Background: an optimization exercise with open tools, aiming at small area, a short achievable clock period and few clock cycles per item. Do not read the settings as production practice. RTL that was checked went through simulation tests only; none was proved equivalent to the original. Not every run is shown, and edits may drop behaviour that the tests do not exercise. No functional check of the RTL was part of run 14.

### Floorplan with the power grid, run 1

Pins as bars on the die edge. Tap cells in grey.
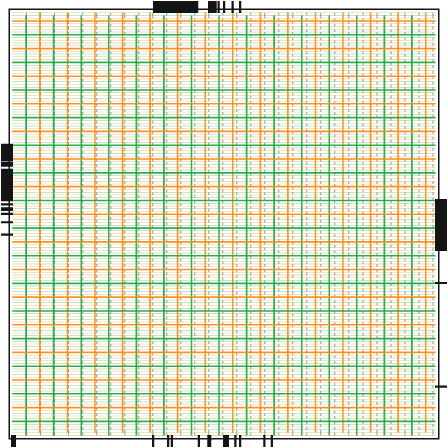
### Full-chip view from the flow's report step, run 1

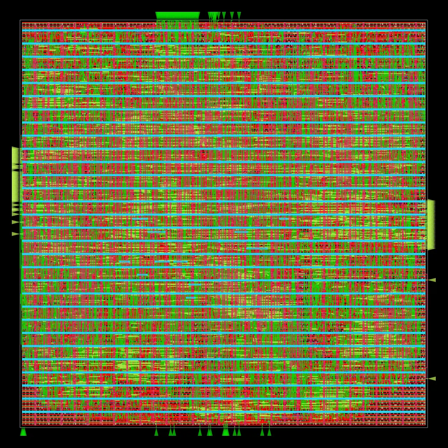
### Selected gate families, run 1

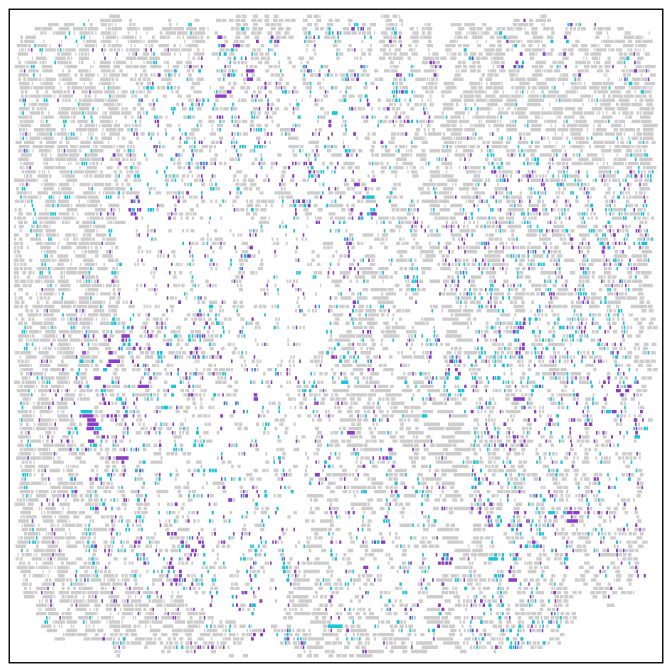
`flow/run.sh`:
```
#!/bin/bash
# synth_recipe.tcl (not shown) runs the flow's synth.tcl, then flattens the netlist and writes it again
# the make line also repeats each setting of config.mk as NAME=value (left out here)
make -C /OpenROAD-flow-scripts/flow DESIGN_CONFIG=/design/flow/config.mk WORK_HOME=/design/flow/orfs CLKGATE_MAP_FILE= SYNTH_SCRIPT=/design/flow/synth_recipe.tcl finish
```
`flow/config.mk`:
```
export PLATFORM = sky130hd
export DESIGN_NAME = fpu_s
export DESIGN_NICKNAME = fpu_s
export VERILOG_FILES = /design/flow/design.v
export SDC_FILE = /design/flow/constraint.sdc
export NUM_CORES = 8
export LEC_CHECK = 0
export CAP_MARGIN = 20
export CORE_MARGIN = 2
export CORE_UTILIZATION = 40
export SETUP_SLACK_MARGIN = 5
export SLEW_MARGIN = 20
```
`flow/constraint.sdc`:
```
create_clock -name core_clock -period 20.0 [get_ports {clk}]
set_input_delay 4.0000 -clock core_clock [delete_from_list [all_inputs] [get_ports {clk}]]
set_output_delay 4.0000 -clock core_clock [all_outputs]
set_load 0.01 [all_outputs]
```
`flow/design.v`:
```
module fpu_s (
  input         clk,
  input         rst_n,
  input         req_valid,
  input  [6:0]  req_opcode,
  input  [6:0]  req_f7,
  input  [2:0]  req_rm,
  input  [4:0]  req_rs2,
  input  [31:0] req_v1,
  input  [31:0] req_v2,
  input  [31:0] req_v3,
  output        resp_valid,
  output [31:0] resp_value,
  output [4:0]  resp_fflags
);
  localparam K = 4;                  
  localparam NC = 6;                 
  localparam N = K * NC + 1;         
  localparam F = N + 2;              
  localparam WD = F + 3;
  wire [31:0] a = req_v1, b = req_v2, c = req_v3;
  wire op53 = req_opcode == 7'h53;
  wire is_fmadd = ~op53;
  wire d_add  = op53 & (req_f7 == 7'h00);
  wire d_sub  = op53 & (req_f7 == 7'h04);
  wire d_mul  = op53 & (req_f7 == 7'h08);
  wire d_div  = op53 & (req_f7 == 7'h0c);
  wire d_sqrt = op53 & (req_f7 == 7'h2c);
  wire d_i2f  = op53 & (req_f7 == 7'h68);
  wire d_f2i  = op53 & (req_f7 == 7'h60);
  wire d_addsub = d_add | d_sub;
  wire d_fma  = d_addsub | d_mul | is_fmadd | d_i2f;
  wire d_ds   = d_div | d_sqrt;
  wire d_misc = ~d_fma & ~d_ds;
  wire start = req_valid & rst_n;
  reg [2:0] brm;
  always @* case (req_rm) 3'd0: brm = 0; 3'd1: brm = 4; 3'd2: brm = 3; 3'd3: brm = 2; 3'd4: brm = 1; default: brm = 0; endcase
  reg        pend;           
  reg        slowm;          
  reg        replay;         
  reg        v_misc;         
  reg [31:0] misc_res; reg [4:0] misc_fl; reg m_rnd, m_inc, m_s, m_uns;
  reg [27:0] f_x, f_y; reg f_abgt, f_eeq, f_sub;
  reg [7:0]  f_xe; reg [2:0] f_abfl; reg f_sgn, f_sgnc, f_acc, f_neg, f_spec, f_ssgn, f_snv;
  reg [1:0]  f_skind; reg [2:0] f_rm; reg [9:0] f_exp;
  reg        busy; reg [2:0] cnt; reg f_dmode;
  reg [WD-1:0] ds_ws, ds_wc; reg [N:0] ds_q, ds_qm, ds_m; reg ds_sq; reg ds_s;
  wire [23:0] ds_d = misc_res[23:0];    
  wire [9:0]  ds_e = f_exp;             
  wire [31:0] oa = d_addsub ? {b[31] ^ d_sub, b[30:0]} : a;
  wire [31:0] ob = d_addsub ? 32'h3f800000 : b;
  wire acc = ~d_mul & ~d_i2f;
  wire [31:0] oc = d_addsub ? a : ~acc ? 32'd0 : {c[31] ^ req_opcode[2] ^ req_opcode[3], c[30:0]};
  wire neg = is_fmadd & req_opcode[3];
  wire [9:0] m_exp; wire m_sgn, m_spec, m_ssgn, m_snv, m_subab, m_zab; wire [1:0] m_skind;
  fma_spec u_spec (.a(oa), .b(ob), .c(oc), .acc(acc), .exp_ab(m_exp), .sgn_ab(m_sgn),
                   .spec(m_spec), .spec_kind(m_skind), .spec_sgn(m_ssgn), .spec_nv(m_snv),
                   .sub_ab(m_subab), .zero_ab(m_zab));
  wire [47:0] prod;
  mul24 u_prod (.a({a[30:23] != 0, a[22:0]}), .b({b[30:23] != 0, b[22:0]}), .p(prod));
  wire [31:0] cv_res, cv_norm; wire [4:0] cv_fl; wire [5:0] cv_lz; wire cv_neg, cv_rnd, cv_inc;
  fpu_cvt u_cvt (.a(a), .rm(req_rm), .uns(req_rs2[0]), .f2i(d_f2i), .i2f(d_i2f),
                 .f2i_res(cv_res), .f2i_fl(cv_fl), .f2i_rnd(cv_rnd), .f2i_inc(cv_inc),
                 .norm(cv_norm), .lz(cv_lz), .i2f_neg(cv_neg));
  wire [47:0] p_src = replay ? {f_x, f_y[27:8]} : d_i2f ? {1'b0, cv_norm, 15'd0}
                    : d_addsub ? {1'b0, b[30:23] != 0, b[22:0], 23'd0} : prod;
  wire [7:0]  xa_r = oa[30:23] | {7'd0, oa[30:23] == 0};
  wire [7:0]  xb_r = ob[30:23] | {7'd0, ob[30:23] == 0};
  wire [7:0]  xa_src = replay ? f_exp[7:0] + 8'd127 : xa_r;
  wire [7:0]  xb_src = replay ? 8'd127 : xb_r;
  wire [9:0]  e_src = replay ? f_exp : m_exp;
  wire [31:0] c_src = replay ? misc_res : oc;
  wire        a_src = replay ? f_acc : acc;
  wire [47:0] pr_dec; wire pr_ovf47, pr_ovf46, pr_tiny, pr_gt126, pr_r47, pr_r46;
  fma_pre u_pre (.xa(xa_src), .xb(xb_src), .ec(c_src[30:23]), .acc(a_src), .dec(pr_dec), .ovf47(pr_ovf47), .ovf46(pr_ovf46),
                 .tiny(pr_tiny), .gt126(pr_gt126), .r47(pr_r47), .r46(pr_r46));
  wire [27:0] al_x, al_y; wire al_abgt, al_eeq; wire [7:0] al_xe; wire [2:0] al_abfl;
  wire sub_src = replay ? (f_sgnc ^ f_sgn) : (oc[31] ^ m_sgn);
  wire i2f_now = start & d_i2f;
  fma_align u_align (.prod(p_src), .dec(pr_dec), .ovf47(pr_ovf47 & ~i2f_now), .ovf46(pr_ovf46 & ~i2f_now), .tiny(pr_tiny & ~i2f_now), .c(c_src),
                     .x(al_x), .y(al_y), .sub(sub_src), .ab_gt(al_abgt), .e_eq(al_eeq),
                     .xe(al_xe), .abfl(al_abfl));
  wire fma_go = (start & d_fma) | replay;
  wire go_slow = start & (d_mul | is_fmadd) & ~m_spec & ~m_zab & ~pr_tiny & (m_subab | pr_r46);
  reg [2:0] msel;
  always @* begin
    case (req_f7)
      7'h10: msel = 3'd0;
      7'h14: msel = 3'd1;
      7'h50: msel = 3'd2;
      default: msel = 3'd4;
    endcase
  end
  wire [31:0] mi_res; wire [4:0] mi_fl;
  fpu_misc u_misc (.sel(msel), .rm(req_rm), .a(a), .b(b), .res(mi_res), .flags(mi_fl));
  wire [7:0] ea = a[30:23], eb = b[30:23];
  wire [23:0] sq_sig = (ea == 0) ? cv_norm[31:8] : {1'b1, a[22:0]};
  wire [9:0]  sq_e   = (ea == 0) ? -10'd127 - {4'd0, cv_lz} : {2'd0, ea} - 10'd127;
  wire        sq_odd = sq_e[0];
  wire [9:0]  sq_eh  = {sq_e[9], sq_e[9:1]};     
  wire        dv_lt  = a[22:0] < b[22:0];        
  wire [WD-1:0] ds_w0 = d_sqrt ? (({{(WD-24){1'b0}}, sq_sig} << (F - 26 + (sq_odd ? 1 : 0))) - ({{(WD-1){1'b0}}, 1'b1} << (F - 1)))
                               : ({{(WD-24){1'b0}}, 1'b1, a[22:0]} << (F - 25 + (dv_lt ? 1 : 0)));
  wire [WD-1:0] dd = {{(WD-24){1'b0}}, ds_d} << (F - 24);
  wire [WD-1:0] sws [0:K]; wire [WD-1:0] swc [0:K]; wire [N:0] qq [0:K]; wire [N:0] qm [0:K]; wire [N:0] mm [0:K];
  assign sws[0] = ds_ws; assign swc[0] = ds_wc; assign qq[0] = ds_q; assign qm[0] = ds_qm; assign mm[0] = ds_m;
  genvar g;
  generate for (g = 0; g < K; g = g + 1) begin : st
    srt_step #(.F(F), .N(N)) u (.sq(ds_sq), .ws(sws[g]), .wc(swc[g]), .q(qq[g]), .qm(qm[g]), .m(mm[g]), .d(dd),
                                .ws_n(sws[g+1]), .wc_n(swc[g+1]), .q_n(qq[g+1]), .qm_n(qm[g+1]), .m_n(mm[g+1]));
  end endgenerate
  wire ds_last = busy & (cnt == NC - 1);
  wire [WD-1:0] lws = sws[1], lwc = swc[1];      
  wire [N:0] lq = qq[1], lqm = qm[1];
  wire [WD-1:0] fw = lws + lwc;
  wire [WD-1:0] tend = ds_sq ? (({{(WD-N-1){1'b0}}, lqm} << (F - N)) | ({{(WD-1){1'b0}}, 1'b1} << (F - N - 1))) : dd;
  wire [WD-1:0] t3s = lws ^ lwc ^ tend;
  wire [WD-1:0] t3c = {((lws & lwc) | (lws & tend) | (lwc & tend)), 1'b0};
  wire [WD-1:0] o2 = {(lws[WD-2:0] | lwc[WD-2:0]), 1'b0};
  wire [WD-1:0] o3 = {(t3s[WD-2:0] | t3c[WD-2:0]), 1'b0};
  wire fw_z  = (lws ^ lwc) == o2;
  wire fw2_z = (t3s ^ t3c) == o3;
  wire fneg = fw[WD-1];
  wire [N:0] fq = fneg ? lqm : lq;
  wire ds_sticky = fneg ? ~fw2_z : ~fw_z;
  wire [47:0] pd = {1'b0, fq[N-1:0], ds_sticky, {(47-N-1){1'b0}}};
  wire [47:0] sp = {f_x, f_y[27:8]};
  wire signed [9:0] sx = f_exp;
  wire s_ovf46 = sx > 10'sd127;
  wire s_tiny = sx < -10'sd151;
  wire s_l = ~sp[47] & ~sp[46] & (sp != 0) & (sx > -10'sd126) & ~s_ovf46;
  wire s_r = (sp != 0) & ~s_tiny & (sp[47] ? (sx < -10'sd127) : (sx < -10'sd126));
  always @(posedge clk) begin
    if (!rst_n) begin
      pend <= 1'b0; v_misc <= 1'b0; busy <= 1'b0; slowm <= 1'b0; replay <= 1'b0;
    end else begin
      v_misc <= start & d_misc;
      pend   <= (fma_go & ~go_slow) | ds_last;
      slowm  <= go_slow | (slowm & (s_l | s_r));
      replay <= slowm & ~s_l & ~s_r;
      if (start & d_ds) busy <= 1'b1;
      else if (ds_last) busy <= 1'b0;
    end
    if (start & ~d_fma) begin
      misc_res <= d_f2i ? cv_res : mi_res;
      misc_fl  <= d_f2i ? cv_fl : mi_fl;
      m_rnd <= d_f2i & cv_rnd; m_inc <= cv_inc; m_s <= a[31]; m_uns <= req_rs2[0];
    end
    if (start & d_fma) begin
      f_sgn  <= d_i2f ? cv_neg : m_sgn;
      f_spec <= ~d_i2f & m_spec;
      f_skind <= m_skind; f_ssgn <= m_ssgn; f_snv <= m_snv;
      f_sgnc <= oc[31]; f_acc <= acc; f_neg <= neg; f_rm <= brm;
      misc_res <= oc;
    end
    if (fma_go) begin
      if (go_slow) begin
        f_x <= p_src[47:20]; f_y <= {p_src[19:0], 8'd0}; f_exp <= e_src;
      end else begin
        f_x <= al_x; f_y <= al_y; f_sub <= sub_src;
        f_abgt <= al_abgt; f_eeq <= al_eeq; f_xe <= (start & d_i2f) ? 8'd158 - {2'd0, cv_lz} : al_xe; f_abfl <= al_abfl;
      end
    end else if (slowm) begin
      if (s_l) begin {f_x, f_y[27:8]} <= {sp[46:0], 1'b0}; f_exp <= f_exp - 10'd1; end
      else if (s_r) begin {f_x, f_y[27:8]} <= {1'b0, sp[47:2], sp[1] | sp[0]}; f_exp <= f_exp + 10'd1; end
    end
    ds_ws <= start ? ds_w0 : sws[K];
    ds_wc <= start ? {WD{1'b0}} : swc[K];
    ds_q  <= start ? (d_sqrt ? {1'b1, {N{1'b0}}} : {(N+1){1'b0}}) : qq[K];
    ds_qm <= start ? {(N+1){1'b0}} : qm[K];
    ds_m  <= start ? {2'b01, {(N-1){1'b0}}} : mm[K];
    if (start) begin
      cnt <= 3'd0;
      ds_sq <= d_sqrt;
      if (d_ds) begin
        misc_res <= {8'd0, 1'b1, b[22:0]};
        f_exp <= d_sqrt ? sq_eh : {2'd0, ea} - {2'd0, eb} - {9'd0, dv_lt};
      end
      ds_s <= d_sqrt ? 1'b0 : a[31] ^ b[31];
      f_dmode <= d_ds;
      if (d_ds) begin
        f_rm <= brm; f_abfl <= 3'd0; f_acc <= 1'b0; f_neg <= 1'b0; f_spec <= 1'b0;
      end
    end else if (busy) begin
      cnt <= cnt + 3'd1;
    end
  end
  wire [31:0] f_res; wire [4:0] f_fl;
  fma_add u_add (.x(f_x), .y(f_y), .sub(f_sub), .ab_gt(f_abgt), .e_eq(f_eeq),
                 .xe(f_xe), .abfl(f_abfl), .sgn_ab(f_sgn), .sgn_c(f_sgnc), .acc(f_acc), .rmode(f_rm),
                 .negres(f_neg), .spec(f_spec), .spec_kind(f_skind), .spec_sgn(f_ssgn), .spec_nv(f_snv),
                 .dmode(f_dmode), .d_e(ds_e[7:0] + 8'd127), .d_s(pd[45:23]), .d_g({pd[22], |pd[21:0]}), .d_sgn(ds_s),
                 .res(f_res), .flags(f_fl));
  wire [31:0] pf_res; wire [4:0] pf_fl;
  f2i_post u_post (.ip(misc_res), .inc(m_inc), .s(m_s), .uns(m_uns), .fl(misc_fl), .res(pf_res), .flags(pf_fl));
  assign resp_valid  = v_misc | pend;
  assign resp_value  = v_misc ? (m_rnd ? pf_res : misc_res) : f_res;
  assign resp_fflags = v_misc ? (m_rnd ? pf_fl : misc_fl) : f_fl;
endmodule
module fma_spec (
  input  [31:0] a,           
  input  [31:0] b,           
  input  [31:0] c,           
  input         acc,         
  output [9:0]  exp_ab,      
  output        sgn_ab,
  output        spec,        
  output [1:0]  spec_kind,   
  output        spec_sgn,
  output        spec_nv,
  output        sub_ab,      
  output        zero_ab
);
  wire [7:0] ea = a[30:23], eb = b[30:23], ec = c[30:23];
  wire a_max = &ea, b_max = &eb, c_max = acc & (&ec);
  wire a_mz = a[22:0] == 0, b_mz = b[22:0] == 0, c_mz = c[22:0] == 0;
  wire a_nan = a_max & ~a_mz, b_nan = b_max & ~b_mz, c_nan = c_max & ~c_mz;
  wire a_inf = a_max & a_mz,  b_inf = b_max & b_mz,  c_inf = c_max & c_mz;
  wire a_zero = (ea == 0) & a_mz, b_zero = (eb == 0) & b_mz;
  wire c_zero = (ec == 0) & c_mz;
  wire sc = c[31];
  assign sgn_ab = a[31] ^ b[31];
  wire inf_ab = a_inf | b_inf;
  assign zero_ab = a_zero | b_zero;
  assign sub_ab = ~zero_ab & (((ea == 0) & ~a_mz) | ((eb == 0) & ~b_mz));
  wire any_nan = a_nan | b_nan | c_nan;
  wire inv = (a_inf & b_zero) | (a_zero & b_inf) | (c_inf & inf_ab & (sc != sgn_ab));
  assign spec_nv = (a_nan & ~a[22]) | (b_nan & ~b[22]) | (c_nan & ~c[22]) | (~any_nan & inv);
  assign spec = any_nan | inv | c_inf | inf_ab | (c_zero & zero_ab & (sc == sgn_ab));
  assign spec_kind = (any_nan | inv) ? 2'd2 : (c_inf | inf_ab) ? 2'd1 : 2'd0;
  assign spec_sgn = c_inf ? sc : inf_ab ? sgn_ab : sc;
  wire [9:0] xa = {2'b00, ea | {7'd0, ea == 0}};
  wire [9:0] xb = {2'b00, eb | {7'd0, eb == 0}};
  assign exp_ab = xa + xb - 10'd254;
endmodule
module fma_pre (
  input  [7:0]  xa, xb,
  input  [7:0]  ec,
  input         acc,
  output [47:0] dec,         
  output        ovf47, ovf46, tiny,
  output        gt126,       
  output        r47, r46     
);
  wire [8:0] s = {1'b0, xa} + {1'b0, xb};         
  assign ovf47 = s >= 9'd381;
  assign ovf46 = s > 9'd381;
  assign tiny  = s < 9'd103;
  assign gt126 = s > 9'd128;
  assign r47 = ~tiny & (s < 9'd127);
  assign r46 = ~tiny & (s < 9'd128);
  wire [7:0] ec1 = ec | {7'd0, ec == 0};
  wire [9:0] d46 = {2'b00, xa} + {2'b00, xb} - {2'b00, ec1} - 10'd127;
  wire [9:0] n46 = {2'b00, ec1} + 10'd127 - {2'b00, xa} - {2'b00, xb};
  wire [9:0] d47 = d46 + 10'd1;
  wire [9:0] n47 = n46 - 10'd1;
  wire [9:0] dhi = 10'd254 - {2'b00, ec1};
  wire [9:0] nhi = {2'b00, ec1} - 10'd254;
  wire [9:0] dlo = 10'd1 - {2'b00, ec1};
  wire [9:0] nlo = {2'b00, ec1} - 10'd1;
  function [15:0] cmp(input [7:0] ea1, input [9:0] d, input [9:0] n);
    reg gt, eq; reg [9:0] sh;
    begin
      eq = d == 0;
      gt = ~d[9] & ~eq;
      sh = gt ? d : n;
      cmp = {~acc | gt, eq & acc, sh >= 10'd28, sh[4:0], gt ? ea1 : ec1};
    end
  endfunction
  wire [15:0] c47 = ovf47 ? cmp(8'd254, dhi, nhi) : tiny ? cmp(8'd1, dlo, nlo) : cmp(s[7:0] - 8'd126, d47, n47);
  wire [15:0] c46 = ovf46 ? cmp(8'd254, dhi, nhi) : tiny ? cmp(8'd1, dlo, nlo) : cmp(s[7:0] - 8'd127, d46, n46);
  wire [15:0] c00 = ovf46 ? cmp(8'd254, dhi, nhi) : cmp(8'd1, dlo, nlo);
  assign dec = {c47, c46, c00};
endmodule
module fma_align (
  input  [47:0] prod,
  input  [47:0] dec,
  input         ovf47, ovf46, tiny,
  input  [31:0] c,           
  output [27:0] x,           
  output [27:0] y,           
  input         sub,
  output        ab_gt, e_eq,
  output [7:0]  xe,
  output [2:0]  abfl         
);
  wire p47 = prod[47], p46 = prod[46];
  wire [15:0] dk = p47 ? dec[47:32] : p46 ? dec[31:16] : dec[15:0];
  assign ab_gt = dk[15]; assign e_eq = dk[14];
  wire big = dk[13];
  wire [4:0] shamt = dk[12:8];
  assign xe = dk[7:0];
  wire ovf = p47 ? ovf47 : ovf46;
  wire pnz = prod != 0;
  wire [27:0] sab_p = p47 ? {1'b0, 1'b1, prod[46:24], prod[23], |prod[22:0], 1'b0}
                          : {1'b0, p46, prod[45:23], prod[22], |prod[21:0], 1'b0};
  wire [27:0] sab = ovf ? {2'b01, 23'h7fffff, 2'b11, 1'b0} : tiny ? {26'd0, pnz, 1'b0} : sab_p;
  wire ab0 = ~ovf & (tiny | (~p47 & ~p46));
  assign abfl = ovf ? 3'b101 : tiny ? {1'b0, pnz, pnz} : {1'b0, ab0 & (sab[2] | sab[1]), 1'b0};
  wire [27:0] sc = {1'b0, c[30:23] != 0, c[22:0], 3'b000};
  assign x = ab_gt ? sab : sc;
  wire [27:0] y0 = ab_gt ? sc : sab;
  wire [27:0] ysh = y0 >> shamt;
  wire yst = |(y0 & ~(28'hfffffff << shamt));
  wire [27:0] ya = big ? {27'd0, y0 != 0} : {ysh[27:1], ysh[0] | yst};
  assign y = sub ? ~ya : ya;
endmodule
module lzc32 (input [31:0] v, output [5:0] z);
  wire [15:0] v1; wire [15:0] z1;      
  genvar i;
  generate for (i = 0; i < 16; i = i + 1) begin : l1
    assign v1[i] = v[2*i+1] | v[2*i];
    assign z1[i] = ~v[2*i+1];
  end endgenerate
  wire [7:0] v2; wire [15:0] z2;       
  generate for (i = 0; i < 8; i = i + 1) begin : l2
    assign v2[i] = v1[2*i+1] | v1[2*i];
    assign z2[2*i+1 -: 2] = v1[2*i+1] ? {1'b0, z1[2*i+1]} : {1'b1, z1[2*i]};
  end endgenerate
  wire [3:0] v3; wire [11:0] z3;       
  generate for (i = 0; i < 4; i = i + 1) begin : l3
    assign v3[i] = v2[2*i+1] | v2[2*i];
    assign z3[3*i+2 -: 3] = v2[2*i+1] ? {1'b0, z2[4*i+3 -: 2]} : {1'b1, z2[4*i+1 -: 2]};
  end endgenerate
  wire [1:0] v4; wire [7:0] z4;        
  generate for (i = 0; i < 2; i = i + 1) begin : l4
    assign v4[i] = v3[2*i+1] | v3[2*i];
    assign z4[4*i+3 -: 4] = v3[2*i+1] ? {1'b0, z3[6*i+5 -: 3]} : {1'b1, z3[6*i+2 -: 3]};
  end endgenerate
  assign z = ~v4[1] & ~v4[0] ? 6'd32 : v4[1] ? {2'b00, z4[7:4]} : {2'b01, z4[3:0]};
endmodule
module fp_round2 (
  input  [2:0]  rmode,
  input         sgn,
  input  [7:0]  ein,
  input  [7:0]  ein1,        
  input  [22:0] sin,
  input  [1:0]  guard,
  output [30:0] res
);
  wire [24:0] s1 = {1'b0, ein != 0, sin} + 25'd1;
  reg [30:0] inc;
  always @* begin
    if (s1[24]) inc = (ein == 8'd254) ? 31'h7f800000 : {ein1, s1[23:1]};
    else inc = {(ein == 0) ? {7'd0, s1[23]} : ein, s1[22:0]};
  end
  reg up;
  always @* begin
    case (rmode)
      3'd0: up = guard[1] & (guard[0] | sin[0]);
      3'd1: up = guard != 0;
      3'd2: up = (guard != 0) & ~sgn;
      3'd3: up = (guard != 0) & sgn;
      default: up = 1'b0;
    endcase
  end
  assign res = up ? inc : {ein, sin};
endmodule
module fma_add (
  input  [27:0] x,
  input  [27:0] y,           
  input         sub,
  input         ab_gt, e_eq,
  input  [7:0]  xe,
  input  [2:0]  abfl,
  input         sgn_ab,
  input         sgn_c,
  input         acc,
  input  [2:0]  rmode,
  input         negres,
  input         spec,
  input  [1:0]  spec_kind,
  input         spec_sgn,
  input         spec_nv,
  input         dmode,       
  input  [7:0]  d_e,
  input  [22:0] d_s,
  input  [1:0]  d_g,
  input         d_sgn,
  output [31:0] res,
  output [4:0]  flags
);
  wire [28:0] mainsum = {1'b0, x} + {1'b0, y} + {28'd0, sub};
  wire borrow = sub & ~mainsum[28];
  wire [27:0] alt = ~(x + y);             
  wire swap = e_eq & borrow;
  wire [27:0] sum = swap ? alt : mainsum[27:0];
  wire xsgn = (ab_gt | swap) ? sgn_ab : sgn_c;
  wire [7:0] maxsh = xe - 8'd1;
  wire [7:0] xe1 = xe + 8'd1;
  wire [27:0] sent = (maxsh > 8'd26) ? 28'd0 : (28'd1 << (5'd26 - maxsh[4:0]));
  wire [5:0] zs;
  lzc32 u_lzc (.v({sum | sent, 4'b1111}), .z(zs));
  wire [28:0] slw = {1'b0, sum} << zs[4:0];
  wire [27:0] sl = slw[28:1];             
  wire szero = sum == 0;
  reg [7:0] ne, ne1; reg [22:0] ns; reg [1:0] ng; reg novf;
  always @* begin
    novf = 1'b0;
    if (sum[27]) begin
      novf = xe == 8'd254;
      ne = novf ? 8'd254 : xe1; ne1 = xe1 + 8'd1;
      ns = novf ? 23'h7fffff : sum[26:4];
      ng = novf ? 2'b11 : {sum[3], |sum[2:0]};
    end else if (sum[26]) begin
      ne = xe; ne1 = xe1; ns = sum[25:3]; ng = {sum[2], |sum[1:0]};
    end else begin
      ne = (sl[26] & ~szero) ? xe1 - {2'd0, zs} : 8'd0;
      ne1 = (sl[26] & ~szero) ? xe1 + 8'd1 - {2'd0, zs} : 8'd1;
      ns = sl[25:3]; ng = {sl[2], |sl[1:0]};
    end
  end
  wire [7:0] re = dmode ? d_e : ne;
  wire [7:0] re1 = dmode ? d_e + 8'd1 : ne1;
  wire [22:0] rs = dmode ? d_s : ns;
  wire [1:0] rg = dmode ? d_g : ng;
  wire rsgn = dmode ? d_sgn : xsgn;
  wire rovf = ~dmode & novf;
  wire [30:0] rr;
  fp_round2 rnd (.rmode(rmode), .sgn(rsgn), .ein(re), .ein1(re1), .sin(rs), .guard(rg), .res(rr));
  wire nx = abfl[0] | rovf | (rg != 0);
  wire is_inf = rr[30:23] == 8'hff;
  wire [4:0] fl = {2'b00, abfl[2] | rovf | is_inf, abfl[1] | ((re == 0) & (rg != 0)), nx};
  wire zrule = ~dmode & acc & sub & szero & ~abfl[0];
  wire zsgn = zrule ? (rmode == 3'd3) : rsgn;
  wire [31:0] sres = (spec_kind == 2'd2) ? 32'h7fc00000 :
                     {spec_sgn ^ negres, (spec_kind == 2'd1) ? 31'h7f800000 : 31'd0};
  assign res   = spec ? sres : {zsgn ^ negres, rr};
  assign flags = spec ? {spec_nv, 4'd0} : fl;
endmodule
module fpu_misc (
  input  [2:0]  sel,
  input  [2:0]  rm,
  input  [31:0] a,
  input  [31:0] b,
  output reg [31:0] res,
  output reg [4:0]  flags
);
  wire [7:0] ea = a[30:23], eb = b[30:23];
  wire a_max = &ea, b_max = &eb;
  wire a_nan = a_max & (a[22:0] != 0);
  wire b_nan = b_max & (b[22:0] != 0);
  wire a_q = a_max & a[22];
  wire b_q = b_max & b[22];
  wire a_snan = a_nan & ~a[22], b_snan = b_nan & ~b[22];
  wire a_inf = a_max & (a[22:0] == 0);
  wire a_zero = (a[30:0] == 0), b_zero = (b[30:0] == 0);
  wire [31:0] df = {1'b0, a[30:0]} - {1'b0, b[30:0]};
  wire mag_lt = df[31];
  wire mag_eq = a[30:0] == b[30:0];
  wire mag_gt = ~mag_lt & ~mag_eq;
  wire lt = ~(a_zero & b_zero) & ((a[31] & ~b[31]) | ((a[31] == b[31]) & (a[31] ? mag_gt : mag_lt)));
  wire eq = (mag_eq & (a[31] == b[31])) | (a_zero & b_zero);
  wire a_neg0 = a_zero & a[31], b_neg0 = b_zero & b[31];
  wire zz = a_zero & b_zero & (a[31] ^ b[31]);      
  reg [31:0] mm;
  always @* begin
    if (a_snan & b_snan) mm = 32'h7fc00000;
    else if (a_snan) mm = b;
    else if (b_snan) mm = a;
    else if (a_q & b_q) mm = 32'h7fc00000;
    else if (a_q) mm = b;
    else if (b_q) mm = a;
    else if (zz) mm = (a_neg0 ^ rm[0]) ? a : b;
    else mm = (lt ^ rm[0]) ? a : b;
  end
  wire [9:0] cls;
  wire a_sub = (ea == 0) & ~a_zero;
  wire a_nrm = (ea != 0) & ~a_max;
  assign cls = {a_q, a_nan & ~a[22], ~a[31] & a_inf, ~a[31] & a_nrm, ~a[31] & a_sub, ~a[31] & a_zero,
                a[31] & a_zero, a[31] & a_sub, a[31] & a_nrm, a[31] & a_inf};
  always @* begin
    res = 32'd0; flags = 5'd0;
    case (sel)
      3'd0: res = {rm[1] ? a[31] ^ b[31] : rm[0] ^ b[31], a[30:0]};
      3'd1: begin res = mm; flags = {a_snan | b_snan, 4'd0}; end
      3'd2: begin
        if (rm[1]) begin res = {31'd0, ~a_nan & ~b_nan & eq}; flags = {a_snan | b_snan, 4'd0}; end
        else begin res = {31'd0, ~a_nan & ~b_nan & (lt | (~rm[0] & eq))}; flags = {a_nan | b_nan, 4'd0}; end
      end
      default: res = rm[0] ? {22'd0, cls} : a;
    endcase
  end
endmodule
module fpu_cvt (
  input  [31:0] a,
  input  [2:0]  rm,
  input         uns,
  input         f2i,         
  input         i2f,         
  output reg [31:0] f2i_res,    
  output reg [4:0]  f2i_fl,
  output reg        f2i_rnd,    
  output            f2i_inc,
  output [31:0] norm,        
  output [5:0]  lz,          
  output        i2f_neg
);
  function [31:0] rev32(input [31:0] v);
    integer k;
    for (k = 0; k < 32; k = k + 1) rev32[k] = v[31-k];
  endfunction
  wire s = a[31];
  wire [7:0] e = a[30:23];
  assign i2f_neg = ~uns & s;
  wire [31:0] v = i2f ? (i2f_neg ? -a : a) : {a[22:0], 9'd0};
  wire [5:0] lzc;
  lzc32 u_lz (.v(v), .z(lzc));
  assign lz = lzc;
  wire [23:0] sig = {e != 0, a[22:0]};
  wire [8:0] rsh = 9'd158 - {1'b0, e};          
  wire [5:0] sh = f2i ? ((rsh > 9'd33) ? 6'd33 : rsh[5:0]) : lzc;
  wire [31:0] xin = f2i ? {sig, 8'd0} : rev32(v);
  wire [31:0] y = (sh >= 6'd32) ? 32'd0 : xin >> sh[4:0];
  assign norm = rev32(y);
  wire [63:0] xw = {32'd0, xin};
  wire [5:0] shm1 = sh - 6'd1;
  wire g1 = (sh != 0) & xw[shm1];
  wire [5:0] tz;      
  lzc32 u_tz (.v(rev32(xin)), .z(tz));
  wire g0 = (sh > 6'd1) & (tz < shm1);
  wire [31:0] ip = y;
  wire inexact = g1 | g0;
  reg minc;
  always @* begin
    case (rm)
      3'd1: minc = 1'b0;
      3'd2: minc = ~uns & s & inexact;
      3'd3: minc = ~s & inexact;
      3'd4: minc = ~uns & s & inexact;
      default: minc = g1 & (g0 | ip[0]);
    endcase
  end
  assign f2i_inc = minc;
  wire nan = (e == 8'hff) & (a[22:0] != 0);
  wire inf = (e == 8'hff) & (a[22:0] == 0);
  wire zero = (a[30:0] == 0);
  wire signed [8:0] sx = {1'b0, e} - 9'd127;
  always @* begin
    f2i_rnd = 1'b0;
    if (!uns) begin
      if (nan | (inf & ~s)) begin f2i_res = 32'h7fffffff; f2i_fl = 5'b10000; end
      else if (inf) begin f2i_res = 32'h80000000; f2i_fl = 5'b10000; end
      else if (zero) begin f2i_res = 32'd0; f2i_fl = 5'd0; end
      else if (sx == 9'sd31) begin
        if (s & (a[22:0] == 0)) begin f2i_res = 32'h80000000; f2i_fl = 5'd0; end
        else begin f2i_res = s ? 32'h80000000 : 32'h7fffffff; f2i_fl = 5'b10000; end
      end
      else if (sx > 9'sd31) begin f2i_res = s ? 32'h80000000 : 32'h7fffffff; f2i_fl = 5'b10000; end
      else if (sx < -9'sd2) begin f2i_res = 32'd0; f2i_fl = 5'b00001; end
      else begin f2i_res = ip; f2i_fl = {4'd0, inexact}; f2i_rnd = 1'b1; end
    end else begin
      if (nan | (inf & ~s)) begin f2i_res = 32'hffffffff; f2i_fl = 5'b10000; end
      else if (s) begin
        f2i_res = 32'd0;
        if (inf | zero | (sx > 9'sd31)) f2i_fl = 5'b10000;
        else if (sx < -9'sd1) f2i_fl = 5'b00001;
        else f2i_fl = inexact ? 5'b00001 : 5'b10000;
      end
      else if (zero) begin f2i_res = 32'd0; f2i_fl = 5'd0; end
      else if (sx > 9'sd31) begin f2i_res = 32'hffffffff; f2i_fl = 5'b10000; end
      else if (sx < -9'sd1) begin f2i_res = 32'd0; f2i_fl = 5'b00001; end
      else begin f2i_res = ip; f2i_fl = {4'd0, inexact}; f2i_rnd = 1'b1; end
    end
  end
endmodule
module f2i_post (
  input  [31:0] ip,
  input         inc,
  input         s,
  input         uns,
  input  [4:0]  fl,
  output [31:0] res,
  output [4:0]  flags
);
  wire [31:0] maxv = uns ? 32'hffffffff : 32'h7fffffff;
  wire ovr = ~s & inc & (ip == maxv);
  wire [31:0] sum = (s ? ~ip : ip) + {31'd0, s ? ~inc : inc};
  assign res = ovr ? maxv : sum;
  assign flags = ovr ? 5'b10001 : fl;
endmodule
module srt_step #(parameter F = 30, N = 28) (
  input             sq,
  input  [F+2:0]    ws, wc,
  input  [N:0]      q, qm, m,
  input  [F+2:0]    d,
  output [F+2:0]    ws_n, wc_n,
  output [N:0]      q_n, qm_n, m_n
);
  localparam WD = F + 3;
  wire [WD-1:0] a = {ws[WD-2:0], 1'b0};
  wire [WD-1:0] b = {wc[WD-2:0], 1'b0};
  wire [3:0] v = a[WD-1:WD-4] + b[WD-1:WD-4];
  wire pos = ~v[3];                  
  wire neg = v[3] & (v != 4'hf);     
  wire [WD-1:0] mf = {{(WD-N-1){1'b0}}, m} << (F - N);
  wire [WD-1:0] tq = ({{(WD-N-1){1'b0}}, pos ? q : qm} << (F - N)) | (mf >> 1) | (pos ? {WD{1'b0}} : mf);
  wire [WD-1:0] t = sq ? tq : d;
  wire [WD-1:0] c = pos ? ~t : neg ? t : {WD{1'b0}};
  assign ws_n = a ^ b ^ c;
  wire [WD-1:0] mj = (a & b) | (a & c) | (b & c);
  assign wc_n = {mj[WD-2:0], pos};
  assign q_n  = neg ? (qm | m) : pos ? (q | m) : q;
  assign qm_n = pos ? q : neg ? qm : (qm | m);
  assign m_n  = {1'b0, m[N:1]};
endmodule
module mul24 (
  input  [23:0] a,
  input  [23:0] b,
  output [47:0] p
);
  wire x0_0 = a[0] & b[0];
  wire x0_1 = a[1] & b[0];
  wire x0_2 = a[2] & b[0];
  wire x0_3 = a[3] & b[0];
  wire x0_4 = a[4] & b[0];
  wire x0_5 = a[5] & b[0];
  wire x0_6 = a[6] & b[0];
  wire x0_7 = a[7] & b[0];
  wire x0_8 = a[8] & b[0];
  wire x0_9 = a[9] & b[0];
  wire x0_10 = a[10] & b[0];
  wire x0_11 = a[11] & b[0];
  wire x0_12 = a[12] & b[0];
  wire x0_13 = a[13] & b[0];
  wire x0_14 = a[14] & b[0];
  wire x0_15 = a[15] & b[0];
  wire x0_16 = a[16] & b[0];
  wire x0_17 = a[17] & b[0];
  wire x0_18 = a[18] & b[0];
  wire x0_19 = a[19] & b[0];
  wire x0_20 = a[20] & b[0];
  wire x0_21 = a[21] & b[0];
  wire x0_22 = a[22] & b[0];
  wire x0_23 = a[23] & b[0];
  wire x1_0 = a[0] & b[1];
  wire x1_1 = a[1] & b[1];
  wire x1_2 = a[2] & b[1];
  wire x1_3 = a[3] & b[1];
  wire x1_4 = a[4] & b[1];
  wire x1_5 = a[5] & b[1];
  wire x1_6 = a[6] & b[1];
  wire x1_7 = a[7] & b[1];
  wire x1_8 = a[8] & b[1];
  wire x1_9 = a[9] & b[1];
  wire x1_10 = a[10] & b[1];
  wire x1_11 = a[11] & b[1];
  wire x1_12 = a[12] & b[1];
  wire x1_13 = a[13] & b[1];
  wire x1_14 = a[14] & b[1];
  wire x1_15 = a[15] & b[1];
  wire x1_16 = a[16] & b[1];
  wire x1_17 = a[17] & b[1];
  wire x1_18 = a[18] & b[1];
  wire x1_19 = a[19] & b[1];
  wire x1_20 = a[20] & b[1];
  wire x1_21 = a[21] & b[1];
  wire x1_22 = a[22] & b[1];
  wire x1_23 = a[23] & b[1];
  wire x2_0 = a[0] & b[2];
  wire x2_1 = a[1] & b[2];
  wire x2_2 = a[2] & b[2];
  wire x2_3 = a[3] & b[2];
  wire x2_4 = a[4] & b[2];
  wire x2_5 = a[5] & b[2];
  wire x2_6 = a[6] & b[2];
  wire x2_7 = a[7] & b[2];
  wire x2_8 = a[8] & b[2];
  wire x2_9 = a[9] & b[2];
  wire x2_10 = a[10] & b[2];
  wire x2_11 = a[11] & b[2];
  wire x2_12 = a[12] & b[2];
  wire x2_13 = a[13] & b[2];
  wire x2_14 = a[14] & b[2];
  wire x2_15 = a[15] & b[2];
  wire x2_16 = a[16] & b[2];
  wire x2_17 = a[17] & b[2];
  wire x2_18 = a[18] & b[2];
  wire x2_19 = a[19] & b[2];
  wire x2_20 = a[20] & b[2];
  wire x2_21 = a[21] & b[2];
  wire x2_22 = a[22] & b[2];
  wire x2_23 = a[23] & b[2];
  wire x3_0 = a[0] & b[3];
  wire x3_1 = a[1] & b[3];
  wire x3_2 = a[2] & b[3];
  wire x3_3 = a[3] & b[3];
  wire x3_4 = a[4] & b[3];
  wire x3_5 = a[5] & b[3];
  wire x3_6 = a[6] & b[3];
  wire x3_7 = a[7] & b[3];
  wire x3_8 = a[8] & b[3];
  wire x3_9 = a[9] & b[3];
  wire x3_10 = a[10] & b[3];
  wire x3_11 = a[11] & b[3];
  wire x3_12 = a[12] & b[3];
  wire x3_13 = a[13] & b[3];
  wire x3_14 = a[14] & b[3];
  wire x3_15 = a[15] & b[3];
  wire x3_16 = a[16] & b[3];
  wire x3_17 = a[17] & b[3];
  wire x3_18 = a[18] & b[3];
  wire x3_19 = a[19] & b[3];
  wire x3_20 = a[20] & b[3];
  wire x3_21 = a[21] & b[3];
  wire x3_22 = a[22] & b[3];
  wire x3_23 = a[23] & b[3];
  wire x4_0 = a[0] & b[4];
  wire x4_1 = a[1] & b[4];
  wire x4_2 = a[2] & b[4];
  wire x4_3 = a[3] & b[4];
  wire x4_4 = a[4] & b[4];
  wire x4_5 = a[5] & b[4];
  wire x4_6 = a[6] & b[4];
  wire x4_7 = a[7] & b[4];
  wire x4_8 = a[8] & b[4];
  wire x4_9 = a[9] & b[4];
  wire x4_10 = a[10] & b[4];
  wire x4_11 = a[11] & b[4];
  wire x4_12 = a[12] & b[4];
  wire x4_13 = a[13] & b[4];
  wire x4_14 = a[14] & b[4];
  wire x4_15 = a[15] & b[4];
  wire x4_16 = a[16] & b[4];
  wire x4_17 = a[17] & b[4];
  wire x4_18 = a[18] & b[4];
  wire x4_19 = a[19] & b[4];
  wire x4_20 = a[20] & b[4];
  wire x4_21 = a[21] & b[4];
  wire x4_22 = a[22] & b[4];
  wire x4_23 = a[23] & b[4];
  wire x5_0 = a[0] & b[5];
  wire x5_1 = a[1] & b[5];
  wire x5_2 = a[2] & b[5];
  wire x5_3 = a[3] & b[5];
  wire x5_4 = a[4] & b[5];
  wire x5_5 = a[5] & b[5];
  wire x5_6 = a[6] & b[5];
  wire x5_7 = a[7] & b[5];
  wire x5_8 = a[8] & b[5];
  wire x5_9 = a[9] & b[5];
  wire x5_10 = a[10] & b[5];
  wire x5_11 = a[11] & b[5];
  wire x5_12 = a[12] & b[5];
  wire x5_13 = a[13] & b[5];
  wire x5_14 = a[14] & b[5];
  wire x5_15 = a[15] & b[5];
  wire x5_16 = a[16] & b[5];
  wire x5_17 = a[17] & b[5];
  wire x5_18 = a[18] & b[5];
  wire x5_19 = a[19] & b[5];
  wire x5_20 = a[20] & b[5];
  wire x5_21 = a[21] & b[5];
  wire x5_22 = a[22] & b[5];
  wire x5_23 = a[23] & b[5];
  wire x6_0 = a[0] & b[6];
  wire x6_1 = a[1] & b[6];
  wire x6_2 = a[2] & b[6];
  wire x6_3 = a[3] & b[6];
  wire x6_4 = a[4] & b[6];
  wire x6_5 = a[5] & b[6];
  wire x6_6 = a[6] & b[6];
  wire x6_7 = a[7] & b[6];
  wire x6_8 = a[8] & b[6];
  wire x6_9 = a[9] & b[6];
  wire x6_10 = a[10] & b[6];
  wire x6_11 = a[11] & b[6];
  wire x6_12 = a[12] & b[6];
  wire x6_13 = a[13] & b[6];
  wire x6_14 = a[14] & b[6];
  wire x6_15 = a[15] & b[6];
  wire x6_16 = a[16] & b[6];
  wire x6_17 = a[17] & b[6];
  wire x6_18 = a[18] & b[6];
  wire x6_19 = a[19] & b[6];
  wire x6_20 = a[20] & b[6];
  wire x6_21 = a[21] & b[6];
  wire x6_22 = a[22] & b[6];
  wire x6_23 = a[23] & b[6];
  wire x7_0 = a[0] & b[7];
  wire x7_1 = a[1] & b[7];
  wire x7_2 = a[2] & b[7];
  wire x7_3 = a[3] & b[7];
  wire x7_4 = a[4] & b[7];
  wire x7_5 = a[5] & b[7];
  wire x7_6 = a[6] & b[7];
  wire x7_7 = a[7] & b[7];
  wire x7_8 = a[8] & b[7];
  wire x7_9 = a[9] & b[7];
  wire x7_10 = a[10] & b[7];
  wire x7_11 = a[11] & b[7];
  wire x7_12 = a[12] & b[7];
  wire x7_13 = a[13] & b[7];
  wire x7_14 = a[14] & b[7];
  wire x7_15 = a[15] & b[7];
  wire x7_16 = a[16] & b[7];
  wire x7_17 = a[17] & b[7];
  wire x7_18 = a[18] & b[7];
  wire x7_19 = a[19] & b[7];
  wire x7_20 = a[20] & b[7];
  wire x7_21 = a[21] & b[7];
  wire x7_22 = a[22] & b[7];
  wire x7_23 = a[23] & b[7];
  wire x8_0 = a[0] & b[8];
  wire x8_1 = a[1] & b[8];
  wire x8_2 = a[2] & b[8];
  wire x8_3 = a[3] & b[8];
  wire x8_4 = a[4] & b[8];
  wire x8_5 = a[5] & b[8];
  wire x8_6 = a[6] & b[8];
  wire x8_7 = a[7] & b[8];
  wire x8_8 = a[8] & b[8];
  wire x8_9 = a[9] & b[8];
  wire x8_10 = a[10] & b[8];
  wire x8_11 = a[11] & b[8];
  wire x8_12 = a[12] & b[8];
  wire x8_13 = a[13] & b[8];
  wire x8_14 = a[14] & b[8];
  wire x8_15 = a[15] & b[8];
  wire x8_16 = a[16] & b[8];
  wire x8_17 = a[17] & b[8];
  wire x8_18 = a[18] & b[8];
  wire x8_19 = a[19] & b[8];
  wire x8_20 = a[20] & b[8];
  wire x8_21 = a[21] & b[8];
  wire x8_22 = a[22] & b[8];
  wire x8_23 = a[23] & b[8];
  wire x9_0 = a[0] & b[9];
  wire x9_1 = a[1] & b[9];
  wire x9_2 = a[2] & b[9];
  wire x9_3 = a[3] & b[9];
  wire x9_4 = a[4] & b[9];
  wire x9_5 = a[5] & b[9];
  wire x9_6 = a[6] & b[9];
  wire x9_7 = a[7] & b[9];
  wire x9_8 = a[8] & b[9];
  wire x9_9 = a[9] & b[9];
  wire x9_10 = a[10] & b[9];
  wire x9_11 = a[11] & b[9];
  wire x9_12 = a[12] & b[9];
  wire x9_13 = a[13] & b[9];
  wire x9_14 = a[14] & b[9];
  wire x9_15 = a[15] & b[9];
  wire x9_16 = a[16] & b[9];
  wire x9_17 = a[17] & b[9];
  wire x9_18 = a[18] & b[9];
  wire x9_19 = a[19] & b[9];
  wire x9_20 = a[20] & b[9];
  wire x9_21 = a[21] & b[9];
  wire x9_22 = a[22] & b[9];
  wire x9_23 = a[23] & b[9];
  wire x10_0 = a[0] & b[10];
  wire x10_1 = a[1] & b[10];
  wire x10_2 = a[2] & b[10];
  wire x10_3 = a[3] & b[10];
  wire x10_4 = a[4] & b[10];
  wire x10_5 = a[5] & b[10];
  wire x10_6 = a[6] & b[10];
  wire x10_7 = a[7] & b[10];
  wire x10_8 = a[8] & b[10];
  wire x10_9 = a[9] & b[10];
  wire x10_10 = a[10] & b[10];
  wire x10_11 = a[11] & b[10];
  wire x10_12 = a[12] & b[10];
  wire x10_13 = a[13] & b[10];
  wire x10_14 = a[14] & b[10];
  wire x10_15 = a[15] & b[10];
  wire x10_16 = a[16] & b[10];
  wire x10_17 = a[17] & b[10];
  wire x10_18 = a[18] & b[10];
  wire x10_19 = a[19] & b[10];
  wire x10_20 = a[20] & b[10];
  wire x10_21 = a[21] & b[10];
  wire x10_22 = a[22] & b[10];
  wire x10_23 = a[23] & b[10];
  wire x11_0 = a[0] & b[11];
  wire x11_1 = a[1] & b[11];
  wire x11_2 = a[2] & b[11];
  wire x11_3 = a[3] & b[11];
  wire x11_4 = a[4] & b[11];
  wire x11_5 = a[5] & b[11];
  wire x11_6 = a[6] & b[11];
  wire x11_7 = a[7] & b[11];
  wire x11_8 = a[8] & b[11];
  wire x11_9 = a[9] & b[11];
  wire x11_10 = a[10] & b[11];
  wire x11_11 = a[11] & b[11];
  wire x11_12 = a[12] & b[11];
  wire x11_13 = a[13] & b[11];
  wire x11_14 = a[14] & b[11];
  wire x11_15 = a[15] & b[11];
  wire x11_16 = a[16] & b[11];
  wire x11_17 = a[17] & b[11];
  wire x11_18 = a[18] & b[11];
  wire x11_19 = a[19] & b[11];
  wire x11_20 = a[20] & b[11];
  wire x11_21 = a[21] & b[11];
  wire x11_22 = a[22] & b[11];
  wire x11_23 = a[23] & b[11];
  wire x12_0 = a[0] & b[12];
  wire x12_1 = a[1] & b[12];
  wire x12_2 = a[2] & b[12];
  wire x12_3 = a[3] & b[12];
  wire x12_4 = a[4] & b[12];
  wire x12_5 = a[5] & b[12];
  wire x12_6 = a[6] & b[12];
  wire x12_7 = a[7] & b[12];
  wire x12_8 = a[8] & b[12];
  wire x12_9 = a[9] & b[12];
  wire x12_10 = a[10] & b[12];
  wire x12_11 = a[11] & b[12];
  wire x12_12 = a[12] & b[12];
  wire x12_13 = a[13] & b[12];
  wire x12_14 = a[14] & b[12];
  wire x12_15 = a[15] & b[12];
  wire x12_16 = a[16] & b[12];
  wire x12_17 = a[17] & b[12];
  wire x12_18 = a[18] & b[12];
  wire x12_19 = a[19] & b[12];
  wire x12_20 = a[20] & b[12];
  wire x12_21 = a[21] & b[12];
  wire x12_22 = a[22] & b[12];
  wire x12_23 = a[23] & b[12];
  wire x13_0 = a[0] & b[13];
  wire x13_1 = a[1] & b[13];
  wire x13_2 = a[2] & b[13];
  wire x13_3 = a[3] & b[13];
  wire x13_4 = a[4] & b[13];
  wire x13_5 = a[5] & b[13];
  wire x13_6 = a[6] & b[13];
  wire x13_7 = a[7] & b[13];
  wire x13_8 = a[8] & b[13];
  wire x13_9 = a[9] & b[13];
  wire x13_10 = a[10] & b[13];
  wire x13_11 = a[11] & b[13];
  wire x13_12 = a[12] & b[13];
  wire x13_13 = a[13] & b[13];
  wire x13_14 = a[14] & b[13];
  wire x13_15 = a[15] & b[13];
  wire x13_16 = a[16] & b[13];
  wire x13_17 = a[17] & b[13];
  wire x13_18 = a[18] & b[13];
  wire x13_19 = a[19] & b[13];
  wire x13_20 = a[20] & b[13];
  wire x13_21 = a[21] & b[13];
  wire x13_22 = a[22] & b[13];
  wire x13_23 = a[23] & b[13];
  wire x14_0 = a[0] & b[14];
  wire x14_1 = a[1] & b[14];
  wire x14_2 = a[2] & b[14];
  wire x14_3 = a[3] & b[14];
  wire x14_4 = a[4] & b[14];
  wire x14_5 = a[5] & b[14];
  wire x14_6 = a[6] & b[14];
  wire x14_7 = a[7] & b[14];
  wire x14_8 = a[8] & b[14];
  wire x14_9 = a[9] & b[14];
  wire x14_10 = a[10] & b[14];
  wire x14_11 = a[11] & b[14];
  wire x14_12 = a[12] & b[14];
  wire x14_13 = a[13] & b[14];
  wire x14_14 = a[14] & b[14];
  wire x14_15 = a[15] & b[14];
  wire x14_16 = a[16] & b[14];
  wire x14_17 = a[17] & b[14];
  wire x14_18 = a[18] & b[14];
  wire x14_19 = a[19] & b[14];
  wire x14_20 = a[20] & b[14];
  wire x14_21 = a[21] & b[14];
  wire x14_22 = a[22] & b[14];
  wire x14_23 = a[23] & b[14];
  wire x15_0 = a[0] & b[15];
  wire x15_1 = a[1] & b[15];
  wire x15_2 = a[2] & b[15];
  wire x15_3 = a[3] & b[15];
  wire x15_4 = a[4] & b[15];
  wire x15_5 = a[5] & b[15];
  wire x15_6 = a[6] & b[15];
  wire x15_7 = a[7] & b[15];
  wire x15_8 = a[8] & b[15];
  wire x15_9 = a[9] & b[15];
  wire x15_10 = a[10] & b[15];
  wire x15_11 = a[11] & b[15];
  wire x15_12 = a[12] & b[15];
  wire x15_13 = a[13] & b[15];
  wire x15_14 = a[14] & b[15];
  wire x15_15 = a[15] & b[15];
  wire x15_16 = a[16] & b[15];
  wire x15_17 = a[17] & b[15];
  wire x15_18 = a[18] & b[15];
  wire x15_19 = a[19] & b[15];
  wire x15_20 = a[20] & b[15];
  wire x15_21 = a[21] & b[15];
  wire x15_22 = a[22] & b[15];
  wire x15_23 = a[23] & b[15];
  wire x16_0 = a[0] & b[16];
  wire x16_1 = a[1] & b[16];
  wire x16_2 = a[2] & b[16];
  wire x16_3 = a[3] & b[16];
  wire x16_4 = a[4] & b[16];
  wire x16_5 = a[5] & b[16];
  wire x16_6 = a[6] & b[16];
  wire x16_7 = a[7] & b[16];
  wire x16_8 = a[8] & b[16];
  wire x16_9 = a[9] & b[16];
  wire x16_10 = a[10] & b[16];
  wire x16_11 = a[11] & b[16];
  wire x16_12 = a[12] & b[16];
  wire x16_13 = a[13] & b[16];
  wire x16_14 = a[14] & b[16];
  wire x16_15 = a[15] & b[16];
  wire x16_16 = a[16] & b[16];
  wire x16_17 = a[17] & b[16];
  wire x16_18 = a[18] & b[16];
  wire x16_19 = a[19] & b[16];
  wire x16_20 = a[20] & b[16];
  wire x16_21 = a[21] & b[16];
  wire x16_22 = a[22] & b[16];
  wire x16_23 = a[23] & b[16];
  wire x17_0 = a[0] & b[17];
  wire x17_1 = a[1] & b[17];
  wire x17_2 = a[2] & b[17];
  wire x17_3 = a[3] & b[17];
  wire x17_4 = a[4] & b[17];
  wire x17_5 = a[5] & b[17];
  wire x17_6 = a[6] & b[17];
  wire x17_7 = a[7] & b[17];
  wire x17_8 = a[8] & b[17];
  wire x17_9 = a[9] & b[17];
  wire x17_10 = a[10] & b[17];
  wire x17_11 = a[11] & b[17];
  wire x17_12 = a[12] & b[17];
  wire x17_13 = a[13] & b[17];
  wire x17_14 = a[14] & b[17];
  wire x17_15 = a[15] & b[17];
  wire x17_16 = a[16] & b[17];
  wire x17_17 = a[17] & b[17];
  wire x17_18 = a[18] & b[17];
  wire x17_19 = a[19] & b[17];
  wire x17_20 = a[20] & b[17];
  wire x17_21 = a[21] & b[17];
  wire x17_22 = a[22] & b[17];
  wire x17_23 = a[23] & b[17];
  wire x18_0 = a[0] & b[18];
  wire x18_1 = a[1] & b[18];
  wire x18_2 = a[2] & b[18];
  wire x18_3 = a[3] & b[18];
  wire x18_4 = a[4] & b[18];
  wire x18_5 = a[5] & b[18];
  wire x18_6 = a[6] & b[18];
  wire x18_7 = a[7] & b[18];
  wire x18_8 = a[8] & b[18];
  wire x18_9 = a[9] & b[18];
  wire x18_10 = a[10] & b[18];
  wire x18_11 = a[11] & b[18];
  wire x18_12 = a[12] & b[18];
  wire x18_13 = a[13] & b[18];
  wire x18_14 = a[14] & b[18];
  wire x18_15 = a[15] & b[18];
  wire x18_16 = a[16] & b[18];
  wire x18_17 = a[17] & b[18];
  wire x18_18 = a[18] & b[18];
  wire x18_19 = a[19] & b[18];
  wire x18_20 = a[20] & b[18];
  wire x18_21 = a[21] & b[18];
  wire x18_22 = a[22] & b[18];
  wire x18_23 = a[23] & b[18];
  wire x19_0 = a[0] & b[19];
  wire x19_1 = a[1] & b[19];
  wire x19_2 = a[2] & b[19];
  wire x19_3 = a[3] & b[19];
  wire x19_4 = a[4] & b[19];
  wire x19_5 = a[5] & b[19];
  wire x19_6 = a[6] & b[19];
  wire x19_7 = a[7] & b[19];
  wire x19_8 = a[8] & b[19];
  wire x19_9 = a[9] & b[19];
  wire x19_10 = a[10] & b[19];
  wire x19_11 = a[11] & b[19];
  wire x19_12 = a[12] & b[19];
  wire x19_13 = a[13] & b[19];
  wire x19_14 = a[14] & b[19];
  wire x19_15 = a[15] & b[19];
  wire x19_16 = a[16] & b[19];
  wire x19_17 = a[17] & b[19];
  wire x19_18 = a[18] & b[19];
  wire x19_19 = a[19] & b[19];
  wire x19_20 = a[20] & b[19];
  wire x19_21 = a[21] & b[19];
  wire x19_22 = a[22] & b[19];
  wire x19_23 = a[23] & b[19];
  wire x20_0 = a[0] & b[20];
  wire x20_1 = a[1] & b[20];
  wire x20_2 = a[2] & b[20];
  wire x20_3 = a[3] & b[20];
  wire x20_4 = a[4] & b[20];
  wire x20_5 = a[5] & b[20];
  wire x20_6 = a[6] & b[20];
  wire x20_7 = a[7] & b[20];
  wire x20_8 = a[8] & b[20];
  wire x20_9 = a[9] & b[20];
  wire x20_10 = a[10] & b[20];
  wire x20_11 = a[11] & b[20];
  wire x20_12 = a[12] & b[20];
  wire x20_13 = a[13] & b[20];
  wire x20_14 = a[14] & b[20];
  wire x20_15 = a[15] & b[20];
  wire x20_16 = a[16] & b[20];
  wire x20_17 = a[17] & b[20];
  wire x20_18 = a[18] & b[20];
  wire x20_19 = a[19] & b[20];
  wire x20_20 = a[20] & b[20];
  wire x20_21 = a[21] & b[20];
  wire x20_22 = a[22] & b[20];
  wire x20_23 = a[23] & b[20];
  wire x21_0 = a[0] & b[21];
  wire x21_1 = a[1] & b[21];
  wire x21_2 = a[2] & b[21];
  wire x21_3 = a[3] & b[21];
  wire x21_4 = a[4] & b[21];
  wire x21_5 = a[5] & b[21];
  wire x21_6 = a[6] & b[21];
  wire x21_7 = a[7] & b[21];
  wire x21_8 = a[8] & b[21];
  wire x21_9 = a[9] & b[21];
  wire x21_10 = a[10] & b[21];
  wire x21_11 = a[11] & b[21];
  wire x21_12 = a[12] & b[21];
  wire x21_13 = a[13] & b[21];
  wire x21_14 = a[14] & b[21];
  wire x21_15 = a[15] & b[21];
  wire x21_16 = a[16] & b[21];
  wire x21_17 = a[17] & b[21];
  wire x21_18 = a[18] & b[21];
  wire x21_19 = a[19] & b[21];
  wire x21_20 = a[20] & b[21];
  wire x21_21 = a[21] & b[21];
  wire x21_22 = a[22] & b[21];
  wire x21_23 = a[23] & b[21];
  wire x22_0 = a[0] & b[22];
  wire x22_1 = a[1] & b[22];
  wire x22_2 = a[2] & b[22];
  wire x22_3 = a[3] & b[22];
  wire x22_4 = a[4] & b[22];
  wire x22_5 = a[5] & b[22];
  wire x22_6 = a[6] & b[22];
  wire x22_7 = a[7] & b[22];
  wire x22_8 = a[8] & b[22];
  wire x22_9 = a[9] & b[22];
  wire x22_10 = a[10] & b[22];
  wire x22_11 = a[11] & b[22];
  wire x22_12 = a[12] & b[22];
  wire x22_13 = a[13] & b[22];
  wire x22_14 = a[14] & b[22];
  wire x22_15 = a[15] & b[22];
  wire x22_16 = a[16] & b[22];
  wire x22_17 = a[17] & b[22];
  wire x22_18 = a[18] & b[22];
  wire x22_19 = a[19] & b[22];
  wire x22_20 = a[20] & b[22];
  wire x22_21 = a[21] & b[22];
  wire x22_22 = a[22] & b[22];
  wire x22_23 = a[23] & b[22];
  wire x23_0 = a[0] & b[23];
  wire x23_1 = a[1] & b[23];
  wire x23_2 = a[2] & b[23];
  wire x23_3 = a[3] & b[23];
  wire x23_4 = a[4] & b[23];
  wire x23_5 = a[5] & b[23];
  wire x23_6 = a[6] & b[23];
  wire x23_7 = a[7] & b[23];
  wire x23_8 = a[8] & b[23];
  wire x23_9 = a[9] & b[23];
  wire x23_10 = a[10] & b[23];
  wire x23_11 = a[11] & b[23];
  wire x23_12 = a[12] & b[23];
  wire x23_13 = a[13] & b[23];
  wire x23_14 = a[14] & b[23];
  wire x23_15 = a[15] & b[23];
  wire x23_16 = a[16] & b[23];
  wire x23_17 = a[17] & b[23];
  wire x23_18 = a[18] & b[23];
  wire x23_19 = a[19] & b[23];
  wire x23_20 = a[20] & b[23];
  wire x23_21 = a[21] & b[23];
  wire x23_22 = a[22] & b[23];
  wire x23_23 = a[23] & b[23];
  wire hs1 = x0_19 ^ x1_18;
  wire hc2 = x0_19 & x1_18;
  wire fs3 = x0_20 ^ x1_19 ^ x2_18;
  wire fc4 = (x0_20 & x1_19) | (x0_20 & x2_18) | (x1_19 & x2_18);
  wire hs5 = x3_17 ^ x4_16;
  wire hc6 = x3_17 & x4_16;
  wire fs7 = x0_21 ^ x1_20 ^ x2_19;
  wire fc8 = (x0_21 & x1_20) | (x0_21 & x2_19) | (x1_20 & x2_19);
  wire fs9 = x3_18 ^ x4_17 ^ x5_16;
  wire fc10 = (x3_18 & x4_17) | (x3_18 & x5_16) | (x4_17 & x5_16);
  wire hs11 = x6_15 ^ x7_14;
  wire hc12 = x6_15 & x7_14;
  wire fs13 = x0_22 ^ x1_21 ^ x2_20;
  wire fc14 = (x0_22 & x1_21) | (x0_22 & x2_20) | (x1_21 & x2_20);
  wire fs15 = x3_19 ^ x4_18 ^ x5_17;
  wire fc16 = (x3_19 & x4_18) | (x3_19 & x5_17) | (x4_18 & x5_17);
  wire fs17 = x6_16 ^ x7_15 ^ x8_14;
  wire fc18 = (x6_16 & x7_15) | (x6_16 & x8_14) | (x7_15 & x8_14);
  wire hs19 = x9_13 ^ x10_12;
  wire hc20 = x9_13 & x10_12;
  wire fs21 = x0_23 ^ x1_22 ^ x2_21;
  wire fc22 = (x0_23 & x1_22) | (x0_23 & x2_21) | (x1_22 & x2_21);
  wire fs23 = x3_20 ^ x4_19 ^ x5_18;
  wire fc24 = (x3_20 & x4_19) | (x3_20 & x5_18) | (x4_19 & x5_18);
  wire fs25 = x6_17 ^ x7_16 ^ x8_15;
  wire fc26 = (x6_17 & x7_16) | (x6_17 & x8_15) | (x7_16 & x8_15);
  wire fs27 = x9_14 ^ x10_13 ^ x11_12;
  wire fc28 = (x9_14 & x10_13) | (x9_14 & x11_12) | (x10_13 & x11_12);
  wire hs29 = x12_11 ^ x13_10;
  wire hc30 = x12_11 & x13_10;
  wire fs31 = x1_23 ^ x2_22 ^ x3_21;
  wire fc32 = (x1_23 & x2_22) | (x1_23 & x3_21) | (x2_22 & x3_21);
  wire fs33 = x4_20 ^ x5_19 ^ x6_18;
  wire fc34 = (x4_20 & x5_19) | (x4_20 & x6_18) | (x5_19 & x6_18);
  wire fs35 = x7_17 ^ x8_16 ^ x9_15;
  wire fc36 = (x7_17 & x8_16) | (x7_17 & x9_15) | (x8_16 & x9_15);
  wire fs37 = x10_14 ^ x11_13 ^ x12_12;
  wire fc38 = (x10_14 & x11_13) | (x10_14 & x12_12) | (x11_13 & x12_12);
  wire hs39 = x13_11 ^ x14_10;
  wire hc40 = x13_11 & x14_10;
  wire fs41 = x2_23 ^ x3_22 ^ x4_21;
  wire fc42 = (x2_23 & x3_22) | (x2_23 & x4_21) | (x3_22 & x4_21);
  wire fs43 = x5_20 ^ x6_19 ^ x7_18;
  wire fc44 = (x5_20 & x6_19) | (x5_20 & x7_18) | (x6_19 & x7_18);
  wire fs45 = x8_17 ^ x9_16 ^ x10_15;
  wire fc46 = (x8_17 & x9_16) | (x8_17 & x10_15) | (x9_16 & x10_15);
  wire fs47 = x11_14 ^ x12_13 ^ x13_12;
  wire fc48 = (x11_14 & x12_13) | (x11_14 & x13_12) | (x12_13 & x13_12);
  wire fs49 = x3_23 ^ x4_22 ^ x5_21;
  wire fc50 = (x3_23 & x4_22) | (x3_23 & x5_21) | (x4_22 & x5_21);
  wire fs51 = x6_20 ^ x7_19 ^ x8_18;
  wire fc52 = (x6_20 & x7_19) | (x6_20 & x8_18) | (x7_19 & x8_18);
  wire fs53 = x9_17 ^ x10_16 ^ x11_15;
  wire fc54 = (x9_17 & x10_16) | (x9_17 & x11_15) | (x10_16 & x11_15);
  wire fs55 = x4_23 ^ x5_22 ^ x6_21;
  wire fc56 = (x4_23 & x5_22) | (x4_23 & x6_21) | (x5_22 & x6_21);
  wire fs57 = x7_20 ^ x8_19 ^ x9_18;
  wire fc58 = (x7_20 & x8_19) | (x7_20 & x9_18) | (x8_19 & x9_18);
  wire fs59 = x5_23 ^ x6_22 ^ x7_21;
  wire fc60 = (x5_23 & x6_22) | (x5_23 & x7_21) | (x6_22 & x7_21);
  wire hs61 = x0_13 ^ x1_12;
  wire hc62 = x0_13 & x1_12;
  wire fs63 = x0_14 ^ x1_13 ^ x2_12;
  wire fc64 = (x0_14 & x1_13) | (x0_14 & x2_12) | (x1_13 & x2_12);
  wire hs65 = x3_11 ^ x4_10;
  wire hc66 = x3_11 & x4_10;
  wire fs67 = x0_15 ^ x1_14 ^ x2_13;
  wire fc68 = (x0_15 & x1_14) | (x0_15 & x2_13) | (x1_14 & x2_13);
  wire fs69 = x3_12 ^ x4_11 ^ x5_10;
  wire fc70 = (x3_12 & x4_11) | (x3_12 & x5_10) | (x4_11 & x5_10);
  wire hs71 = x6_9 ^ x7_8;
  wire hc72 = x6_9 & x7_8;
  wire fs73 = x0_16 ^ x1_15 ^ x2_14;
  wire fc74 = (x0_16 & x1_15) | (x0_16 & x2_14) | (x1_15 & x2_14);
  wire fs75 = x3_13 ^ x4_12 ^ x5_11;
  wire fc76 = (x3_13 & x4_12) | (x3_13 & x5_11) | (x4_12 & x5_11);
  wire fs77 = x6_10 ^ x7_9 ^ x8_8;
  wire fc78 = (x6_10 & x7_9) | (x6_10 & x8_8) | (x7_9 & x8_8);
  wire hs79 = x9_7 ^ x10_6;
  wire hc80 = x9_7 & x10_6;
  wire fs81 = x0_17 ^ x1_16 ^ x2_15;
  wire fc82 = (x0_17 & x1_16) | (x0_17 & x2_15) | (x1_16 & x2_15);
  wire fs83 = x3_14 ^ x4_13 ^ x5_12;
  wire fc84 = (x3_14 & x4_13) | (x3_14 & x5_12) | (x4_13 & x5_12);
  wire fs85 = x6_11 ^ x7_10 ^ x8_9;
  wire fc86 = (x6_11 & x7_10) | (x6_11 & x8_9) | (x7_10 & x8_9);
  wire fs87 = x9_8 ^ x10_7 ^ x11_6;
  wire fc88 = (x9_8 & x10_7) | (x9_8 & x11_6) | (x10_7 & x11_6);
  wire hs89 = x12_5 ^ x13_4;
  wire hc90 = x12_5 & x13_4;
  wire fs91 = x0_18 ^ x1_17 ^ x2_16;
  wire fc92 = (x0_18 & x1_17) | (x0_18 & x2_16) | (x1_17 & x2_16);
  wire fs93 = x3_15 ^ x4_14 ^ x5_13;
  wire fc94 = (x3_15 & x4_14) | (x3_15 & x5_13) | (x4_14 & x5_13);
  wire fs95 = x6_12 ^ x7_11 ^ x8_10;
  wire fc96 = (x6_12 & x7_11) | (x6_12 & x8_10) | (x7_11 & x8_10);
  wire fs97 = x9_9 ^ x10_8 ^ x11_7;
  wire fc98 = (x9_9 & x10_8) | (x9_9 & x11_7) | (x10_8 & x11_7);
  wire fs99 = x12_6 ^ x13_5 ^ x14_4;
  wire fc100 = (x12_6 & x13_5) | (x12_6 & x14_4) | (x13_5 & x14_4);
  wire hs101 = x15_3 ^ x16_2;
  wire hc102 = x15_3 & x16_2;
  wire fs103 = hs1 ^ x2_17 ^ x3_16;
  wire fc104 = (hs1 & x2_17) | (hs1 & x3_16) | (x2_17 & x3_16);
  wire fs105 = x4_15 ^ x5_14 ^ x6_13;
  wire fc106 = (x4_15 & x5_14) | (x4_15 & x6_13) | (x5_14 & x6_13);
  wire fs107 = x7_12 ^ x8_11 ^ x9_10;
  wire fc108 = (x7_12 & x8_11) | (x7_12 & x9_10) | (x8_11 & x9_10);
  wire fs109 = x10_9 ^ x11_8 ^ x12_7;
  wire fc110 = (x10_9 & x11_8) | (x10_9 & x12_7) | (x11_8 & x12_7);
  wire fs111 = x13_6 ^ x14_5 ^ x15_4;
  wire fc112 = (x13_6 & x14_5) | (x13_6 & x15_4) | (x14_5 & x15_4);
  wire fs113 = x16_3 ^ x17_2 ^ x18_1;
  wire fc114 = (x16_3 & x17_2) | (x16_3 & x18_1) | (x17_2 & x18_1);
  wire fs115 = hc2 ^ fs3 ^ hs5;
  wire fc116 = (hc2 & fs3) | (hc2 & hs5) | (fs3 & hs5);
  wire fs117 = x5_15 ^ x6_14 ^ x7_13;
  wire fc118 = (x5_15 & x6_14) | (x5_15 & x7_13) | (x6_14 & x7_13);
  wire fs119 = x8_12 ^ x9_11 ^ x10_10;
  wire fc120 = (x8_12 & x9_11) | (x8_12 & x10_10) | (x9_11 & x10_10);
  wire fs121 = x11_9 ^ x12_8 ^ x13_7;
  wire fc122 = (x11_9 & x12_8) | (x11_9 & x13_7) | (x12_8 & x13_7);
  wire fs123 = x14_6 ^ x15_5 ^ x16_4;
  wire fc124 = (x14_6 & x15_5) | (x14_6 & x16_4) | (x15_5 & x16_4);
  wire fs125 = x17_3 ^ x18_2 ^ x19_1;
  wire fc126 = (x17_3 & x18_2) | (x17_3 & x19_1) | (x18_2 & x19_1);
  wire fs127 = fc4 ^ hc6 ^ fs7;
  wire fc128 = (fc4 & hc6) | (fc4 & fs7) | (hc6 & fs7);
  wire fs129 = fs9 ^ hs11 ^ x8_13;
  wire fc130 = (fs9 & hs11) | (fs9 & x8_13) | (hs11 & x8_13);
  wire fs131 = x9_12 ^ x10_11 ^ x11_10;
  wire fc132 = (x9_12 & x10_11) | (x9_12 & x11_10) | (x10_11 & x11_10);
  wire fs133 = x12_9 ^ x13_8 ^ x14_7;
  wire fc134 = (x12_9 & x13_8) | (x12_9 & x14_7) | (x13_8 & x14_7);
  wire fs135 = x15_6 ^ x16_5 ^ x17_4;
  wire fc136 = (x15_6 & x16_5) | (x15_6 & x17_4) | (x16_5 & x17_4);
  wire fs137 = x18_3 ^ x19_2 ^ x20_1;
  wire fc138 = (x18_3 & x19_2) | (x18_3 & x20_1) | (x19_2 & x20_1);
  wire fs139 = fc8 ^ fc10 ^ hc12;
  wire fc140 = (fc8 & fc10) | (fc8 & hc12) | (fc10 & hc12);
  wire fs141 = fs13 ^ fs15 ^ fs17;
  wire fc142 = (fs13 & fs15) | (fs13 & fs17) | (fs15 & fs17);
  wire fs143 = hs19 ^ x11_11 ^ x12_10;
  wire fc144 = (hs19 & x11_11) | (hs19 & x12_10) | (x11_11 & x12_10);
  wire fs145 = x13_9 ^ x14_8 ^ x15_7;
  wire fc146 = (x13_9 & x14_8) | (x13_9 & x15_7) | (x14_8 & x15_7);
  wire fs147 = x16_6 ^ x17_5 ^ x18_4;
  wire fc148 = (x16_6 & x17_5) | (x16_6 & x18_4) | (x17_5 & x18_4);
  wire fs149 = x19_3 ^ x20_2 ^ x21_1;
  wire fc150 = (x19_3 & x20_2) | (x19_3 & x21_1) | (x20_2 & x21_1);
  wire fs151 = fc14 ^ fc16 ^ fc18;
  wire fc152 = (fc14 & fc16) | (fc14 & fc18) | (fc16 & fc18);
  wire fs153 = hc20 ^ fs21 ^ fs23;
  wire fc154 = (hc20 & fs21) | (hc20 & fs23) | (fs21 & fs23);
  wire fs155 = fs25 ^ fs27 ^ hs29;
  wire fc156 = (fs25 & fs27) | (fs25 & hs29) | (fs27 & hs29);
  wire fs157 = x14_9 ^ x15_8 ^ x16_7;
  wire fc158 = (x14_9 & x15_8) | (x14_9 & x16_7) | (x15_8 & x16_7);
  wire fs159 = x17_6 ^ x18_5 ^ x19_4;
  wire fc160 = (x17_6 & x18_5) | (x17_6 & x19_4) | (x18_5 & x19_4);
  wire fs161 = x20_3 ^ x21_2 ^ x22_1;
  wire fc162 = (x20_3 & x21_2) | (x20_3 & x22_1) | (x21_2 & x22_1);
  wire fs163 = fc22 ^ fc24 ^ fc26;
  wire fc164 = (fc22 & fc24) | (fc22 & fc26) | (fc24 & fc26);
  wire fs165 = fc28 ^ hc30 ^ fs31;
  wire fc166 = (fc28 & hc30) | (fc28 & fs31) | (hc30 & fs31);
  wire fs167 = fs33 ^ fs35 ^ fs37;
  wire fc168 = (fs33 & fs35) | (fs33 & fs37) | (fs35 & fs37);
  wire fs169 = hs39 ^ x15_9 ^ x16_8;
  wire fc170 = (hs39 & x15_9) | (hs39 & x16_8) | (x15_9 & x16_8);
  wire fs171 = x17_7 ^ x18_6 ^ x19_5;
  wire fc172 = (x17_7 & x18_6) | (x17_7 & x19_5) | (x18_6 & x19_5);
  wire fs173 = x20_4 ^ x21_3 ^ x22_2;
  wire fc174 = (x20_4 & x21_3) | (x20_4 & x22_2) | (x21_3 & x22_2);
  wire fs175 = fc32 ^ fc34 ^ fc36;
  wire fc176 = (fc32 & fc34) | (fc32 & fc36) | (fc34 & fc36);
  wire fs177 = fc38 ^ hc40 ^ fs41;
  wire fc178 = (fc38 & hc40) | (fc38 & fs41) | (hc40 & fs41);
  wire fs179 = fs43 ^ fs45 ^ fs47;
  wire fc180 = (fs43 & fs45) | (fs43 & fs47) | (fs45 & fs47);
  wire fs181 = x14_11 ^ x15_10 ^ x16_9;
  wire fc182 = (x14_11 & x15_10) | (x14_11 & x16_9) | (x15_10 & x16_9);
  wire fs183 = x17_8 ^ x18_7 ^ x19_6;
  wire fc184 = (x17_8 & x18_7) | (x17_8 & x19_6) | (x18_7 & x19_6);
  wire fs185 = x20_5 ^ x21_4 ^ x22_3;
  wire fc186 = (x20_5 & x21_4) | (x20_5 & x22_3) | (x21_4 & x22_3);
  wire fs187 = fc42 ^ fc44 ^ fc46;
  wire fc188 = (fc42 & fc44) | (fc42 & fc46) | (fc44 & fc46);
  wire fs189 = fc48 ^ fs49 ^ fs51;
  wire fc190 = (fc48 & fs49) | (fc48 & fs51) | (fs49 & fs51);
  wire fs191 = fs53 ^ x12_14 ^ x13_13;
  wire fc192 = (fs53 & x12_14) | (fs53 & x13_13) | (x12_14 & x13_13);
  wire fs193 = x14_12 ^ x15_11 ^ x16_10;
  wire fc194 = (x14_12 & x15_11) | (x14_12 & x16_10) | (x15_11 & x16_10);
  wire fs195 = x17_9 ^ x18_8 ^ x19_7;
  wire fc196 = (x17_9 & x18_8) | (x17_9 & x19_7) | (x18_8 & x19_7);
  wire fs197 = x20_6 ^ x21_5 ^ x22_4;
  wire fc198 = (x20_6 & x21_5) | (x20_6 & x22_4) | (x21_5 & x22_4);
  wire fs199 = fc50 ^ fc52 ^ fc54;
  wire fc200 = (fc50 & fc52) | (fc50 & fc54) | (fc52 & fc54);
  wire fs201 = fs55 ^ fs57 ^ x10_17;
  wire fc202 = (fs55 & fs57) | (fs55 & x10_17) | (fs57 & x10_17);
  wire fs203 = x11_16 ^ x12_15 ^ x13_14;
  wire fc204 = (x11_16 & x12_15) | (x11_16 & x13_14) | (x12_15 & x13_14);
  wire fs205 = x14_13 ^ x15_12 ^ x16_11;
  wire fc206 = (x14_13 & x15_12) | (x14_13 & x16_11) | (x15_12 & x16_11);
  wire fs207 = x17_10 ^ x18_9 ^ x19_8;
  wire fc208 = (x17_10 & x18_9) | (x17_10 & x19_8) | (x18_9 & x19_8);
  wire fs209 = x20_7 ^ x21_6 ^ x22_5;
  wire fc210 = (x20_7 & x21_6) | (x20_7 & x22_5) | (x21_6 & x22_5);
  wire fs211 = fc56 ^ fc58 ^ fs59;
  wire fc212 = (fc56 & fc58) | (fc56 & fs59) | (fc58 & fs59);
  wire fs213 = x8_20 ^ x9_19 ^ x10_18;
  wire fc214 = (x8_20 & x9_19) | (x8_20 & x10_18) | (x9_19 & x10_18);
  wire fs215 = x11_17 ^ x12_16 ^ x13_15;
  wire fc216 = (x11_17 & x12_16) | (x11_17 & x13_15) | (x12_16 & x13_15);
  wire fs217 = x14_14 ^ x15_13 ^ x16_12;
  wire fc218 = (x14_14 & x15_13) | (x14_14 & x16_12) | (x15_13 & x16_12);
  wire fs219 = x17_11 ^ x18_10 ^ x19_9;
  wire fc220 = (x17_11 & x18_10) | (x17_11 & x19_9) | (x18_10 & x19_9);
  wire fs221 = x20_8 ^ x21_7 ^ x22_6;
  wire fc222 = (x20_8 & x21_7) | (x20_8 & x22_6) | (x21_7 & x22_6);
  wire fs223 = fc60 ^ x6_23 ^ x7_22;
  wire fc224 = (fc60 & x6_23) | (fc60 & x7_22) | (x6_23 & x7_22);
  wire fs225 = x8_21 ^ x9_20 ^ x10_19;
  wire fc226 = (x8_21 & x9_20) | (x8_21 & x10_19) | (x9_20 & x10_19);
  wire fs227 = x11_18 ^ x12_17 ^ x13_16;
  wire fc228 = (x11_18 & x12_17) | (x11_18 & x13_16) | (x12_17 & x13_16);
  wire fs229 = x14_15 ^ x15_14 ^ x16_13;
  wire fc230 = (x14_15 & x15_14) | (x14_15 & x16_13) | (x15_14 & x16_13);
  wire fs231 = x17_12 ^ x18_11 ^ x19_10;
  wire fc232 = (x17_12 & x18_11) | (x17_12 & x19_10) | (x18_11 & x19_10);
  wire fs233 = x20_9 ^ x21_8 ^ x22_7;
  wire fc234 = (x20_9 & x21_8) | (x20_9 & x22_7) | (x21_8 & x22_7);
  wire fs235 = x7_23 ^ x8_22 ^ x9_21;
  wire fc236 = (x7_23 & x8_22) | (x7_23 & x9_21) | (x8_22 & x9_21);
  wire fs237 = x10_20 ^ x11_19 ^ x12_18;
  wire fc238 = (x10_20 & x11_19) | (x10_20 & x12_18) | (x11_19 & x12_18);
  wire fs239 = x13_17 ^ x14_16 ^ x15_15;
  wire fc240 = (x13_17 & x14_16) | (x13_17 & x15_15) | (x14_16 & x15_15);
  wire fs241 = x16_14 ^ x17_13 ^ x18_12;
  wire fc242 = (x16_14 & x17_13) | (x16_14 & x18_12) | (x17_13 & x18_12);
  wire fs243 = x19_11 ^ x20_10 ^ x21_9;
  wire fc244 = (x19_11 & x20_10) | (x19_11 & x21_9) | (x20_10 & x21_9);
  wire fs245 = x8_23 ^ x9_22 ^ x10_21;
  wire fc246 = (x8_23 & x9_22) | (x8_23 & x10_21) | (x9_22 & x10_21);
  wire fs247 = x11_20 ^ x12_19 ^ x13_18;
  wire fc248 = (x11_20 & x12_19) | (x11_20 & x13_18) | (x12_19 & x13_18);
  wire fs249 = x14_17 ^ x15_16 ^ x16_15;
  wire fc250 = (x14_17 & x15_16) | (x14_17 & x16_15) | (x15_16 & x16_15);
  wire fs251 = x17_14 ^ x18_13 ^ x19_12;
  wire fc252 = (x17_14 & x18_13) | (x17_14 & x19_12) | (x18_13 & x19_12);
  wire fs253 = x9_23 ^ x10_22 ^ x11_21;
  wire fc254 = (x9_23 & x10_22) | (x9_23 & x11_21) | (x10_22 & x11_21);
  wire fs255 = x12_20 ^ x13_19 ^ x14_18;
  wire fc256 = (x12_20 & x13_19) | (x12_20 & x14_18) | (x13_19 & x14_18);
  wire fs257 = x15_17 ^ x16_16 ^ x17_15;
  wire fc258 = (x15_17 & x16_16) | (x15_17 & x17_15) | (x16_16 & x17_15);
  wire fs259 = x10_23 ^ x11_22 ^ x12_21;
  wire fc260 = (x10_23 & x11_22) | (x10_23 & x12_21) | (x11_22 & x12_21);
  wire fs261 = x13_20 ^ x14_19 ^ x15_18;
  wire fc262 = (x13_20 & x14_19) | (x13_20 & x15_18) | (x14_19 & x15_18);
  wire fs263 = x11_23 ^ x12_22 ^ x13_21;
  wire fc264 = (x11_23 & x12_22) | (x11_23 & x13_21) | (x12_22 & x13_21);
  wire hs265 = x0_9 ^ x1_8;
  wire hc266 = x0_9 & x1_8;
  wire fs267 = x0_10 ^ x1_9 ^ x2_8;
  wire fc268 = (x0_10 & x1_9) | (x0_10 & x2_8) | (x1_9 & x2_8);
  wire hs269 = x3_7 ^ x4_6;
  wire hc270 = x3_7 & x4_6;
  wire fs271 = x0_11 ^ x1_10 ^ x2_9;
  wire fc272 = (x0_11 & x1_10) | (x0_11 & x2_9) | (x1_10 & x2_9);
  wire fs273 = x3_8 ^ x4_7 ^ x5_6;
  wire fc274 = (x3_8 & x4_7) | (x3_8 & x5_6) | (x4_7 & x5_6);
  wire hs275 = x6_5 ^ x7_4;
  wire hc276 = x6_5 & x7_4;
  wire fs277 = x0_12 ^ x1_11 ^ x2_10;
  wire fc278 = (x0_12 & x1_11) | (x0_12 & x2_10) | (x1_11 & x2_10);
  wire fs279 = x3_9 ^ x4_8 ^ x5_7;
  wire fc280 = (x3_9 & x4_8) | (x3_9 & x5_7) | (x4_8 & x5_7);
  wire fs281 = x6_6 ^ x7_5 ^ x8_4;
  wire fc282 = (x6_6 & x7_5) | (x6_6 & x8_4) | (x7_5 & x8_4);
  wire hs283 = x9_3 ^ x10_2;
  wire hc284 = x9_3 & x10_2;
  wire fs285 = hs61 ^ x2_11 ^ x3_10;
  wire fc286 = (hs61 & x2_11) | (hs61 & x3_10) | (x2_11 & x3_10);
  wire fs287 = x4_9 ^ x5_8 ^ x6_7;
  wire fc288 = (x4_9 & x5_8) | (x4_9 & x6_7) | (x5_8 & x6_7);
  wire fs289 = x7_6 ^ x8_5 ^ x9_4;
  wire fc290 = (x7_6 & x8_5) | (x7_6 & x9_4) | (x8_5 & x9_4);
  wire fs291 = x10_3 ^ x11_2 ^ x12_1;
  wire fc292 = (x10_3 & x11_2) | (x10_3 & x12_1) | (x11_2 & x12_1);
  wire fs293 = hc62 ^ fs63 ^ hs65;
  wire fc294 = (hc62 & fs63) | (hc62 & hs65) | (fs63 & hs65);
  wire fs295 = x5_9 ^ x6_8 ^ x7_7;
  wire fc296 = (x5_9 & x6_8) | (x5_9 & x7_7) | (x6_8 & x7_7);
  wire fs297 = x8_6 ^ x9_5 ^ x10_4;
  wire fc298 = (x8_6 & x9_5) | (x8_6 & x10_4) | (x9_5 & x10_4);
  wire fs299 = x11_3 ^ x12_2 ^ x13_1;
  wire fc300 = (x11_3 & x12_2) | (x11_3 & x13_1) | (x12_2 & x13_1);
  wire fs301 = fc64 ^ hc66 ^ fs67;
  wire fc302 = (fc64 & hc66) | (fc64 & fs67) | (hc66 & fs67);
  wire fs303 = fs69 ^ hs71 ^ x8_7;
  wire fc304 = (fs69 & hs71) | (fs69 & x8_7) | (hs71 & x8_7);
  wire fs305 = x9_6 ^ x10_5 ^ x11_4;
  wire fc306 = (x9_6 & x10_5) | (x9_6 & x11_4) | (x10_5 & x11_4);
  wire fs307 = x12_3 ^ x13_2 ^ x14_1;
  wire fc308 = (x12_3 & x13_2) | (x12_3 & x14_1) | (x13_2 & x14_1);
  wire fs309 = fc68 ^ fc70 ^ hc72;
  wire fc310 = (fc68 & fc70) | (fc68 & hc72) | (fc70 & hc72);
  wire fs311 = fs73 ^ fs75 ^ fs77;
  wire fc312 = (fs73 & fs75) | (fs73 & fs77) | (fs75 & fs77);
  wire fs313 = hs79 ^ x11_5 ^ x12_4;
  wire fc314 = (hs79 & x11_5) | (hs79 & x12_4) | (x11_5 & x12_4);
  wire fs315 = x13_3 ^ x14_2 ^ x15_1;
  wire fc316 = (x13_3 & x14_2) | (x13_3 & x15_1) | (x14_2 & x15_1);
  wire fs317 = fc74 ^ fc76 ^ fc78;
  wire fc318 = (fc74 & fc76) | (fc74 & fc78) | (fc76 & fc78);
  wire fs319 = hc80 ^ fs81 ^ fs83;
  wire fc320 = (hc80 & fs81) | (hc80 & fs83) | (fs81 & fs83);
  wire fs321 = fs85 ^ fs87 ^ hs89;
  wire fc322 = (fs85 & fs87) | (fs85 & hs89) | (fs87 & hs89);
  wire fs323 = x14_3 ^ x15_2 ^ x16_1;
  wire fc324 = (x14_3 & x15_2) | (x14_3 & x16_1) | (x15_2 & x16_1);
  wire fs325 = fc82 ^ fc84 ^ fc86;
  wire fc326 = (fc82 & fc84) | (fc82 & fc86) | (fc84 & fc86);
  wire fs327 = fc88 ^ hc90 ^ fs91;
  wire fc328 = (fc88 & hc90) | (fc88 & fs91) | (hc90 & fs91);
  wire fs329 = fs93 ^ fs95 ^ fs97;
  wire fc330 = (fs93 & fs95) | (fs93 & fs97) | (fs95 & fs97);
  wire fs331 = fs99 ^ hs101 ^ x17_1;
  wire fc332 = (fs99 & hs101) | (fs99 & x17_1) | (hs101 & x17_1);
  wire fs333 = fc92 ^ fc94 ^ fc96;
  wire fc334 = (fc92 & fc94) | (fc92 & fc96) | (fc94 & fc96);
  wire fs335 = fc98 ^ fc100 ^ hc102;
  wire fc336 = (fc98 & fc100) | (fc98 & hc102) | (fc100 & hc102);
  wire fs337 = fs103 ^ fs105 ^ fs107;
  wire fc338 = (fs103 & fs105) | (fs103 & fs107) | (fs105 & fs107);
  wire fs339 = fs109 ^ fs111 ^ fs113;
  wire fc340 = (fs109 & fs111) | (fs109 & fs113) | (fs111 & fs113);
  wire fs341 = fc104 ^ fc106 ^ fc108;
  wire fc342 = (fc104 & fc106) | (fc104 & fc108) | (fc106 & fc108);
  wire fs343 = fc110 ^ fc112 ^ fc114;
  wire fc344 = (fc110 & fc112) | (fc110 & fc114) | (fc112 & fc114);
  wire fs345 = fs115 ^ fs117 ^ fs119;
  wire fc346 = (fs115 & fs117) | (fs115 & fs119) | (fs117 & fs119);
  wire fs347 = fs121 ^ fs123 ^ fs125;
  wire fc348 = (fs121 & fs123) | (fs121 & fs125) | (fs123 & fs125);
  wire fs349 = fc116 ^ fc118 ^ fc120;
  wire fc350 = (fc116 & fc118) | (fc116 & fc120) | (fc118 & fc120);
  wire fs351 = fc122 ^ fc124 ^ fc126;
  wire fc352 = (fc122 & fc124) | (fc122 & fc126) | (fc124 & fc126);
  wire fs353 = fs127 ^ fs129 ^ fs131;
  wire fc354 = (fs127 & fs129) | (fs127 & fs131) | (fs129 & fs131);
  wire fs355 = fs133 ^ fs135 ^ fs137;
  wire fc356 = (fs133 & fs135) | (fs133 & fs137) | (fs135 & fs137);
  wire fs357 = fc128 ^ fc130 ^ fc132;
  wire fc358 = (fc128 & fc130) | (fc128 & fc132) | (fc130 & fc132);
  wire fs359 = fc134 ^ fc136 ^ fc138;
  wire fc360 = (fc134 & fc136) | (fc134 & fc138) | (fc136 & fc138);
  wire fs361 = fs139 ^ fs141 ^ fs143;
  wire fc362 = (fs139 & fs141) | (fs139 & fs143) | (fs141 & fs143);
  wire fs363 = fs145 ^ fs147 ^ fs149;
  wire fc364 = (fs145 & fs147) | (fs145 & fs149) | (fs147 & fs149);
  wire fs365 = fc140 ^ fc142 ^ fc144;
  wire fc366 = (fc140 & fc142) | (fc140 & fc144) | (fc142 & fc144);
  wire fs367 = fc146 ^ fc148 ^ fc150;
  wire fc368 = (fc146 & fc148) | (fc146 & fc150) | (fc148 & fc150);
  wire fs369 = fs151 ^ fs153 ^ fs155;
  wire fc370 = (fs151 & fs153) | (fs151 & fs155) | (fs153 & fs155);
  wire fs371 = fs157 ^ fs159 ^ fs161;
  wire fc372 = (fs157 & fs159) | (fs157 & fs161) | (fs159 & fs161);
  wire fs373 = fc152 ^ fc154 ^ fc156;
  wire fc374 = (fc152 & fc154) | (fc152 & fc156) | (fc154 & fc156);
  wire fs375 = fc158 ^ fc160 ^ fc162;
  wire fc376 = (fc158 & fc160) | (fc158 & fc162) | (fc160 & fc162);
  wire fs377 = fs163 ^ fs165 ^ fs167;
  wire fc378 = (fs163 & fs165) | (fs163 & fs167) | (fs165 & fs167);
  wire fs379 = fs169 ^ fs171 ^ fs173;
  wire fc380 = (fs169 & fs171) | (fs169 & fs173) | (fs171 & fs173);
  wire fs381 = fc164 ^ fc166 ^ fc168;
  wire fc382 = (fc164 & fc166) | (fc164 & fc168) | (fc166 & fc168);
  wire fs383 = fc170 ^ fc172 ^ fc174;
  wire fc384 = (fc170 & fc172) | (fc170 & fc174) | (fc172 & fc174);
  wire fs385 = fs175 ^ fs177 ^ fs179;
  wire fc386 = (fs175 & fs177) | (fs175 & fs179) | (fs177 & fs179);
  wire fs387 = fs181 ^ fs183 ^ fs185;
  wire fc388 = (fs181 & fs183) | (fs181 & fs185) | (fs183 & fs185);
  wire fs389 = fc176 ^ fc178 ^ fc180;
  wire fc390 = (fc176 & fc178) | (fc176 & fc180) | (fc178 & fc180);
  wire fs391 = fc182 ^ fc184 ^ fc186;
  wire fc392 = (fc182 & fc184) | (fc182 & fc186) | (fc184 & fc186);
  wire fs393 = fs187 ^ fs189 ^ fs191;
  wire fc394 = (fs187 & fs189) | (fs187 & fs191) | (fs189 & fs191);
  wire fs395 = fs193 ^ fs195 ^ fs197;
  wire fc396 = (fs193 & fs195) | (fs193 & fs197) | (fs195 & fs197);
  wire fs397 = fc188 ^ fc190 ^ fc192;
  wire fc398 = (fc188 & fc190) | (fc188 & fc192) | (fc190 & fc192);
  wire fs399 = fc194 ^ fc196 ^ fc198;
  wire fc400 = (fc194 & fc196) | (fc194 & fc198) | (fc196 & fc198);
  wire fs401 = fs199 ^ fs201 ^ fs203;
  wire fc402 = (fs199 & fs201) | (fs199 & fs203) | (fs201 & fs203);
  wire fs403 = fs205 ^ fs207 ^ fs209;
  wire fc404 = (fs205 & fs207) | (fs205 & fs209) | (fs207 & fs209);
  wire fs405 = fc200 ^ fc202 ^ fc204;
  wire fc406 = (fc200 & fc202) | (fc200 & fc204) | (fc202 & fc204);
  wire fs407 = fc206 ^ fc208 ^ fc210;
  wire fc408 = (fc206 & fc208) | (fc206 & fc210) | (fc208 & fc210);
  wire fs409 = fs211 ^ fs213 ^ fs215;
  wire fc410 = (fs211 & fs213) | (fs211 & fs215) | (fs213 & fs215);
  wire fs411 = fs217 ^ fs219 ^ fs221;
  wire fc412 = (fs217 & fs219) | (fs217 & fs221) | (fs219 & fs221);
  wire fs413 = fc212 ^ fc214 ^ fc216;
  wire fc414 = (fc212 & fc214) | (fc212 & fc216) | (fc214 & fc216);
  wire fs415 = fc218 ^ fc220 ^ fc222;
  wire fc416 = (fc218 & fc220) | (fc218 & fc222) | (fc220 & fc222);
  wire fs417 = fs223 ^ fs225 ^ fs227;
  wire fc418 = (fs223 & fs225) | (fs223 & fs227) | (fs225 & fs227);
  wire fs419 = fs229 ^ fs231 ^ fs233;
  wire fc420 = (fs229 & fs231) | (fs229 & fs233) | (fs231 & fs233);
  wire fs421 = fc224 ^ fc226 ^ fc228;
  wire fc422 = (fc224 & fc226) | (fc224 & fc228) | (fc226 & fc228);
  wire fs423 = fc230 ^ fc232 ^ fc234;
  wire fc424 = (fc230 & fc232) | (fc230 & fc234) | (fc232 & fc234);
  wire fs425 = fs235 ^ fs237 ^ fs239;
  wire fc426 = (fs235 & fs237) | (fs235 & fs239) | (fs237 & fs239);
  wire fs427 = fs241 ^ fs243 ^ x22_8;
  wire fc428 = (fs241 & fs243) | (fs241 & x22_8) | (fs243 & x22_8);
  wire fs429 = fc236 ^ fc238 ^ fc240;
  wire fc430 = (fc236 & fc238) | (fc236 & fc240) | (fc238 & fc240);
  wire fs431 = fc242 ^ fc244 ^ fs245;
  wire fc432 = (fc242 & fc244) | (fc242 & fs245) | (fc244 & fs245);
  wire fs433 = fs247 ^ fs249 ^ fs251;
  wire fc434 = (fs247 & fs249) | (fs247 & fs251) | (fs249 & fs251);
  wire fs435 = x20_11 ^ x21_10 ^ x22_9;
  wire fc436 = (x20_11 & x21_10) | (x20_11 & x22_9) | (x21_10 & x22_9);
  wire fs437 = fc246 ^ fc248 ^ fc250;
  wire fc438 = (fc246 & fc248) | (fc246 & fc250) | (fc248 & fc250);
  wire fs439 = fc252 ^ fs253 ^ fs255;
  wire fc440 = (fc252 & fs253) | (fc252 & fs255) | (fs253 & fs255);
  wire fs441 = fs257 ^ x18_14 ^ x19_13;
  wire fc442 = (fs257 & x18_14) | (fs257 & x19_13) | (x18_14 & x19_13);
  wire fs443 = x20_12 ^ x21_11 ^ x22_10;
  wire fc444 = (x20_12 & x21_11) | (x20_12 & x22_10) | (x21_11 & x22_10);
  wire fs445 = fc254 ^ fc256 ^ fc258;
  wire fc446 = (fc254 & fc256) | (fc254 & fc258) | (fc256 & fc258);
  wire fs447 = fs259 ^ fs261 ^ x16_17;
  wire fc448 = (fs259 & fs261) | (fs259 & x16_17) | (fs261 & x16_17);
  wire fs449 = x17_16 ^ x18_15 ^ x19_14;
  wire fc450 = (x17_16 & x18_15) | (x17_16 & x19_14) | (x18_15 & x19_14);
  wire fs451 = x20_13 ^ x21_12 ^ x22_11;
  wire fc452 = (x20_13 & x21_12) | (x20_13 & x22_11) | (x21_12 & x22_11);
  wire fs453 = fc260 ^ fc262 ^ fs263;
  wire fc454 = (fc260 & fc262) | (fc260 & fs263) | (fc262 & fs263);
  wire fs455 = x14_20 ^ x15_19 ^ x16_18;
  wire fc456 = (x14_20 & x15_19) | (x14_20 & x16_18) | (x15_19 & x16_18);
  wire fs457 = x17_17 ^ x18_16 ^ x19_15;
  wire fc458 = (x17_17 & x18_16) | (x17_17 & x19_15) | (x18_16 & x19_15);
  wire fs459 = x20_14 ^ x21_13 ^ x22_12;
  wire fc460 = (x20_14 & x21_13) | (x20_14 & x22_12) | (x21_13 & x22_12);
  wire fs461 = fc264 ^ x12_23 ^ x13_22;
  wire fc462 = (fc264 & x12_23) | (fc264 & x13_22) | (x12_23 & x13_22);
  wire fs463 = x14_21 ^ x15_20 ^ x16_19;
  wire fc464 = (x14_21 & x15_20) | (x14_21 & x16_19) | (x15_20 & x16_19);
  wire fs465 = x17_18 ^ x18_17 ^ x19_16;
  wire fc466 = (x17_18 & x18_17) | (x17_18 & x19_16) | (x18_17 & x19_16);
  wire fs467 = x20_15 ^ x21_14 ^ x22_13;
  wire fc468 = (x20_15 & x21_14) | (x20_15 & x22_13) | (x21_14 & x22_13);
  wire fs469 = x13_23 ^ x14_22 ^ x15_21;
  wire fc470 = (x13_23 & x14_22) | (x13_23 & x15_21) | (x14_22 & x15_21);
  wire fs471 = x16_20 ^ x17_19 ^ x18_18;
  wire fc472 = (x16_20 & x17_19) | (x16_20 & x18_18) | (x17_19 & x18_18);
  wire fs473 = x19_17 ^ x20_16 ^ x21_15;
  wire fc474 = (x19_17 & x20_16) | (x19_17 & x21_15) | (x20_16 & x21_15);
  wire fs475 = x14_23 ^ x15_22 ^ x16_21;
  wire fc476 = (x14_23 & x15_22) | (x14_23 & x16_21) | (x15_22 & x16_21);
  wire fs477 = x17_20 ^ x18_19 ^ x19_18;
  wire fc478 = (x17_20 & x18_19) | (x17_20 & x19_18) | (x18_19 & x19_18);
  wire fs479 = x15_23 ^ x16_22 ^ x17_21;
  wire fc480 = (x15_23 & x16_22) | (x15_23 & x17_21) | (x16_22 & x17_21);
  wire hs481 = x0_6 ^ x1_5;
  wire hc482 = x0_6 & x1_5;
  wire fs483 = x0_7 ^ x1_6 ^ x2_5;
  wire fc484 = (x0_7 & x1_6) | (x0_7 & x2_5) | (x1_6 & x2_5);
  wire hs485 = x3_4 ^ x4_3;
  wire hc486 = x3_4 & x4_3;
  wire fs487 = x0_8 ^ x1_7 ^ x2_6;
  wire fc488 = (x0_8 & x1_7) | (x0_8 & x2_6) | (x1_7 & x2_6);
  wire fs489 = x3_5 ^ x4_4 ^ x5_3;
  wire fc490 = (x3_5 & x4_4) | (x3_5 & x5_3) | (x4_4 & x5_3);
  wire hs491 = x6_2 ^ x7_1;
  wire hc492 = x6_2 & x7_1;
  wire fs493 = hs265 ^ x2_7 ^ x3_6;
  wire fc494 = (hs265 & x2_7) | (hs265 & x3_6) | (x2_7 & x3_6);
  wire fs495 = x4_5 ^ x5_4 ^ x6_3;
  wire fc496 = (x4_5 & x5_4) | (x4_5 & x6_3) | (x5_4 & x6_3);
  wire fs497 = x7_2 ^ x8_1 ^ x9_0;
  wire fc498 = (x7_2 & x8_1) | (x7_2 & x9_0) | (x8_1 & x9_0);
  wire fs499 = hc266 ^ fs267 ^ hs269;
  wire fc500 = (hc266 & fs267) | (hc266 & hs269) | (fs267 & hs269);
  wire fs501 = x5_5 ^ x6_4 ^ x7_3;
  wire fc502 = (x5_5 & x6_4) | (x5_5 & x7_3) | (x6_4 & x7_3);
  wire fs503 = x8_2 ^ x9_1 ^ x10_0;
  wire fc504 = (x8_2 & x9_1) | (x8_2 & x10_0) | (x9_1 & x10_0);
  wire fs505 = fc268 ^ hc270 ^ fs271;
  wire fc506 = (fc268 & hc270) | (fc268 & fs271) | (hc270 & fs271);
  wire fs507 = fs273 ^ hs275 ^ x8_3;
  wire fc508 = (fs273 & hs275) | (fs273 & x8_3) | (hs275 & x8_3);
  wire fs509 = x9_2 ^ x10_1 ^ x11_0;
  wire fc510 = (x9_2 & x10_1) | (x9_2 & x11_0) | (x10_1 & x11_0);
  wire fs511 = fc272 ^ fc274 ^ hc276;
  wire fc512 = (fc272 & fc274) | (fc272 & hc276) | (fc274 & hc276);
  wire fs513 = fs277 ^ fs279 ^ fs281;
  wire fc514 = (fs277 & fs279) | (fs277 & fs281) | (fs279 & fs281);
  wire fs515 = hs283 ^ x11_1 ^ x12_0;
  wire fc516 = (hs283 & x11_1) | (hs283 & x12_0) | (x11_1 & x12_0);
  wire fs517 = fc278 ^ fc280 ^ fc282;
  wire fc518 = (fc278 & fc280) | (fc278 & fc282) | (fc280 & fc282);
  wire fs519 = hc284 ^ fs285 ^ fs287;
  wire fc520 = (hc284 & fs285) | (hc284 & fs287) | (fs285 & fs287);
  wire fs521 = fs289 ^ fs291 ^ x13_0;
  wire fc522 = (fs289 & fs291) | (fs289 & x13_0) | (fs291 & x13_0);
  wire fs523 = fc286 ^ fc288 ^ fc290;
  wire fc524 = (fc286 & fc288) | (fc286 & fc290) | (fc288 & fc290);
  wire fs525 = fc292 ^ fs293 ^ fs295;
  wire fc526 = (fc292 & fs293) | (fc292 & fs295) | (fs293 & fs295);
  wire fs527 = fs297 ^ fs299 ^ x14_0;
  wire fc528 = (fs297 & fs299) | (fs297 & x14_0) | (fs299 & x14_0);
  wire fs529 = fc294 ^ fc296 ^ fc298;
  wire fc530 = (fc294 & fc296) | (fc294 & fc298) | (fc296 & fc298);
  wire fs531 = fc300 ^ fs301 ^ fs303;
  wire fc532 = (fc300 & fs301) | (fc300 & fs303) | (fs301 & fs303);
  wire fs533 = fs305 ^ fs307 ^ x15_0;
  wire fc534 = (fs305 & fs307) | (fs305 & x15_0) | (fs307 & x15_0);
  wire fs535 = fc302 ^ fc304 ^ fc306;
  wire fc536 = (fc302 & fc304) | (fc302 & fc306) | (fc304 & fc306);
  wire fs537 = fc308 ^ fs309 ^ fs311;
  wire fc538 = (fc308 & fs309) | (fc308 & fs311) | (fs309 & fs311);
  wire fs539 = fs313 ^ fs315 ^ x16_0;
  wire fc540 = (fs313 & fs315) | (fs313 & x16_0) | (fs315 & x16_0);
  wire fs541 = fc310 ^ fc312 ^ fc314;
  wire fc542 = (fc310 & fc312) | (fc310 & fc314) | (fc312 & fc314);
  wire fs543 = fc316 ^ fs317 ^ fs319;
  wire fc544 = (fc316 & fs317) | (fc316 & fs319) | (fs317 & fs319);
  wire fs545 = fs321 ^ fs323 ^ x17_0;
  wire fc546 = (fs321 & fs323) | (fs321 & x17_0) | (fs323 & x17_0);
  wire fs547 = fc318 ^ fc320 ^ fc322;
  wire fc548 = (fc318 & fc320) | (fc318 & fc322) | (fc320 & fc322);
  wire fs549 = fc324 ^ fs325 ^ fs327;
  wire fc550 = (fc324 & fs325) | (fc324 & fs327) | (fs325 & fs327);
  wire fs551 = fs329 ^ fs331 ^ x18_0;
  wire fc552 = (fs329 & fs331) | (fs329 & x18_0) | (fs331 & x18_0);
  wire fs553 = fc326 ^ fc328 ^ fc330;
  wire fc554 = (fc326 & fc328) | (fc326 & fc330) | (fc328 & fc330);
  wire fs555 = fc332 ^ fs333 ^ fs335;
  wire fc556 = (fc332 & fs333) | (fc332 & fs335) | (fs333 & fs335);
  wire fs557 = fs337 ^ fs339 ^ x19_0;
  wire fc558 = (fs337 & fs339) | (fs337 & x19_0) | (fs339 & x19_0);
  wire fs559 = fc334 ^ fc336 ^ fc338;
  wire fc560 = (fc334 & fc336) | (fc334 & fc338) | (fc336 & fc338);
  wire fs561 = fc340 ^ fs341 ^ fs343;
  wire fc562 = (fc340 & fs341) | (fc340 & fs343) | (fs341 & fs343);
  wire fs563 = fs345 ^ fs347 ^ x20_0;
  wire fc564 = (fs345 & fs347) | (fs345 & x20_0) | (fs347 & x20_0);
  wire fs565 = fc342 ^ fc344 ^ fc346;
  wire fc566 = (fc342 & fc344) | (fc342 & fc346) | (fc344 & fc346);
  wire fs567 = fc348 ^ fs349 ^ fs351;
  wire fc568 = (fc348 & fs349) | (fc348 & fs351) | (fs349 & fs351);
  wire fs569 = fs353 ^ fs355 ^ x21_0;
  wire fc570 = (fs353 & fs355) | (fs353 & x21_0) | (fs355 & x21_0);
  wire fs571 = fc350 ^ fc352 ^ fc354;
  wire fc572 = (fc350 & fc352) | (fc350 & fc354) | (fc352 & fc354);
  wire fs573 = fc356 ^ fs357 ^ fs359;
  wire fc574 = (fc356 & fs357) | (fc356 & fs359) | (fs357 & fs359);
  wire fs575 = fs361 ^ fs363 ^ x22_0;
  wire fc576 = (fs361 & fs363) | (fs361 & x22_0) | (fs363 & x22_0);
  wire fs577 = fc358 ^ fc360 ^ fc362;
  wire fc578 = (fc358 & fc360) | (fc358 & fc362) | (fc360 & fc362);
  wire fs579 = fc364 ^ fs365 ^ fs367;
  wire fc580 = (fc364 & fs365) | (fc364 & fs367) | (fs365 & fs367);
  wire fs581 = fs369 ^ fs371 ^ x23_0;
  wire fc582 = (fs369 & fs371) | (fs369 & x23_0) | (fs371 & x23_0);
  wire fs583 = fc366 ^ fc368 ^ fc370;
  wire fc584 = (fc366 & fc368) | (fc366 & fc370) | (fc368 & fc370);
  wire fs585 = fc372 ^ fs373 ^ fs375;
  wire fc586 = (fc372 & fs373) | (fc372 & fs375) | (fs373 & fs375);
  wire fs587 = fs377 ^ fs379 ^ x23_1;
  wire fc588 = (fs377 & fs379) | (fs377 & x23_1) | (fs379 & x23_1);
  wire fs589 = fc374 ^ fc376 ^ fc378;
  wire fc590 = (fc374 & fc376) | (fc374 & fc378) | (fc376 & fc378);
  wire fs591 = fc380 ^ fs381 ^ fs383;
  wire fc592 = (fc380 & fs381) | (fc380 & fs383) | (fs381 & fs383);
  wire fs593 = fs385 ^ fs387 ^ x23_2;
  wire fc594 = (fs385 & fs387) | (fs385 & x23_2) | (fs387 & x23_2);
  wire fs595 = fc382 ^ fc384 ^ fc386;
  wire fc596 = (fc382 & fc384) | (fc382 & fc386) | (fc384 & fc386);
  wire fs597 = fc388 ^ fs389 ^ fs391;
  wire fc598 = (fc388 & fs389) | (fc388 & fs391) | (fs389 & fs391);
  wire fs599 = fs393 ^ fs395 ^ x23_3;
  wire fc600 = (fs393 & fs395) | (fs393 & x23_3) | (fs395 & x23_3);
  wire fs601 = fc390 ^ fc392 ^ fc394;
  wire fc602 = (fc390 & fc392) | (fc390 & fc394) | (fc392 & fc394);
  wire fs603 = fc396 ^ fs397 ^ fs399;
  wire fc604 = (fc396 & fs397) | (fc396 & fs399) | (fs397 & fs399);
  wire fs605 = fs401 ^ fs403 ^ x23_4;
  wire fc606 = (fs401 & fs403) | (fs401 & x23_4) | (fs403 & x23_4);
  wire fs607 = fc398 ^ fc400 ^ fc402;
  wire fc608 = (fc398 & fc400) | (fc398 & fc402) | (fc400 & fc402);
  wire fs609 = fc404 ^ fs405 ^ fs407;
  wire fc610 = (fc404 & fs405) | (fc404 & fs407) | (fs405 & fs407);
  wire fs611 = fs409 ^ fs411 ^ x23_5;
  wire fc612 = (fs409 & fs411) | (fs409 & x23_5) | (fs411 & x23_5);
  wire fs613 = fc406 ^ fc408 ^ fc410;
  wire fc614 = (fc406 & fc408) | (fc406 & fc410) | (fc408 & fc410);
  wire fs615 = fc412 ^ fs413 ^ fs415;
  wire fc616 = (fc412 & fs413) | (fc412 & fs415) | (fs413 & fs415);
  wire fs617 = fs417 ^ fs419 ^ x23_6;
  wire fc618 = (fs417 & fs419) | (fs417 & x23_6) | (fs419 & x23_6);
  wire fs619 = fc414 ^ fc416 ^ fc418;
  wire fc620 = (fc414 & fc416) | (fc414 & fc418) | (fc416 & fc418);
  wire fs621 = fc420 ^ fs421 ^ fs423;
  wire fc622 = (fc420 & fs421) | (fc420 & fs423) | (fs421 & fs423);
  wire fs623 = fs425 ^ fs427 ^ x23_7;
  wire fc624 = (fs425 & fs427) | (fs425 & x23_7) | (fs427 & x23_7);
  wire fs625 = fc422 ^ fc424 ^ fc426;
  wire fc626 = (fc422 & fc424) | (fc422 & fc426) | (fc424 & fc426);
  wire fs627 = fc428 ^ fs429 ^ fs431;
  wire fc628 = (fc428 & fs429) | (fc428 & fs431) | (fs429 & fs431);
  wire fs629 = fs433 ^ fs435 ^ x23_8;
  wire fc630 = (fs433 & fs435) | (fs433 & x23_8) | (fs435 & x23_8);
  wire fs631 = fc430 ^ fc432 ^ fc434;
  wire fc632 = (fc430 & fc432) | (fc430 & fc434) | (fc432 & fc434);
  wire fs633 = fc436 ^ fs437 ^ fs439;
  wire fc634 = (fc436 & fs437) | (fc436 & fs439) | (fs437 & fs439);
  wire fs635 = fs441 ^ fs443 ^ x23_9;
  wire fc636 = (fs441 & fs443) | (fs441 & x23_9) | (fs443 & x23_9);
  wire fs637 = fc438 ^ fc440 ^ fc442;
  wire fc638 = (fc438 & fc440) | (fc438 & fc442) | (fc440 & fc442);
  wire fs639 = fc444 ^ fs445 ^ fs447;
  wire fc640 = (fc444 & fs445) | (fc444 & fs447) | (fs445 & fs447);
  wire fs641 = fs449 ^ fs451 ^ x23_10;
  wire fc642 = (fs449 & fs451) | (fs449 & x23_10) | (fs451 & x23_10);
  wire fs643 = fc446 ^ fc448 ^ fc450;
  wire fc644 = (fc446 & fc448) | (fc446 & fc450) | (fc448 & fc450);
  wire fs645 = fc452 ^ fs453 ^ fs455;
  wire fc646 = (fc452 & fs453) | (fc452 & fs455) | (fs453 & fs455);
  wire fs647 = fs457 ^ fs459 ^ x23_11;
  wire fc648 = (fs457 & fs459) | (fs457 & x23_11) | (fs459 & x23_11);
  wire fs649 = fc454 ^ fc456 ^ fc458;
  wire fc650 = (fc454 & fc456) | (fc454 & fc458) | (fc456 & fc458);
  wire fs651 = fc460 ^ fs461 ^ fs463;
  wire fc652 = (fc460 & fs461) | (fc460 & fs463) | (fs461 & fs463);
  wire fs653 = fs465 ^ fs467 ^ x23_12;
  wire fc654 = (fs465 & fs467) | (fs465 & x23_12) | (fs467 & x23_12);
  wire fs655 = fc462 ^ fc464 ^ fc466;
  wire fc656 = (fc462 & fc464) | (fc462 & fc466) | (fc464 & fc466);
  wire fs657 = fc468 ^ fs469 ^ fs471;
  wire fc658 = (fc468 & fs469) | (fc468 & fs471) | (fs469 & fs471);
  wire fs659 = fs473 ^ x22_14 ^ x23_13;
  wire fc660 = (fs473 & x22_14) | (fs473 & x23_13) | (x22_14 & x23_13);
  wire fs661 = fc470 ^ fc472 ^ fc474;
  wire fc662 = (fc470 & fc472) | (fc470 & fc474) | (fc472 & fc474);
  wire fs663 = fs475 ^ fs477 ^ x20_17;
  wire fc664 = (fs475 & fs477) | (fs475 & x20_17) | (fs477 & x20_17);
  wire fs665 = x21_16 ^ x22_15 ^ x23_14;
  wire fc666 = (x21_16 & x22_15) | (x21_16 & x23_14) | (x22_15 & x23_14);
  wire fs667 = fc476 ^ fc478 ^ fs479;
  wire fc668 = (fc476 & fc478) | (fc476 & fs479) | (fc478 & fs479);
  wire fs669 = x18_20 ^ x19_19 ^ x20_18;
  wire fc670 = (x18_20 & x19_19) | (x18_20 & x20_18) | (x19_19 & x20_18);
  wire fs671 = x21_17 ^ x22_16 ^ x23_15;
  wire fc672 = (x21_17 & x22_16) | (x21_17 & x23_15) | (x22_16 & x23_15);
  wire fs673 = fc480 ^ x16_23 ^ x17_22;
  wire fc674 = (fc480 & x16_23) | (fc480 & x17_22) | (x16_23 & x17_22);
  wire fs675 = x18_21 ^ x19_20 ^ x20_19;
  wire fc676 = (x18_21 & x19_20) | (x18_21 & x20_19) | (x19_20 & x20_19);
  wire fs677 = x21_18 ^ x22_17 ^ x23_16;
  wire fc678 = (x21_18 & x22_17) | (x21_18 & x23_16) | (x22_17 & x23_16);
  wire fs679 = x17_23 ^ x18_22 ^ x19_21;
  wire fc680 = (x17_23 & x18_22) | (x17_23 & x19_21) | (x18_22 & x19_21);
  wire fs681 = x20_20 ^ x21_19 ^ x22_18;
  wire fc682 = (x20_20 & x21_19) | (x20_20 & x22_18) | (x21_19 & x22_18);
  wire fs683 = x18_23 ^ x19_22 ^ x20_21;
  wire fc684 = (x18_23 & x19_22) | (x18_23 & x20_21) | (x19_22 & x20_21);
  wire hs685 = x0_4 ^ x1_3;
  wire hc686 = x0_4 & x1_3;
  wire fs687 = x0_5 ^ x1_4 ^ x2_3;
  wire fc688 = (x0_5 & x1_4) | (x0_5 & x2_3) | (x1_4 & x2_3);
  wire hs689 = x3_2 ^ x4_1;
  wire hc690 = x3_2 & x4_1;
  wire fs691 = hs481 ^ x2_4 ^ x3_3;
  wire fc692 = (hs481 & x2_4) | (hs481 & x3_3) | (x2_4 & x3_3);
  wire fs693 = x4_2 ^ x5_1 ^ x6_0;
  wire fc694 = (x4_2 & x5_1) | (x4_2 & x6_0) | (x5_1 & x6_0);
  wire fs695 = hc482 ^ fs483 ^ hs485;
  wire fc696 = (hc482 & fs483) | (hc482 & hs485) | (fs483 & hs485);
  wire fs697 = x5_2 ^ x6_1 ^ x7_0;
  wire fc698 = (x5_2 & x6_1) | (x5_2 & x7_0) | (x6_1 & x7_0);
  wire fs699 = fc484 ^ hc486 ^ fs487;
  wire fc700 = (fc484 & hc486) | (fc484 & fs487) | (hc486 & fs487);
  wire fs701 = fs489 ^ hs491 ^ x8_0;
  wire fc702 = (fs489 & hs491) | (fs489 & x8_0) | (hs491 & x8_0);
  wire fs703 = fc488 ^ fc490 ^ hc492;
  wire fc704 = (fc488 & fc490) | (fc488 & hc492) | (fc490 & hc492);
  wire fs705 = fs493 ^ fs495 ^ fs497;
  wire fc706 = (fs493 & fs495) | (fs493 & fs497) | (fs495 & fs497);
  wire fs707 = fc494 ^ fc496 ^ fc498;
  wire fc708 = (fc494 & fc496) | (fc494 & fc498) | (fc496 & fc498);
  wire fs709 = fs499 ^ fs501 ^ fs503;
  wire fc710 = (fs499 & fs501) | (fs499 & fs503) | (fs501 & fs503);
  wire fs711 = fc500 ^ fc502 ^ fc504;
  wire fc712 = (fc500 & fc502) | (fc500 & fc504) | (fc502 & fc504);
  wire fs713 = fs505 ^ fs507 ^ fs509;
  wire fc714 = (fs505 & fs507) | (fs505 & fs509) | (fs507 & fs509);
  wire fs715 = fc506 ^ fc508 ^ fc510;
  wire fc716 = (fc506 & fc508) | (fc506 & fc510) | (fc508 & fc510);
  wire fs717 = fs511 ^ fs513 ^ fs515;
  wire fc718 = (fs511 & fs513) | (fs511 & fs515) | (fs513 & fs515);
  wire fs719 = fc512 ^ fc514 ^ fc516;
  wire fc720 = (fc512 & fc514) | (fc512 & fc516) | (fc514 & fc516);
  wire fs721 = fs517 ^ fs519 ^ fs521;
  wire fc722 = (fs517 & fs519) | (fs517 & fs521) | (fs519 & fs521);
  wire fs723 = fc518 ^ fc520 ^ fc522;
  wire fc724 = (fc518 & fc520) | (fc518 & fc522) | (fc520 & fc522);
  wire fs725 = fs523 ^ fs525 ^ fs527;
  wire fc726 = (fs523 & fs525) | (fs523 & fs527) | (fs525 & fs527);
  wire fs727 = fc524 ^ fc526 ^ fc528;
  wire fc728 = (fc524 & fc526) | (fc524 & fc528) | (fc526 & fc528);
  wire fs729 = fs529 ^ fs531 ^ fs533;
  wire fc730 = (fs529 & fs531) | (fs529 & fs533) | (fs531 & fs533);
  wire fs731 = fc530 ^ fc532 ^ fc534;
  wire fc732 = (fc530 & fc532) | (fc530 & fc534) | (fc532 & fc534);
  wire fs733 = fs535 ^ fs537 ^ fs539;
  wire fc734 = (fs535 & fs537) | (fs535 & fs539) | (fs537 & fs539);
  wire fs735 = fc536 ^ fc538 ^ fc540;
  wire fc736 = (fc536 & fc538) | (fc536 & fc540) | (fc538 & fc540);
  wire fs737 = fs541 ^ fs543 ^ fs545;
  wire fc738 = (fs541 & fs543) | (fs541 & fs545) | (fs543 & fs545);
  wire fs739 = fc542 ^ fc544 ^ fc546;
  wire fc740 = (fc542 & fc544) | (fc542 & fc546) | (fc544 & fc546);
  wire fs741 = fs547 ^ fs549 ^ fs551;
  wire fc742 = (fs547 & fs549) | (fs547 & fs551) | (fs549 & fs551);
  wire fs743 = fc548 ^ fc550 ^ fc552;
  wire fc744 = (fc548 & fc550) | (fc548 & fc552) | (fc550 & fc552);
  wire fs745 = fs553 ^ fs555 ^ fs557;
  wire fc746 = (fs553 & fs555) | (fs553 & fs557) | (fs555 & fs557);
  wire fs747 = fc554 ^ fc556 ^ fc558;
  wire fc748 = (fc554 & fc556) | (fc554 & fc558) | (fc556 & fc558);
  wire fs749 = fs559 ^ fs561 ^ fs563;
  wire fc750 = (fs559 & fs561) | (fs559 & fs563) | (fs561 & fs563);
  wire fs751 = fc560 ^ fc562 ^ fc564;
  wire fc752 = (fc560 & fc562) | (fc560 & fc564) | (fc562 & fc564);
  wire fs753 = fs565 ^ fs567 ^ fs569;
  wire fc754 = (fs565 & fs567) | (fs565 & fs569) | (fs567 & fs569);
  wire fs755 = fc566 ^ fc568 ^ fc570;
  wire fc756 = (fc566 & fc568) | (fc566 & fc570) | (fc568 & fc570);
  wire fs757 = fs571 ^ fs573 ^ fs575;
  wire fc758 = (fs571 & fs573) | (fs571 & fs575) | (fs573 & fs575);
  wire fs759 = fc572 ^ fc574 ^ fc576;
  wire fc760 = (fc572 & fc574) | (fc572 & fc576) | (fc574 & fc576);
  wire fs761 = fs577 ^ fs579 ^ fs581;
  wire fc762 = (fs577 & fs579) | (fs577 & fs581) | (fs579 & fs581);
  wire fs763 = fc578 ^ fc580 ^ fc582;
  wire fc764 = (fc578 & fc580) | (fc578 & fc582) | (fc580 & fc582);
  wire fs765 = fs583 ^ fs585 ^ fs587;
  wire fc766 = (fs583 & fs585) | (fs583 & fs587) | (fs585 & fs587);
  wire fs767 = fc584 ^ fc586 ^ fc588;
  wire fc768 = (fc584 & fc586) | (fc584 & fc588) | (fc586 & fc588);
  wire fs769 = fs589 ^ fs591 ^ fs593;
  wire fc770 = (fs589 & fs591) | (fs589 & fs593) | (fs591 & fs593);
  wire fs771 = fc590 ^ fc592 ^ fc594;
  wire fc772 = (fc590 & fc592) | (fc590 & fc594) | (fc592 & fc594);
  wire fs773 = fs595 ^ fs597 ^ fs599;
  wire fc774 = (fs595 & fs597) | (fs595 & fs599) | (fs597 & fs599);
  wire fs775 = fc596 ^ fc598 ^ fc600;
  wire fc776 = (fc596 & fc598) | (fc596 & fc600) | (fc598 & fc600);
  wire fs777 = fs601 ^ fs603 ^ fs605;
  wire fc778 = (fs601 & fs603) | (fs601 & fs605) | (fs603 & fs605);
  wire fs779 = fc602 ^ fc604 ^ fc606;
  wire fc780 = (fc602 & fc604) | (fc602 & fc606) | (fc604 & fc606);
  wire fs781 = fs607 ^ fs609 ^ fs611;
  wire fc782 = (fs607 & fs609) | (fs607 & fs611) | (fs609 & fs611);
  wire fs783 = fc608 ^ fc610 ^ fc612;
  wire fc784 = (fc608 & fc610) | (fc608 & fc612) | (fc610 & fc612);
  wire fs785 = fs613 ^ fs615 ^ fs617;
  wire fc786 = (fs613 & fs615) | (fs613 & fs617) | (fs615 & fs617);
  wire fs787 = fc614 ^ fc616 ^ fc618;
  wire fc788 = (fc614 & fc616) | (fc614 & fc618) | (fc616 & fc618);
  wire fs789 = fs619 ^ fs621 ^ fs623;
  wire fc790 = (fs619 & fs621) | (fs619 & fs623) | (fs621 & fs623);
  wire fs791 = fc620 ^ fc622 ^ fc624;
  wire fc792 = (fc620 & fc622) | (fc620 & fc624) | (fc622 & fc624);
  wire fs793 = fs625 ^ fs627 ^ fs629;
  wire fc794 = (fs625 & fs627) | (fs625 & fs629) | (fs627 & fs629);
  wire fs795 = fc626 ^ fc628 ^ fc630;
  wire fc796 = (fc626 & fc628) | (fc626 & fc630) | (fc628 & fc630);
  wire fs797 = fs631 ^ fs633 ^ fs635;
  wire fc798 = (fs631 & fs633) | (fs631 & fs635) | (fs633 & fs635);
  wire fs799 = fc632 ^ fc634 ^ fc636;
  wire fc800 = (fc632 & fc634) | (fc632 & fc636) | (fc634 & fc636);
  wire fs801 = fs637 ^ fs639 ^ fs641;
  wire fc802 = (fs637 & fs639) | (fs637 & fs641) | (fs639 & fs641);
  wire fs803 = fc638 ^ fc640 ^ fc642;
  wire fc804 = (fc638 & fc640) | (fc638 & fc642) | (fc640 & fc642);
  wire fs805 = fs643 ^ fs645 ^ fs647;
  wire fc806 = (fs643 & fs645) | (fs643 & fs647) | (fs645 & fs647);
  wire fs807 = fc644 ^ fc646 ^ fc648;
  wire fc808 = (fc644 & fc646) | (fc644 & fc648) | (fc646 & fc648);
  wire fs809 = fs649 ^ fs651 ^ fs653;
  wire fc810 = (fs649 & fs651) | (fs649 & fs653) | (fs651 & fs653);
  wire fs811 = fc650 ^ fc652 ^ fc654;
  wire fc812 = (fc650 & fc652) | (fc650 & fc654) | (fc652 & fc654);
  wire fs813 = fs655 ^ fs657 ^ fs659;
  wire fc814 = (fs655 & fs657) | (fs655 & fs659) | (fs657 & fs659);
  wire fs815 = fc656 ^ fc658 ^ fc660;
  wire fc816 = (fc656 & fc658) | (fc656 & fc660) | (fc658 & fc660);
  wire fs817 = fs661 ^ fs663 ^ fs665;
  wire fc818 = (fs661 & fs663) | (fs661 & fs665) | (fs663 & fs665);
  wire fs819 = fc662 ^ fc664 ^ fc666;
  wire fc820 = (fc662 & fc664) | (fc662 & fc666) | (fc664 & fc666);
  wire fs821 = fs667 ^ fs669 ^ fs671;
  wire fc822 = (fs667 & fs669) | (fs667 & fs671) | (fs669 & fs671);
  wire fs823 = fc668 ^ fc670 ^ fc672;
  wire fc824 = (fc668 & fc670) | (fc668 & fc672) | (fc670 & fc672);
  wire fs825 = fs673 ^ fs675 ^ fs677;
  wire fc826 = (fs673 & fs675) | (fs673 & fs677) | (fs675 & fs677);
  wire fs827 = fc674 ^ fc676 ^ fc678;
  wire fc828 = (fc674 & fc676) | (fc674 & fc678) | (fc676 & fc678);
  wire fs829 = fs679 ^ fs681 ^ x23_17;
  wire fc830 = (fs679 & fs681) | (fs679 & x23_17) | (fs681 & x23_17);
  wire fs831 = fc680 ^ fc682 ^ fs683;
  wire fc832 = (fc680 & fc682) | (fc680 & fs683) | (fc682 & fs683);
  wire fs833 = x21_20 ^ x22_19 ^ x23_18;
  wire fc834 = (x21_20 & x22_19) | (x21_20 & x23_18) | (x22_19 & x23_18);
  wire fs835 = fc684 ^ x19_23 ^ x20_22;
  wire fc836 = (fc684 & x19_23) | (fc684 & x20_22) | (x19_23 & x20_22);
  wire fs837 = x21_21 ^ x22_20 ^ x23_19;
  wire fc838 = (x21_21 & x22_20) | (x21_21 & x23_19) | (x22_20 & x23_19);
  wire fs839 = x20_23 ^ x21_22 ^ x22_21;
  wire fc840 = (x20_23 & x21_22) | (x20_23 & x22_21) | (x21_22 & x22_21);
  wire hs841 = x0_3 ^ x1_2;
  wire hc842 = x0_3 & x1_2;
  wire fs843 = hs685 ^ x2_2 ^ x3_1;
  wire fc844 = (hs685 & x2_2) | (hs685 & x3_1) | (x2_2 & x3_1);
  wire fs845 = hc686 ^ fs687 ^ hs689;
  wire fc846 = (hc686 & fs687) | (hc686 & hs689) | (fs687 & hs689);
  wire fs847 = fc688 ^ hc690 ^ fs691;
  wire fc848 = (fc688 & hc690) | (fc688 & fs691) | (hc690 & fs691);
  wire fs849 = fc692 ^ fc694 ^ fs695;
  wire fc850 = (fc692 & fc694) | (fc692 & fs695) | (fc694 & fs695);
  wire fs851 = fc696 ^ fc698 ^ fs699;
  wire fc852 = (fc696 & fc698) | (fc696 & fs699) | (fc698 & fs699);
  wire fs853 = fc700 ^ fc702 ^ fs703;
  wire fc854 = (fc700 & fc702) | (fc700 & fs703) | (fc702 & fs703);
  wire fs855 = fc704 ^ fc706 ^ fs707;
  wire fc856 = (fc704 & fc706) | (fc704 & fs707) | (fc706 & fs707);
  wire fs857 = fc708 ^ fc710 ^ fs711;
  wire fc858 = (fc708 & fc710) | (fc708 & fs711) | (fc710 & fs711);
  wire fs859 = fc712 ^ fc714 ^ fs715;
  wire fc860 = (fc712 & fc714) | (fc712 & fs715) | (fc714 & fs715);
  wire fs861 = fc716 ^ fc718 ^ fs719;
  wire fc862 = (fc716 & fc718) | (fc716 & fs719) | (fc718 & fs719);
  wire fs863 = fc720 ^ fc722 ^ fs723;
  wire fc864 = (fc720 & fc722) | (fc720 & fs723) | (fc722 & fs723);
  wire fs865 = fc724 ^ fc726 ^ fs727;
  wire fc866 = (fc724 & fc726) | (fc724 & fs727) | (fc726 & fs727);
  wire fs867 = fc728 ^ fc730 ^ fs731;
  wire fc868 = (fc728 & fc730) | (fc728 & fs731) | (fc730 & fs731);
  wire fs869 = fc732 ^ fc734 ^ fs735;
  wire fc870 = (fc732 & fc734) | (fc732 & fs735) | (fc734 & fs735);
  wire fs871 = fc736 ^ fc738 ^ fs739;
  wire fc872 = (fc736 & fc738) | (fc736 & fs739) | (fc738 & fs739);
  wire fs873 = fc740 ^ fc742 ^ fs743;
  wire fc874 = (fc740 & fc742) | (fc740 & fs743) | (fc742 & fs743);
  wire fs875 = fc744 ^ fc746 ^ fs747;
  wire fc876 = (fc744 & fc746) | (fc744 & fs747) | (fc746 & fs747);
  wire fs877 = fc748 ^ fc750 ^ fs751;
  wire fc878 = (fc748 & fc750) | (fc748 & fs751) | (fc750 & fs751);
  wire fs879 = fc752 ^ fc754 ^ fs755;
  wire fc880 = (fc752 & fc754) | (fc752 & fs755) | (fc754 & fs755);
  wire fs881 = fc756 ^ fc758 ^ fs759;
  wire fc882 = (fc756 & fc758) | (fc756 & fs759) | (fc758 & fs759);
  wire fs883 = fc760 ^ fc762 ^ fs763;
  wire fc884 = (fc760 & fc762) | (fc760 & fs763) | (fc762 & fs763);
  wire fs885 = fc764 ^ fc766 ^ fs767;
  wire fc886 = (fc764 & fc766) | (fc764 & fs767) | (fc766 & fs767);
  wire fs887 = fc768 ^ fc770 ^ fs771;
  wire fc888 = (fc768 & fc770) | (fc768 & fs771) | (fc770 & fs771);
  wire fs889 = fc772 ^ fc774 ^ fs775;
  wire fc890 = (fc772 & fc774) | (fc772 & fs775) | (fc774 & fs775);
  wire fs891 = fc776 ^ fc778 ^ fs779;
  wire fc892 = (fc776 & fc778) | (fc776 & fs779) | (fc778 & fs779);
  wire fs893 = fc780 ^ fc782 ^ fs783;
  wire fc894 = (fc780 & fc782) | (fc780 & fs783) | (fc782 & fs783);
  wire fs895 = fc784 ^ fc786 ^ fs787;
  wire fc896 = (fc784 & fc786) | (fc784 & fs787) | (fc786 & fs787);
  wire fs897 = fc788 ^ fc790 ^ fs791;
  wire fc898 = (fc788 & fc790) | (fc788 & fs791) | (fc790 & fs791);
  wire fs899 = fc792 ^ fc794 ^ fs795;
  wire fc900 = (fc792 & fc794) | (fc792 & fs795) | (fc794 & fs795);
  wire fs901 = fc796 ^ fc798 ^ fs799;
  wire fc902 = (fc796 & fc798) | (fc796 & fs799) | (fc798 & fs799);
  wire fs903 = fc800 ^ fc802 ^ fs803;
  wire fc904 = (fc800 & fc802) | (fc800 & fs803) | (fc802 & fs803);
  wire fs905 = fc804 ^ fc806 ^ fs807;
  wire fc906 = (fc804 & fc806) | (fc804 & fs807) | (fc806 & fs807);
  wire fs907 = fc808 ^ fc810 ^ fs811;
  wire fc908 = (fc808 & fc810) | (fc808 & fs811) | (fc810 & fs811);
  wire fs909 = fc812 ^ fc814 ^ fs815;
  wire fc910 = (fc812 & fc814) | (fc812 & fs815) | (fc814 & fs815);
  wire fs911 = fc816 ^ fc818 ^ fs819;
  wire fc912 = (fc816 & fc818) | (fc816 & fs819) | (fc818 & fs819);
  wire fs913 = fc820 ^ fc822 ^ fs823;
  wire fc914 = (fc820 & fc822) | (fc820 & fs823) | (fc822 & fs823);
  wire fs915 = fc824 ^ fc826 ^ fs827;
  wire fc916 = (fc824 & fc826) | (fc824 & fs827) | (fc826 & fs827);
  wire fs917 = fc828 ^ fc830 ^ fs831;
  wire fc918 = (fc828 & fc830) | (fc828 & fs831) | (fc830 & fs831);
  wire fs919 = fc832 ^ fc834 ^ fs835;
  wire fc920 = (fc832 & fc834) | (fc832 & fs835) | (fc834 & fs835);
  wire fs921 = fc836 ^ fc838 ^ fs839;
  wire fc922 = (fc836 & fc838) | (fc836 & fs839) | (fc838 & fs839);
  wire fs923 = fc840 ^ x21_23 ^ x22_22;
  wire fc924 = (fc840 & x21_23) | (fc840 & x22_22) | (x21_23 & x22_22);
  wire hs925 = x0_2 ^ x1_1;
  wire hc926 = x0_2 & x1_1;
  wire fs927 = hs841 ^ x2_1 ^ x3_0;
  wire fc928 = (hs841 & x2_1) | (hs841 & x3_0) | (x2_1 & x3_0);
  wire fs929 = hc842 ^ fs843 ^ x4_0;
  wire fc930 = (hc842 & fs843) | (hc842 & x4_0) | (fs843 & x4_0);
  wire fs931 = fc844 ^ fs845 ^ x5_0;
  wire fc932 = (fc844 & fs845) | (fc844 & x5_0) | (fs845 & x5_0);
  wire fs933 = fc846 ^ fs847 ^ fs693;
  wire fc934 = (fc846 & fs847) | (fc846 & fs693) | (fs847 & fs693);
  wire fs935 = fc848 ^ fs849 ^ fs697;
  wire fc936 = (fc848 & fs849) | (fc848 & fs697) | (fs849 & fs697);
  wire fs937 = fc850 ^ fs851 ^ fs701;
  wire fc938 = (fc850 & fs851) | (fc850 & fs701) | (fs851 & fs701);
  wire fs939 = fc852 ^ fs853 ^ fs705;
  wire fc940 = (fc852 & fs853) | (fc852 & fs705) | (fs853 & fs705);
  wire fs941 = fc854 ^ fs855 ^ fs709;
  wire fc942 = (fc854 & fs855) | (fc854 & fs709) | (fs855 & fs709);
  wire fs943 = fc856 ^ fs857 ^ fs713;
  wire fc944 = (fc856 & fs857) | (fc856 & fs713) | (fs857 & fs713);
  wire fs945 = fc858 ^ fs859 ^ fs717;
  wire fc946 = (fc858 & fs859) | (fc858 & fs717) | (fs859 & fs717);
  wire fs947 = fc860 ^ fs861 ^ fs721;
  wire fc948 = (fc860 & fs861) | (fc860 & fs721) | (fs861 & fs721);
  wire fs949 = fc862 ^ fs863 ^ fs725;
  wire fc950 = (fc862 & fs863) | (fc862 & fs725) | (fs863 & fs725);
  wire fs951 = fc864 ^ fs865 ^ fs729;
  wire fc952 = (fc864 & fs865) | (fc864 & fs729) | (fs865 & fs729);
  wire fs953 = fc866 ^ fs867 ^ fs733;
  wire fc954 = (fc866 & fs867) | (fc866 & fs733) | (fs867 & fs733);
  wire fs955 = fc868 ^ fs869 ^ fs737;
  wire fc956 = (fc868 & fs869) | (fc868 & fs737) | (fs869 & fs737);
  wire fs957 = fc870 ^ fs871 ^ fs741;
  wire fc958 = (fc870 & fs871) | (fc870 & fs741) | (fs871 & fs741);
  wire fs959 = fc872 ^ fs873 ^ fs745;
  wire fc960 = (fc872 & fs873) | (fc872 & fs745) | (fs873 & fs745);
  wire fs961 = fc874 ^ fs875 ^ fs749;
  wire fc962 = (fc874 & fs875) | (fc874 & fs749) | (fs875 & fs749);
  wire fs963 = fc876 ^ fs877 ^ fs753;
  wire fc964 = (fc876 & fs877) | (fc876 & fs753) | (fs877 & fs753);
  wire fs965 = fc878 ^ fs879 ^ fs757;
  wire fc966 = (fc878 & fs879) | (fc878 & fs757) | (fs879 & fs757);
  wire fs967 = fc880 ^ fs881 ^ fs761;
  wire fc968 = (fc880 & fs881) | (fc880 & fs761) | (fs881 & fs761);
  wire fs969 = fc882 ^ fs883 ^ fs765;
  wire fc970 = (fc882 & fs883) | (fc882 & fs765) | (fs883 & fs765);
  wire fs971 = fc884 ^ fs885 ^ fs769;
  wire fc972 = (fc884 & fs885) | (fc884 & fs769) | (fs885 & fs769);
  wire fs973 = fc886 ^ fs887 ^ fs773;
  wire fc974 = (fc886 & fs887) | (fc886 & fs773) | (fs887 & fs773);
  wire fs975 = fc888 ^ fs889 ^ fs777;
  wire fc976 = (fc888 & fs889) | (fc888 & fs777) | (fs889 & fs777);
  wire fs977 = fc890 ^ fs891 ^ fs781;
  wire fc978 = (fc890 & fs891) | (fc890 & fs781) | (fs891 & fs781);
  wire fs979 = fc892 ^ fs893 ^ fs785;
  wire fc980 = (fc892 & fs893) | (fc892 & fs785) | (fs893 & fs785);
  wire fs981 = fc894 ^ fs895 ^ fs789;
  wire fc982 = (fc894 & fs895) | (fc894 & fs789) | (fs895 & fs789);
  wire fs983 = fc896 ^ fs897 ^ fs793;
  wire fc984 = (fc896 & fs897) | (fc896 & fs793) | (fs897 & fs793);
  wire fs985 = fc898 ^ fs899 ^ fs797;
  wire fc986 = (fc898 & fs899) | (fc898 & fs797) | (fs899 & fs797);
  wire fs987 = fc900 ^ fs901 ^ fs801;
  wire fc988 = (fc900 & fs901) | (fc900 & fs801) | (fs901 & fs801);
  wire fs989 = fc902 ^ fs903 ^ fs805;
  wire fc990 = (fc902 & fs903) | (fc902 & fs805) | (fs903 & fs805);
  wire fs991 = fc904 ^ fs905 ^ fs809;
  wire fc992 = (fc904 & fs905) | (fc904 & fs809) | (fs905 & fs809);
  wire fs993 = fc906 ^ fs907 ^ fs813;
  wire fc994 = (fc906 & fs907) | (fc906 & fs813) | (fs907 & fs813);
  wire fs995 = fc908 ^ fs909 ^ fs817;
  wire fc996 = (fc908 & fs909) | (fc908 & fs817) | (fs909 & fs817);
  wire fs997 = fc910 ^ fs911 ^ fs821;
  wire fc998 = (fc910 & fs911) | (fc910 & fs821) | (fs911 & fs821);
  wire fs999 = fc912 ^ fs913 ^ fs825;
  wire fc1000 = (fc912 & fs913) | (fc912 & fs825) | (fs913 & fs825);
  wire fs1001 = fc914 ^ fs915 ^ fs829;
  wire fc1002 = (fc914 & fs915) | (fc914 & fs829) | (fs915 & fs829);
  wire fs1003 = fc916 ^ fs917 ^ fs833;
  wire fc1004 = (fc916 & fs917) | (fc916 & fs833) | (fs917 & fs833);
  wire fs1005 = fc918 ^ fs919 ^ fs837;
  wire fc1006 = (fc918 & fs919) | (fc918 & fs837) | (fs919 & fs837);
  wire fs1007 = fc920 ^ fs921 ^ x23_20;
  wire fc1008 = (fc920 & fs921) | (fc920 & x23_20) | (fs921 & x23_20);
  wire fs1009 = fc922 ^ fs923 ^ x23_21;
  wire fc1010 = (fc922 & fs923) | (fc922 & x23_21) | (fs923 & x23_21);
  wire fs1011 = fc924 ^ x22_23 ^ x23_22;
  wire fc1012 = (fc924 & x22_23) | (fc924 & x23_22) | (x22_23 & x23_22);
  wire [47:0] r0 = {1'b0, fc1012, fc1010, fc1008, fc1006, fc1004, fc1002, fc1000, fc998, fc996, fc994, fc992, fc990, fc988, fc986, fc984, fc982, fc980, fc978, fc976, fc974, fc972, fc970, fc968, fc966, fc964, fc962, fc960, fc958, fc956, fc954, fc952, fc950, fc948, fc946, fc944, fc942, fc940, fc938, fc936, fc934, fc932, fc930, fc928, hc926, hs925, x0_1, x0_0};
  wire [47:0] r1 = {1'b0, x23_23, fs1011, fs1009, fs1007, fs1005, fs1003, fs1001, fs999, fs997, fs995, fs993, fs991, fs989, fs987, fs985, fs983, fs981, fs979, fs977, fs975, fs973, fs971, fs969, fs967, fs965, fs963, fs961, fs959, fs957, fs955, fs953, fs951, fs949, fs947, fs945, fs943, fs941, fs939, fs937, fs935, fs933, fs931, fs929, fs927, x2_0, x1_0, 1'b0};
  assign p = r0 + r1;
endmodule
```
==> metrics.csv, run 1 <==
metric;value;unit
outcome;complete, no violations;
yosys_warnings;6;
critPathCaptureType;flip-flop;
relSlewSlack;15.4;%
multiInputGateArea;58700;µm²
rrSetupSlack;5.35;ns
crit_start;req_v2[12];
cp.depth;34;
hold_end;misc_res[19]$_DFF_P_;
post_route_cells_drive_above_1_share;8.44;%
synth_top_family_by_area;compound AO/OA/AOI/OAI gates;
use_met1;51.1;%
synthFlopType;dfxtp_1;
synth_mux_area_share;5.77;%
largest_reg_flops;32;
finalSetupTns;0;ns
nFlopsAndLatches;257;
grt-busiest-layer;met2;
cpMaxStageDelayCell;a2bb2oi_1;
grtUsageMet3;7.26;%
dp_hpwl;302000;µm
start_kind;input pin;
clock.fmax;66.8;MHz
met3_length;34000;µm
drv_slew;0;
multi_input_cells;7761;
seq_area_share;7.84;%
drt_wl_total;386000;µm
io_pins;159;
n_clock_buffer;35;
cts_sinks;257;
dp_slack;2.61;ns
numCtsBuffers;31;
largest_register;misc_res;
synth-compound-area-share;25.7;%
synth_top_area_share;18.2;%
worstPathArrival;15.33;ns
synth_adder_area_share;24.5;%
min_path_cells;2;
taps;2325;
synth.avg_cell_area;7.27;µm²
tightest_slew;1.26;ns
ys_async_sr_fraction;0;%
rsz0062_at_grt;yes;
grt_max_degree;150;
cts-root-buf;clkbuf_16;
grt_util_all_layers;41.7;%
met1Wirelength;146000;µm
ys_ff_latch;257;
drt_iter0_drc;9515;
criticalPathCategory;in2reg;
area_growth;9.14;%
yosysSeqAreaShare;8.56;%
synthTopCellsByCount;nand2_1 (1064), nor2_1 (886), inv_1 (868);
std_cell_rows;153;
yosys.area_share.simple;22.5;%
synthCells;9587;
r2r-start;ds_ws[25]$_DFF_P_;
fin_nets;10500;
hold_class;reg2reg;
netlist_area;69700;µm²
fin_crit_sh;74.8;%
hold_ws;0.459;ns
final_cell_mix;nand2_1 (1058), nor2_1 (875), inv_1 (861), a21oi_1 (724), o21ai_0 (643);
critPathCapture;f_y[0]$_SDFFCE_PP0N_;
synth.most_common_cell;nand2_1;
regArea;5970;µm²
avgViaCountPerCell;6.50;
cp_common_cell;fa_1;
final_hold_viol_count;0;
cts_post_setup_buffers_inserted;10;
grt_overflow;0;
clk_share;1.47;%
path_clk_slew;0.07;ns
start_util;40.2;%
crit_buf_inv;5;
placedCellCount;11700;
use_met2;64.1;%
wl_met2;166000;µm
ant_nets;0;
holdCritStartpoint;misc_res[19]$_DFF_P_;
synth_edf_count;82;
clkLatencyLatePin;0.67;ns
cts_resized;77;
worstPathRequired;20.37;ns
r2r_cells;47;
h-tree-depth;1;
signal_buffers;479;
antenna_found_initial;30;
Testbench counts for the RTL of run 1, summed over its fixed seeds: cycles 3,255, ops 2,400.
Notes on 'Floorplan with the power grid' above:
Key: orange = VDD; green = VSS
154 met1 rails follow the rows. 2325 tap cells. 30 straps on met5. The core has 153 rows. 30 straps on met4.
Die Width: 422 µm
area of the core: 173000 µm²
Die Y: 422 µm

Notes on 'Full-chip view from the flow's report step' above:
design area: 76100 µm²
die area: 178000 µm²
Util after Layout: 43.9%

Notes on 'Selected gate families' above:
Key: cyan = nand cells [cells 1438, most used nand2_1, where all over the die]; purple = nor cells [cells 1270, most used nor2_1, where all over the die]
Finished Layout Cells: 11800
commonest non-fill, non-tap cell in the layout: nand2_1

==> run 2: changes to the inputs <==
--- a/flow/design.v
+++ b/flow/design.v
@@ -39,3 +39,2 @@
   reg        slowm;          
-  reg        replay;         
   reg        v_misc;         
@@ -64,2 +63,9 @@
                  .norm(cv_norm), .lz(cv_lz), .i2f_neg(cv_neg));
+  wire [47:0] sp = {f_x, f_y[27:8]};
+  wire signed [9:0] sx = f_exp;
+  wire s_ovf46 = sx > 10'sd127;
+  wire s_tiny = sx < -10'sd151;
+  wire s_l = ~sp[47] & ~sp[46] & (sp != 0) & (sx > -10'sd126) & ~s_ovf46;
+  wire s_r = (sp != 0) & ~s_tiny & (sp[47] ? (sx < -10'sd127) : (sx < -10'sd126));
+  wire replay = slowm & ~s_l & ~s_r;
   wire [47:0] p_src = replay ? {f_x, f_y[27:8]} : d_i2f ? {1'b0, cv_norm, 15'd0}
@@ -126,11 +132,5 @@
   wire [47:0] pd = {1'b0, fq[N-1:0], ds_sticky, {(47-N-1){1'b0}}};
-  wire [47:0] sp = {f_x, f_y[27:8]};
-  wire signed [9:0] sx = f_exp;
-  wire s_ovf46 = sx > 10'sd127;
-  wire s_tiny = sx < -10'sd151;
-  wire s_l = ~sp[47] & ~sp[46] & (sp != 0) & (sx > -10'sd126) & ~s_ovf46;
-  wire s_r = (sp != 0) & ~s_tiny & (sp[47] ? (sx < -10'sd127) : (sx < -10'sd126));
   always @(posedge clk) begin
     if (!rst_n) begin
-      pend <= 1'b0; v_misc <= 1'b0; busy <= 1'b0; slowm <= 1'b0; replay <= 1'b0;
+      pend <= 1'b0; v_misc <= 1'b0; busy <= 1'b0; slowm <= 1'b0;
     end else begin
@@ -139,3 +139,2 @@
       slowm  <= go_slow | (slowm & (s_l | s_r));
-      replay <= slowm & ~s_l & ~s_r;
       if (start & d_ds) busy <= 1'b1;
@@ -143,7 +142,14 @@
     end
-    if (start & ~d_fma) begin
-      misc_res <= d_f2i ? cv_res : mi_res;
-      misc_fl  <= d_f2i ? cv_fl : mi_fl;
-      m_rnd <= d_f2i & cv_rnd; m_inc <= cv_inc; m_s <= a[31]; m_uns <= req_rs2[0];
-    end
+    misc_fl <= d_f2i ? cv_fl : mi_fl;
+    m_rnd <= d_f2i & cv_rnd; m_inc <= cv_inc; m_s <= a[31]; m_uns <= req_rs2[0];
+    f_sub <= sub_src; f_abgt <= al_abgt; f_eeq <= al_eeq;
+    f_xe <= (start & d_i2f) ? 8'd158 - {2'd0, cv_lz} : al_xe;
+    if (slowm & s_l) {f_x, f_y} <= {sp[46:0], 1'b0, f_y[7:0]};
+    else if (slowm & s_r) {f_x, f_y} <= {1'b0, sp[47:2], sp[1] | sp[0], f_y[7:0]};
+    else if (go_slow) {f_x, f_y} <= {p_src, 8'd0};
+    else begin f_x <= al_x; f_y <= al_y; end
+    if (slowm & s_l) f_exp <= f_exp - 10'd1;
+    else if (slowm & s_r) f_exp <= f_exp + 10'd1;
+    else if (go_slow) f_exp <= e_src;
+    if (start & ~d_fma) misc_res <= d_f2i ? cv_res : mi_res;
     if (start & d_fma) begin
@@ -155,13 +161,3 @@
     end
-    if (fma_go) begin
-      if (go_slow) begin
-        f_x <= p_src[47:20]; f_y <= {p_src[19:0], 8'd0}; f_exp <= e_src;
-      end else begin
-        f_x <= al_x; f_y <= al_y; f_sub <= sub_src;
-        f_abgt <= al_abgt; f_eeq <= al_eeq; f_xe <= (start & d_i2f) ? 8'd158 - {2'd0, cv_lz} : al_xe; f_abfl <= al_abfl;
-      end
-    end else if (slowm) begin
-      if (s_l) begin {f_x, f_y[27:8]} <= {sp[46:0], 1'b0}; f_exp <= f_exp - 10'd1; end
-      else if (s_r) begin {f_x, f_y[27:8]} <= {1'b0, sp[47:2], sp[1] | sp[0]}; f_exp <= f_exp + 10'd1; end
-    end
+    if (fma_go & ~go_slow) f_abfl <= al_abfl;
     ds_ws <= start ? ds_w0 : sws[K];
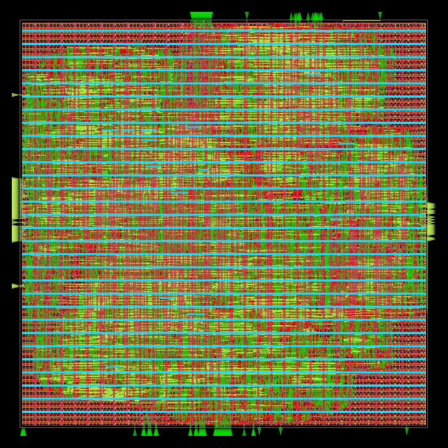
*Full-chip view from the flow's report step, run 2*
Util after Layout: 43.7%
final wirelength: 380000 µm
I/O pin cnt: 159
row count: 153
design area: 76000 µm²

==> run 2 against run 1 <==
Effect of this change: worst setup slack improved by 0.0054 ns; largest cell class unchanged; highest routed layer unchanged; critical endpoint is now resp_value[28]; synthesized cell count up 2.4%.
==> metrics.csv, run 2 <==
metric;value;unit
buf_share;5.29;%
final_hold_viol_count;0;
taps;2325;
dp_hpwl;292000;µm
cts_post_setup_buffers_inserted;8;
cts_resized;82;
tightest_slew;1.25;ns
critPathCaptureType;output port;
signal_buffers;478;
outcome;complete, no violations;
final_cells;12000;
multiInputGateArea;59200;µm²
drt_iter0_drc;11600;
hold_class;reg2reg;
n_clock_buffer;42;
synth-compound-area-share;26.8;%
rrSetupSlack;5.61;ns
post_route_cells_drive_above_1_share;7.60;%
drv_slew;0;
ant_nets;0;
start_kind;flip-flop;
synth.most_common_cell;nand2_1;
synth_top_family_by_area;compound AO/OA/AOI/OAI gates;
hold_end;f_neg$_DFF_P_;
worstPathArrival;10.96;ns
critPathCapture;resp_value[28];
rsz0062_at_grt;yes;
hold_ws;0.539;ns
netlist_area;69900;µm²
routed-via-count;80100;
h-tree-depth;1;
synth_edf_count;17;
cp_max_fo;28;
numCtsBuffers;31;
largest_register;misc_res;
yosysSeqAreaShare;7.58;%
synthFlopType;dfxtp_1;
grt_util_all_layers;40.9;%
largest_reg_flops;32;
dp_slack;2.76;ns
grt_overflow;0;
antenna_found_initial;30;
grt_max_degree;160;
criticalPathCategory;reg2out;
area_growth;8.72;%
path_clk_slew;0.07;ns
die_area;178000;µm²
placedCellCount;11900;
clock.fmax;66.9;MHz
crit_family;compound AO/OA/AOI/OAI gates;
synthCells;9814;
crit_buf_inv;7;
yosys_warnings;6;
cts-root-buf;clkbuf_16;
avgViaCountPerCell;6.70;
cpMaxStageDelayCell;a31oi_1;
numPortBuffers;153;
grt-busiest-layer;met2;
regArea;5300;µm²
grtUsageMet3;10.4;%
worstPathRequired;16.00;ns
holdCritStartpoint;f_neg$_DFF_P_;
nFillCells;17900;
clk_share;1.49;%
top_regs;misc_res x32, ds_ws x29;
synth.avg_cell_area;7.12;µm²
die_height;422;µm
synth_top_area_share;18.1;%
cp_common_cell;a21o_1;
synth_adder_area_share;24.4;%
cp.depth;37;
use_met2;60.4;%
inverters;900;
synth_mux_area_share;5.01;%
r2r_cells;47;
start_util;40.2;%
wl_met2;157000;µm
clkLatencyLatePin;0.67;ns
relSlewSlack;15.7;%
met3_length;47600;µm
final_common_cell;nand2_1;
fin_crit_sh;74.8;%
met1Wirelength;143000;µm
synthTopCellsByCount;nand2_1 (1092), nor2_1 (914), inv_1 (870);
fin_nets;10700;
cts_buffer_depth;3;
multi_input_cells;7942;
r2r-start;ds_ws[26]$_DFF_P_;
ys_ff_latch;256;
crit_start;ds_ws[26]$_DFF_P_;
yosys.area_share.simple;23.6;%
finalSetupViolCount;0;
use_met1;52.0;%
min_path_cells;2;
die_w;422;µm
cts_sinks;256;
Testbench counts for the RTL of run 2, summed over its fixed seeds: cycles 3,250, ops 2,400.
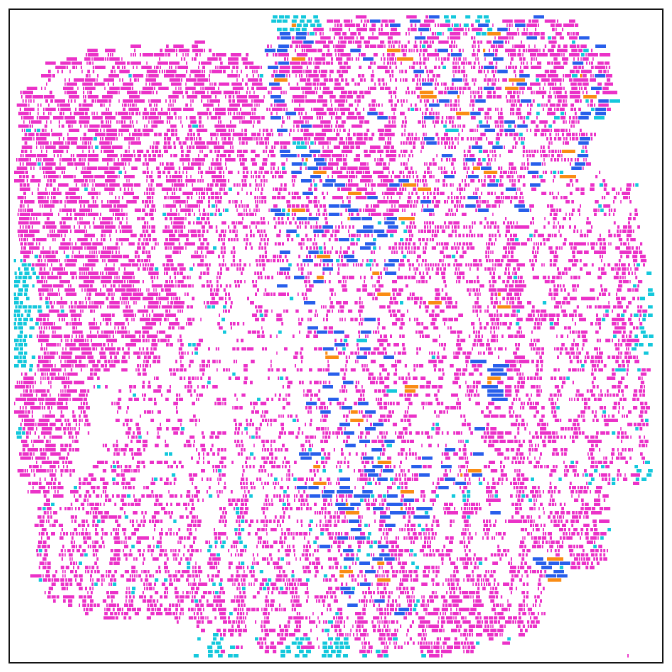
*Cell classes on the final placement, run 2*
Key: blue = sequential cells [cells 256]; magenta = remaining logic cells [cells 8842]; cyan = remaining buffers and delay cells [cells 478]; orange = clock drivers and dummy loads [cells 58]
sequential cell area share: 6.98%
area of the core: 174000 µm²

==> run 3: changes to the inputs <==
--- a/flow/design.v
+++ b/flow/design.v
@@ -40,3 +40,3 @@
   reg        v_misc;         
-  reg [31:0] misc_res; reg [4:0] misc_fl; reg m_rnd, m_inc, m_s, m_uns;
+  reg [31:0] misc_res; reg [4:0] misc_fl;
   reg [27:0] f_x, f_y; reg f_abgt, f_eeq, f_sub;
@@ -90,2 +90,6 @@
   wire go_slow = start & (d_mul | is_fmadd) & ~m_spec & ~m_zab & ~pr_tiny & (m_subab | pr_r46);
+  wire [31:0] pf_res; wire [4:0] pf_fl;
+  f2i_post u_post (.ip(cv_res), .inc(cv_inc), .s(a[31]), .uns(req_rs2[0]), .fl(cv_fl), .res(pf_res), .flags(pf_fl));
+  wire [31:0] f2i_res = cv_rnd ? pf_res : cv_res;
+  wire [4:0]  f2i_fl  = cv_rnd ? pf_fl : cv_fl;
   reg [2:0] msel;
@@ -142,4 +146,3 @@
     end
-    misc_fl <= d_f2i ? cv_fl : mi_fl;
-    m_rnd <= d_f2i & cv_rnd; m_inc <= cv_inc; m_s <= a[31]; m_uns <= req_rs2[0];
+    misc_fl <= d_f2i ? f2i_fl : mi_fl;
     f_sub <= sub_src; f_abgt <= al_abgt; f_eeq <= al_eeq;
@@ -153,3 +156,3 @@
     else if (go_slow) f_exp <= e_src;
-    if (start & ~d_fma) misc_res <= d_f2i ? cv_res : mi_res;
+    if (start & ~d_fma) misc_res <= d_f2i ? f2i_res : mi_res;
     if (start & d_fma) begin
@@ -189,7 +192,5 @@
                  .res(f_res), .flags(f_fl));
-  wire [31:0] pf_res; wire [4:0] pf_fl;
-  f2i_post u_post (.ip(misc_res), .inc(m_inc), .s(m_s), .uns(m_uns), .fl(misc_fl), .res(pf_res), .flags(pf_fl));
   assign resp_valid  = v_misc | pend;
-  assign resp_value  = v_misc ? (m_rnd ? pf_res : misc_res) : f_res;
-  assign resp_fflags = v_misc ? (m_rnd ? pf_fl : misc_fl) : f_fl;
+  assign resp_value  = v_misc ? misc_res : f_res;
+  assign resp_fflags = v_misc ? misc_fl : f_fl;
 endmodule
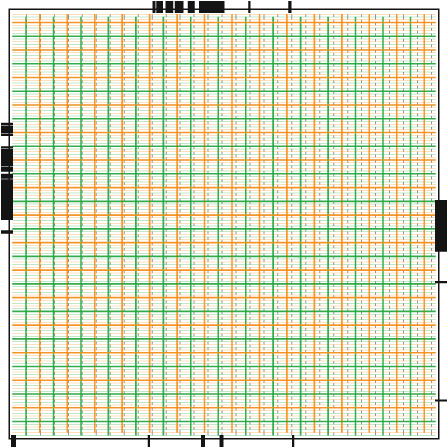
*Floorplan with the power grid, run 3*
Pins as bars on the die edge. Tap cells in grey.
Key: orange = VDD; green = VSS
30 straps on met5. 159 signal pins sit on the boundary. 2325 tap cells. 30 straps on met4.
Die Y: 423 µm
Die Width: 423 µm
area of the core: 174000 µm²

==> run 3 against run 2 <==
Effect of this change: still clean on timing, DRC and antenna; final area increased by 0.75%; wire length increased by 5.5%; global-route usage increased by 2.2 points.
==> metrics.csv, run 3 <==
metric;value;unit
n_clock_buffer;49;
netlist_area;70200;µm²
grt_util_all_layers;43.1;%
wl_met2;167000;µm
grt-busiest-layer;met2;
holdCritStartpoint;misc_res[14]$_DFF_P_;
top_regs;misc_res x32, ds_ws x29;
yosysSeqAreaShare;7.42;%
synthCells;9888;
worstPathArrival;15.24;ns
multi_input_cells;8052;
synth_edf_count;17;
cts-root-buf;clkbuf_16;
cpMaxStageDelayCell;nor2_1;
signal_buffers;472;
final_cell_mix;nand2_1 (1100), nor2_1 (901), inv_1 (882), a21oi_1 (795), o21ai_0 (642);
relSlewSlack;10.9;%
nFillCells;18000;
buf_share;5.10;%
met1Wirelength;148000;µm
criticalPathCategory;in2reg;
yosys.area_share.simple;23.7;%
post_route_cells_drive_above_1_share;7.91;%
crit_start;req_v1[0];
path_clk_slew;0.06;ns
r2r-start;ds_ws[25]$_DFF_P_;
regArea;5220;µm²
start_util;40.3;%
largest_reg_flops;32;
clkLatencyLatePin;0.63;ns
grt_overflow;0;
std_cell_rows;153;
synth_top_area_share;18.0;%
hold_class;reg2reg;
routed-via-count;81500;
cts_resized;59;
worstPathRequired;20.38;ns
hold_end;misc_res[14]$_DFF_P_;
fin_crit_sh;74.3;%
synth_mux_area_share;3.67;%
fin_nets;10800;
clk_share;1.62;%
synth-compound-area-share;27.7;%
yosys_warnings;6;
dp_hpwl;306000;µm
synth_top_family_by_area;compound AO/OA/AOI/OAI gates;
synth.avg_cell_area;7.10;µm²
synthTopCellsByCount;nand2_1 (1106), nor2_1 (908), inv_1 (887);
ys_ff_latch;252;
crit_buf_inv;5;
nFlopsAndLatches;252;
drv_slew;0;
final_common_cell;nand2_1;
avgViaCountPerCell;6.73;
taps;2325;
drt_iter0_drc;11700;
finalSetupViolCount;0;
rsz0062_at_grt;yes;
r2r_cells;57;
placedCellCount;12000;
area_growth;8.99;%
min_path_cells;2;
use_met2;63.5;%
numPortBuffers;153;
die_area;179000;µm²
ys_async_sr_fraction;0;%
synth_adder_area_share;24.4;%
tightest_slew;1.32;ns
cts_post_setup_buffers_inserted;6;
met3_length;48000;µm
grtUsageMet3;11.3;%
cp_max_fo;23;
synthFlopType;dfxtp_1;
multiInputGateArea;59800;µm²
hold_ws;0.464;ns
crit_family;compound AO/OA/AOI/OAI gates;
clock.fmax;67.3;MHz
critPathCapture;misc_res[5]$_DFF_P_;
critPathCaptureType;flip-flop;
antenna_found_initial;25;
finalSetupTns;0;ns
outcome;complete, no violations;
ant_nets;0;
numCtsBuffers;36;
Testbench counts for the RTL of run 3, summed over its fixed seeds: cycles 3,250, ops 2,400.
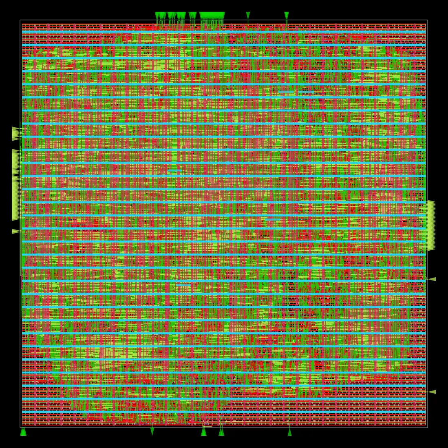
*Full-chip view from the flow's report step, run 3*
final wirelength: 401000 µm
Finished Layout Cells: 12100

==> run 4: changes to the inputs <==
--- a/flow/design.v
+++ b/flow/design.v
@@ -18,3 +18,3 @@
   localparam N = K * NC + 1;         
-  localparam F = N + 2;              
+  localparam F = N + 1;              
   localparam WD = F + 3;
--- a/flow/config.mk
+++ b/flow/config.mk
@@ -7,2 +7,3 @@
 export LEC_CHECK = 0
+export ABC_AREA = 1
 export CAP_MARGIN = 20
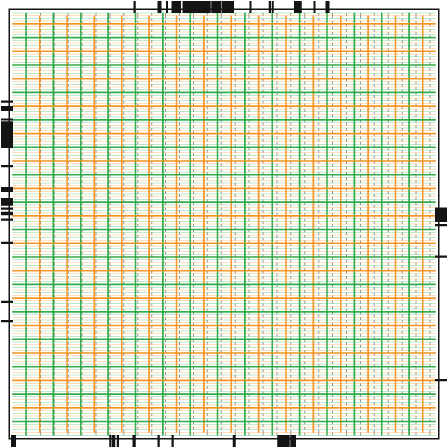
*Floorplan with the power grid, run 4*
Pins as bars on the die edge. Tap cells in grey.
Key: green = VSS; orange = VDD
159 signal pins sit on the boundary. 2340 tap cells. 30 straps on met4. 155 met1 rails follow the rows.
Die Width: 424 µm
area of the core: 176000 µm²
Die Y: 424 µm

==> run 4 against run 3 <==
Effect of this change: global-route usage fell by 2.6 points; clock skew fell by 0.051 ns; non-clock buffer count fell by 115; worst setup slack improved by 0.11 ns; first-iteration DRC count fell by 15%; register-to-register slack improved by 0.03 ns; final area fell by 1.3%; worst hold slack improved by 0.016 ns; synthesized cell count rose by 20%; utilization fell by 1.0 points.
==> metrics.csv, run 4 <==
metric;value;unit
tritoncts;yes;
clk_share;1.52;%
inverters;2133;
synthCells;11900;
grt_util_all_layers;40.4;%
cts_post_setup_buffers_inserted;0;
fin_crit_sh;73.7;%
taps;2340;
ys_top_cells_by_area;fa_1 (18%), nand2_1 (17%), inv_1 (11%);
cts_resized;1;
grt_overflow;0;
io_pins;159;
finalSetupTns;0;ns
slowest_delay;0.75;ns
avgRoutedWirePerCell;26.7;µm
rrSetupSlack;5.59;ns
relSlewSlack;13.5;%
synth.distinct_cells;91;
synth_largest_area_cell;fa_1;
path_clk_slew;0.07;ns
synth_mux_area_share;0.257;%
hold_ws;0.480;ns
ant_nets;0;
synth-compound-area-share;18.3;%
synthFlopType;dfxtp_1;
yosysSeqAreaShare;7.32;%
r2r-start;ds_ws[24]$_DFF_P_;
drt_iter0_drc;9922;
final_hold_viol_count;0;
nFillCells;19500;
met1Wirelength;150000;µm
skew;0.0224;ns
hold_end;f_abfl[2]$_DFF_P_;
yosys.area_share.simple;32.2;%
cts_buffer_depth;3;
ys_async_sr_fraction;0;%
cts-root-buf;clkbuf_16;
n_clock_buffer;42;
cts_sinks;250;
finalSetupViolCount;0;
antenna_found_initial;19;
signal_buffers;357;
drv_slew;0;
placedCellCount;14000;
post_route_cells_drive_above_1_share;4.91;%
cp_common_cell;nand2_1;
hold_buffers;0;
buf_share;4.01;%
critPathCapture;resp_value[4];
grt_pass1_vias;78400;
worstPathArrival;10.75;ns
seq_area_share;6.85;%
final_cell_mix;nand2_1 (3260), inv_1 (2046), o21ai_0 (1066), nand3_1 (875), nor2_1 (785);
clkLatencyLatePin;0.66;ns
multiInputGateArea;55200;µm²
worstReg2RegEnd;ds_ws[3]$_DFF_P_;
outcome;complete, no violations;
firstDrtPassIters;10;
criticalPathCategory;reg2out;
r2r_cells;56;
min_path_cells;2;
hold_class;reg2reg;
synth-xor-area-share;3.10;%
tightest_slew;1.28;ns
fin_nets;12800;
drv_cap;0;
synth_adder_area_share;24.0;%
start_kind;flip-flop;
finalCriticalPeriod;14.75;ns
multi_input_cells;8927;
final_common_cell;nand2_1;
cpMaxStageDelayCell;o211ai_1;
utilization;42.9;%
nFlopsAndLatches;250;
cp_max_fo;40;
dp_hpwl;292000;µm
use_met2;61.6;%
largest_reg_flops;32;
area_growth;6.79;%
synth_top_family_by_area;simple AND/OR/NAND/NOR gates;
placed_area;74200;µm²
synth_top_area_share;17.8;%
dp_slack;4.31;ns
numPortBuffers;153;
die_area;180000;µm²
clock.fmax;67.8;MHz
place_congestion;1.07;
grtUsageMet3;6.76;%
regArea;5170;µm²
avgViaCountPerCell;5.85;
setup_ws;5.25;ns
grt-busiest-layer;met2;
post-route-cell-area;75500;µm²
largest_class;multi-input combinational cells;
cp.depth;33;
synth.most_common_cell;nand2_1;
crit_family;simple AND/OR/NAND/NOR gates;
yosys_warnings;6;
met3_length;35800;µm
numCtsBuffers;31;
dr.max_layer_used;met5;
drt_wl_total;376000;µm
grt_max_degree;95;
synthTopCellsByCount;nand2_1 (3270), inv_1 (2052), o21ai_0 (1069);
grt_pass1_wl;539000;µm
wl_met2;161000;µm
crit_buf_inv;8;
start_util;40.2;%
use_met1;52.9;%
synth_edf_count;17;
ys_ff_latch;250;
h-tree-depth;1;
post-route-drc-count;0;
std_cell_rows;154;
num_antenna_cells;15;
largest_register;misc_res;
critPathCaptureType;output port;
rsz0062_at_grt;no;
netlist_area;70700;µm²
worstPathRequired;16.00;ns
holdCritStartpoint;f_abfl[2]$_DFF_P_;
synth.avg_cell_area;5.94;µm²
routed-via-count;82300;
crit_start;ds_ws[24]$_DFF_P_;
Testbench counts for the RTL of run 4, summed over its fixed seeds: cycles 3,250, ops 2,400.
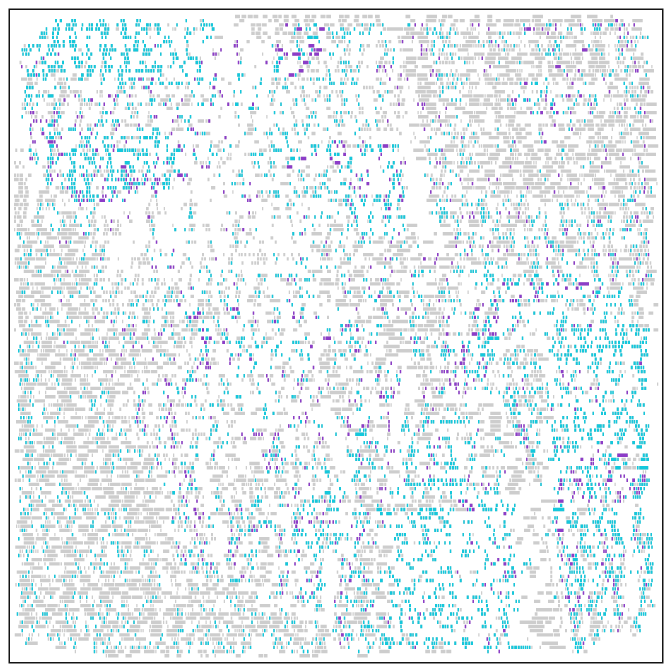
*Selected gate families, run 4*
Key: cyan = nand cells [cells 4363, most used nand2_1, where all over the die]; purple = nor cells [cells 977, most used nor2_1, where all over the die]
fraction of area in multi-input gates: 73.1%
Finished Layout Cells: 14100

==> run 5: changes to the inputs <==
--- a/flow/config.mk
+++ b/flow/config.mk
@@ -7,3 +7,2 @@
 export LEC_CHECK = 0
-export ABC_AREA = 1
 export CAP_MARGIN = 20
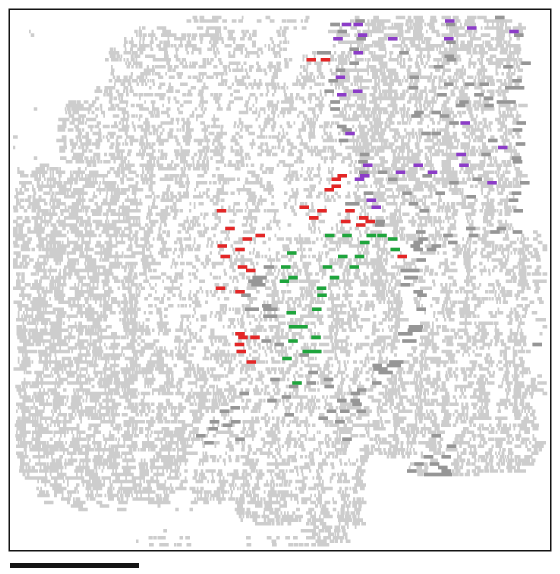
*Sequential cells grouped by signal name, run 5*
Scale bar: 100 µm. Other sequential cells in the stronger grey, the rest of the logic in the fainter grey.
Key: red = misc_res [flops 32, where centre]; purple = ds_wc [flops 27]; green = f_x [flops 28, where centre]
Another 163 sequential cells are not coloured.
Util after Layout: 44.1%

==> run 5 against run 4 <==
Effect of this change: utilization up 1.2 points; highest routed layer unchanged; area after synthesis down 3.1%; count of clock-buffer cells in the layout up 4; worst hold slack better by 0.0090 ns; sequential share of layout area up 0.058 points; final cell count down 17%; register-to-register slack worse by 0.09 ns; wire length down 1.6%; largest cell class unchanged.
==> metrics.csv, run 5 <==
metric;value;unit
grtUsageMet3;11.1;%
met1Wirelength;135000;µm
post_route_cells_drive_above_1_share;8.59;%
synthTopCellsByCount;nand2_1 (988), nor2_1 (955), inv_1 (880);
netlist_area;68500;µm²
synth_mux_area_share;5.65;%
critPathCaptureType;flip-flop;
worstReg2RegEnd;ds_ws[6]$_DFF_P_;
r2r-start;ds_ws[25]$_DFF_P_;
cts_post_setup_buffers_inserted;13;
final_cells;11600;
synth_adder_area_share;24.7;%
routed-via-count;78500;
core;170000;µm²
synthCells;9519;
nFillCells;17400;
final_common_cell;nand2_1;
use_met1;50.7;%
cts_buffer_depth;3;
drv_cap;0;
synth.most_common_cell;nand2_1;
seq_area_share;6.91;%
largest_register;misc_res;
met3_length;47500;µm
start_util;40.3;%
synth_largest_area_cell;fa_1;
multiInputGateArea;58300;µm²
largest_class;multi-input combinational cells;
nFlopsAndLatches;250;
grt_util_all_layers;40.7;%
drt_iter0_drc;12000;
regArea;5180;µm²
synth.distinct_cells;135;
area_growth;9.30;%
std_cell_rows;151;
criticalPathCategory;in2reg;
holdCritStartpoint;f_abfl[0]$_DFF_P_;
multi_input_area_share;77.9;%
grt_max_degree;154;
clk_share;1.46;%
fin_nets;10500;
rsz0062_at_grt;yes;
dp_slack;2.38;ns
post-route-drc-count;0;
outcome;complete, no violations;
cts-root-buf;clkbuf_16;
num_antenna_cells;27;
synth-compound-area-share;26.2;%
buf_share;5.31;%
synth_edf_count;17;
cp.depth;39;
crit_family;compound AO/OA/AOI/OAI gates;
hold_ws;0.489;ns
slowest_delay;0.58;ns
cts_resized;86;
setup_ws;4.98;ns
grt_overflow;0;
ys_ff_latch;250;
cts_sinks;250;
hold_end;f_abfl[0]$_DFF_P_;
cp_max_fo;15;
yosysSeqAreaShare;7.55;%
antenna_found_initial;27;
h-tree-depth;2;
n_clock_buffer;46;
critPathCapture;f_y[0]$_SDFFCE_PP0P_;
worstPathRequired;20.32;ns
grt_pass1_vias;73700;
grt_pass1_wl;522000;µm
hold_buffers;0;
clock.fmax;66.6;MHz
synth.avg_cell_area;7.20;µm²
crit_buf_inv;6;
io_pins;159;
taps;2218;
synth-xor-area-share;4.71;%
dr.max_layer_used;met5;
relSlewSlack;14.9;%
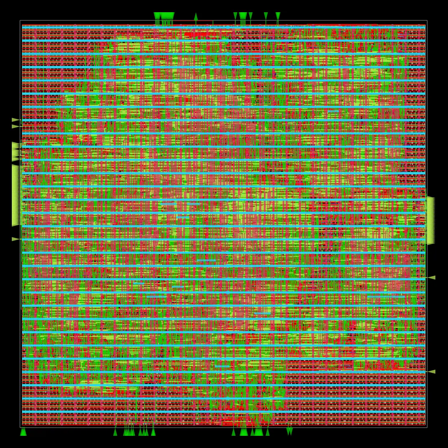
*Full-chip view from the flow's report step, run 5*
Die Y: 418 µm
design area: 74900 µm²
die area: 175000 µm²
final wirelength: 370000 µm
Die Width: 418 µm

==> run 6: changes to the inputs <==
--- a/flow/design.v
+++ b/flow/design.v
@@ -15,4 +15,4 @@
 );
-  localparam K = 4;                  
-  localparam NC = 6;                 
+  localparam K = 6;                  
+  localparam NC = 4;                 
   localparam N = K * NC + 1;         
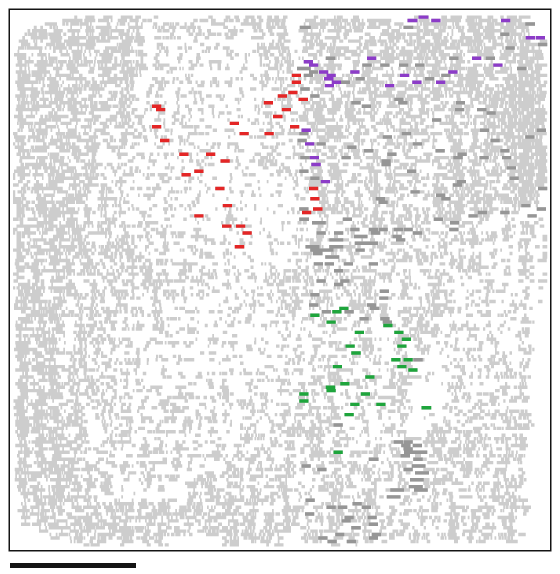
*Sequential cells grouped by signal name, run 6*
Scale bar: 100 µm. Other sequential cells in the stronger grey, the rest of the logic in the fainter grey.
Key: red = misc_res [flops 32, where top centre]; green = f_x [flops 28]; purple = ds_wc [flops 27]
Reg area: 5150 µm²
Util after Layout: 45.8%

==> run 6 against run 5 <==
Effect of this change: global-route usage grew 4.0 points; die area grew 5.2%; worst hold slack lost 0.014 ns; via count grew 5.9%; first-iteration DRC count shrank 7.5%; largest cell class unchanged.
==> metrics.csv, run 6 <==
metric;value;unit
ys_ff_latch;248;
use_met2;67.3;%
cts_buffer_depth;3;
io_pins;159;
num_antenna_cells;34;
finalSetupTns;0;ns
slowest_delay;0.59;ns
cp.depth;79;
crit_buf_inv;21;
tritoncts;yes;
worstPathArrival;15.94;ns
avgViaCountPerCell;6.65;
yosysSeqAreaShare;7.12;%
nFlopsAndLatches;248;
yosys.area_share.simple;22.8;%
ant_nets;0;
antenna_found_initial;39;
synth_top_family_by_area;compound AO/OA/AOI/OAI gates;
skew;0.0717;ns
numCtsBuffers;37;
path_clk_slew;0.06;ns
crit_start;ds_ws[25]$_DFF_P_;
critPathCapture;ds_ws[26]$_DFF_P_;
grt_max_degree;145;
cpMaxStageDelayCell;fa_2;
placedCellCount;12200;
finalSetupViolCount;0;
rsz0062_at_grt;yes;
largest_class;multi-input combinational cells;
start_kind;flip-flop;
setup_ws;4.62;ns
synth-compound-area-share;26.0;%
outcome;complete, no violations;
finalCriticalPeriod;15.38;ns
holdCritStartpoint;cnt[2]$_SDFFE_PP0P_;
final_cell_mix;nand2_1 (1026), nor2_1 (961), inv_1 (950), a21oi_1 (778), fa_1 (651);
hold_end;cnt[2]$_SDFFE_PP0P_;
worstPathRequired;20.56;ns
firstDrtPassIters;8;
multiInputGateArea;62900;µm²
drv_slew;0;
ys_top_cells_by_area;fa_1 (19%), dfxtp_1 (6.4%), ha_1 (6.2%);
wl_met2;180000;µm
grtUsageMet3;9.17;%
hold_ws;0.475;ns
numPortBuffers;153;
post-route-cell-area;81900;µm²
dp_slack;1.40;ns
die_area;184000;µm²
grt-busiest-layer;met2;
nFillCells;18200;
cts-root-buf;clkbuf_16;
signal_buffers;647;
dr.max_layer_used;met5;
use_met1;55.1;%
post_route_cells_drive_above_1_share;11.3;%
worstReg2RegEnd;ds_ws[26]$_DFF_P_;
synth_top_area_share;18.8;%
criticalPathCategory;reg2reg;
clock.fmax;65.0;MHz
std_cell_rows;155;
cts_post_setup_buffers_inserted;93;
drt_iter0_drc;11100;
clk_share;1.46;%
largest_reg_flops;32;
Testbench counts for the RTL of run 6, summed over its fixed seeds: cycles 2,982, ops 2,400.
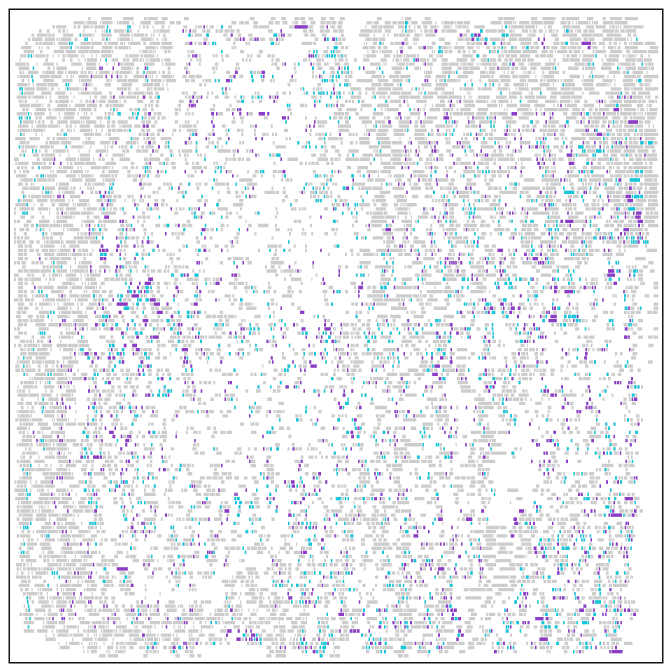
*Selected gate families, run 6*
Key: cyan = nand cells [cells 1459, most used nand2_1, where all over the die]; purple = nor cells [cells 1382, most used nor2_1, where all over the die]
fraction of area in multi-input gates: 76.8%
Finished Layout Cells: 12500

==> run 7: changes to the inputs <==
--- a/flow/design.v
+++ b/flow/design.v
@@ -45,3 +45,3 @@
   reg        busy; reg [2:0] cnt; reg f_dmode;
-  reg [WD-1:0] ds_ws, ds_wc; reg [N:0] ds_q, ds_qm, ds_m; reg ds_sq; reg ds_s;
+  reg [WD-1:0] ds_ws, ds_wc; reg [N:0] ds_q, ds_qm; wire [N:0] ds_m; reg ds_sq; reg ds_s;
   wire [23:0] ds_d = misc_res[23:0];    
@@ -117,2 +117,6 @@
   genvar g;
+  generate for (g = 0; g <= N; g = g + 1) begin : mw
+    if (g < N && (N - 1 - g) % K == 0) assign ds_m[g] = cnt == (N - 1 - g) / K;
+    else assign ds_m[g] = 1'b0;
+  end endgenerate
   generate for (g = 0; g < K; g = g + 1) begin : st
@@ -169,3 +173,2 @@
     ds_qm <= start ? {(N+1){1'b0}} : qm[K];
-    ds_m  <= start ? {2'b01, {(N-1){1'b0}}} : mm[K];
     if (start) begin
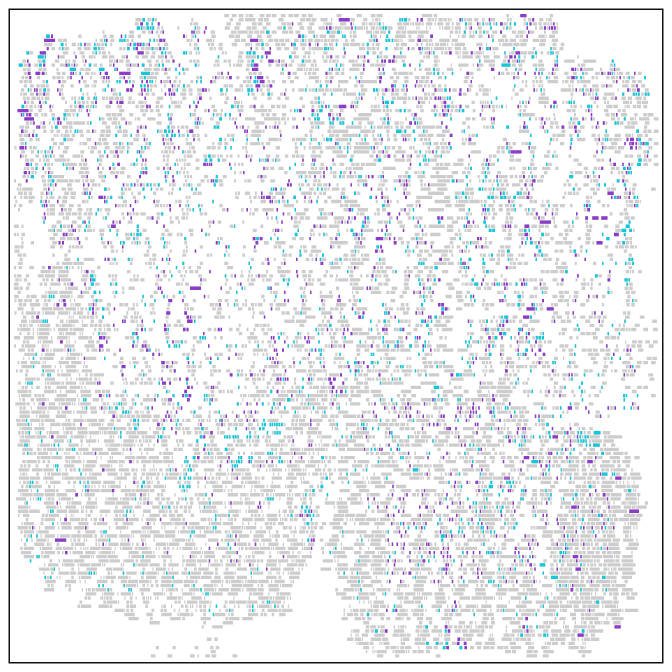
*Selected gate families, run 7*
Key: cyan = nand cells [cells 1412, most used nand2_1, where all over the die]; purple = nor cells [cells 1334, most used nor2_1, where all over the die]
Finished Layout Cells: 12400
fraction of area in multi-input gates: 77.2%

==> run 7 against run 6 <==
Effect of this change: still clean; fmax grew 3.4%; final area shrank 1.1%; worst setup slack gained 0.51 ns; synthesized cell count shrank 0.18%; global-route usage shrank 2.1 points; clock skew shrank 0.039 ns; sequential share of layout area shrank 0.057 points; highest routed layer unchanged.
==> metrics.csv, run 7 <==
metric;value;unit
outcome;complete, no violations;
cp_max_fo;20;
multi_input_cells;8137;
regArea;5040;µm²
r2r-start;ds_wc[25]$_SDFF_PP0_;
synth_mux_area_share;6.50;%
drt_iter0_drc;11400;
met1Wirelength;154000;µm
criticalPathCategory;in2reg;
synth_top_area_share;18.8;%
post-route-drc-count;0;
worstPathArrival;15.30;ns
placed_area;76900;µm²
synth_adder_area_share;25.0;%
clock.fmax;67.2;MHz
met3_length;50200;µm
avgRoutedWirePerCell;33.1;µm
synthFlopType;dfxtp_1;
drv_cap;0;
routed-via-count;82900;
final_common_cell;nand2_1;
final_hold_viol_count;0;
drv_slew;0;
firstDrtPassIters;9;
wl_met2;170000;µm
hold_ws;0.474;ns
yosys.area_share.simple;22.4;%
ys_async_sr_fraction;0;%
ys_top_cells_by_area;fa_1 (19%), dfxtp_1 (6.3%), ha_1 (6.2%);
fin_crit_sh;74.4;%
largest_class;multi-input combinational cells;
clk_share;1.46;%
use_met2;63.2;%
rsz0062_at_grt;yes;
dp_hpwl;312000;µm
num_antenna_cells;16;
drt_wl_total;412000;µm
buf_share;6.68;%
synth.most_common_cell;nand2_1;
cp.depth;39;
synth_top_family_by_area;compound AO/OA/AOI/OAI gates;
dp_slack;1.90;ns
post_route_cells_drive_above_1_share;10.3;%
place_congestion;1.09;
numCtsBuffers;35;
dr.max_layer_used;met5;
synth-xor-area-share;4.21;%
seq_area_share;6.23;%
nFillCells;18600;
die_height;429;µm
grt-busiest-layer;met2;
area_growth;11.9;%
clkLatencyLatePin;0.60;ns
grt_pass1_wl;574000;µm
grtUsageMet3;12.0;%
multiInputGateArea;62500;µm²
avgViaCountPerCell;6.66;
synth.avg_cell_area;7.18;µm²
crit_family;adder cells;
synth-compound-area-share;25.9;%
netlist_area;72400;µm²
antenna_found_initial;22;
fin_nets;11200;
hold_buffers;0;
ant_nets;0;
final_cell_mix;nand2_1 (980), inv_1 (962), nor2_1 (930), a21oi_1 (777), fa_1 (661);
slowest_delay;0.59;ns
start_util;40.1;%
grt_pass1_vias;77800;
skew;0.0329;ns
hold_class;reg2reg;
numPortBuffers;153;
cp_common_cell;fa_1;
tightest_slew;1.27;ns
synth_edf_count;17;
tritoncts;yes;
ys_ff_latch;243;
hold_end;misc_res[31]$_DFF_P_;
cts-root-buf;clkbuf_16;
grt_max_degree;70;
rrSetupSlack;5.16;ns
holdCritStartpoint;misc_res[31]$_DFF_P_;
post-route-cell-area;81000;µm²
worstReg2RegEnd;ds_ws[3]$_DFF_P_;
placedCellCount;12200;
crit_start;req_v1[16];
yosysSeqAreaShare;6.96;%
start_kind;input pin;
Testbench counts for the RTL of run 7, summed over its fixed seeds: cycles 2,982, ops 2,400.
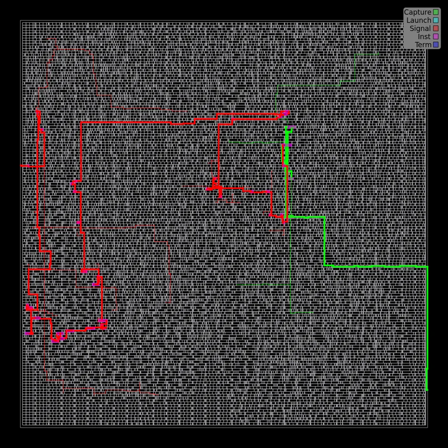
*Worst path highlighted, run 7*
Final Critical Period: 14.87 ns
Util after Layout: 44.9%
setup TNS: 0 ns
Setup WS post-layout: 5.13 ns

==> run 8: changes to the inputs <==
==> flow/flow/run.sh (new file) <==
#!/bin/bash
# Layout flow: the standard synthesis unchanged, then the standard ORFS
# steps (floorplan to finish) with timing repair aimed at a setup margin of
# 7 ns. The clock period and all constraints stay the design's.
# Each step's full output goes to a log file in this folder.
set -euo pipefail
bash standard.sh synth > synth.log 2>&1
bash standard.sh SETUP_SLACK_MARGIN=7 finish > layout.log 2>&1
==> flow/standard.sh (new file) <==
#!/bin/bash
# synth_recipe.tcl (not shown) runs the flow's synth.tcl, then flattens the netlist and writes it again
# the make line also repeats each setting of config.mk as NAME=value (left out here)
make -C /OpenROAD-flow-scripts/flow DESIGN_CONFIG=/design/flow/config.mk WORK_HOME=/design/flow/orfs CLKGATE_MAP_FILE= SYNTH_SCRIPT=/design/flow/synth_recipe.tcl "${@:-finish}"
--- a/flow/config.mk
+++ b/flow/config.mk
@@ -7,2 +7,3 @@
 export LEC_CHECK = 0
+export ABC_AREA = 1
 export CAP_MARGIN = 20
@@ -10,3 +11,2 @@
 export CORE_UTILIZATION = 40
-export SETUP_SLACK_MARGIN = 5
 export SLEW_MARGIN = 20
removed: flow/run.sh
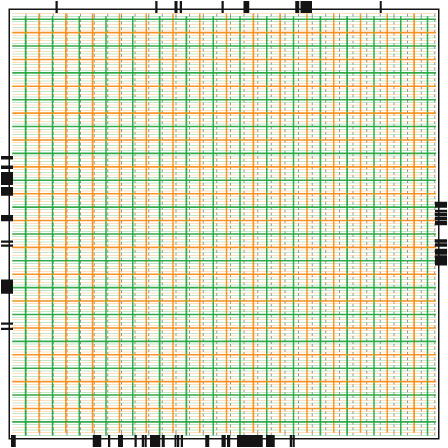
*Floorplan with the power grid, run 8*
Pins as bars on the die edge. Tap cells in grey.
Key: green = VSS; orange = VDD
31 straps on met5. The core has 157 rows. 158 met1 rails follow the rows. 2464 tap cells. 31 straps on met4.
Die Width: 434 µm
area of the core: 183000 µm²

==> run 8 against run 7 <==
Effect of this change: global-route usage fell by 0.24 points; fmax rose by 4.1%; final area rose by 5.0%; die area rose by 2.0%; critical path depth rose by 56; non-clock buffer count rose by 4; synthesized cell count rose by 24%; critical endpoint is now ds_ws[22]$_DFF_P_; largest cell class unchanged.
==> metrics.csv, run 8 <==
metric;value;unit
outcome;complete, no violations;
final_cell_mix;nand2_1 (3310), inv_1 (2148), o21ai_0 (1090), nand3_1 (919), nor2_1 (761);
hold_ws;0.487;ns
yosysSeqAreaShare;6.82;%
r2r_cells;95;
synth.avg_cell_area;5.90;µm²
drv_cap;0;
utilization;46.4;%
worstPathArrival;14.83;ns
ys_async_sr_fraction;0;%
tritoncts;yes;
synth_top_area_share;18.4;%
synth.distinct_cells;80;
firstDrtPassIters;9;
drt_wl_total;415000;µm
hold_buffers;0;
io_pins;159;
final_cells;15100;
dr.max_layer_used;met5;
cp_max_fo;8;
ys_ff_latch;243;
grt_util_all_layers;42.3;%
numPortBuffers;153;
met1Wirelength;158000;µm
placedCellCount;14700;
die_area;188000;µm²
cp_common_cell;buf_4;
drt_iter0_drc;12500;
final_common_cell;nand2_1;
synth_adder_area_share;24.5;%
cts-root-buf;clkbuf_16;
multiInputGateArea;60700;µm²
skew;0.0422;ns
synth.most_common_cell;nand2_1;
final_hold_viol_count;0;
start_kind;flip-flop;
clock.fmax;70.0;MHz
rrSetupSlack;5.72;ns
multi_input_area_share;71.4;%
signal_buffers;620;
cts_sinks;243;
multi_input_cells;9367;
place_congestion;1.13;
grt_pass1_wl;582000;µm
crit_family;buffers and inverters;
grt_overflow;0;
cp.depth;95;
rsz0062_at_grt;yes;
tightest_slew;1.31;ns
post_route_cells_drive_above_1_share;10.5;%
ys_top_cells_by_area;fa_1 (18%), nand2_1 (17%), inv_1 (11%);
finalCriticalPeriod;14.28;ns
antenna_found_initial;36;
synth_largest_area_cell;fa_1;
synthCells;12500;
min_path_cells;2;
crit_buf_inv;37;
regArea;5040;µm²
fin_crit_sh;71.4;%
fin_nets;13700;
path_clk_slew;0.06;ns
dp_hpwl;309000;µm
buf_share;7.00;%
area_growth;15.2;%
cts_buffer_depth;3;
synthFlopType;dfxtp_1;
clkLatencyLatePin;0.62;ns
start_util;40.3;%
criticalPathCategory;reg2reg;
cts_resized;455;
nFillCells;19300;
largest_class;multi-input combinational cells;
cts_post_setup_buffers_inserted;159;
cpMaxStageDelayCell;fa_2;
hold_end;f_abfl[2]$_DFF_P_;
num_antenna_cells;19;
largest_reg_flops;32;
grt_max_degree;81;
grtUsageMet3;12.0;%
ant_nets;0;
relSlewSlack;11.9;%
routed-via-count;90100;
yosys_warnings;6;
critPathCapture;ds_ws[22]$_DFF_P_;
placed_area;77700;µm²
use_met2;62.3;%
netlist_area;73800;µm²
holdCritStartpoint;f_abfl[2]$_DFF_P_;
clk_share;1.55;%
critPathCaptureType;flip-flop;
dp_slack;2.60;ns
setup_ws;5.72;ns
use_met1;53.8;%
synth-xor-area-share;2.96;%
post-route-drc-count;0;
inverters;2290;
worstPathRequired;20.55;ns
synthTopCellsByCount;nand2_1 (3416), inv_1 (2212), o21ai_0 (1266);
finalSetupViolCount;0;
yosys.area_share.simple;31.9;%
avgViaCountPerCell;5.98;
synth_mux_area_share;0.220;%
grt-busiest-layer;met2;
synth-compound-area-share;18.4;%
h-tree-depth;2;
largest_register;misc_res;
seq_area_share;5.93;%
r2r-start;ds_ws[26]$_DFF_P_;
crit_start;ds_ws[26]$_DFF_P_;
numCtsBuffers;36;
nFlopsAndLatches;243;
synth_top_family_by_area;simple AND/OR/NAND/NOR gates;
grt_pass1_vias;84200;
avgRoutedWirePerCell;27.5;µm
worstReg2RegEnd;ds_ws[22]$_DFF_P_;
n_clock_buffer;52;
synth_edf_count;17;
wl_met2;171000;µm
drv_slew;0;
met3_length;52300;µm
taps;2464;
finalSetupTns;0;ns
hold_class;reg2reg;
slowest_delay;0.57;ns
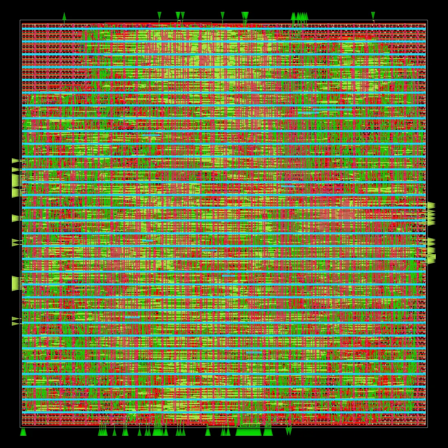
*Full-chip view from the flow's report step, run 8*
row count: 157
design area: 85100 µm²

==> run 9: changes to the inputs <==
--- a/flow/design.v
+++ b/flow/design.v
@@ -15,4 +15,4 @@
 );
-  localparam K = 6;                  
-  localparam NC = 4;                 
+  localparam K = 4;                  
+  localparam NC = 6;                 
   localparam N = K * NC + 1;         
@@ -45,3 +45,3 @@
   reg        busy; reg [2:0] cnt; reg f_dmode;
-  reg [WD-1:0] ds_ws, ds_wc; reg [N:0] ds_q, ds_qm; wire [N:0] ds_m; reg ds_sq; reg ds_s;
+  reg [WD-1:0] ds_ws, ds_wc; reg [N:0] ds_q, ds_qm, ds_m; reg ds_sq; reg ds_s;
   wire [23:0] ds_d = misc_res[23:0];    
@@ -117,6 +117,2 @@
   genvar g;
-  generate for (g = 0; g <= N; g = g + 1) begin : mw
-    if (g < N && (N - 1 - g) % K == 0) assign ds_m[g] = cnt == (N - 1 - g) / K;
-    else assign ds_m[g] = 1'b0;
-  end endgenerate
   generate for (g = 0; g < K; g = g + 1) begin : st
@@ -173,2 +169,3 @@
     ds_qm <= start ? {(N+1){1'b0}} : qm[K];
+    ds_m  <= start ? {2'b01, {(N-1){1'b0}}} : mm[K];
     if (start) begin
--- a/flow/config.mk
+++ b/flow/config.mk
@@ -7,3 +7,2 @@
 export LEC_CHECK = 0
-export ABC_AREA = 1
 export CAP_MARGIN = 20
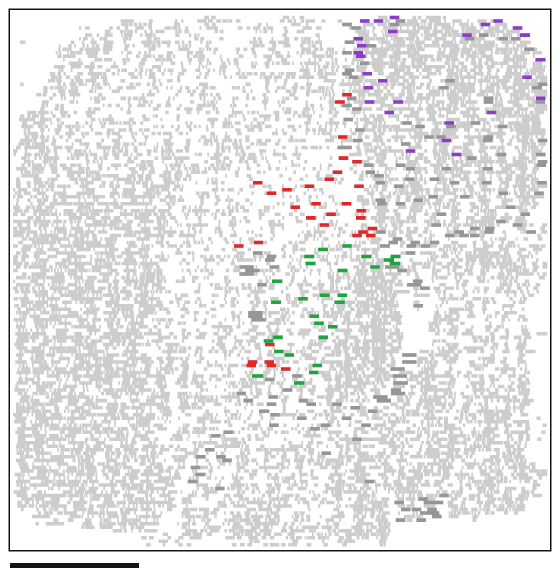
*Sequential cells grouped by signal name, run 9*
Scale bar: 100 µm. Other sequential cells in the stronger grey, the rest of the logic in the fainter grey.
Key: green = f_x [flops 28, where centre]; red = misc_res [flops 32]; purple = ds_wc [flops 27]
Another 163 sequential cells are not coloured.
Reg area: 5210 µm²

==> run 9 against run 8 <==
Effect of this change: now fails the layout checks on capacitance limit, slew limit; area after synthesis down 7.2%; final cell count shrank 21%; non-clock buffer count up 126; fmax about the same; via count is 11% lower; largest cell class unchanged.
==> metrics.csv, run 9 <==
metric;value;unit
relSlewSlack;-5.08;%
grt_util_all_layers;44.1;%
synth.distinct_cells;135;
final_hold_viol_count;0;
die_area;175000;µm²
r2r_cells;47;
setup_ws;5.73;ns
multi_input_area_share;75.7;%
r2r-start;ds_wc[24]$_SDFF_PP0_;
slowest_delay;0.63;ns
drv_slew;4;
avgRoutedWirePerCell;33.7;µm
std_cell_rows;151;
cts_resized;577;
worstReg2RegEnd;ds_ws[11]$_DFF_P_;
drt_wl_total;401000;µm
synth_top_family_by_area;compound AO/OA/AOI/OAI gates;
clock.fmax;70.1;MHz
crit_family;adder cells;
numCtsBuffers;37;
netlist_area;68500;µm²
synth_edf_count;17;
met1Wirelength;148000;µm
largest_reg_flops;32;
finalSetupTns;0;ns
grt-busiest-layer;met2;
h-tree-depth;2;
ys_async_sr_fraction;0;%
dp_hpwl;298000;µm
cpMaxStageDelayCell;dlygate4sd2_1;
yosysSeqAreaShare;7.55;%
yosys_warnings;6;
synth_mux_area_share;5.65;%
num_antenna_cells;18;
seq_area_share;6.42;%
yosys.area_share.simple;22.3;%
fin_nets;10800;
synth_adder_area_share;24.7;%
hold_end;cnt[1]$_SDFFE_PP0P_;
routed-via-count;79800;
buf_share;8.51;%
rrSetupSlack;7.40;ns
cts_buffer_depth;3;
cts-root-buf;clkbuf_16;
synth_top_area_share;18.3;%
cts_sinks;250;
multiInputGateArea;61400;µm²
fin_crit_sh;71.4;%
min_path_cells;2;
synthCells;9519;
taps;2218;
final_cell_mix;nand2_1 (958), nor2_1 (925), inv_1 (862), a21oi_1 (763), fa_1 (583);
place_congestion;1.08;
utilization;47.7;%
post_route_cells_drive_above_1_share;15.9;%
synth.most_common_cell;nand2_1;
signal_buffers;746;
path_clk_slew;0.07;ns
synth.avg_cell_area;7.20;µm²
tightest_slew;1.58;ns
grt_overflow;0;
finalSetupViolCount;0;
synthTopCellsByCount;nand2_1 (988), nor2_1 (955), inv_1 (880);
ys_ff_latch;250;
worstPathRequired;20.35;ns
ant_nets;0;
dr.max_layer_used;met5;
holdCritStartpoint;cnt[1]$_SDFFE_PP0P_;
crit_start;req_v2[12];
nFlopsAndLatches;250;
worstPathArrival;14.63;ns
placed_area;72900;µm²
grtUsageMet3;11.1;%
placedCellCount;11500;
cp_max_fo;16;
post-route-drc-count;0;
cp.depth;38;
firstDrtPassIters;9;
grt_pass1_wl;559000;µm
synth-compound-area-share;26.2;%
synthFlopType;dfxtp_1;
synth_largest_area_cell;fa_1;
outcome;complete, but fails checks;
drt_iter0_drc;11300;
start_util;40.3;%
drv_cap;1;
hold_class;reg2reg;
nFillCells;17000;
critPathCapture;f_y[0]$_SDFFCE_PP0P_;
io_pins;159;
met3_length;45600;µm
grt_pass1_vias;75700;
core;170000;µm²
hold_ws;0.500;ns
n_clock_buffer;50;
clk_share;1.50;%
clkLatencyLatePin;0.63;ns
multi_input_cells;7714;
use_met2;66.2;%
hold_buffers;0;
use_met1;54.2;%
crit_buf_inv;9;
inverters;912;
dp_slack;2.39;ns
rsz0062_at_grt;yes;
largest_class;multi-input combinational cells;
critPathCaptureType;flip-flop;
numPortBuffers;153;
start_kind;input pin;
skew;0.0461;ns
avgViaCountPerCell;6.69;
violations;capacitance limit, slew limit;
cts_post_setup_buffers_inserted;145;
wl_met2;168000;µm
finalCriticalPeriod;14.27;ns
final_common_cell;nand2_1;
largest_register;misc_res;
ys_top_cells_by_area;fa_1 (18%), dfxtp_1 (6.8%), ha_1 (6.4%);
synth-xor-area-share;4.71;%
area_growth;18.3;%
tritoncts;yes;
criticalPathCategory;in2reg;
antenna_found_initial;35;
grt_max_degree;154;
Testbench counts for the RTL of run 9, summed over its fixed seeds: cycles 3,250, ops 2,400.
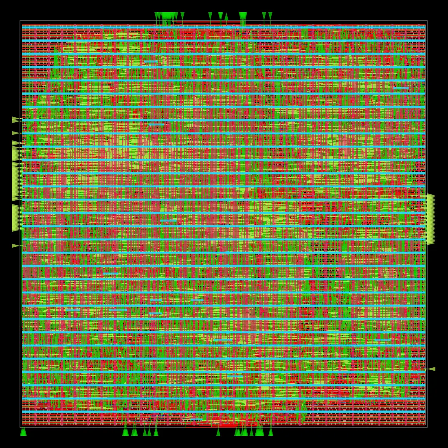
*Full-chip view from the flow's report step, run 9*
design area: 81100 µm²
Finished Layout Cells: 11900
Die Width: 418 µm

==> run 10: changes to the inputs <==
--- a/flow/config.mk
+++ b/flow/config.mk
@@ -7,2 +7,3 @@
 export LEC_CHECK = 0
+export ABC_AREA = 1
 export CAP_MARGIN = 20
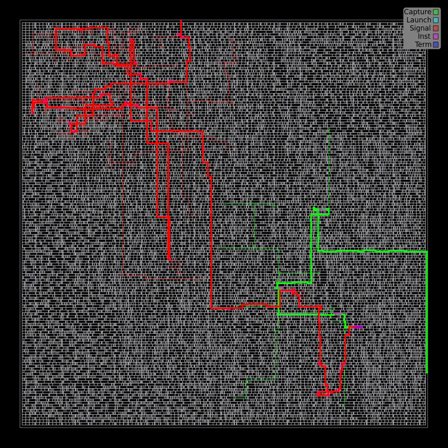
*Worst path highlighted, run 10*
Setup WS post-layout: 7.10 ns
Final Critical Period: 12.90 ns
Finished Layout Cells: 14200
Util after Layout: 44.3%

==> run 10 against run 9 <==
Effect of this change: the run now finishes clean; count of clock-buffer cells in the layout decreased by 8; fmax rose by 11%; die area rose by 3.2%; sequential cell count unchanged; worst hold slack worse by 0.011 ns; via count up 4.3%; area after synthesis increased by 3.2%; critical path type unchanged; critical endpoint unchanged; highest routed layer unchanged.
==> metrics.csv, run 10 <==
metric;value;unit
outcome;complete, no violations;
grt-busiest-layer;met2;
finalSetupTns;0;ns
synth.distinct_cells;91;
die_area;180000;µm²
fin_crit_sh;64.5;%
cp.depth;41;
rrSetupSlack;7.47;ns
r2r_cells;60;
ant_nets;0;
die_w;424;µm
synth_mux_area_share;0.257;%
start_util;40.2;%
start_kind;input pin;
n_clock_buffer;42;
final_cell_mix;nand2_1 (3222), inv_1 (2032), o21ai_0 (1012), nand3_1 (859), nor2_1 (772);
worstReg2RegEnd;ds_ws[3]$_DFF_P_;
multi_input_cells;8933;
crit_buf_inv;10;
met3_length;35800;µm
avgRoutedWirePerCell;26.8;µm
grtUsageMet3;6.82;%
drt_iter0_drc;10300;
largest_reg_flops;32;
synth_adder_area_share;24.0;%
ys_ff_latch;250;
yosys.area_share.simple;32.2;%
synth-compound-area-share;18.3;%
clkLatencyLatePin;0.66;ns
relSlewSlack;15.9;%
seq_area_share;6.64;%
synth-xor-area-share;3.10;%
tritoncts;yes;
grt_util_all_layers;40.8;%
cts-root-buf;clkbuf_16;
largest_register;misc_res;
place_congestion;1.07;
use_met1;53.4;%
signal_buffers;463;
post_route_cells_drive_above_1_share;7.25;%
numPortBuffers;153;
synth_top_family_by_area;simple AND/OR/NAND/NOR gates;
use_met2;61.9;%
hold_end;f_abfl[2]$_DFF_P_;
cpMaxStageDelayCell;nor2_2;
met1Wirelength;153000;µm
cts_sinks;250;
antenna_found_initial;21;
grt_pass1_vias;79000;
grt_overflow;0;
cts_buffer_depth;3;
largest_class;multi-input combinational cells;
regArea;5180;µm²
synthTopCellsByCount;nand2_1 (3270), inv_1 (2052), o21ai_0 (1069);
placed_area;74200;µm²
drv_slew;0;
routed-via-count;83200;
ys_top_cells_by_area;fa_1 (18%), nand2_1 (17%), inv_1 (11%);
synth_top_area_share;17.8;%
criticalPathCategory;in2reg;
area_growth;10.3;%
worstPathArrival;13.30;ns
worstPathRequired;20.40;ns
grt_max_degree;95;
dp_slack;4.31;ns
clock.fmax;77.5;MHz
fin_nets;12900;
hold_buffers;0;
firstDrtPassIters;7;
yosysSeqAreaShare;7.32;%
yosys_warnings;6;
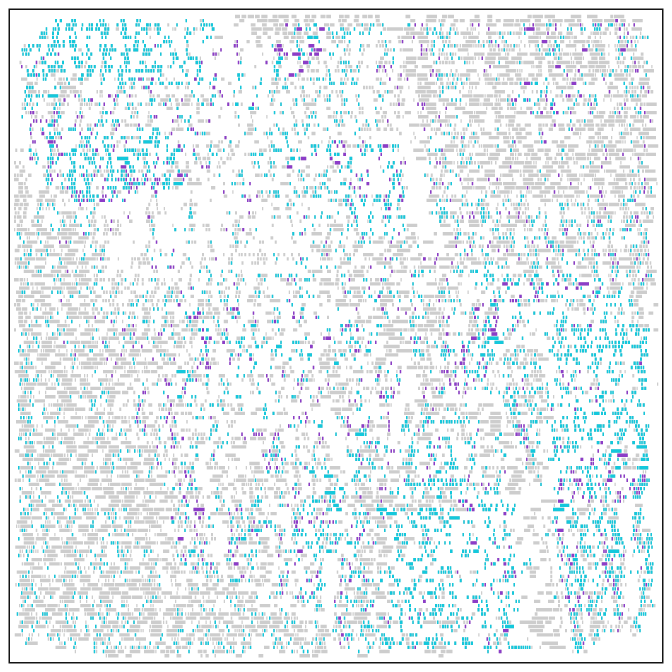
*Selected gate families, run 10*
Key: purple = nor cells [cells 977, most used nor2_1, where all over the die]; cyan = nand cells [cells 4369, most used nand2_1, where all over the die]
fraction of area in multi-input gates: 72.1%

==> run 11: changes to the inputs <==
==> flow/flow/run.sh (replaced) <==
#!/bin/bash
# Layout flow: the standard synthesis unchanged, then the standard ORFS
# steps (floorplan to finish) with timing repair aimed at a setup margin of
# 6 ns. The clock period and all constraints stay the design's.
# Each step's full output goes to a log file in this folder.
set -euo pipefail
bash standard.sh synth > synth.log 2>&1
bash standard.sh SETUP_SLACK_MARGIN=6 finish > layout.log 2>&1
--- a/flow/config.mk
+++ b/flow/config.mk
@@ -7,3 +7,2 @@
 export LEC_CHECK = 0
-export ABC_AREA = 1
 export CAP_MARGIN = 20
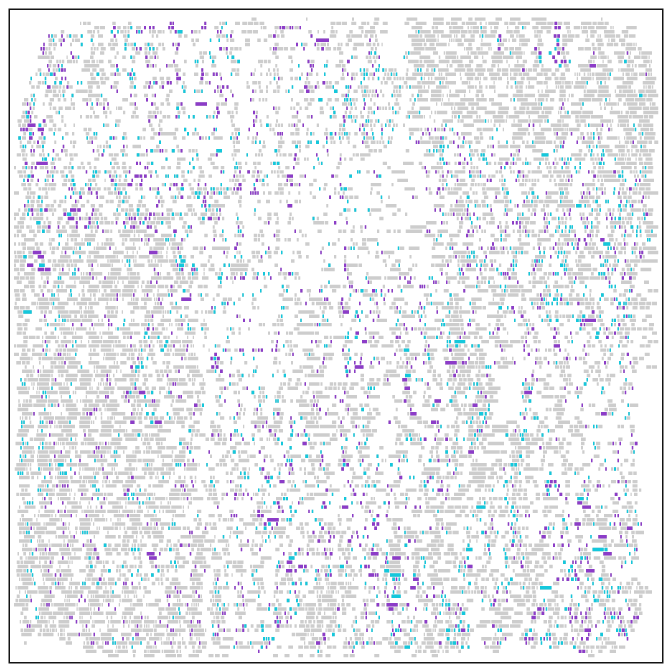
*Selected gate families, run 11*
Key: purple = nor cells [cells 1378, most used nor2_1, where all over the die]; cyan = nand cells [cells 1361, most used nand2_1, where all over the die]
Finished Layout Cells: 11800
fraction of area in multi-input gates: 76.5%

==> run 11 against run 10 <==
Effect of this change: final area increased by 0.26%; critical endpoint unchanged; sequential cell count unchanged; synthesized cell count decreased by 20%; still clean on timing, DRC and antenna; global-route usage increased by 3.5 points; critical path type unchanged.
==> metrics.csv, run 11 <==
metric;value;unit
avgRoutedWirePerCell;33.9;µm
ys_async_sr_fraction;0;%
place_congestion;1.07;
placed_area;73000;µm²
hold_ws;0.487;ns
synth_mux_area_share;5.65;%
skew;0.0470;ns
criticalPathCategory;in2reg;
h-tree-depth;2;
cpMaxStageDelayCell;o21ai_0;
synthFlopType;dfxtp_1;
grt_overflow;0;
crit_start;req_v1[8];
yosysSeqAreaShare;7.55;%
synth_top_family_by_area;compound AO/OA/AOI/OAI gates;
nFillCells;17400;
drt_iter0_drc;10400;
largest_reg_flops;32;
cts_resized;306;
core;170000;µm²
hold_buffers;0;
grt_pass1_vias;74500;
use_met1;54.9;%
yosys.area_share.simple;22.3;%
critPathCapture;f_y[0]$_SDFFCE_PP0P_;
cts_sinks;250;
largest_register;misc_res;
io_pins;159;
grt_max_degree;154;
start_kind;input pin;
buf_share;7.19;%
met3_length;41500;µm
finalCriticalPeriod;14.22;ns
largest_class;multi-input combinational cells;
drv_cap;0;
area_growth;14.1;%
holdCritStartpoint;f_abfl[0]$_DFF_P_;
ys_ff_latch;250;
grt_util_all_layers;44.3;%
cts-root-buf;clkbuf_16;
numCtsBuffers;34;
final_cell_mix;nand2_1 (971), nor2_1 (931), inv_1 (858), a21oi_1 (784), fa_1 (595);
post_route_cells_drive_above_1_share;12.5;%
grtUsageMet3;9.75;%
drv_slew;0;
n_clock_buffer;42;
synthCells;9519;
avgViaCountPerCell;6.64;
taps;2218;
cts_buffer_depth;3;
finalSetupTns;0;ns
clk_share;1.55;%
yosys_warnings;6;
start_util;40.3;%
slowest_delay;0.80;ns
placedCellCount;11500;
worstPathArrival;14.55;ns
netlist_area;68500;µm²
grt-busiest-layer;met2;
r2r-start;ds_wc[25]$_SDFF_PP0_;
multi_input_cells;7713;
worstPathRequired;20.33;ns
synth_edf_count;17;
die_height;418;µm
clkLatencyLatePin;0.62;ns
dp_hpwl;303000;µm
ant_nets;0;
cts_post_setup_buffers_inserted;95;
use_met2;67.0;%
hold_end;f_abfl[0]$_DFF_P_;
die_w;418;µm
signal_buffers;625;
synth.distinct_cells;135;
path_clk_slew;0.07;ns
synth_adder_area_share;24.7;%
worstReg2RegEnd;ds_ws[15]$_DFF_P_;
synth_top_area_share;18.3;%
post-route-cell-area;78200;µm²
synth.avg_cell_area;7.20;µm²
firstDrtPassIters;7;
synth-compound-area-share;26.2;%
min_path_cells;2;
crit_buf_inv;9;
cp.depth;37;
outcome;complete, no violations;
synthTopCellsByCount;nand2_1 (988), nor2_1 (955), inv_1 (880);
std_cell_rows;151;
tightest_slew;1.22;ns
clock.fmax;70.3;MHz
finalSetupViolCount;0;
fin_nets;10600;
drt_wl_total;400000;µm
ys_top_cells_by_area;fa_1 (18%), dfxtp_1 (6.8%), ha_1 (6.4%);
relSlewSlack;17.8;%
synth_largest_area_cell;fa_1;
rsz0062_at_grt;yes;
dp_slack;2.05;ns
synth.most_common_cell;nand2_1;
final_common_cell;nand2_1;
rrSetupSlack;6.57;ns
numPortBuffers;153;
fin_crit_sh;71.1;%
inverters;908;
grt_pass1_wl;560000;µm
multiInputGateArea;59800;µm²
cp_common_cell;fa_1;
die_area;175000;µm²
r2r_cells;51;
cp_max_fo;20;
critPathCaptureType;flip-flop;
synth-xor-area-share;4.71;%
num_antenna_cells;16;
antenna_found_initial;39;
hold_class;reg2reg;
dr.max_layer_used;met5;
final_hold_viol_count;0;
crit_family;compound AO/OA/AOI/OAI gates;
tritoncts;yes;
post-route-drc-count;0;
nFlopsAndLatches;250;
routed-via-count;78400;
met1Wirelength;150000;µm
setup_ws;5.78;ns
wl_met2;170000;µm
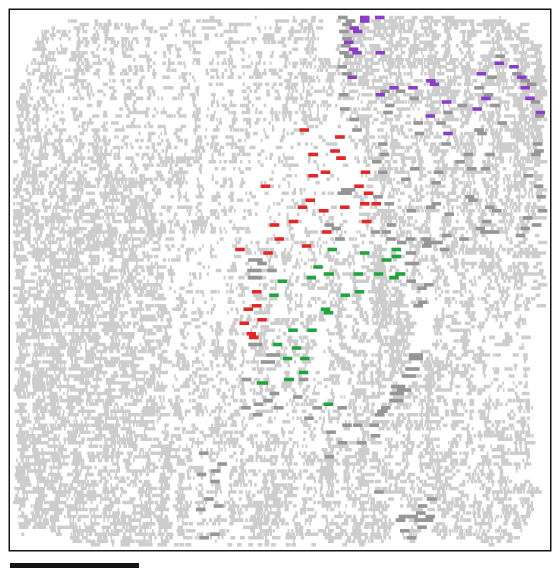
*Sequential cells grouped by signal name, run 11*
Scale bar: 100 µm. Other sequential cells in the stronger grey, the rest of the logic in the fainter grey.
Key: green = f_x [flops 28, where centre]; red = misc_res [flops 32]; purple = ds_wc [flops 27, where upper right]
Another 163 sequential cells are not coloured.
Util after Layout: 46.0%
sequential cell area share: 6.63%
Reg area: 5190 µm²

==> run 12: changes to the inputs <==
--- a/flow/design.v
+++ b/flow/design.v
@@ -15,7 +15,4 @@
 );
-  localparam K = 4;                  
-  localparam NC = 6;                 
-  localparam N = K * NC + 1;         
-  localparam F = N + 1;              
-  localparam WD = F + 3;
+  localparam K = 3;                  
+  localparam NC = 4;                 
   wire [31:0] a = req_v1, b = req_v2, c = req_v3;
@@ -45,3 +42,3 @@
   reg        busy; reg [2:0] cnt; reg f_dmode;
-  reg [WD-1:0] ds_ws, ds_wc; reg [N:0] ds_q, ds_qm, ds_m; reg ds_sq; reg ds_s;
+  reg [32:0] ds_ws, ds_wc; reg [29:0] ds_q, ds_qm, ds_m; reg ds_sq; reg ds_s;
   wire [23:0] ds_d = misc_res[23:0];    
@@ -111,6 +108,8 @@
   wire        dv_lt  = a[22:0] < b[22:0];        
-  wire [WD-1:0] ds_w0 = d_sqrt ? (({{(WD-24){1'b0}}, sq_sig} << (F - 26 + (sq_odd ? 1 : 0))) - ({{(WD-1){1'b0}}, 1'b1} << (F - 1)))
-                               : ({{(WD-24){1'b0}}, 1'b1, a[22:0]} << (F - 25 + (dv_lt ? 1 : 0)));
-  wire [WD-1:0] dd = {{(WD-24){1'b0}}, ds_d} << (F - 24);
-  wire [WD-1:0] sws [0:K]; wire [WD-1:0] swc [0:K]; wire [N:0] qq [0:K]; wire [N:0] qm [0:K]; wire [N:0] mm [0:K];
+  wire [32:0] f1_ws, f1_wc; wire [29:0] f1_q, f1_qm, f1_m;
+  srt4_first u_first (.sq(d_sqrt), .ma({1'b1, a[22:0]}), .dbl(dv_lt), .mb({1'b1, b[22:0]}), .sig(sq_sig), .odd(sq_odd),
+                      .ws(f1_ws), .wc(f1_wc), .q(f1_q), .qm(f1_qm), .m(f1_m));
+  wire [32:0] dd1 = {4'd0, ds_d, 5'd0};
+  wire [32:0] dd2 = {3'd0, ds_d, 6'd0};
+  wire [32:0] sws [0:K]; wire [32:0] swc [0:K]; wire [29:0] qq [0:K]; wire [29:0] qm [0:K]; wire [29:0] mm [0:K];
   assign sws[0] = ds_ws; assign swc[0] = ds_wc; assign qq[0] = ds_q; assign qm[0] = ds_qm; assign mm[0] = ds_m;
@@ -118,20 +117,18 @@
   generate for (g = 0; g < K; g = g + 1) begin : st
-    srt_step #(.F(F), .N(N)) u (.sq(ds_sq), .ws(sws[g]), .wc(swc[g]), .q(qq[g]), .qm(qm[g]), .m(mm[g]), .d(dd),
-                                .ws_n(sws[g+1]), .wc_n(swc[g+1]), .q_n(qq[g+1]), .qm_n(qm[g+1]), .m_n(mm[g+1]));
+    srt4_step u (.sq(ds_sq), .ws(sws[g]), .wc(swc[g]), .q(qq[g]), .qm(qm[g]), .m(mm[g]), .d1(dd1), .d2(dd2),
+                 .di(ds_d[23:20]), .ws_n(sws[g+1]), .wc_n(swc[g+1]), .q_n(qq[g+1]), .qm_n(qm[g+1]), .m_n(mm[g+1]));
   end endgenerate
   wire ds_last = busy & (cnt == NC - 1);
-  wire [WD-1:0] lws = sws[1], lwc = swc[1];      
-  wire [N:0] lq = qq[1], lqm = qm[1];
-  wire [WD-1:0] fw = lws + lwc;
-  wire [WD-1:0] tend = ds_sq ? (({{(WD-N-1){1'b0}}, lqm} << (F - N)) | ({{(WD-1){1'b0}}, 1'b1} << (F - N - 1))) : dd;
-  wire [WD-1:0] t3s = lws ^ lwc ^ tend;
-  wire [WD-1:0] t3c = {((lws & lwc) | (lws & tend) | (lwc & tend)), 1'b0};
-  wire [WD-1:0] o2 = {(lws[WD-2:0] | lwc[WD-2:0]), 1'b0};
-  wire [WD-1:0] o3 = {(t3s[WD-2:0] | t3c[WD-2:0]), 1'b0};
-  wire fw_z  = (lws ^ lwc) == o2;
+  wire [32:0] fw = ds_ws + ds_wc;
+  wire [32:0] tend = ds_sq ? {3'd0, ds_qm | 30'd1} : dd1;
+  wire [32:0] t3s = ds_ws ^ ds_wc ^ tend;
+  wire [32:0] t3c = {((ds_ws[31:0] & ds_wc[31:0]) | (ds_ws[31:0] & tend[31:0]) | (ds_wc[31:0] & tend[31:0])), 1'b0};
+  wire [32:0] o2 = {(ds_ws[31:0] | ds_wc[31:0]), 1'b0};
+  wire [32:0] o3 = {(t3s[31:0] | t3c[31:0]), 1'b0};
+  wire fw_z  = (ds_ws ^ ds_wc) == o2;
   wire fw2_z = (t3s ^ t3c) == o3;
-  wire fneg = fw[WD-1];
-  wire [N:0] fq = fneg ? lqm : lq;
+  wire fneg = fw[32];
+  wire [29:0] fq = fneg ? ds_qm : ds_q;
   wire ds_sticky = fneg ? ~fw2_z : ~fw_z;
-  wire [47:0] pd = {1'b0, fq[N-1:0], ds_sticky, {(47-N-1){1'b0}}};
+  wire [47:0] pd = {1'b0, fq[28:1], ds_sticky, 18'd0};
   always @(posedge clk) begin
@@ -165,7 +162,7 @@
     if (fma_go & ~go_slow) f_abfl <= al_abfl;
-    ds_ws <= start ? ds_w0 : sws[K];
-    ds_wc <= start ? {WD{1'b0}} : swc[K];
-    ds_q  <= start ? (d_sqrt ? {1'b1, {N{1'b0}}} : {(N+1){1'b0}}) : qq[K];
-    ds_qm <= start ? {(N+1){1'b0}} : qm[K];
-    ds_m  <= start ? {2'b01, {(N-1){1'b0}}} : mm[K];
+    ds_ws <= start ? f1_ws : sws[K];
+    ds_wc <= start ? f1_wc : swc[K];
+    ds_q  <= start ? f1_q : qq[K];
+    ds_qm <= start ? f1_qm : qm[K];
+    ds_m  <= start ? f1_m : mm[K];
     if (start) begin
@@ -578,26 +575,104 @@
 endmodule
-module srt_step #(parameter F = 30, N = 28) (
-  input             sq,
-  input  [F+2:0]    ws, wc,
-  input  [N:0]      q, qm, m,
-  input  [F+2:0]    d,
-  output [F+2:0]    ws_n, wc_n,
-  output [N:0]      q_n, qm_n, m_n
-);
-  localparam WD = F + 3;
-  wire [WD-1:0] a = {ws[WD-2:0], 1'b0};
-  wire [WD-1:0] b = {wc[WD-2:0], 1'b0};
-  wire [3:0] v = a[WD-1:WD-4] + b[WD-1:WD-4];
-  wire pos = ~v[3];                  
-  wire neg = v[3] & (v != 4'hf);     
-  wire [WD-1:0] mf = {{(WD-N-1){1'b0}}, m} << (F - N);
-  wire [WD-1:0] tq = ({{(WD-N-1){1'b0}}, pos ? q : qm} << (F - N)) | (mf >> 1) | (pos ? {WD{1'b0}} : mf);
-  wire [WD-1:0] t = sq ? tq : d;
-  wire [WD-1:0] c = pos ? ~t : neg ? t : {WD{1'b0}};
+module srt4_sel (
+  input  signed [6:0] y,
+  input  [4:0]  ii,
+  output        p2, p1, z0, n1, n2
+);
+  reg signed [6:0] m2, m1, m0, mn;
+  always @* begin
+    case (ii)
+      5'd8:  begin m2 = 7'sd12; m1 = 7'sd4; m0 = -7'sd4; mn = -7'sd13; end
+      5'd9:  begin m2 = 7'sd14; m1 = 7'sd4; m0 = -7'sd6; mn = -7'sd15; end
+      5'd10: begin m2 = 7'sd15; m1 = 7'sd4; m0 = -7'sd6; mn = -7'sd16; end
+      5'd11: begin m2 = 7'sd16; m1 = 7'sd4; m0 = -7'sd6; mn = -7'sd18; end
+      5'd12: begin m2 = 7'sd18; m1 = 7'sd6; m0 = -7'sd8; mn = -7'sd20; end
+      5'd13: begin m2 = 7'sd20; m1 = 7'sd6; m0 = -7'sd8; mn = -7'sd20; end
+      5'd14: begin m2 = 7'sd20; m1 = 7'sd8; m0 = -7'sd8; mn = -7'sd22; end
+      5'd15: begin m2 = 7'sd22; m1 = 7'sd8; m0 = -7'sd8; mn = -7'sd24; end
+      default: begin m2 = 7'sd24; m1 = 7'sd8; m0 = -7'sd8; mn = -7'sd26; end
+    endcase
+  end
+  assign p2 = y >= m2;
+  assign p1 = ~p2 & (y >= m1);
+  assign z0 = (y < m1) & (y >= m0);
+  assign n1 = (y < m0) & (y >= mn);
+  assign n2 = y < mn;
+endmodule
+module srt4_step (
+  input         sq,
+  input  [32:0] ws, wc,
+  input  [29:0] q, qm, m,
+  input  [32:0] d1, d2,      
+  input  [3:0]  di,          
+  output [32:0] ws_n, wc_n,
+  output [29:0] q_n, qm_n, m_n
+);
+  wire [32:0] a = {ws[30:0], 2'b00};
+  wire [32:0] b = {wc[30:0], 2'b00};
+  wire signed [6:0] y = a[31:25] + b[31:25];
+  wire [4:0] ri = q[29] ? 5'd16 : {1'b0, q[28:25]};
+  wire p2, p1, z0, n1, n2;
+  srt4_sel u_sel (.y(y), .ii(sq ? ri : {1'b0, di}), .p2(p2), .p1(p1), .z0(z0), .n1(n1), .n2(n2));
+  wire pos = p2 | p1, neg = n1 | n2, two = p2 | n2;
+  wire [29:0] mh = {1'b0, m[29:1]};
+  wire [29:0] m2x = {m[28:0], 1'b0};
+  wire [29:0] tp = q | (two ? m : mh);
+  wire [29:0] tn = qm | m2x | m | (two ? 30'd0 : mh);
+  wire [29:0] tt = pos ? tp : tn;
+  wire [32:0] mult = sq ? (two ? {2'b00, tt, 1'b0} : {3'b000, tt}) : (two ? d2 : d1);
+  wire [32:0] c = ({33{pos}} & ~mult) | ({33{neg}} & mult);
   assign ws_n = a ^ b ^ c;
-  wire [WD-1:0] mj = (a & b) | (a & c) | (b & c);
-  assign wc_n = {mj[WD-2:0], pos};
-  assign q_n  = neg ? (qm | m) : pos ? (q | m) : q;
-  assign qm_n = pos ? q : neg ? qm : (qm | m);
-  assign m_n  = {1'b0, m[N:1]};
+  wire [32:0] mj = (a & b) | (a & c) | (b & c);
+  assign wc_n = {mj[31:0], pos};
+  assign q_n  = pos ? (q | (p2 ? m2x : m)) : z0 ? q : (qm | (n1 ? (m2x | m) : m2x));
+  assign qm_n = p2 ? (q | m) : p1 ? q : z0 ? (qm | m2x | m) : (qm | (n1 ? m2x : m));
+  assign m_n  = {2'b00, m[29:2]};
+endmodule
+module srt4_first (
+  input         sq,
+  input  [23:0] ma,          
+  input         dbl,         
+  input  [23:0] mb,          
+  input  [23:0] sig,         
+  input         odd,         
+  output [32:0] ws, wc,
+  output [29:0] q, qm, m
+);
+  wire [32:0] dx8 = {9'd0, ma} << (dbl ? 4 : 3);                  
+  wire [32:0] dd = {4'd0, mb, 5'd0};                               
+  wire [32:0] da = {dx8[30:0], 2'b00};                             
+  wire dp2, dp1, dz0, dn1, dn2;
+  srt4_sel u_dsel (.y(da[31:25]), .ii({1'b0, mb[23:20]}), .p2(dp2), .p1(dp1), .z0(dz0), .n1(dn1), .n2(dn2));
+  wire dq1 = dp1 | dp2;
+  wire [32:0] dc = dp2 ? ~{dd[31:0], 1'b0} : dp1 ? ~dd : 33'd0;
+  wire [32:0] dws = da ^ dc;
+  wire [32:0] dwc = {da[31:0] & dc[31:0], dq1};
+  wire [32:0] sx = {5'd0, sig, 4'd0} << odd;                       
+  wire [7:0] xt = sx[28:21];                                       
+  reg [2:0] s0;                                                    
+  always @* begin
+    if      (xt >= 8'd196) s0 = 3'd7;
+    else if (xt >= 8'd144) s0 = 3'd6;
+    else if (xt >= 8'd100) s0 = 3'd5;
+    else                   s0 = 3'd4;
+  end
+  wire [5:0] s0sq = s0 * s0;                                       
+  wire [32:0] sw0 = (sx - {4'd0, s0sq, 23'd0}) << 1;               
+  wire [32:0] sa = {sw0[30:0], 2'b00};                             
+  wire sp2, sp1, sz0, sn1, sn2;
+  srt4_sel u_ssel (.y(sa[31:25]), .ii({1'b0, s0, 1'b0}), .p2(sp2), .p1(sp1), .z0(sz0), .n1(sn1), .n2(sn2));
+  wire spos = sp2 | sp1, sneg = sn1 | sn2, stwo = sp2 | sn2;
+  wire [32:0] stt = {4'd0, s0, 26'd0} + (sp2 ? 33'd1 << 25 : sp1 ? 33'd1 << 24 :
+                    sn1 ? -(33'd1 << 24) : sn2 ? -(33'd1 << 25) : 33'd0);
+  wire [32:0] smd = stwo ? {stt[31:0], 1'b0} : stt;
+  wire [32:0] sc = ({33{spos}} & ~smd) | ({33{sneg}} & smd);
+  wire [32:0] sws = sa ^ sc;
+  wire [32:0] swc = {sa[31:0] & sc[31:0], spos};
+  wire [29:0] sq1 = {1'b0, s0, 26'd0} + (sp2 ? 30'd1 << 26 : sp1 ? 30'd1 << 25 :
+                    sn1 ? -(30'd1 << 25) : sn2 ? -(30'd1 << 26) : 30'd0);
+  assign ws = sq ? sws : dws;
+  assign wc = sq ? swc : dwc;
+  assign q  = sq ? sq1 : dp2 ? (30'd1 << 29) : dp1 ? (30'd1 << 28) : 30'd0;
+  assign qm = sq ? sq1 - (30'd1 << 25) : dp2 ? (30'd1 << 28) : 30'd0;
+  assign m  = sq ? (30'd1 << 23) : (30'd1 << 26);
 endmodule
==> flow/run.sh (new file) <==
#!/bin/bash
# synth_recipe.tcl (not shown) runs the flow's synth.tcl, then flattens the netlist and writes it again
# the make line also repeats each setting of config.mk as NAME=value (left out here)
make -C /OpenROAD-flow-scripts/flow DESIGN_CONFIG=/design/flow/config.mk WORK_HOME=/design/flow/orfs CLKGATE_MAP_FILE= SYNTH_SCRIPT=/design/flow/synth_recipe.tcl finish
--- a/flow/config.mk
+++ b/flow/config.mk
@@ -10,2 +10,3 @@
 export CORE_UTILIZATION = 40
+export SETUP_SLACK_MARGIN = 5
 export SLEW_MARGIN = 20
removed: flow/flow/run.sh
removed: flow/standard.sh
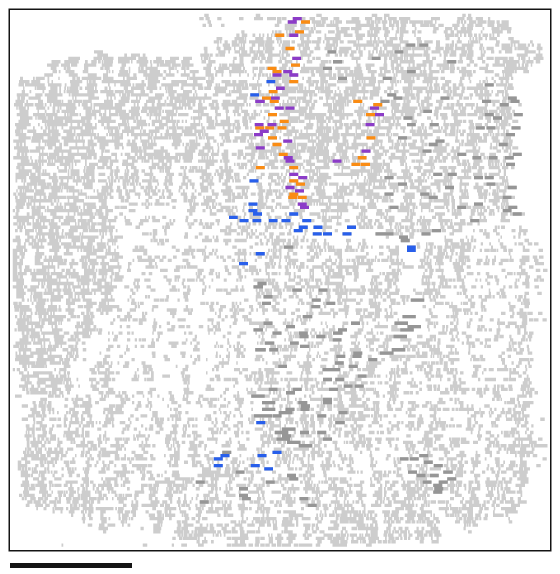
*Sequential cells grouped by signal name, run 12*
Scale bar: 100 µm. Other sequential cells in the stronger grey, the rest of the logic in the fainter grey.
Key: blue = misc_res [flops 32]; orange = ds_ws [flops 33, where top centre]; purple = ds_wc [flops 31, where top centre]
Another 173 sequential cells are not coloured.
sequential cell area share: 6.58%
Util after Layout: 44.0%

==> run 12 against run 11 <==
Effect of this change: count of clock-buffer cells in the layout is 6 higher; area after synthesis is 13% higher; final area up 8.3%; worst setup slack worse by 0.57 ns; non-clock buffer count is 94 lower; register-to-register slack lost 1.1 ns; via count is 12% higher; worst hold slack improved by 0.00085 ns; fmax fell by 3.8%; utilization down 2.0 points; die area is 13% higher; wire length up 7.0%; critical path type unchanged; critical endpoint is now f_y[3]$_SDFFCE_PP0P_; largest cell class unchanged; highest routed layer unchanged.
==> metrics.csv, run 12 <==
metric;value;unit
outcome;complete, no violations;
nFillCells;19700;
buf_share;5.29;%
rsz0062_at_grt;yes;
grt_max_degree;87;
synth_top_area_share;15.9;%
synth-compound-area-share;25.7;%
clkLatencyLatePin;0.61;ns
worstPathArrival;15.11;ns
use_met1;54.3;%
ys_top_cells_by_area;fa_1 (16%), ha_1 (8.3%), dfxtp_1 (6.5%);
yosys_warnings;8;
post-route-cell-area;84700;µm²
cts-root-buf;clkbuf_16;
numCtsBuffers;37;
cp.depth;37;
met1Wirelength;164000;µm
placed_area;81800;µm²
largest_reg_flops;33;
hold_class;reg2reg;
avgRoutedWirePerCell;32.5;µm
synthTopCellsByCount;nand2_1 (1173), inv_1 (1036), nor2_1 (1036);
met3_length;52800;µm
place_congestion;1.08;
grt_pass1_vias;83100;
cpMaxStageDelayCell;o21ai_0;
drv_cap;0;
signal_buffers;531;
finalCriticalPeriod;14.79;ns
synthFlopType;dfxtp_1;
cp_max_fo;46;
synthCells;10800;
cts_resized;118;
critPathCapture;f_y[3]$_SDFFCE_PP0P_;
h-tree-depth;2;
synth_mux_area_share;6.95;%
regArea;5570;µm²
top_regs;ds_ws x33, misc_res x32, ds_wc x31;
finalSetupTns;0;ns
grt_util_all_layers;41.7;%
synth.most_common_cell;nand2_1;
std_cell_rows;161;
nFlopsAndLatches;269;
largest_class;multi-input combinational cells;
worstReg2RegEnd;ds_ws[21]$_DFF_P_;
clock.fmax;67.6;MHz
post-route-drc-count;0;
routed-via-count;87900;
critPathCaptureType;flip-flop;
synth.avg_cell_area;7.17;µm²
cts_buffer_depth;3;
synth.distinct_cells;123;
r2r-start;ds_wc[25]$_DFF_P_;
netlist_area;77300;µm²
tightest_slew;1.34;ns
die_area;197000;µm²
cp_common_cell;fa_1;
rrSetupSlack;5.45;ns
ys_ff_latch;269;
crit_family;adder cells;
wl_met2;174000;µm
grtUsageMet3;10.5;%
placedCellCount;13100;
yosysSeqAreaShare;7.18;%
final_common_cell;nand2_1;
final_hold_viol_count;0;
slowest_delay;0.74;ns
drt_iter0_drc;12600;
multi_input_area_share;78.1;%
io_pins;159;
hold_buffers;0;
cts_sinks;269;
final_cell_mix;nand2_1 (1165), inv_1 (1026), nor2_1 (1011), a21oi_1 (761), fa_1 (611);
firstDrtPassIters;9;
hold_ws;0.488;ns
tritoncts;yes;
skew;0.0484;ns
dp_slack;2.99;ns
path_clk_slew;0.07;ns
synth-xor-area-share;4.07;%
post_route_cells_drive_above_1_share;9.48;%
crit_buf_inv;10;
fin_crit_sh;73.9;%
grt_pass1_wl;604000;µm
start_util;40.2;%
ys_async_sr_fraction;0;%
drt_wl_total;428000;µm
avgViaCountPerCell;6.66;
taps;2526;
synth_largest_area_cell;fa_1;
n_clock_buffer;48;
inverters;1058;
drv_slew;0;
yosys.area_share.simple;23.0;%
hold_end;cnt[2]$_SDFFE_PP0P_;
synth_top_family_by_area;compound AO/OA/AOI/OAI gates;
finalSetupViolCount;0;
multi_input_cells;8724;
synth_adder_area_share;24.2;%
fin_nets;11900;
relSlewSlack;10.4;%
clk_share;1.44;%
Testbench counts for the RTL of run 12, summed over its fixed seeds: cycles 2,982, ops 2,400.
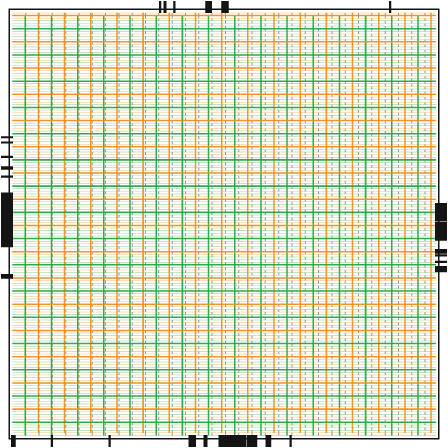
*Floorplan with the power grid, run 12*
Pins as bars on the die edge. Tap cells in grey.
Key: green = VSS; orange = VDD
159 signal pins sit on the boundary. 162 met1 rails follow the rows.
Die Width: 444 µm
Die Y: 444 µm
area of the core: 192000 µm²

==> run 13: changes to the inputs <==
==> flow/flow/run.sh (new file) <==
#!/bin/bash
# Layout flow: the standard synthesis unchanged, then the standard ORFS
# steps (floorplan to finish) with timing repair aimed at a setup margin of
# 6 ns. The clock period and all constraints stay the design's.
# Each step's full output goes to a log file in this folder.
set -euo pipefail
bash standard.sh synth > synth.log 2>&1
bash standard.sh SETUP_SLACK_MARGIN=6 finish > layout.log 2>&1
==> flow/standard.sh (new file) <==
#!/bin/bash
# synth_recipe.tcl (not shown) runs the flow's synth.tcl, then flattens the netlist and writes it again
# the make line also repeats each setting of config.mk as NAME=value (left out here)
make -C /OpenROAD-flow-scripts/flow DESIGN_CONFIG=/design/flow/config.mk WORK_HOME=/design/flow/orfs CLKGATE_MAP_FILE= SYNTH_SCRIPT=/design/flow/synth_recipe.tcl "${@:-finish}"
--- a/flow/config.mk
+++ b/flow/config.mk
@@ -10,3 +10,2 @@
 export CORE_UTILIZATION = 40
-export SETUP_SLACK_MARGIN = 5
 export SLEW_MARGIN = 20
removed: flow/run.sh
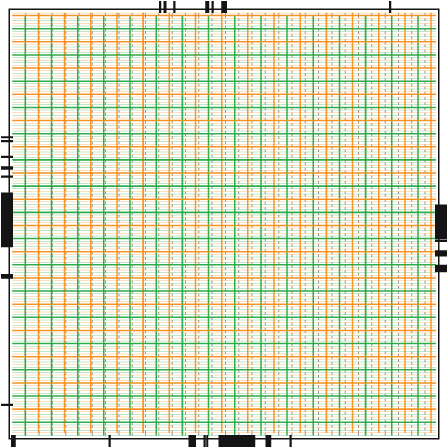
*Floorplan with the power grid, run 13*
Pins as bars on the die edge. Tap cells in grey.
Key: orange = VDD; green = VSS
32 straps on met4. 159 signal pins sit on the boundary. 162 met1 rails follow the rows.

==> run 13 against run 12 <==
Effect of this change: critical path depth decreased by 1; final area grew 3.8%; non-clock buffer count grew 139; worst hold slack got worse by 0.020 ns; sequential cell count did not move; first-iteration DRC count decreased by 0.61%; register-to-register slack better by 0.82 ns; global-route usage up 0.47 points; area after synthesis is the same; utilization grew 1.7 points; highest routed layer unchanged.
==> metrics.csv, run 13 <==
metric;value;unit
outcome;complete, no violations;
finalSetupViolCount;0;
cp_common_cell;fa_1;
synth.most_common_cell;nand2_1;
seq_area_share;6.37;%
hold_class;reg2reg;
synth-compound-area-share;25.7;%
dp_hpwl;331000;µm
cp_max_fo;27;
crit_start;req_v2[5];
criticalPathCategory;in2reg;
ant_nets;0;
clock.fmax;72.2;MHz
critPathCapture;f_y[0]$_SDFFCE_PP0P_;
relSlewSlack;16.5;%
synth_mux_area_share;6.95;%
wl_met2;178000;µm
largest_class;multi-input combinational cells;
numPortBuffers;153;
drv_slew;0;
avgRoutedWirePerCell;32.5;µm
inverters;1059;
worstPathRequired;20.26;ns
r2r-start;ds_sq$_DFFE_PP_;
cts-root-buf;clkbuf_16;
synthCells;10800;
synth.distinct_cells;123;
numCtsBuffers;36;
ys_ff_latch;269;
largest_reg_flops;33;
synth-xor-area-share;4.07;%
n_clock_buffer;52;
regArea;5610;µm²
io_pins;159;
num_antenna_cells;26;
taps;2526;
dp_slack;2.54;ns
finalCriticalPeriod;13.86;ns
signal_buffers;670;
core;192000;µm²
yosys.area_share.simple;23.0;%
grt_overflow;0;
cts_sinks;269;
cts_buffer_depth;3;
multi_input_cells;8721;
nFillCells;19500;
start_util;40.2;%
multiInputGateArea;67700;µm²
hold_end;f_spec$_DFF_P_;
antenna_found_initial;33;
worstReg2RegEnd;ds_ws[19]$_DFF_P_;
netlist_area;77300;µm²
top_regs;ds_ws x33, misc_res x32, ds_wc x31;
skew;0.0564;ns
drt_iter0_drc;12500;
holdCritStartpoint;f_spec$_DFF_P_;
slowest_delay;0.57;ns
met3_length;51700;µm
die_area;197000;µm²
multi_input_area_share;76.9;%
fin_nets;12000;
rrSetupSlack;6.27;ns
critPathCaptureType;flip-flop;
tightest_slew;1.25;ns
r2r_cells;63;
path_clk_slew;0.06;ns
synthTopCellsByCount;nand2_1 (1173), inv_1 (1036), nor2_1 (1036);
ys_top_cells_by_area;fa_1 (16%), ha_1 (8.3%), dfxtp_1 (6.5%);
yosysSeqAreaShare;7.18;%
final_cell_mix;nand2_1 (1153), inv_1 (1013), nor2_1 (1007), a21oi_1 (734), fa_1 (601);
synth_largest_area_cell;fa_1;
avgViaCountPerCell;6.61;
setup_ws;6.14;ns
hold_buffers;0;
dr.max_layer_used;met5;
hold_ws;0.468;ns
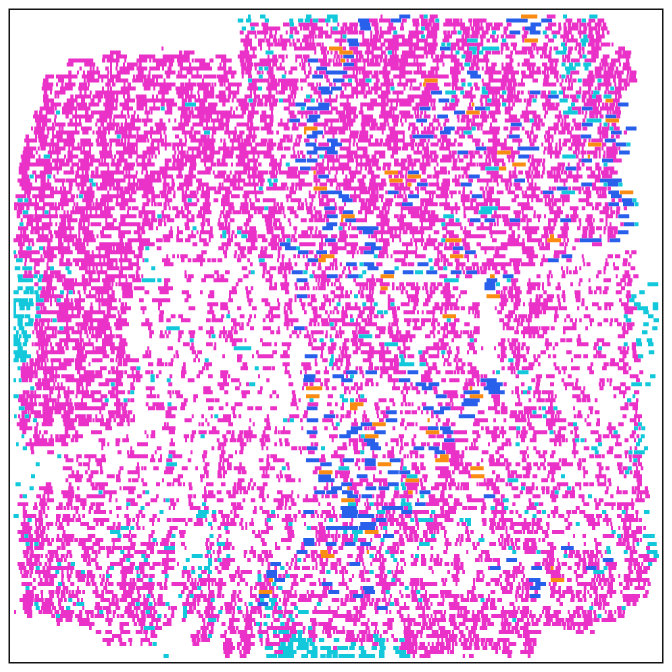
*Cell classes on the final placement, run 13*
Key: orange = clock drivers and dummy loads [cells 66]; magenta = remaining logic cells [cells 9780]; blue = sequential cells [cells 269]; cyan = remaining buffers and delay cells [cells 670]
design area: 88000 µm²
row count: 161
Util after Layout: 45.7%

--- run 14: outline of the changes from run 13 ---
flow/design.v: 2275 -> 2200 lines; modules unchanged: 9
  fpu_s: edited, 193 -> 196 lines
  srt_step: new, 25 lines
  mul24: edited, 1597 -> 1597 lines
  removed: srt4_sel, srt4_step, srt4_first
==> module srt_step as of run 14 <==
module srt_step #(parameter F = 30, N = 28) (
  input             sq,
  input  [F+2:0]    ws, wc,
  input  [N:0]      q, qm, m,
  input  [F+2:0]    d,
  output [F+2:0]    ws_n, wc_n,
  output [N:0]      q_n, qm_n, m_n
);
  localparam WD = F + 3;
  wire [WD-1:0] a = {ws[WD-2:0], 1'b0};
  wire [WD-1:0] b = {wc[WD-2:0], 1'b0};
  wire [3:0] v = a[WD-1:WD-4] + b[WD-1:WD-4];
  wire pos = ~v[3];                  
  wire neg = v[3] & (v != 4'hf);     
  wire [WD-1:0] mf = {{(WD-N-1){1'b0}}, m} << (F - N);
  wire [WD-1:0] tq = ({{(WD-N-1){1'b0}}, pos ? q : qm} << (F - N)) | (mf >> 1) | (pos ? {WD{1'b0}} : mf);
  wire [WD-1:0] t = sq ? tq : d;
  wire [WD-1:0] c = pos ? ~t : neg ? t : {WD{1'b0}};
  assign ws_n = a ^ b ^ c;
  wire [WD-1:0] mj = (a & b) | (a & c) | (b & c);
  assign wc_n = {mj[WD-2:0], pos};
  assign q_n  = neg ? (qm | m) : pos ? (q | m) : q;
  assign qm_n = pos ? q : neg ? qm : (qm | m);
  assign m_n  = {1'b0, m[N:1]};
endmodule
==> flow/flow/run.sh (replaced) <==
#!/bin/bash
# Layout flow: the standard synthesis unchanged, then the standard ORFS
# steps (floorplan to finish) with timing repair aimed at a setup margin of
# 7 ns. The clock period and all constraints stay the design's.
# Each step's full output goes to a log file in this folder.
set -euo pipefail
bash standard.sh synth > synth.log 2>&1
bash standard.sh SETUP_SLACK_MARGIN=7 finish > layout.log 2>&1
--- a/flow/config.mk
+++ b/flow/config.mk
@@ -6,4 +6,5 @@
 export NUM_CORES = 8
 export LEC_CHECK = 0
+export ABC_AREA = 1
 export CAP_MARGIN = 20
 export CORE_MARGIN = 2
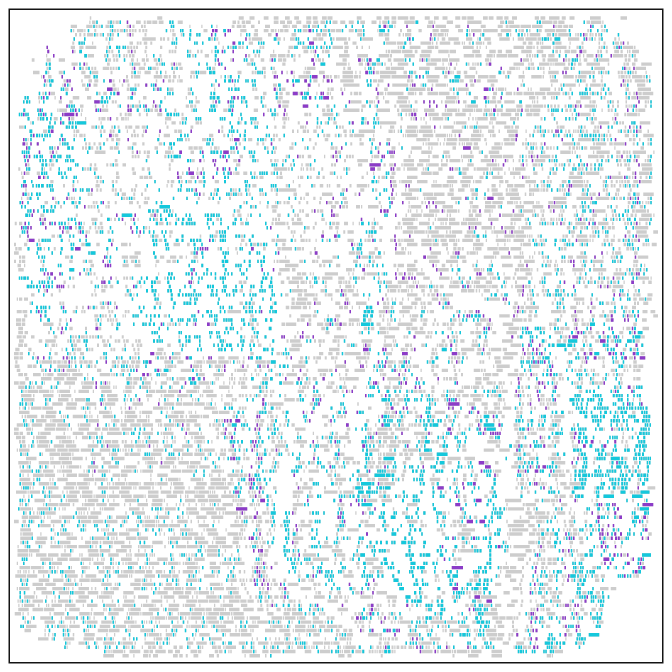
*Selected gate families, run 14*
Key: cyan = nand cells [cells 4261, most used nand2_1, where all over the die]; purple = nor cells [cells 1002, most used nor2_1, where all over the die]
fraction of area in multi-input gates: 71.8%
Finished Layout Cells: 14100

==> run 14 against run 13 <==
Effect of this change: worst setup slack improved by 0.96 ns; wire length down 11%; via count shrank 6.1%; largest cell class unchanged.
==> metrics.csv, run 14 <==
metric;value;unit
critPathCaptureType;output port;
hold_ws;0.499;ns
hold_end;f_abfl[1]$_DFF_P_;
tritoncts;yes;
yosys_warnings;6;
post_route_cells_drive_above_1_share;7.89;%
yosysSeqAreaShare;7.38;%
placed_area;73600;µm²
final_hold_viol_count;0;
met3_length;40000;µm
tightest_slew;1.39;ns
synth.avg_cell_area;5.95;µm²
cp.depth;31;
yosys.area_share.simple;31.8;%
crit_family;compound AO/OA/AOI/OAI gates;
setup_ws;7.10;ns
synth.most_common_cell;nand2_1;
worstPathRequired;16.00;ns
synth_top_family_by_area;simple AND/OR/NAND/NOR gates;
area_growth;11.5;%
num_antenna_cells;6;
antenna_found_initial;14;
n_clock_buffer;42;
synth-xor-area-share;3.30;%
cts_post_setup_buffers_inserted;39;
cts-root-buf;clkbuf_16;
synth_mux_area_share;0.344;%
placedCellCount;13900;
crit_buf_inv;6;
grt_util_all_layers;41.2;%
finalCriticalPeriod;12.90;ns
avgViaCountPerCell;5.88;
synth_edf_count;17;
numCtsBuffers;31;
multiInputGateArea;56100;µm²
signal_buffers;513;
post-route-drc-count;0;
grt_max_degree;77;
clk_share;1.33;%
slowest_delay;0.70;ns
start_kind;flip-flop;
ys_async_sr_fraction;0;%
use_met2;61.9;%
synthCells;11800;
multi_input_cells;8852;
cp_common_cell;nand2_1;
ys_top_cells_by_area;fa_1 (18%), nand2_1 (17%), inv_1 (11%);
nFlopsAndLatches;250;
cts_sinks;250;
synth-compound-area-share;18.1;%
grtUsageMet3;7.33;%
use_met1;54.5;%
clock.fmax;77.5;MHz
clkLatencyLatePin;0.69;ns
start_util;40.3;%
cpMaxStageDelayCell;clkdlybuf4s50_1;
largest_reg_flops;32;
drt_iter0_drc;11000;
grt_pass1_wl;542000;µm
path_clk_slew;0.07;ns
drv_cap;0;
fin_nets;12800;
synth_top_area_share;17.9;%
synthTopCellsByCount;nand2_1 (3207), inv_1 (2018), o21ai_0 (1003);
largest_register;misc_res;
taps;2325;
avgRoutedWirePerCell;27.3;µm
r2r_cells;57;
io_pins;159;
die_w;423;µm
cts_buffer_depth;3;
critPathCapture;resp_value[7];
finalSetupTns;0;ns
place_congestion;1.08;
rrSetupSlack;7.53;ns
firstDrtPassIters;9;
outcome;complete, no violations;
cp_max_fo;36;
synth.distinct_cells;81;
fin_crit_sh;64.5;%
finalSetupViolCount;0;
criticalPathCategory;reg2out;
wl_met2;162000;µm
crit_start;ds_ws[25]$_DFF_P_;
grt_pass1_vias;77100;
hold_class;reg2reg;
synthFlopType;dfxtp_1;
nFillCells;18900;
min_path_cells;2;
drv_slew;0;
dr.max_layer_used;met5;
synth_adder_area_share;24.2;%
post-route-cell-area;78200;µm²
ant_nets;0;
dp_slack;3.37;ns
worstReg2RegEnd;ds_ws[23]$_DFF_P_;
largest_class;multi-input combinational cells;
grt_overflow;0;
grt-busiest-layer;met2;
relSlewSlack;6.36;%
routed-via-count;82900;
hold_buffers;0;
rsz0062_at_grt;no;
drt_wl_total;385000;µm
die_area;179000;µm²
numPortBuffers;153;
synth_largest_area_cell;fa_1;
buf_share;6.25;%
inverters;2099;
skew;0.0478;ns
h-tree-depth;1;
std_cell_rows;153;
met1Wirelength;153000;µm
worstPathArrival;8.90;ns
core;174000;µm²
die_height;423;µm
dp_hpwl;294000;µm
cts_resized;209;
final_common_cell;nand2_1;
r2r-start;ds_ws[25]$_DFF_P_;
final_cell_mix;nand2_1 (3148), inv_1 (1999), o21ai_0 (939), nand3_1 (806), nor2_1 (794);
ys_ff_latch;250;
netlist_area;70100;µm²
holdCritStartpoint;f_abfl[1]$_DFF_P_;
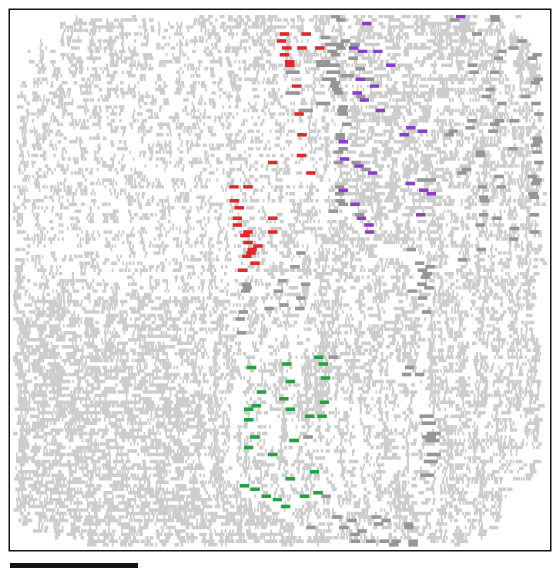
*Sequential cells grouped by signal name, run 14*
Scale bar: 100 µm. Other sequential cells in the stronger grey, the rest of the logic in the fainter grey.
Key: purple = ds_wc [flops 27]; red = misc_res [flops 32]; green = f_x [flops 28, where bottom centre]
Reg area: 5180 µm²
Util after Layout: 44.9%
sequential cell area share: 6.62%

==> run 15: changes to the inputs <==
--- a/flow/design.v
+++ b/flow/design.v
@@ -41,3 +41,5 @@
   reg [31:0] misc_res; reg [4:0] misc_fl;
-  reg [27:0] f_x, f_y; reg f_abgt, f_eeq, f_sub;
+  reg [WD-1:0] r_x, r_y;
+  wire [27:0] f_x = r_x[27:0], f_y = r_y[27:0];
+  reg f_abgt, f_eeq, f_sub;
   reg [7:0]  f_xe; reg [2:0] f_abfl; reg f_sgn, f_sgnc, f_acc, f_neg, f_spec, f_ssgn, f_snv;
@@ -45,3 +47,3 @@
   reg        busy; reg [2:0] cnt; reg f_dmode;
-  reg [WD-1:0] ds_ws, ds_wc; reg [N:0] ds_q, ds_qm, ds_m; reg ds_sq; reg ds_s;
+  wire [WD-1:0] ds_ws = r_x, ds_wc = r_y; reg [N:0] ds_q, ds_qm; wire [N:0] ds_m; reg ds_sq; reg ds_s;
   wire [23:0] ds_d = misc_res[23:0];    
@@ -117,2 +119,6 @@
   genvar g;
+  generate for (g = 0; g <= N; g = g + 1) begin : mw
+    if (g < N && (N - 1 - g) % K == 0) assign ds_m[g] = cnt == (N - 1 - g) / K;
+    else assign ds_m[g] = 1'b0;
+  end endgenerate
   generate for (g = 0; g < K; g = g + 1) begin : st
@@ -149,6 +155,8 @@
     f_xe <= (start & d_i2f) ? 8'd158 - {2'd0, cv_lz} : al_xe;
-    if (slowm & s_l) {f_x, f_y} <= {sp[46:0], 1'b0, f_y[7:0]};
-    else if (slowm & s_r) {f_x, f_y} <= {1'b0, sp[47:2], sp[1] | sp[0], f_y[7:0]};
-    else if (go_slow) {f_x, f_y} <= {p_src, 8'd0};
-    else begin f_x <= al_x; f_y <= al_y; end
+    if (start & d_ds) begin r_x <= ds_w0; r_y <= {WD{1'b0}}; end
+    else if (busy) begin r_x <= sws[K]; r_y <= swc[K]; end
+    else if (slowm & s_l) begin r_x <= {1'b0, sp[46:19]}; r_y <= {1'b0, sp[18:0], 1'b0, f_y[7:0]}; end
+    else if (slowm & s_r) begin r_x <= {2'b00, sp[47:21]}; r_y <= {1'b0, sp[20:2], sp[1] | sp[0], f_y[7:0]}; end
+    else if (go_slow) begin r_x <= {1'b0, p_src[47:20]}; r_y <= {1'b0, p_src[19:0], 8'd0}; end
+    else begin r_x <= {1'b0, al_x}; r_y <= {1'b0, al_y}; end
     if (slowm & s_l) f_exp <= f_exp - 10'd1;
@@ -165,7 +173,4 @@
     if (fma_go & ~go_slow) f_abfl <= al_abfl;
-    ds_ws <= start ? ds_w0 : sws[K];
-    ds_wc <= start ? {WD{1'b0}} : swc[K];
     ds_q  <= start ? (d_sqrt ? {1'b1, {N{1'b0}}} : {(N+1){1'b0}}) : qq[K];
     ds_qm <= start ? {(N+1){1'b0}} : qm[K];
-    ds_m  <= start ? {2'b01, {(N-1){1'b0}}} : mm[K];
     if (start) begin
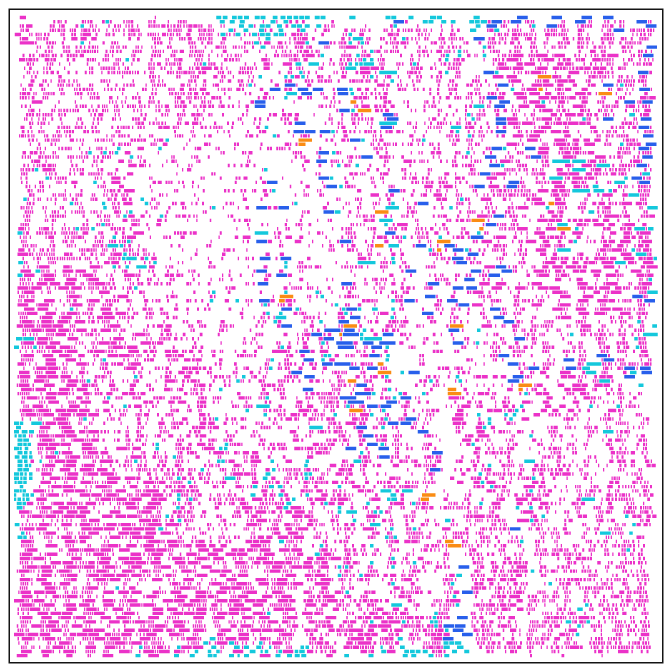
*Cell classes on the final placement, run 15*
Key: magenta = remaining logic cells [cells 10842]; blue = sequential cells [cells 188]; orange = clock drivers and dummy loads [cells 32]; cyan = remaining buffers and delay cells [cells 561]
Util after Layout: 45.2%
sequential cell area share: 5.00%
row count: 152

==> run 15 against run 14 <==
Effect of this change: non-clock buffer count grew 48; first-iteration DRC count is 6.3% lower; global-route usage grew 3.5 points; wire length grew 6.0%; largest cell class unchanged; highest routed layer unchanged.
==> metrics.csv, run 15 <==
metric;value;unit
cpMaxStageDelayCell;clkdlybuf4s50_1;
r2r_cells;59;
synth.most_common_cell;nand2_1;
dp_hpwl;310000;µm
top_regs;misc_res x32, r_x x28, r_y x28;
avgRoutedWirePerCell;29.2;µm
cp_common_cell;nand2_1;
crit_buf_inv;13;
io_pins;159;
nFlopsAndLatches;188;
path_clk_slew;0.09;ns
multi_input_area_share;73.3;%
core;172000;µm²
post-route-cell-area;77500;µm²
yosys_warnings;6;
synth_top_area_share;18.2;%
die_height;420;µm
outcome;complete, no violations;
signal_buffers;561;
synthFlopType;dfxtp_1;
start_util;40.3;%
synth_adder_area_share;24.5;%
cts_buffer_depth;2;
grtUsageMet3;8.67;%
relSlewSlack;10.4;%
critPathCapture;r_y[21]$_SDFF_PP0_;
cts-root-buf;clkbuf_16;
synth.distinct_cells;86;
ys_top_cells_by_area;fa_1 (18%), nand2_1 (17%), inv_1 (11%);
tritoncts;yes;
worstPathRequired;20.41;ns
inverters;2041;
hold_class;reg2reg;
placedCellCount;13700;
rrSetupSlack;7.46;ns
crit_start;req_f7[1];
multiInputGateArea;56800;µm²
firstDrtPassIters;8;
start_kind;input pin;
use_met1;52.2;%
worstPathArrival;13.43;ns
multi_input_cells;8801;
buf_share;7.03;%
synth-compound-area-share;19.8;%
netlist_area;69100;µm²
cts_resized;287;
placed_area;72600;µm²
use_met2;69.7;%
hold_buffers;0;
synthTopCellsByCount;nand2_1 (3053), inv_1 (1965), o21ai_0 (1037);
taps;2310;
fin_crit_sh;65.1;%
cp_max_fo;32;
largest_reg_flops;32;
dp_slack;3.99;ns
grt-busiest-layer;met2;
crit_family;simple AND/OR/NAND/NOR gates;
skew;0.0366;ns
drv_slew;0;
synth-xor-area-share;3.28;%
yosys.area_share.simple;31.5;%
nFillCells;18700;
hold_end;f_abfl[1]$_DFF_P_;
die_w;420;µm
criticalPathCategory;in2reg;
finalSetupTns;0;ns
ant_nets;0;
largest_class;multi-input combinational cells;
critPathCaptureType;flip-flop;
routed-via-count;83700;
avgViaCountPerCell;6.00;
cp.depth;54;
min_path_cells;2;
synth.avg_cell_area;5.95;µm²
worstReg2RegEnd;r_x[17]$_DFF_P_;
synth_edf_count;9;
met1Wirelength;149000;µm
area_growth;12.1;%
clock.fmax;76.8;MHz
num_antenna_cells;23;
cts_post_setup_buffers_inserted;70;
largest_register;misc_res;
numCtsBuffers;17;
clk_share;0.783;%
final_cell_mix;nand2_1 (2982), inv_1 (1937), o21ai_0 (964), nand3_1 (818), nor2_1 (726);
slowest_delay;0.41;ns
tightest_slew;1.34;ns
post-route-drc-count;0;
ys_ff_latch;188;
grt_max_degree;72;
cts_sinks;188;
n_clock_buffer;18;
drt_iter0_drc;10300;
hold_ws;0.478;ns
synth_largest_area_cell;fa_1;
drt_wl_total;408000;µm
clkLatencyLatePin;0.57;ns
grt_util_all_layers;44.7;%
post_route_cells_drive_above_1_share;9.26;%
synth_top_family_by_area;simple AND/OR/NAND/NOR gates;
fin_nets;12700;
yosysSeqAreaShare;5.58;%
drv_cap;0;
final_common_cell;nand2_1;
holdCritStartpoint;f_abfl[1]$_DFF_P_;
grt_pass1_wl;567000;µm
dr.max_layer_used;met5;
wl_met2;178000;µm
rsz0062_at_grt;yes;
finalSetupViolCount;0;
regArea;3870;µm²
ys_async_sr_fraction;0;%
h-tree-depth;4;
die_area;176000;µm²
r2r-start;r_x[26]$_DFF_P_;
synthCells;11600;
place_congestion;1.09;
antenna_found_initial;35;
synth_mux_area_share;0.206;%
final_hold_viol_count;0;
Testbench counts for the RTL of run 15, summed over its fixed seeds: cycles 3,250, ops 2,400.
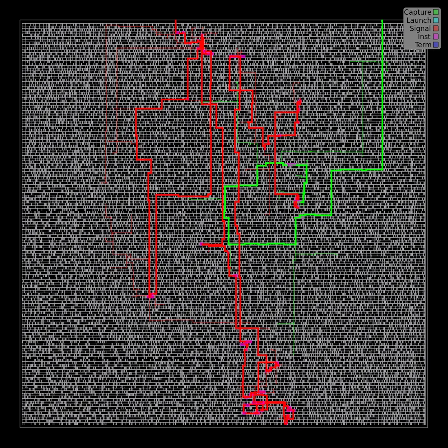
*Worst path highlighted, run 15*
Finished Layout Cells: 14000
Final Critical Period: 13.02 ns
Setup WS post-layout: 6.98 ns

==> run 16: changes to the inputs <==
--- a/flow/config.mk
+++ b/flow/config.mk
@@ -10,3 +10,3 @@
 export CORE_MARGIN = 2
-export CORE_UTILIZATION = 40
+export CORE_UTILIZATION = 60
 export SLEW_MARGIN = 20
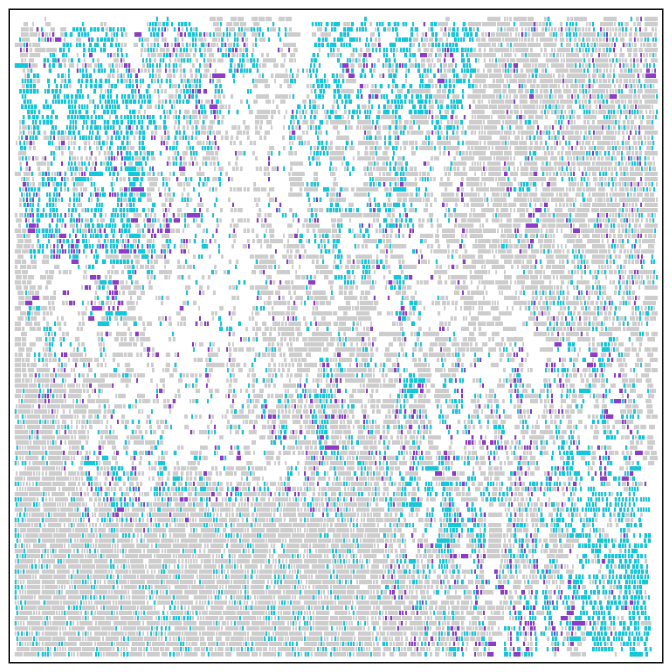
*Selected gate families, run 16*
Key: cyan = nand cells [cells 4099, most used nand2_1, where all over the die]; purple = nor cells [cells 964, most used nor2_1, where all over the die]
fraction of area in multi-input gates: 75.1%
Finished Layout Cells: 13100

==> run 16 against run 15 <==
Effect of this change: now fails the layout checks on capacitance limit, slew limit; area after synthesis unchanged; fmax decreased by 4.1%; worst hold slack improved by 0.030 ns; via count increased by 4.9%; register-to-register slack got worse by 0.17 ns; first-iteration DRC count increased by 46%; non-clock buffer count decreased by 100; global-route usage increased by 14 points; worst setup slack got worse by 0.55 ns.
==> metrics.csv, run 16 <==
metric;value;unit
outcome;complete, but fails checks;
violations;capacitance limit, slew limit;
setup_ws;6.42;ns
grtUsageMet3;26.8;%
drv_cap;1;
cts_sinks;188;
clock.fmax;73.7;MHz
final_cell_mix;nand2_1 (2996), inv_1 (1940), o21ai_0 (965), nand3_1 (811), nor2_1 (734);
tightest_slew;1.58;ns
tritoncts;yes;
drv_slew;8;
rsz0062_at_grt;yes;
grt_util_all_layers;58.8;%
nFlopsAndLatches;188;
cp_max_fo;22;
hold_class;reg2reg;
cts_buffer_depth;2;
taps;1512;
worstPathArrival;13.97;ns
fin_nets;12600;
h-tree-depth;4;
seq_area_share;5.16;%
buf_share;5.86;%
synth_edf_count;9;
largest_register;misc_res;
rrSetupSlack;7.29;ns
worstPathRequired;20.39;ns
die_area;118000;µm²
worstReg2RegEnd;r_x[12]$_DFF_P_;
ys_async_sr_fraction;0;%
skew;0.0244;ns
hold_ws;0.508;ns
cp_common_cell;nor2_1;
r2r_cells;60;
place_congestion;1.19;
multi_input_cells;8797;
placedCellCount;12900;
use_met2;82.1;%
synthCells;11600;
yosys_warnings;6;
dp_hpwl;264000;µm
criticalPathCategory;in2reg;
firstDrtPassIters;22;
die_w;343;µm
std_cell_rows;124;
met3_length;61800;µm
synth-xor-area-share;3.28;%
cts_resized;216;
yosys.area_share.simple;31.5;%
inverters;2043;
post-route-drc-count;0;
crit_buf_inv;6;
dr.max_layer_used;met5;
finalSetupViolCount;0;
wl_met2;139000;µm
ys_ff_latch;188;
drt_iter0_drc;15100;
placed_area;71300;µm²
min_path_cells;2;
synth_adder_area_share;24.5;%
synth.avg_cell_area;5.95;µm²
synth_top_area_share;18.2;%
routed-via-count;87800;
synth-compound-area-share;19.8;%
signal_buffers;461;
slowest_delay;1.32;ns
largest_reg_flops;32;
top_regs;misc_res x32, r_x x28, r_y x28;
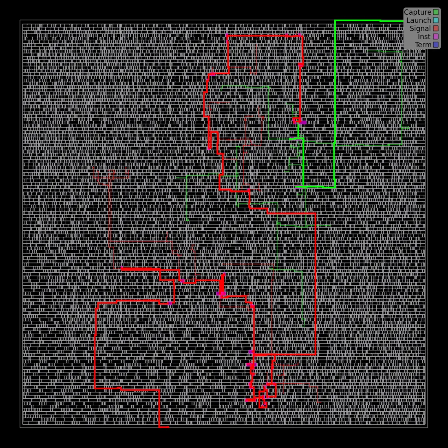
*Worst path highlighted, run 16*
Final Critical Period: 13.58 ns
Util after Layout: 65.8%


==> notes/layouts.md <==
Pictures saved along the way, in no particular order.

Selected gate families.
shot_01.png
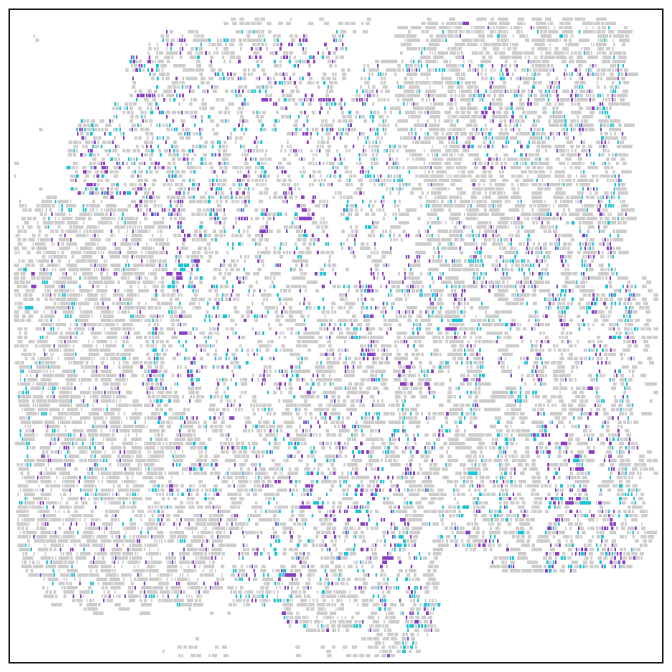
shot_02.png
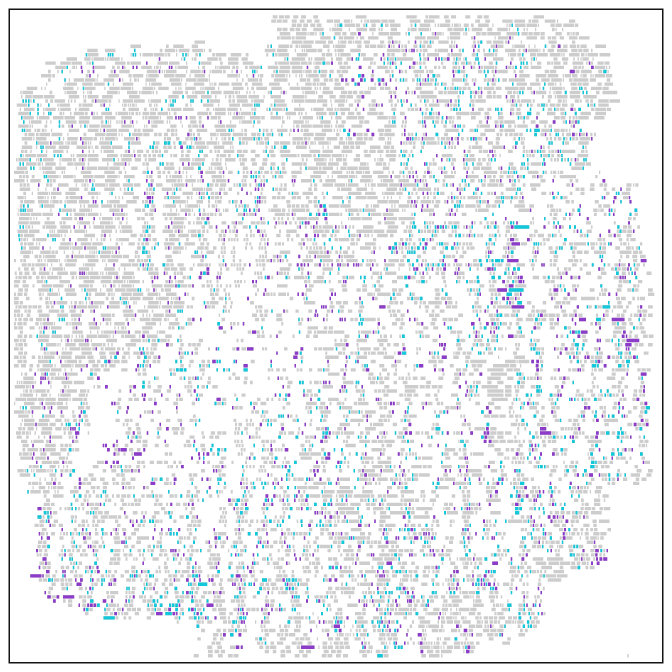
shot_03.png
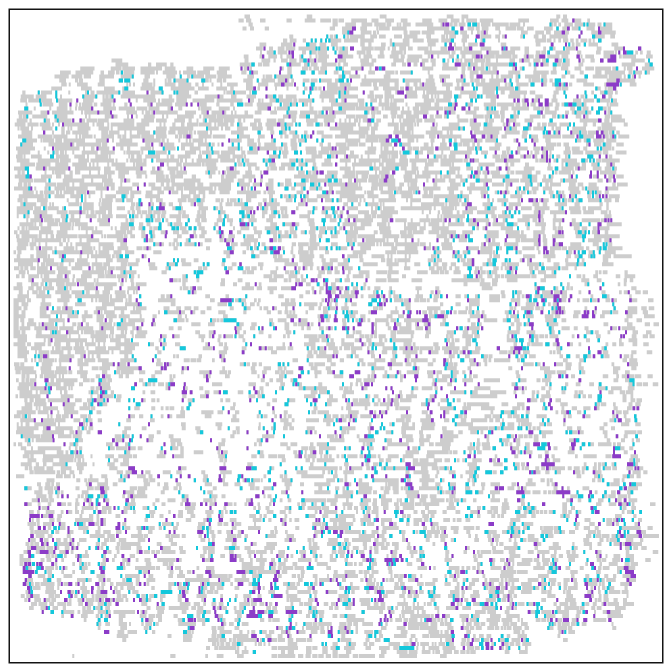
shot_04.png
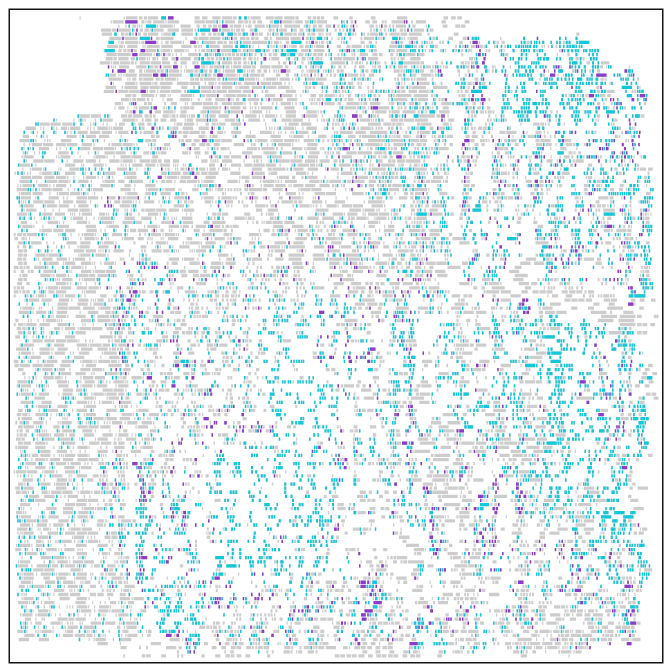
shot_05.png
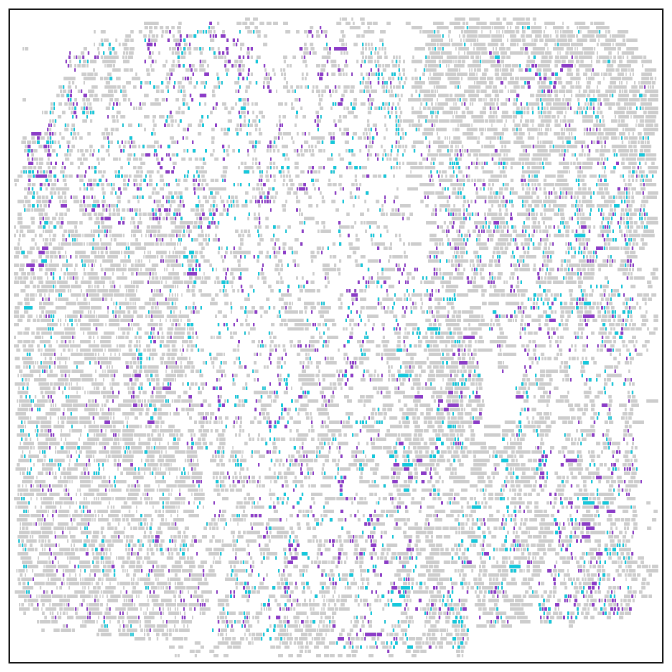
shot_06.png
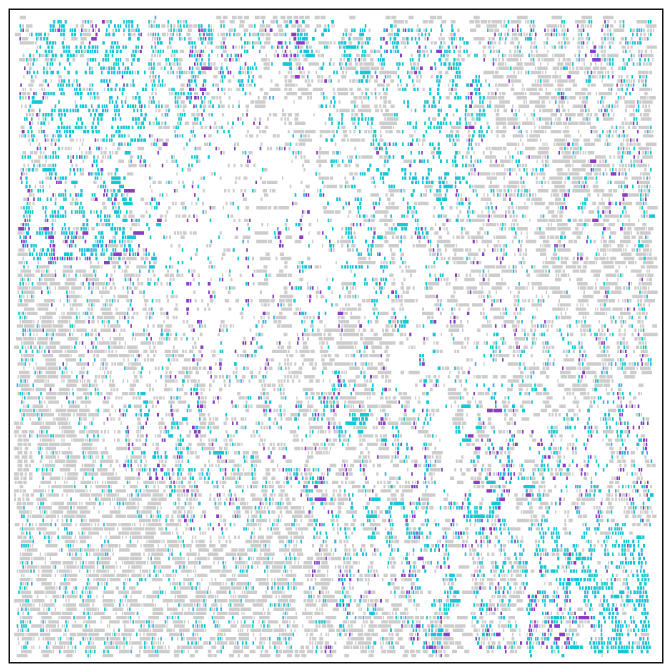
shot_04.png is run 8.
shot_05.png is run 9.
shot_06.png is run 15.
shot_03.png is run 12.
shot_01.png is run 5.
shot_02.png is run 2.

==> re-timing with driven ports <==
In the flow no input, the clock included, has a driving cell. The finished layouts below were timed again as built, in two steps. Step 1, drivers: a clkbuf_16 drives clk and a buf_2 each remaining input, both assumed. Step 2 times the ports against the registers' clock, not the clock port: input delays grow and output delays shrink by t, the midpoint of the rising clock arrivals with the driver on. Three values: no drivers, after step 1, after step 2; two values: the first two.
run	t, ns	slack for setup (ns)	slew at the worst register clock pin (ns)
run 1	0.714	5.038 / 5.079 / 4.365	0.07 / 0.07
run 2	0.721	5.043 / 4.968 / 4.528	0.07 / 0.07
run 3	0.674	5.138 / 5.161 / 4.490	0.07 / 0.07
run 4	0.716	5.251 / 5.184 / 4.877	0.07 / 0.07
run 5	0.666	4.985 / 4.952 / 4.358	0.08 / 0.08
run 6	0.675	4.621 / 4.621 / 4.534	0.07 / 0.07
run 7	0.659	5.129 / 5.057 / 4.521	0.07 / 0.07
run 8	0.684	5.718 / 5.718 / 5.718	0.08 / 0.08
run 9	0.690	5.725 / 5.780 / 5.091	0.07 / 0.07
run 10	0.722	7.104 / 7.072 / 6.415	0.07 / 0.07
run 11	0.663	5.780 / 5.827 / 5.164	0.07 / 0.07
run 12	0.661	5.213 / 5.184 / 4.605	0.07 / 0.07
run 13	0.665	6.141 / 6.190 / 5.525	0.07 / 0.07
run 14	0.747	7.102 / 7.020 / 6.565	0.08 / 0.08
run 15	0.633	6.978 / 7.007 / 6.396	0.11 / 0.11
run 16	0.595	6.423 / 6.233 / 5.638	0.10 / 0.10
For run 16, which loses most, drivers alone change the setup slack by -0.190 ns; drivers and shift together by -0.785 ns.
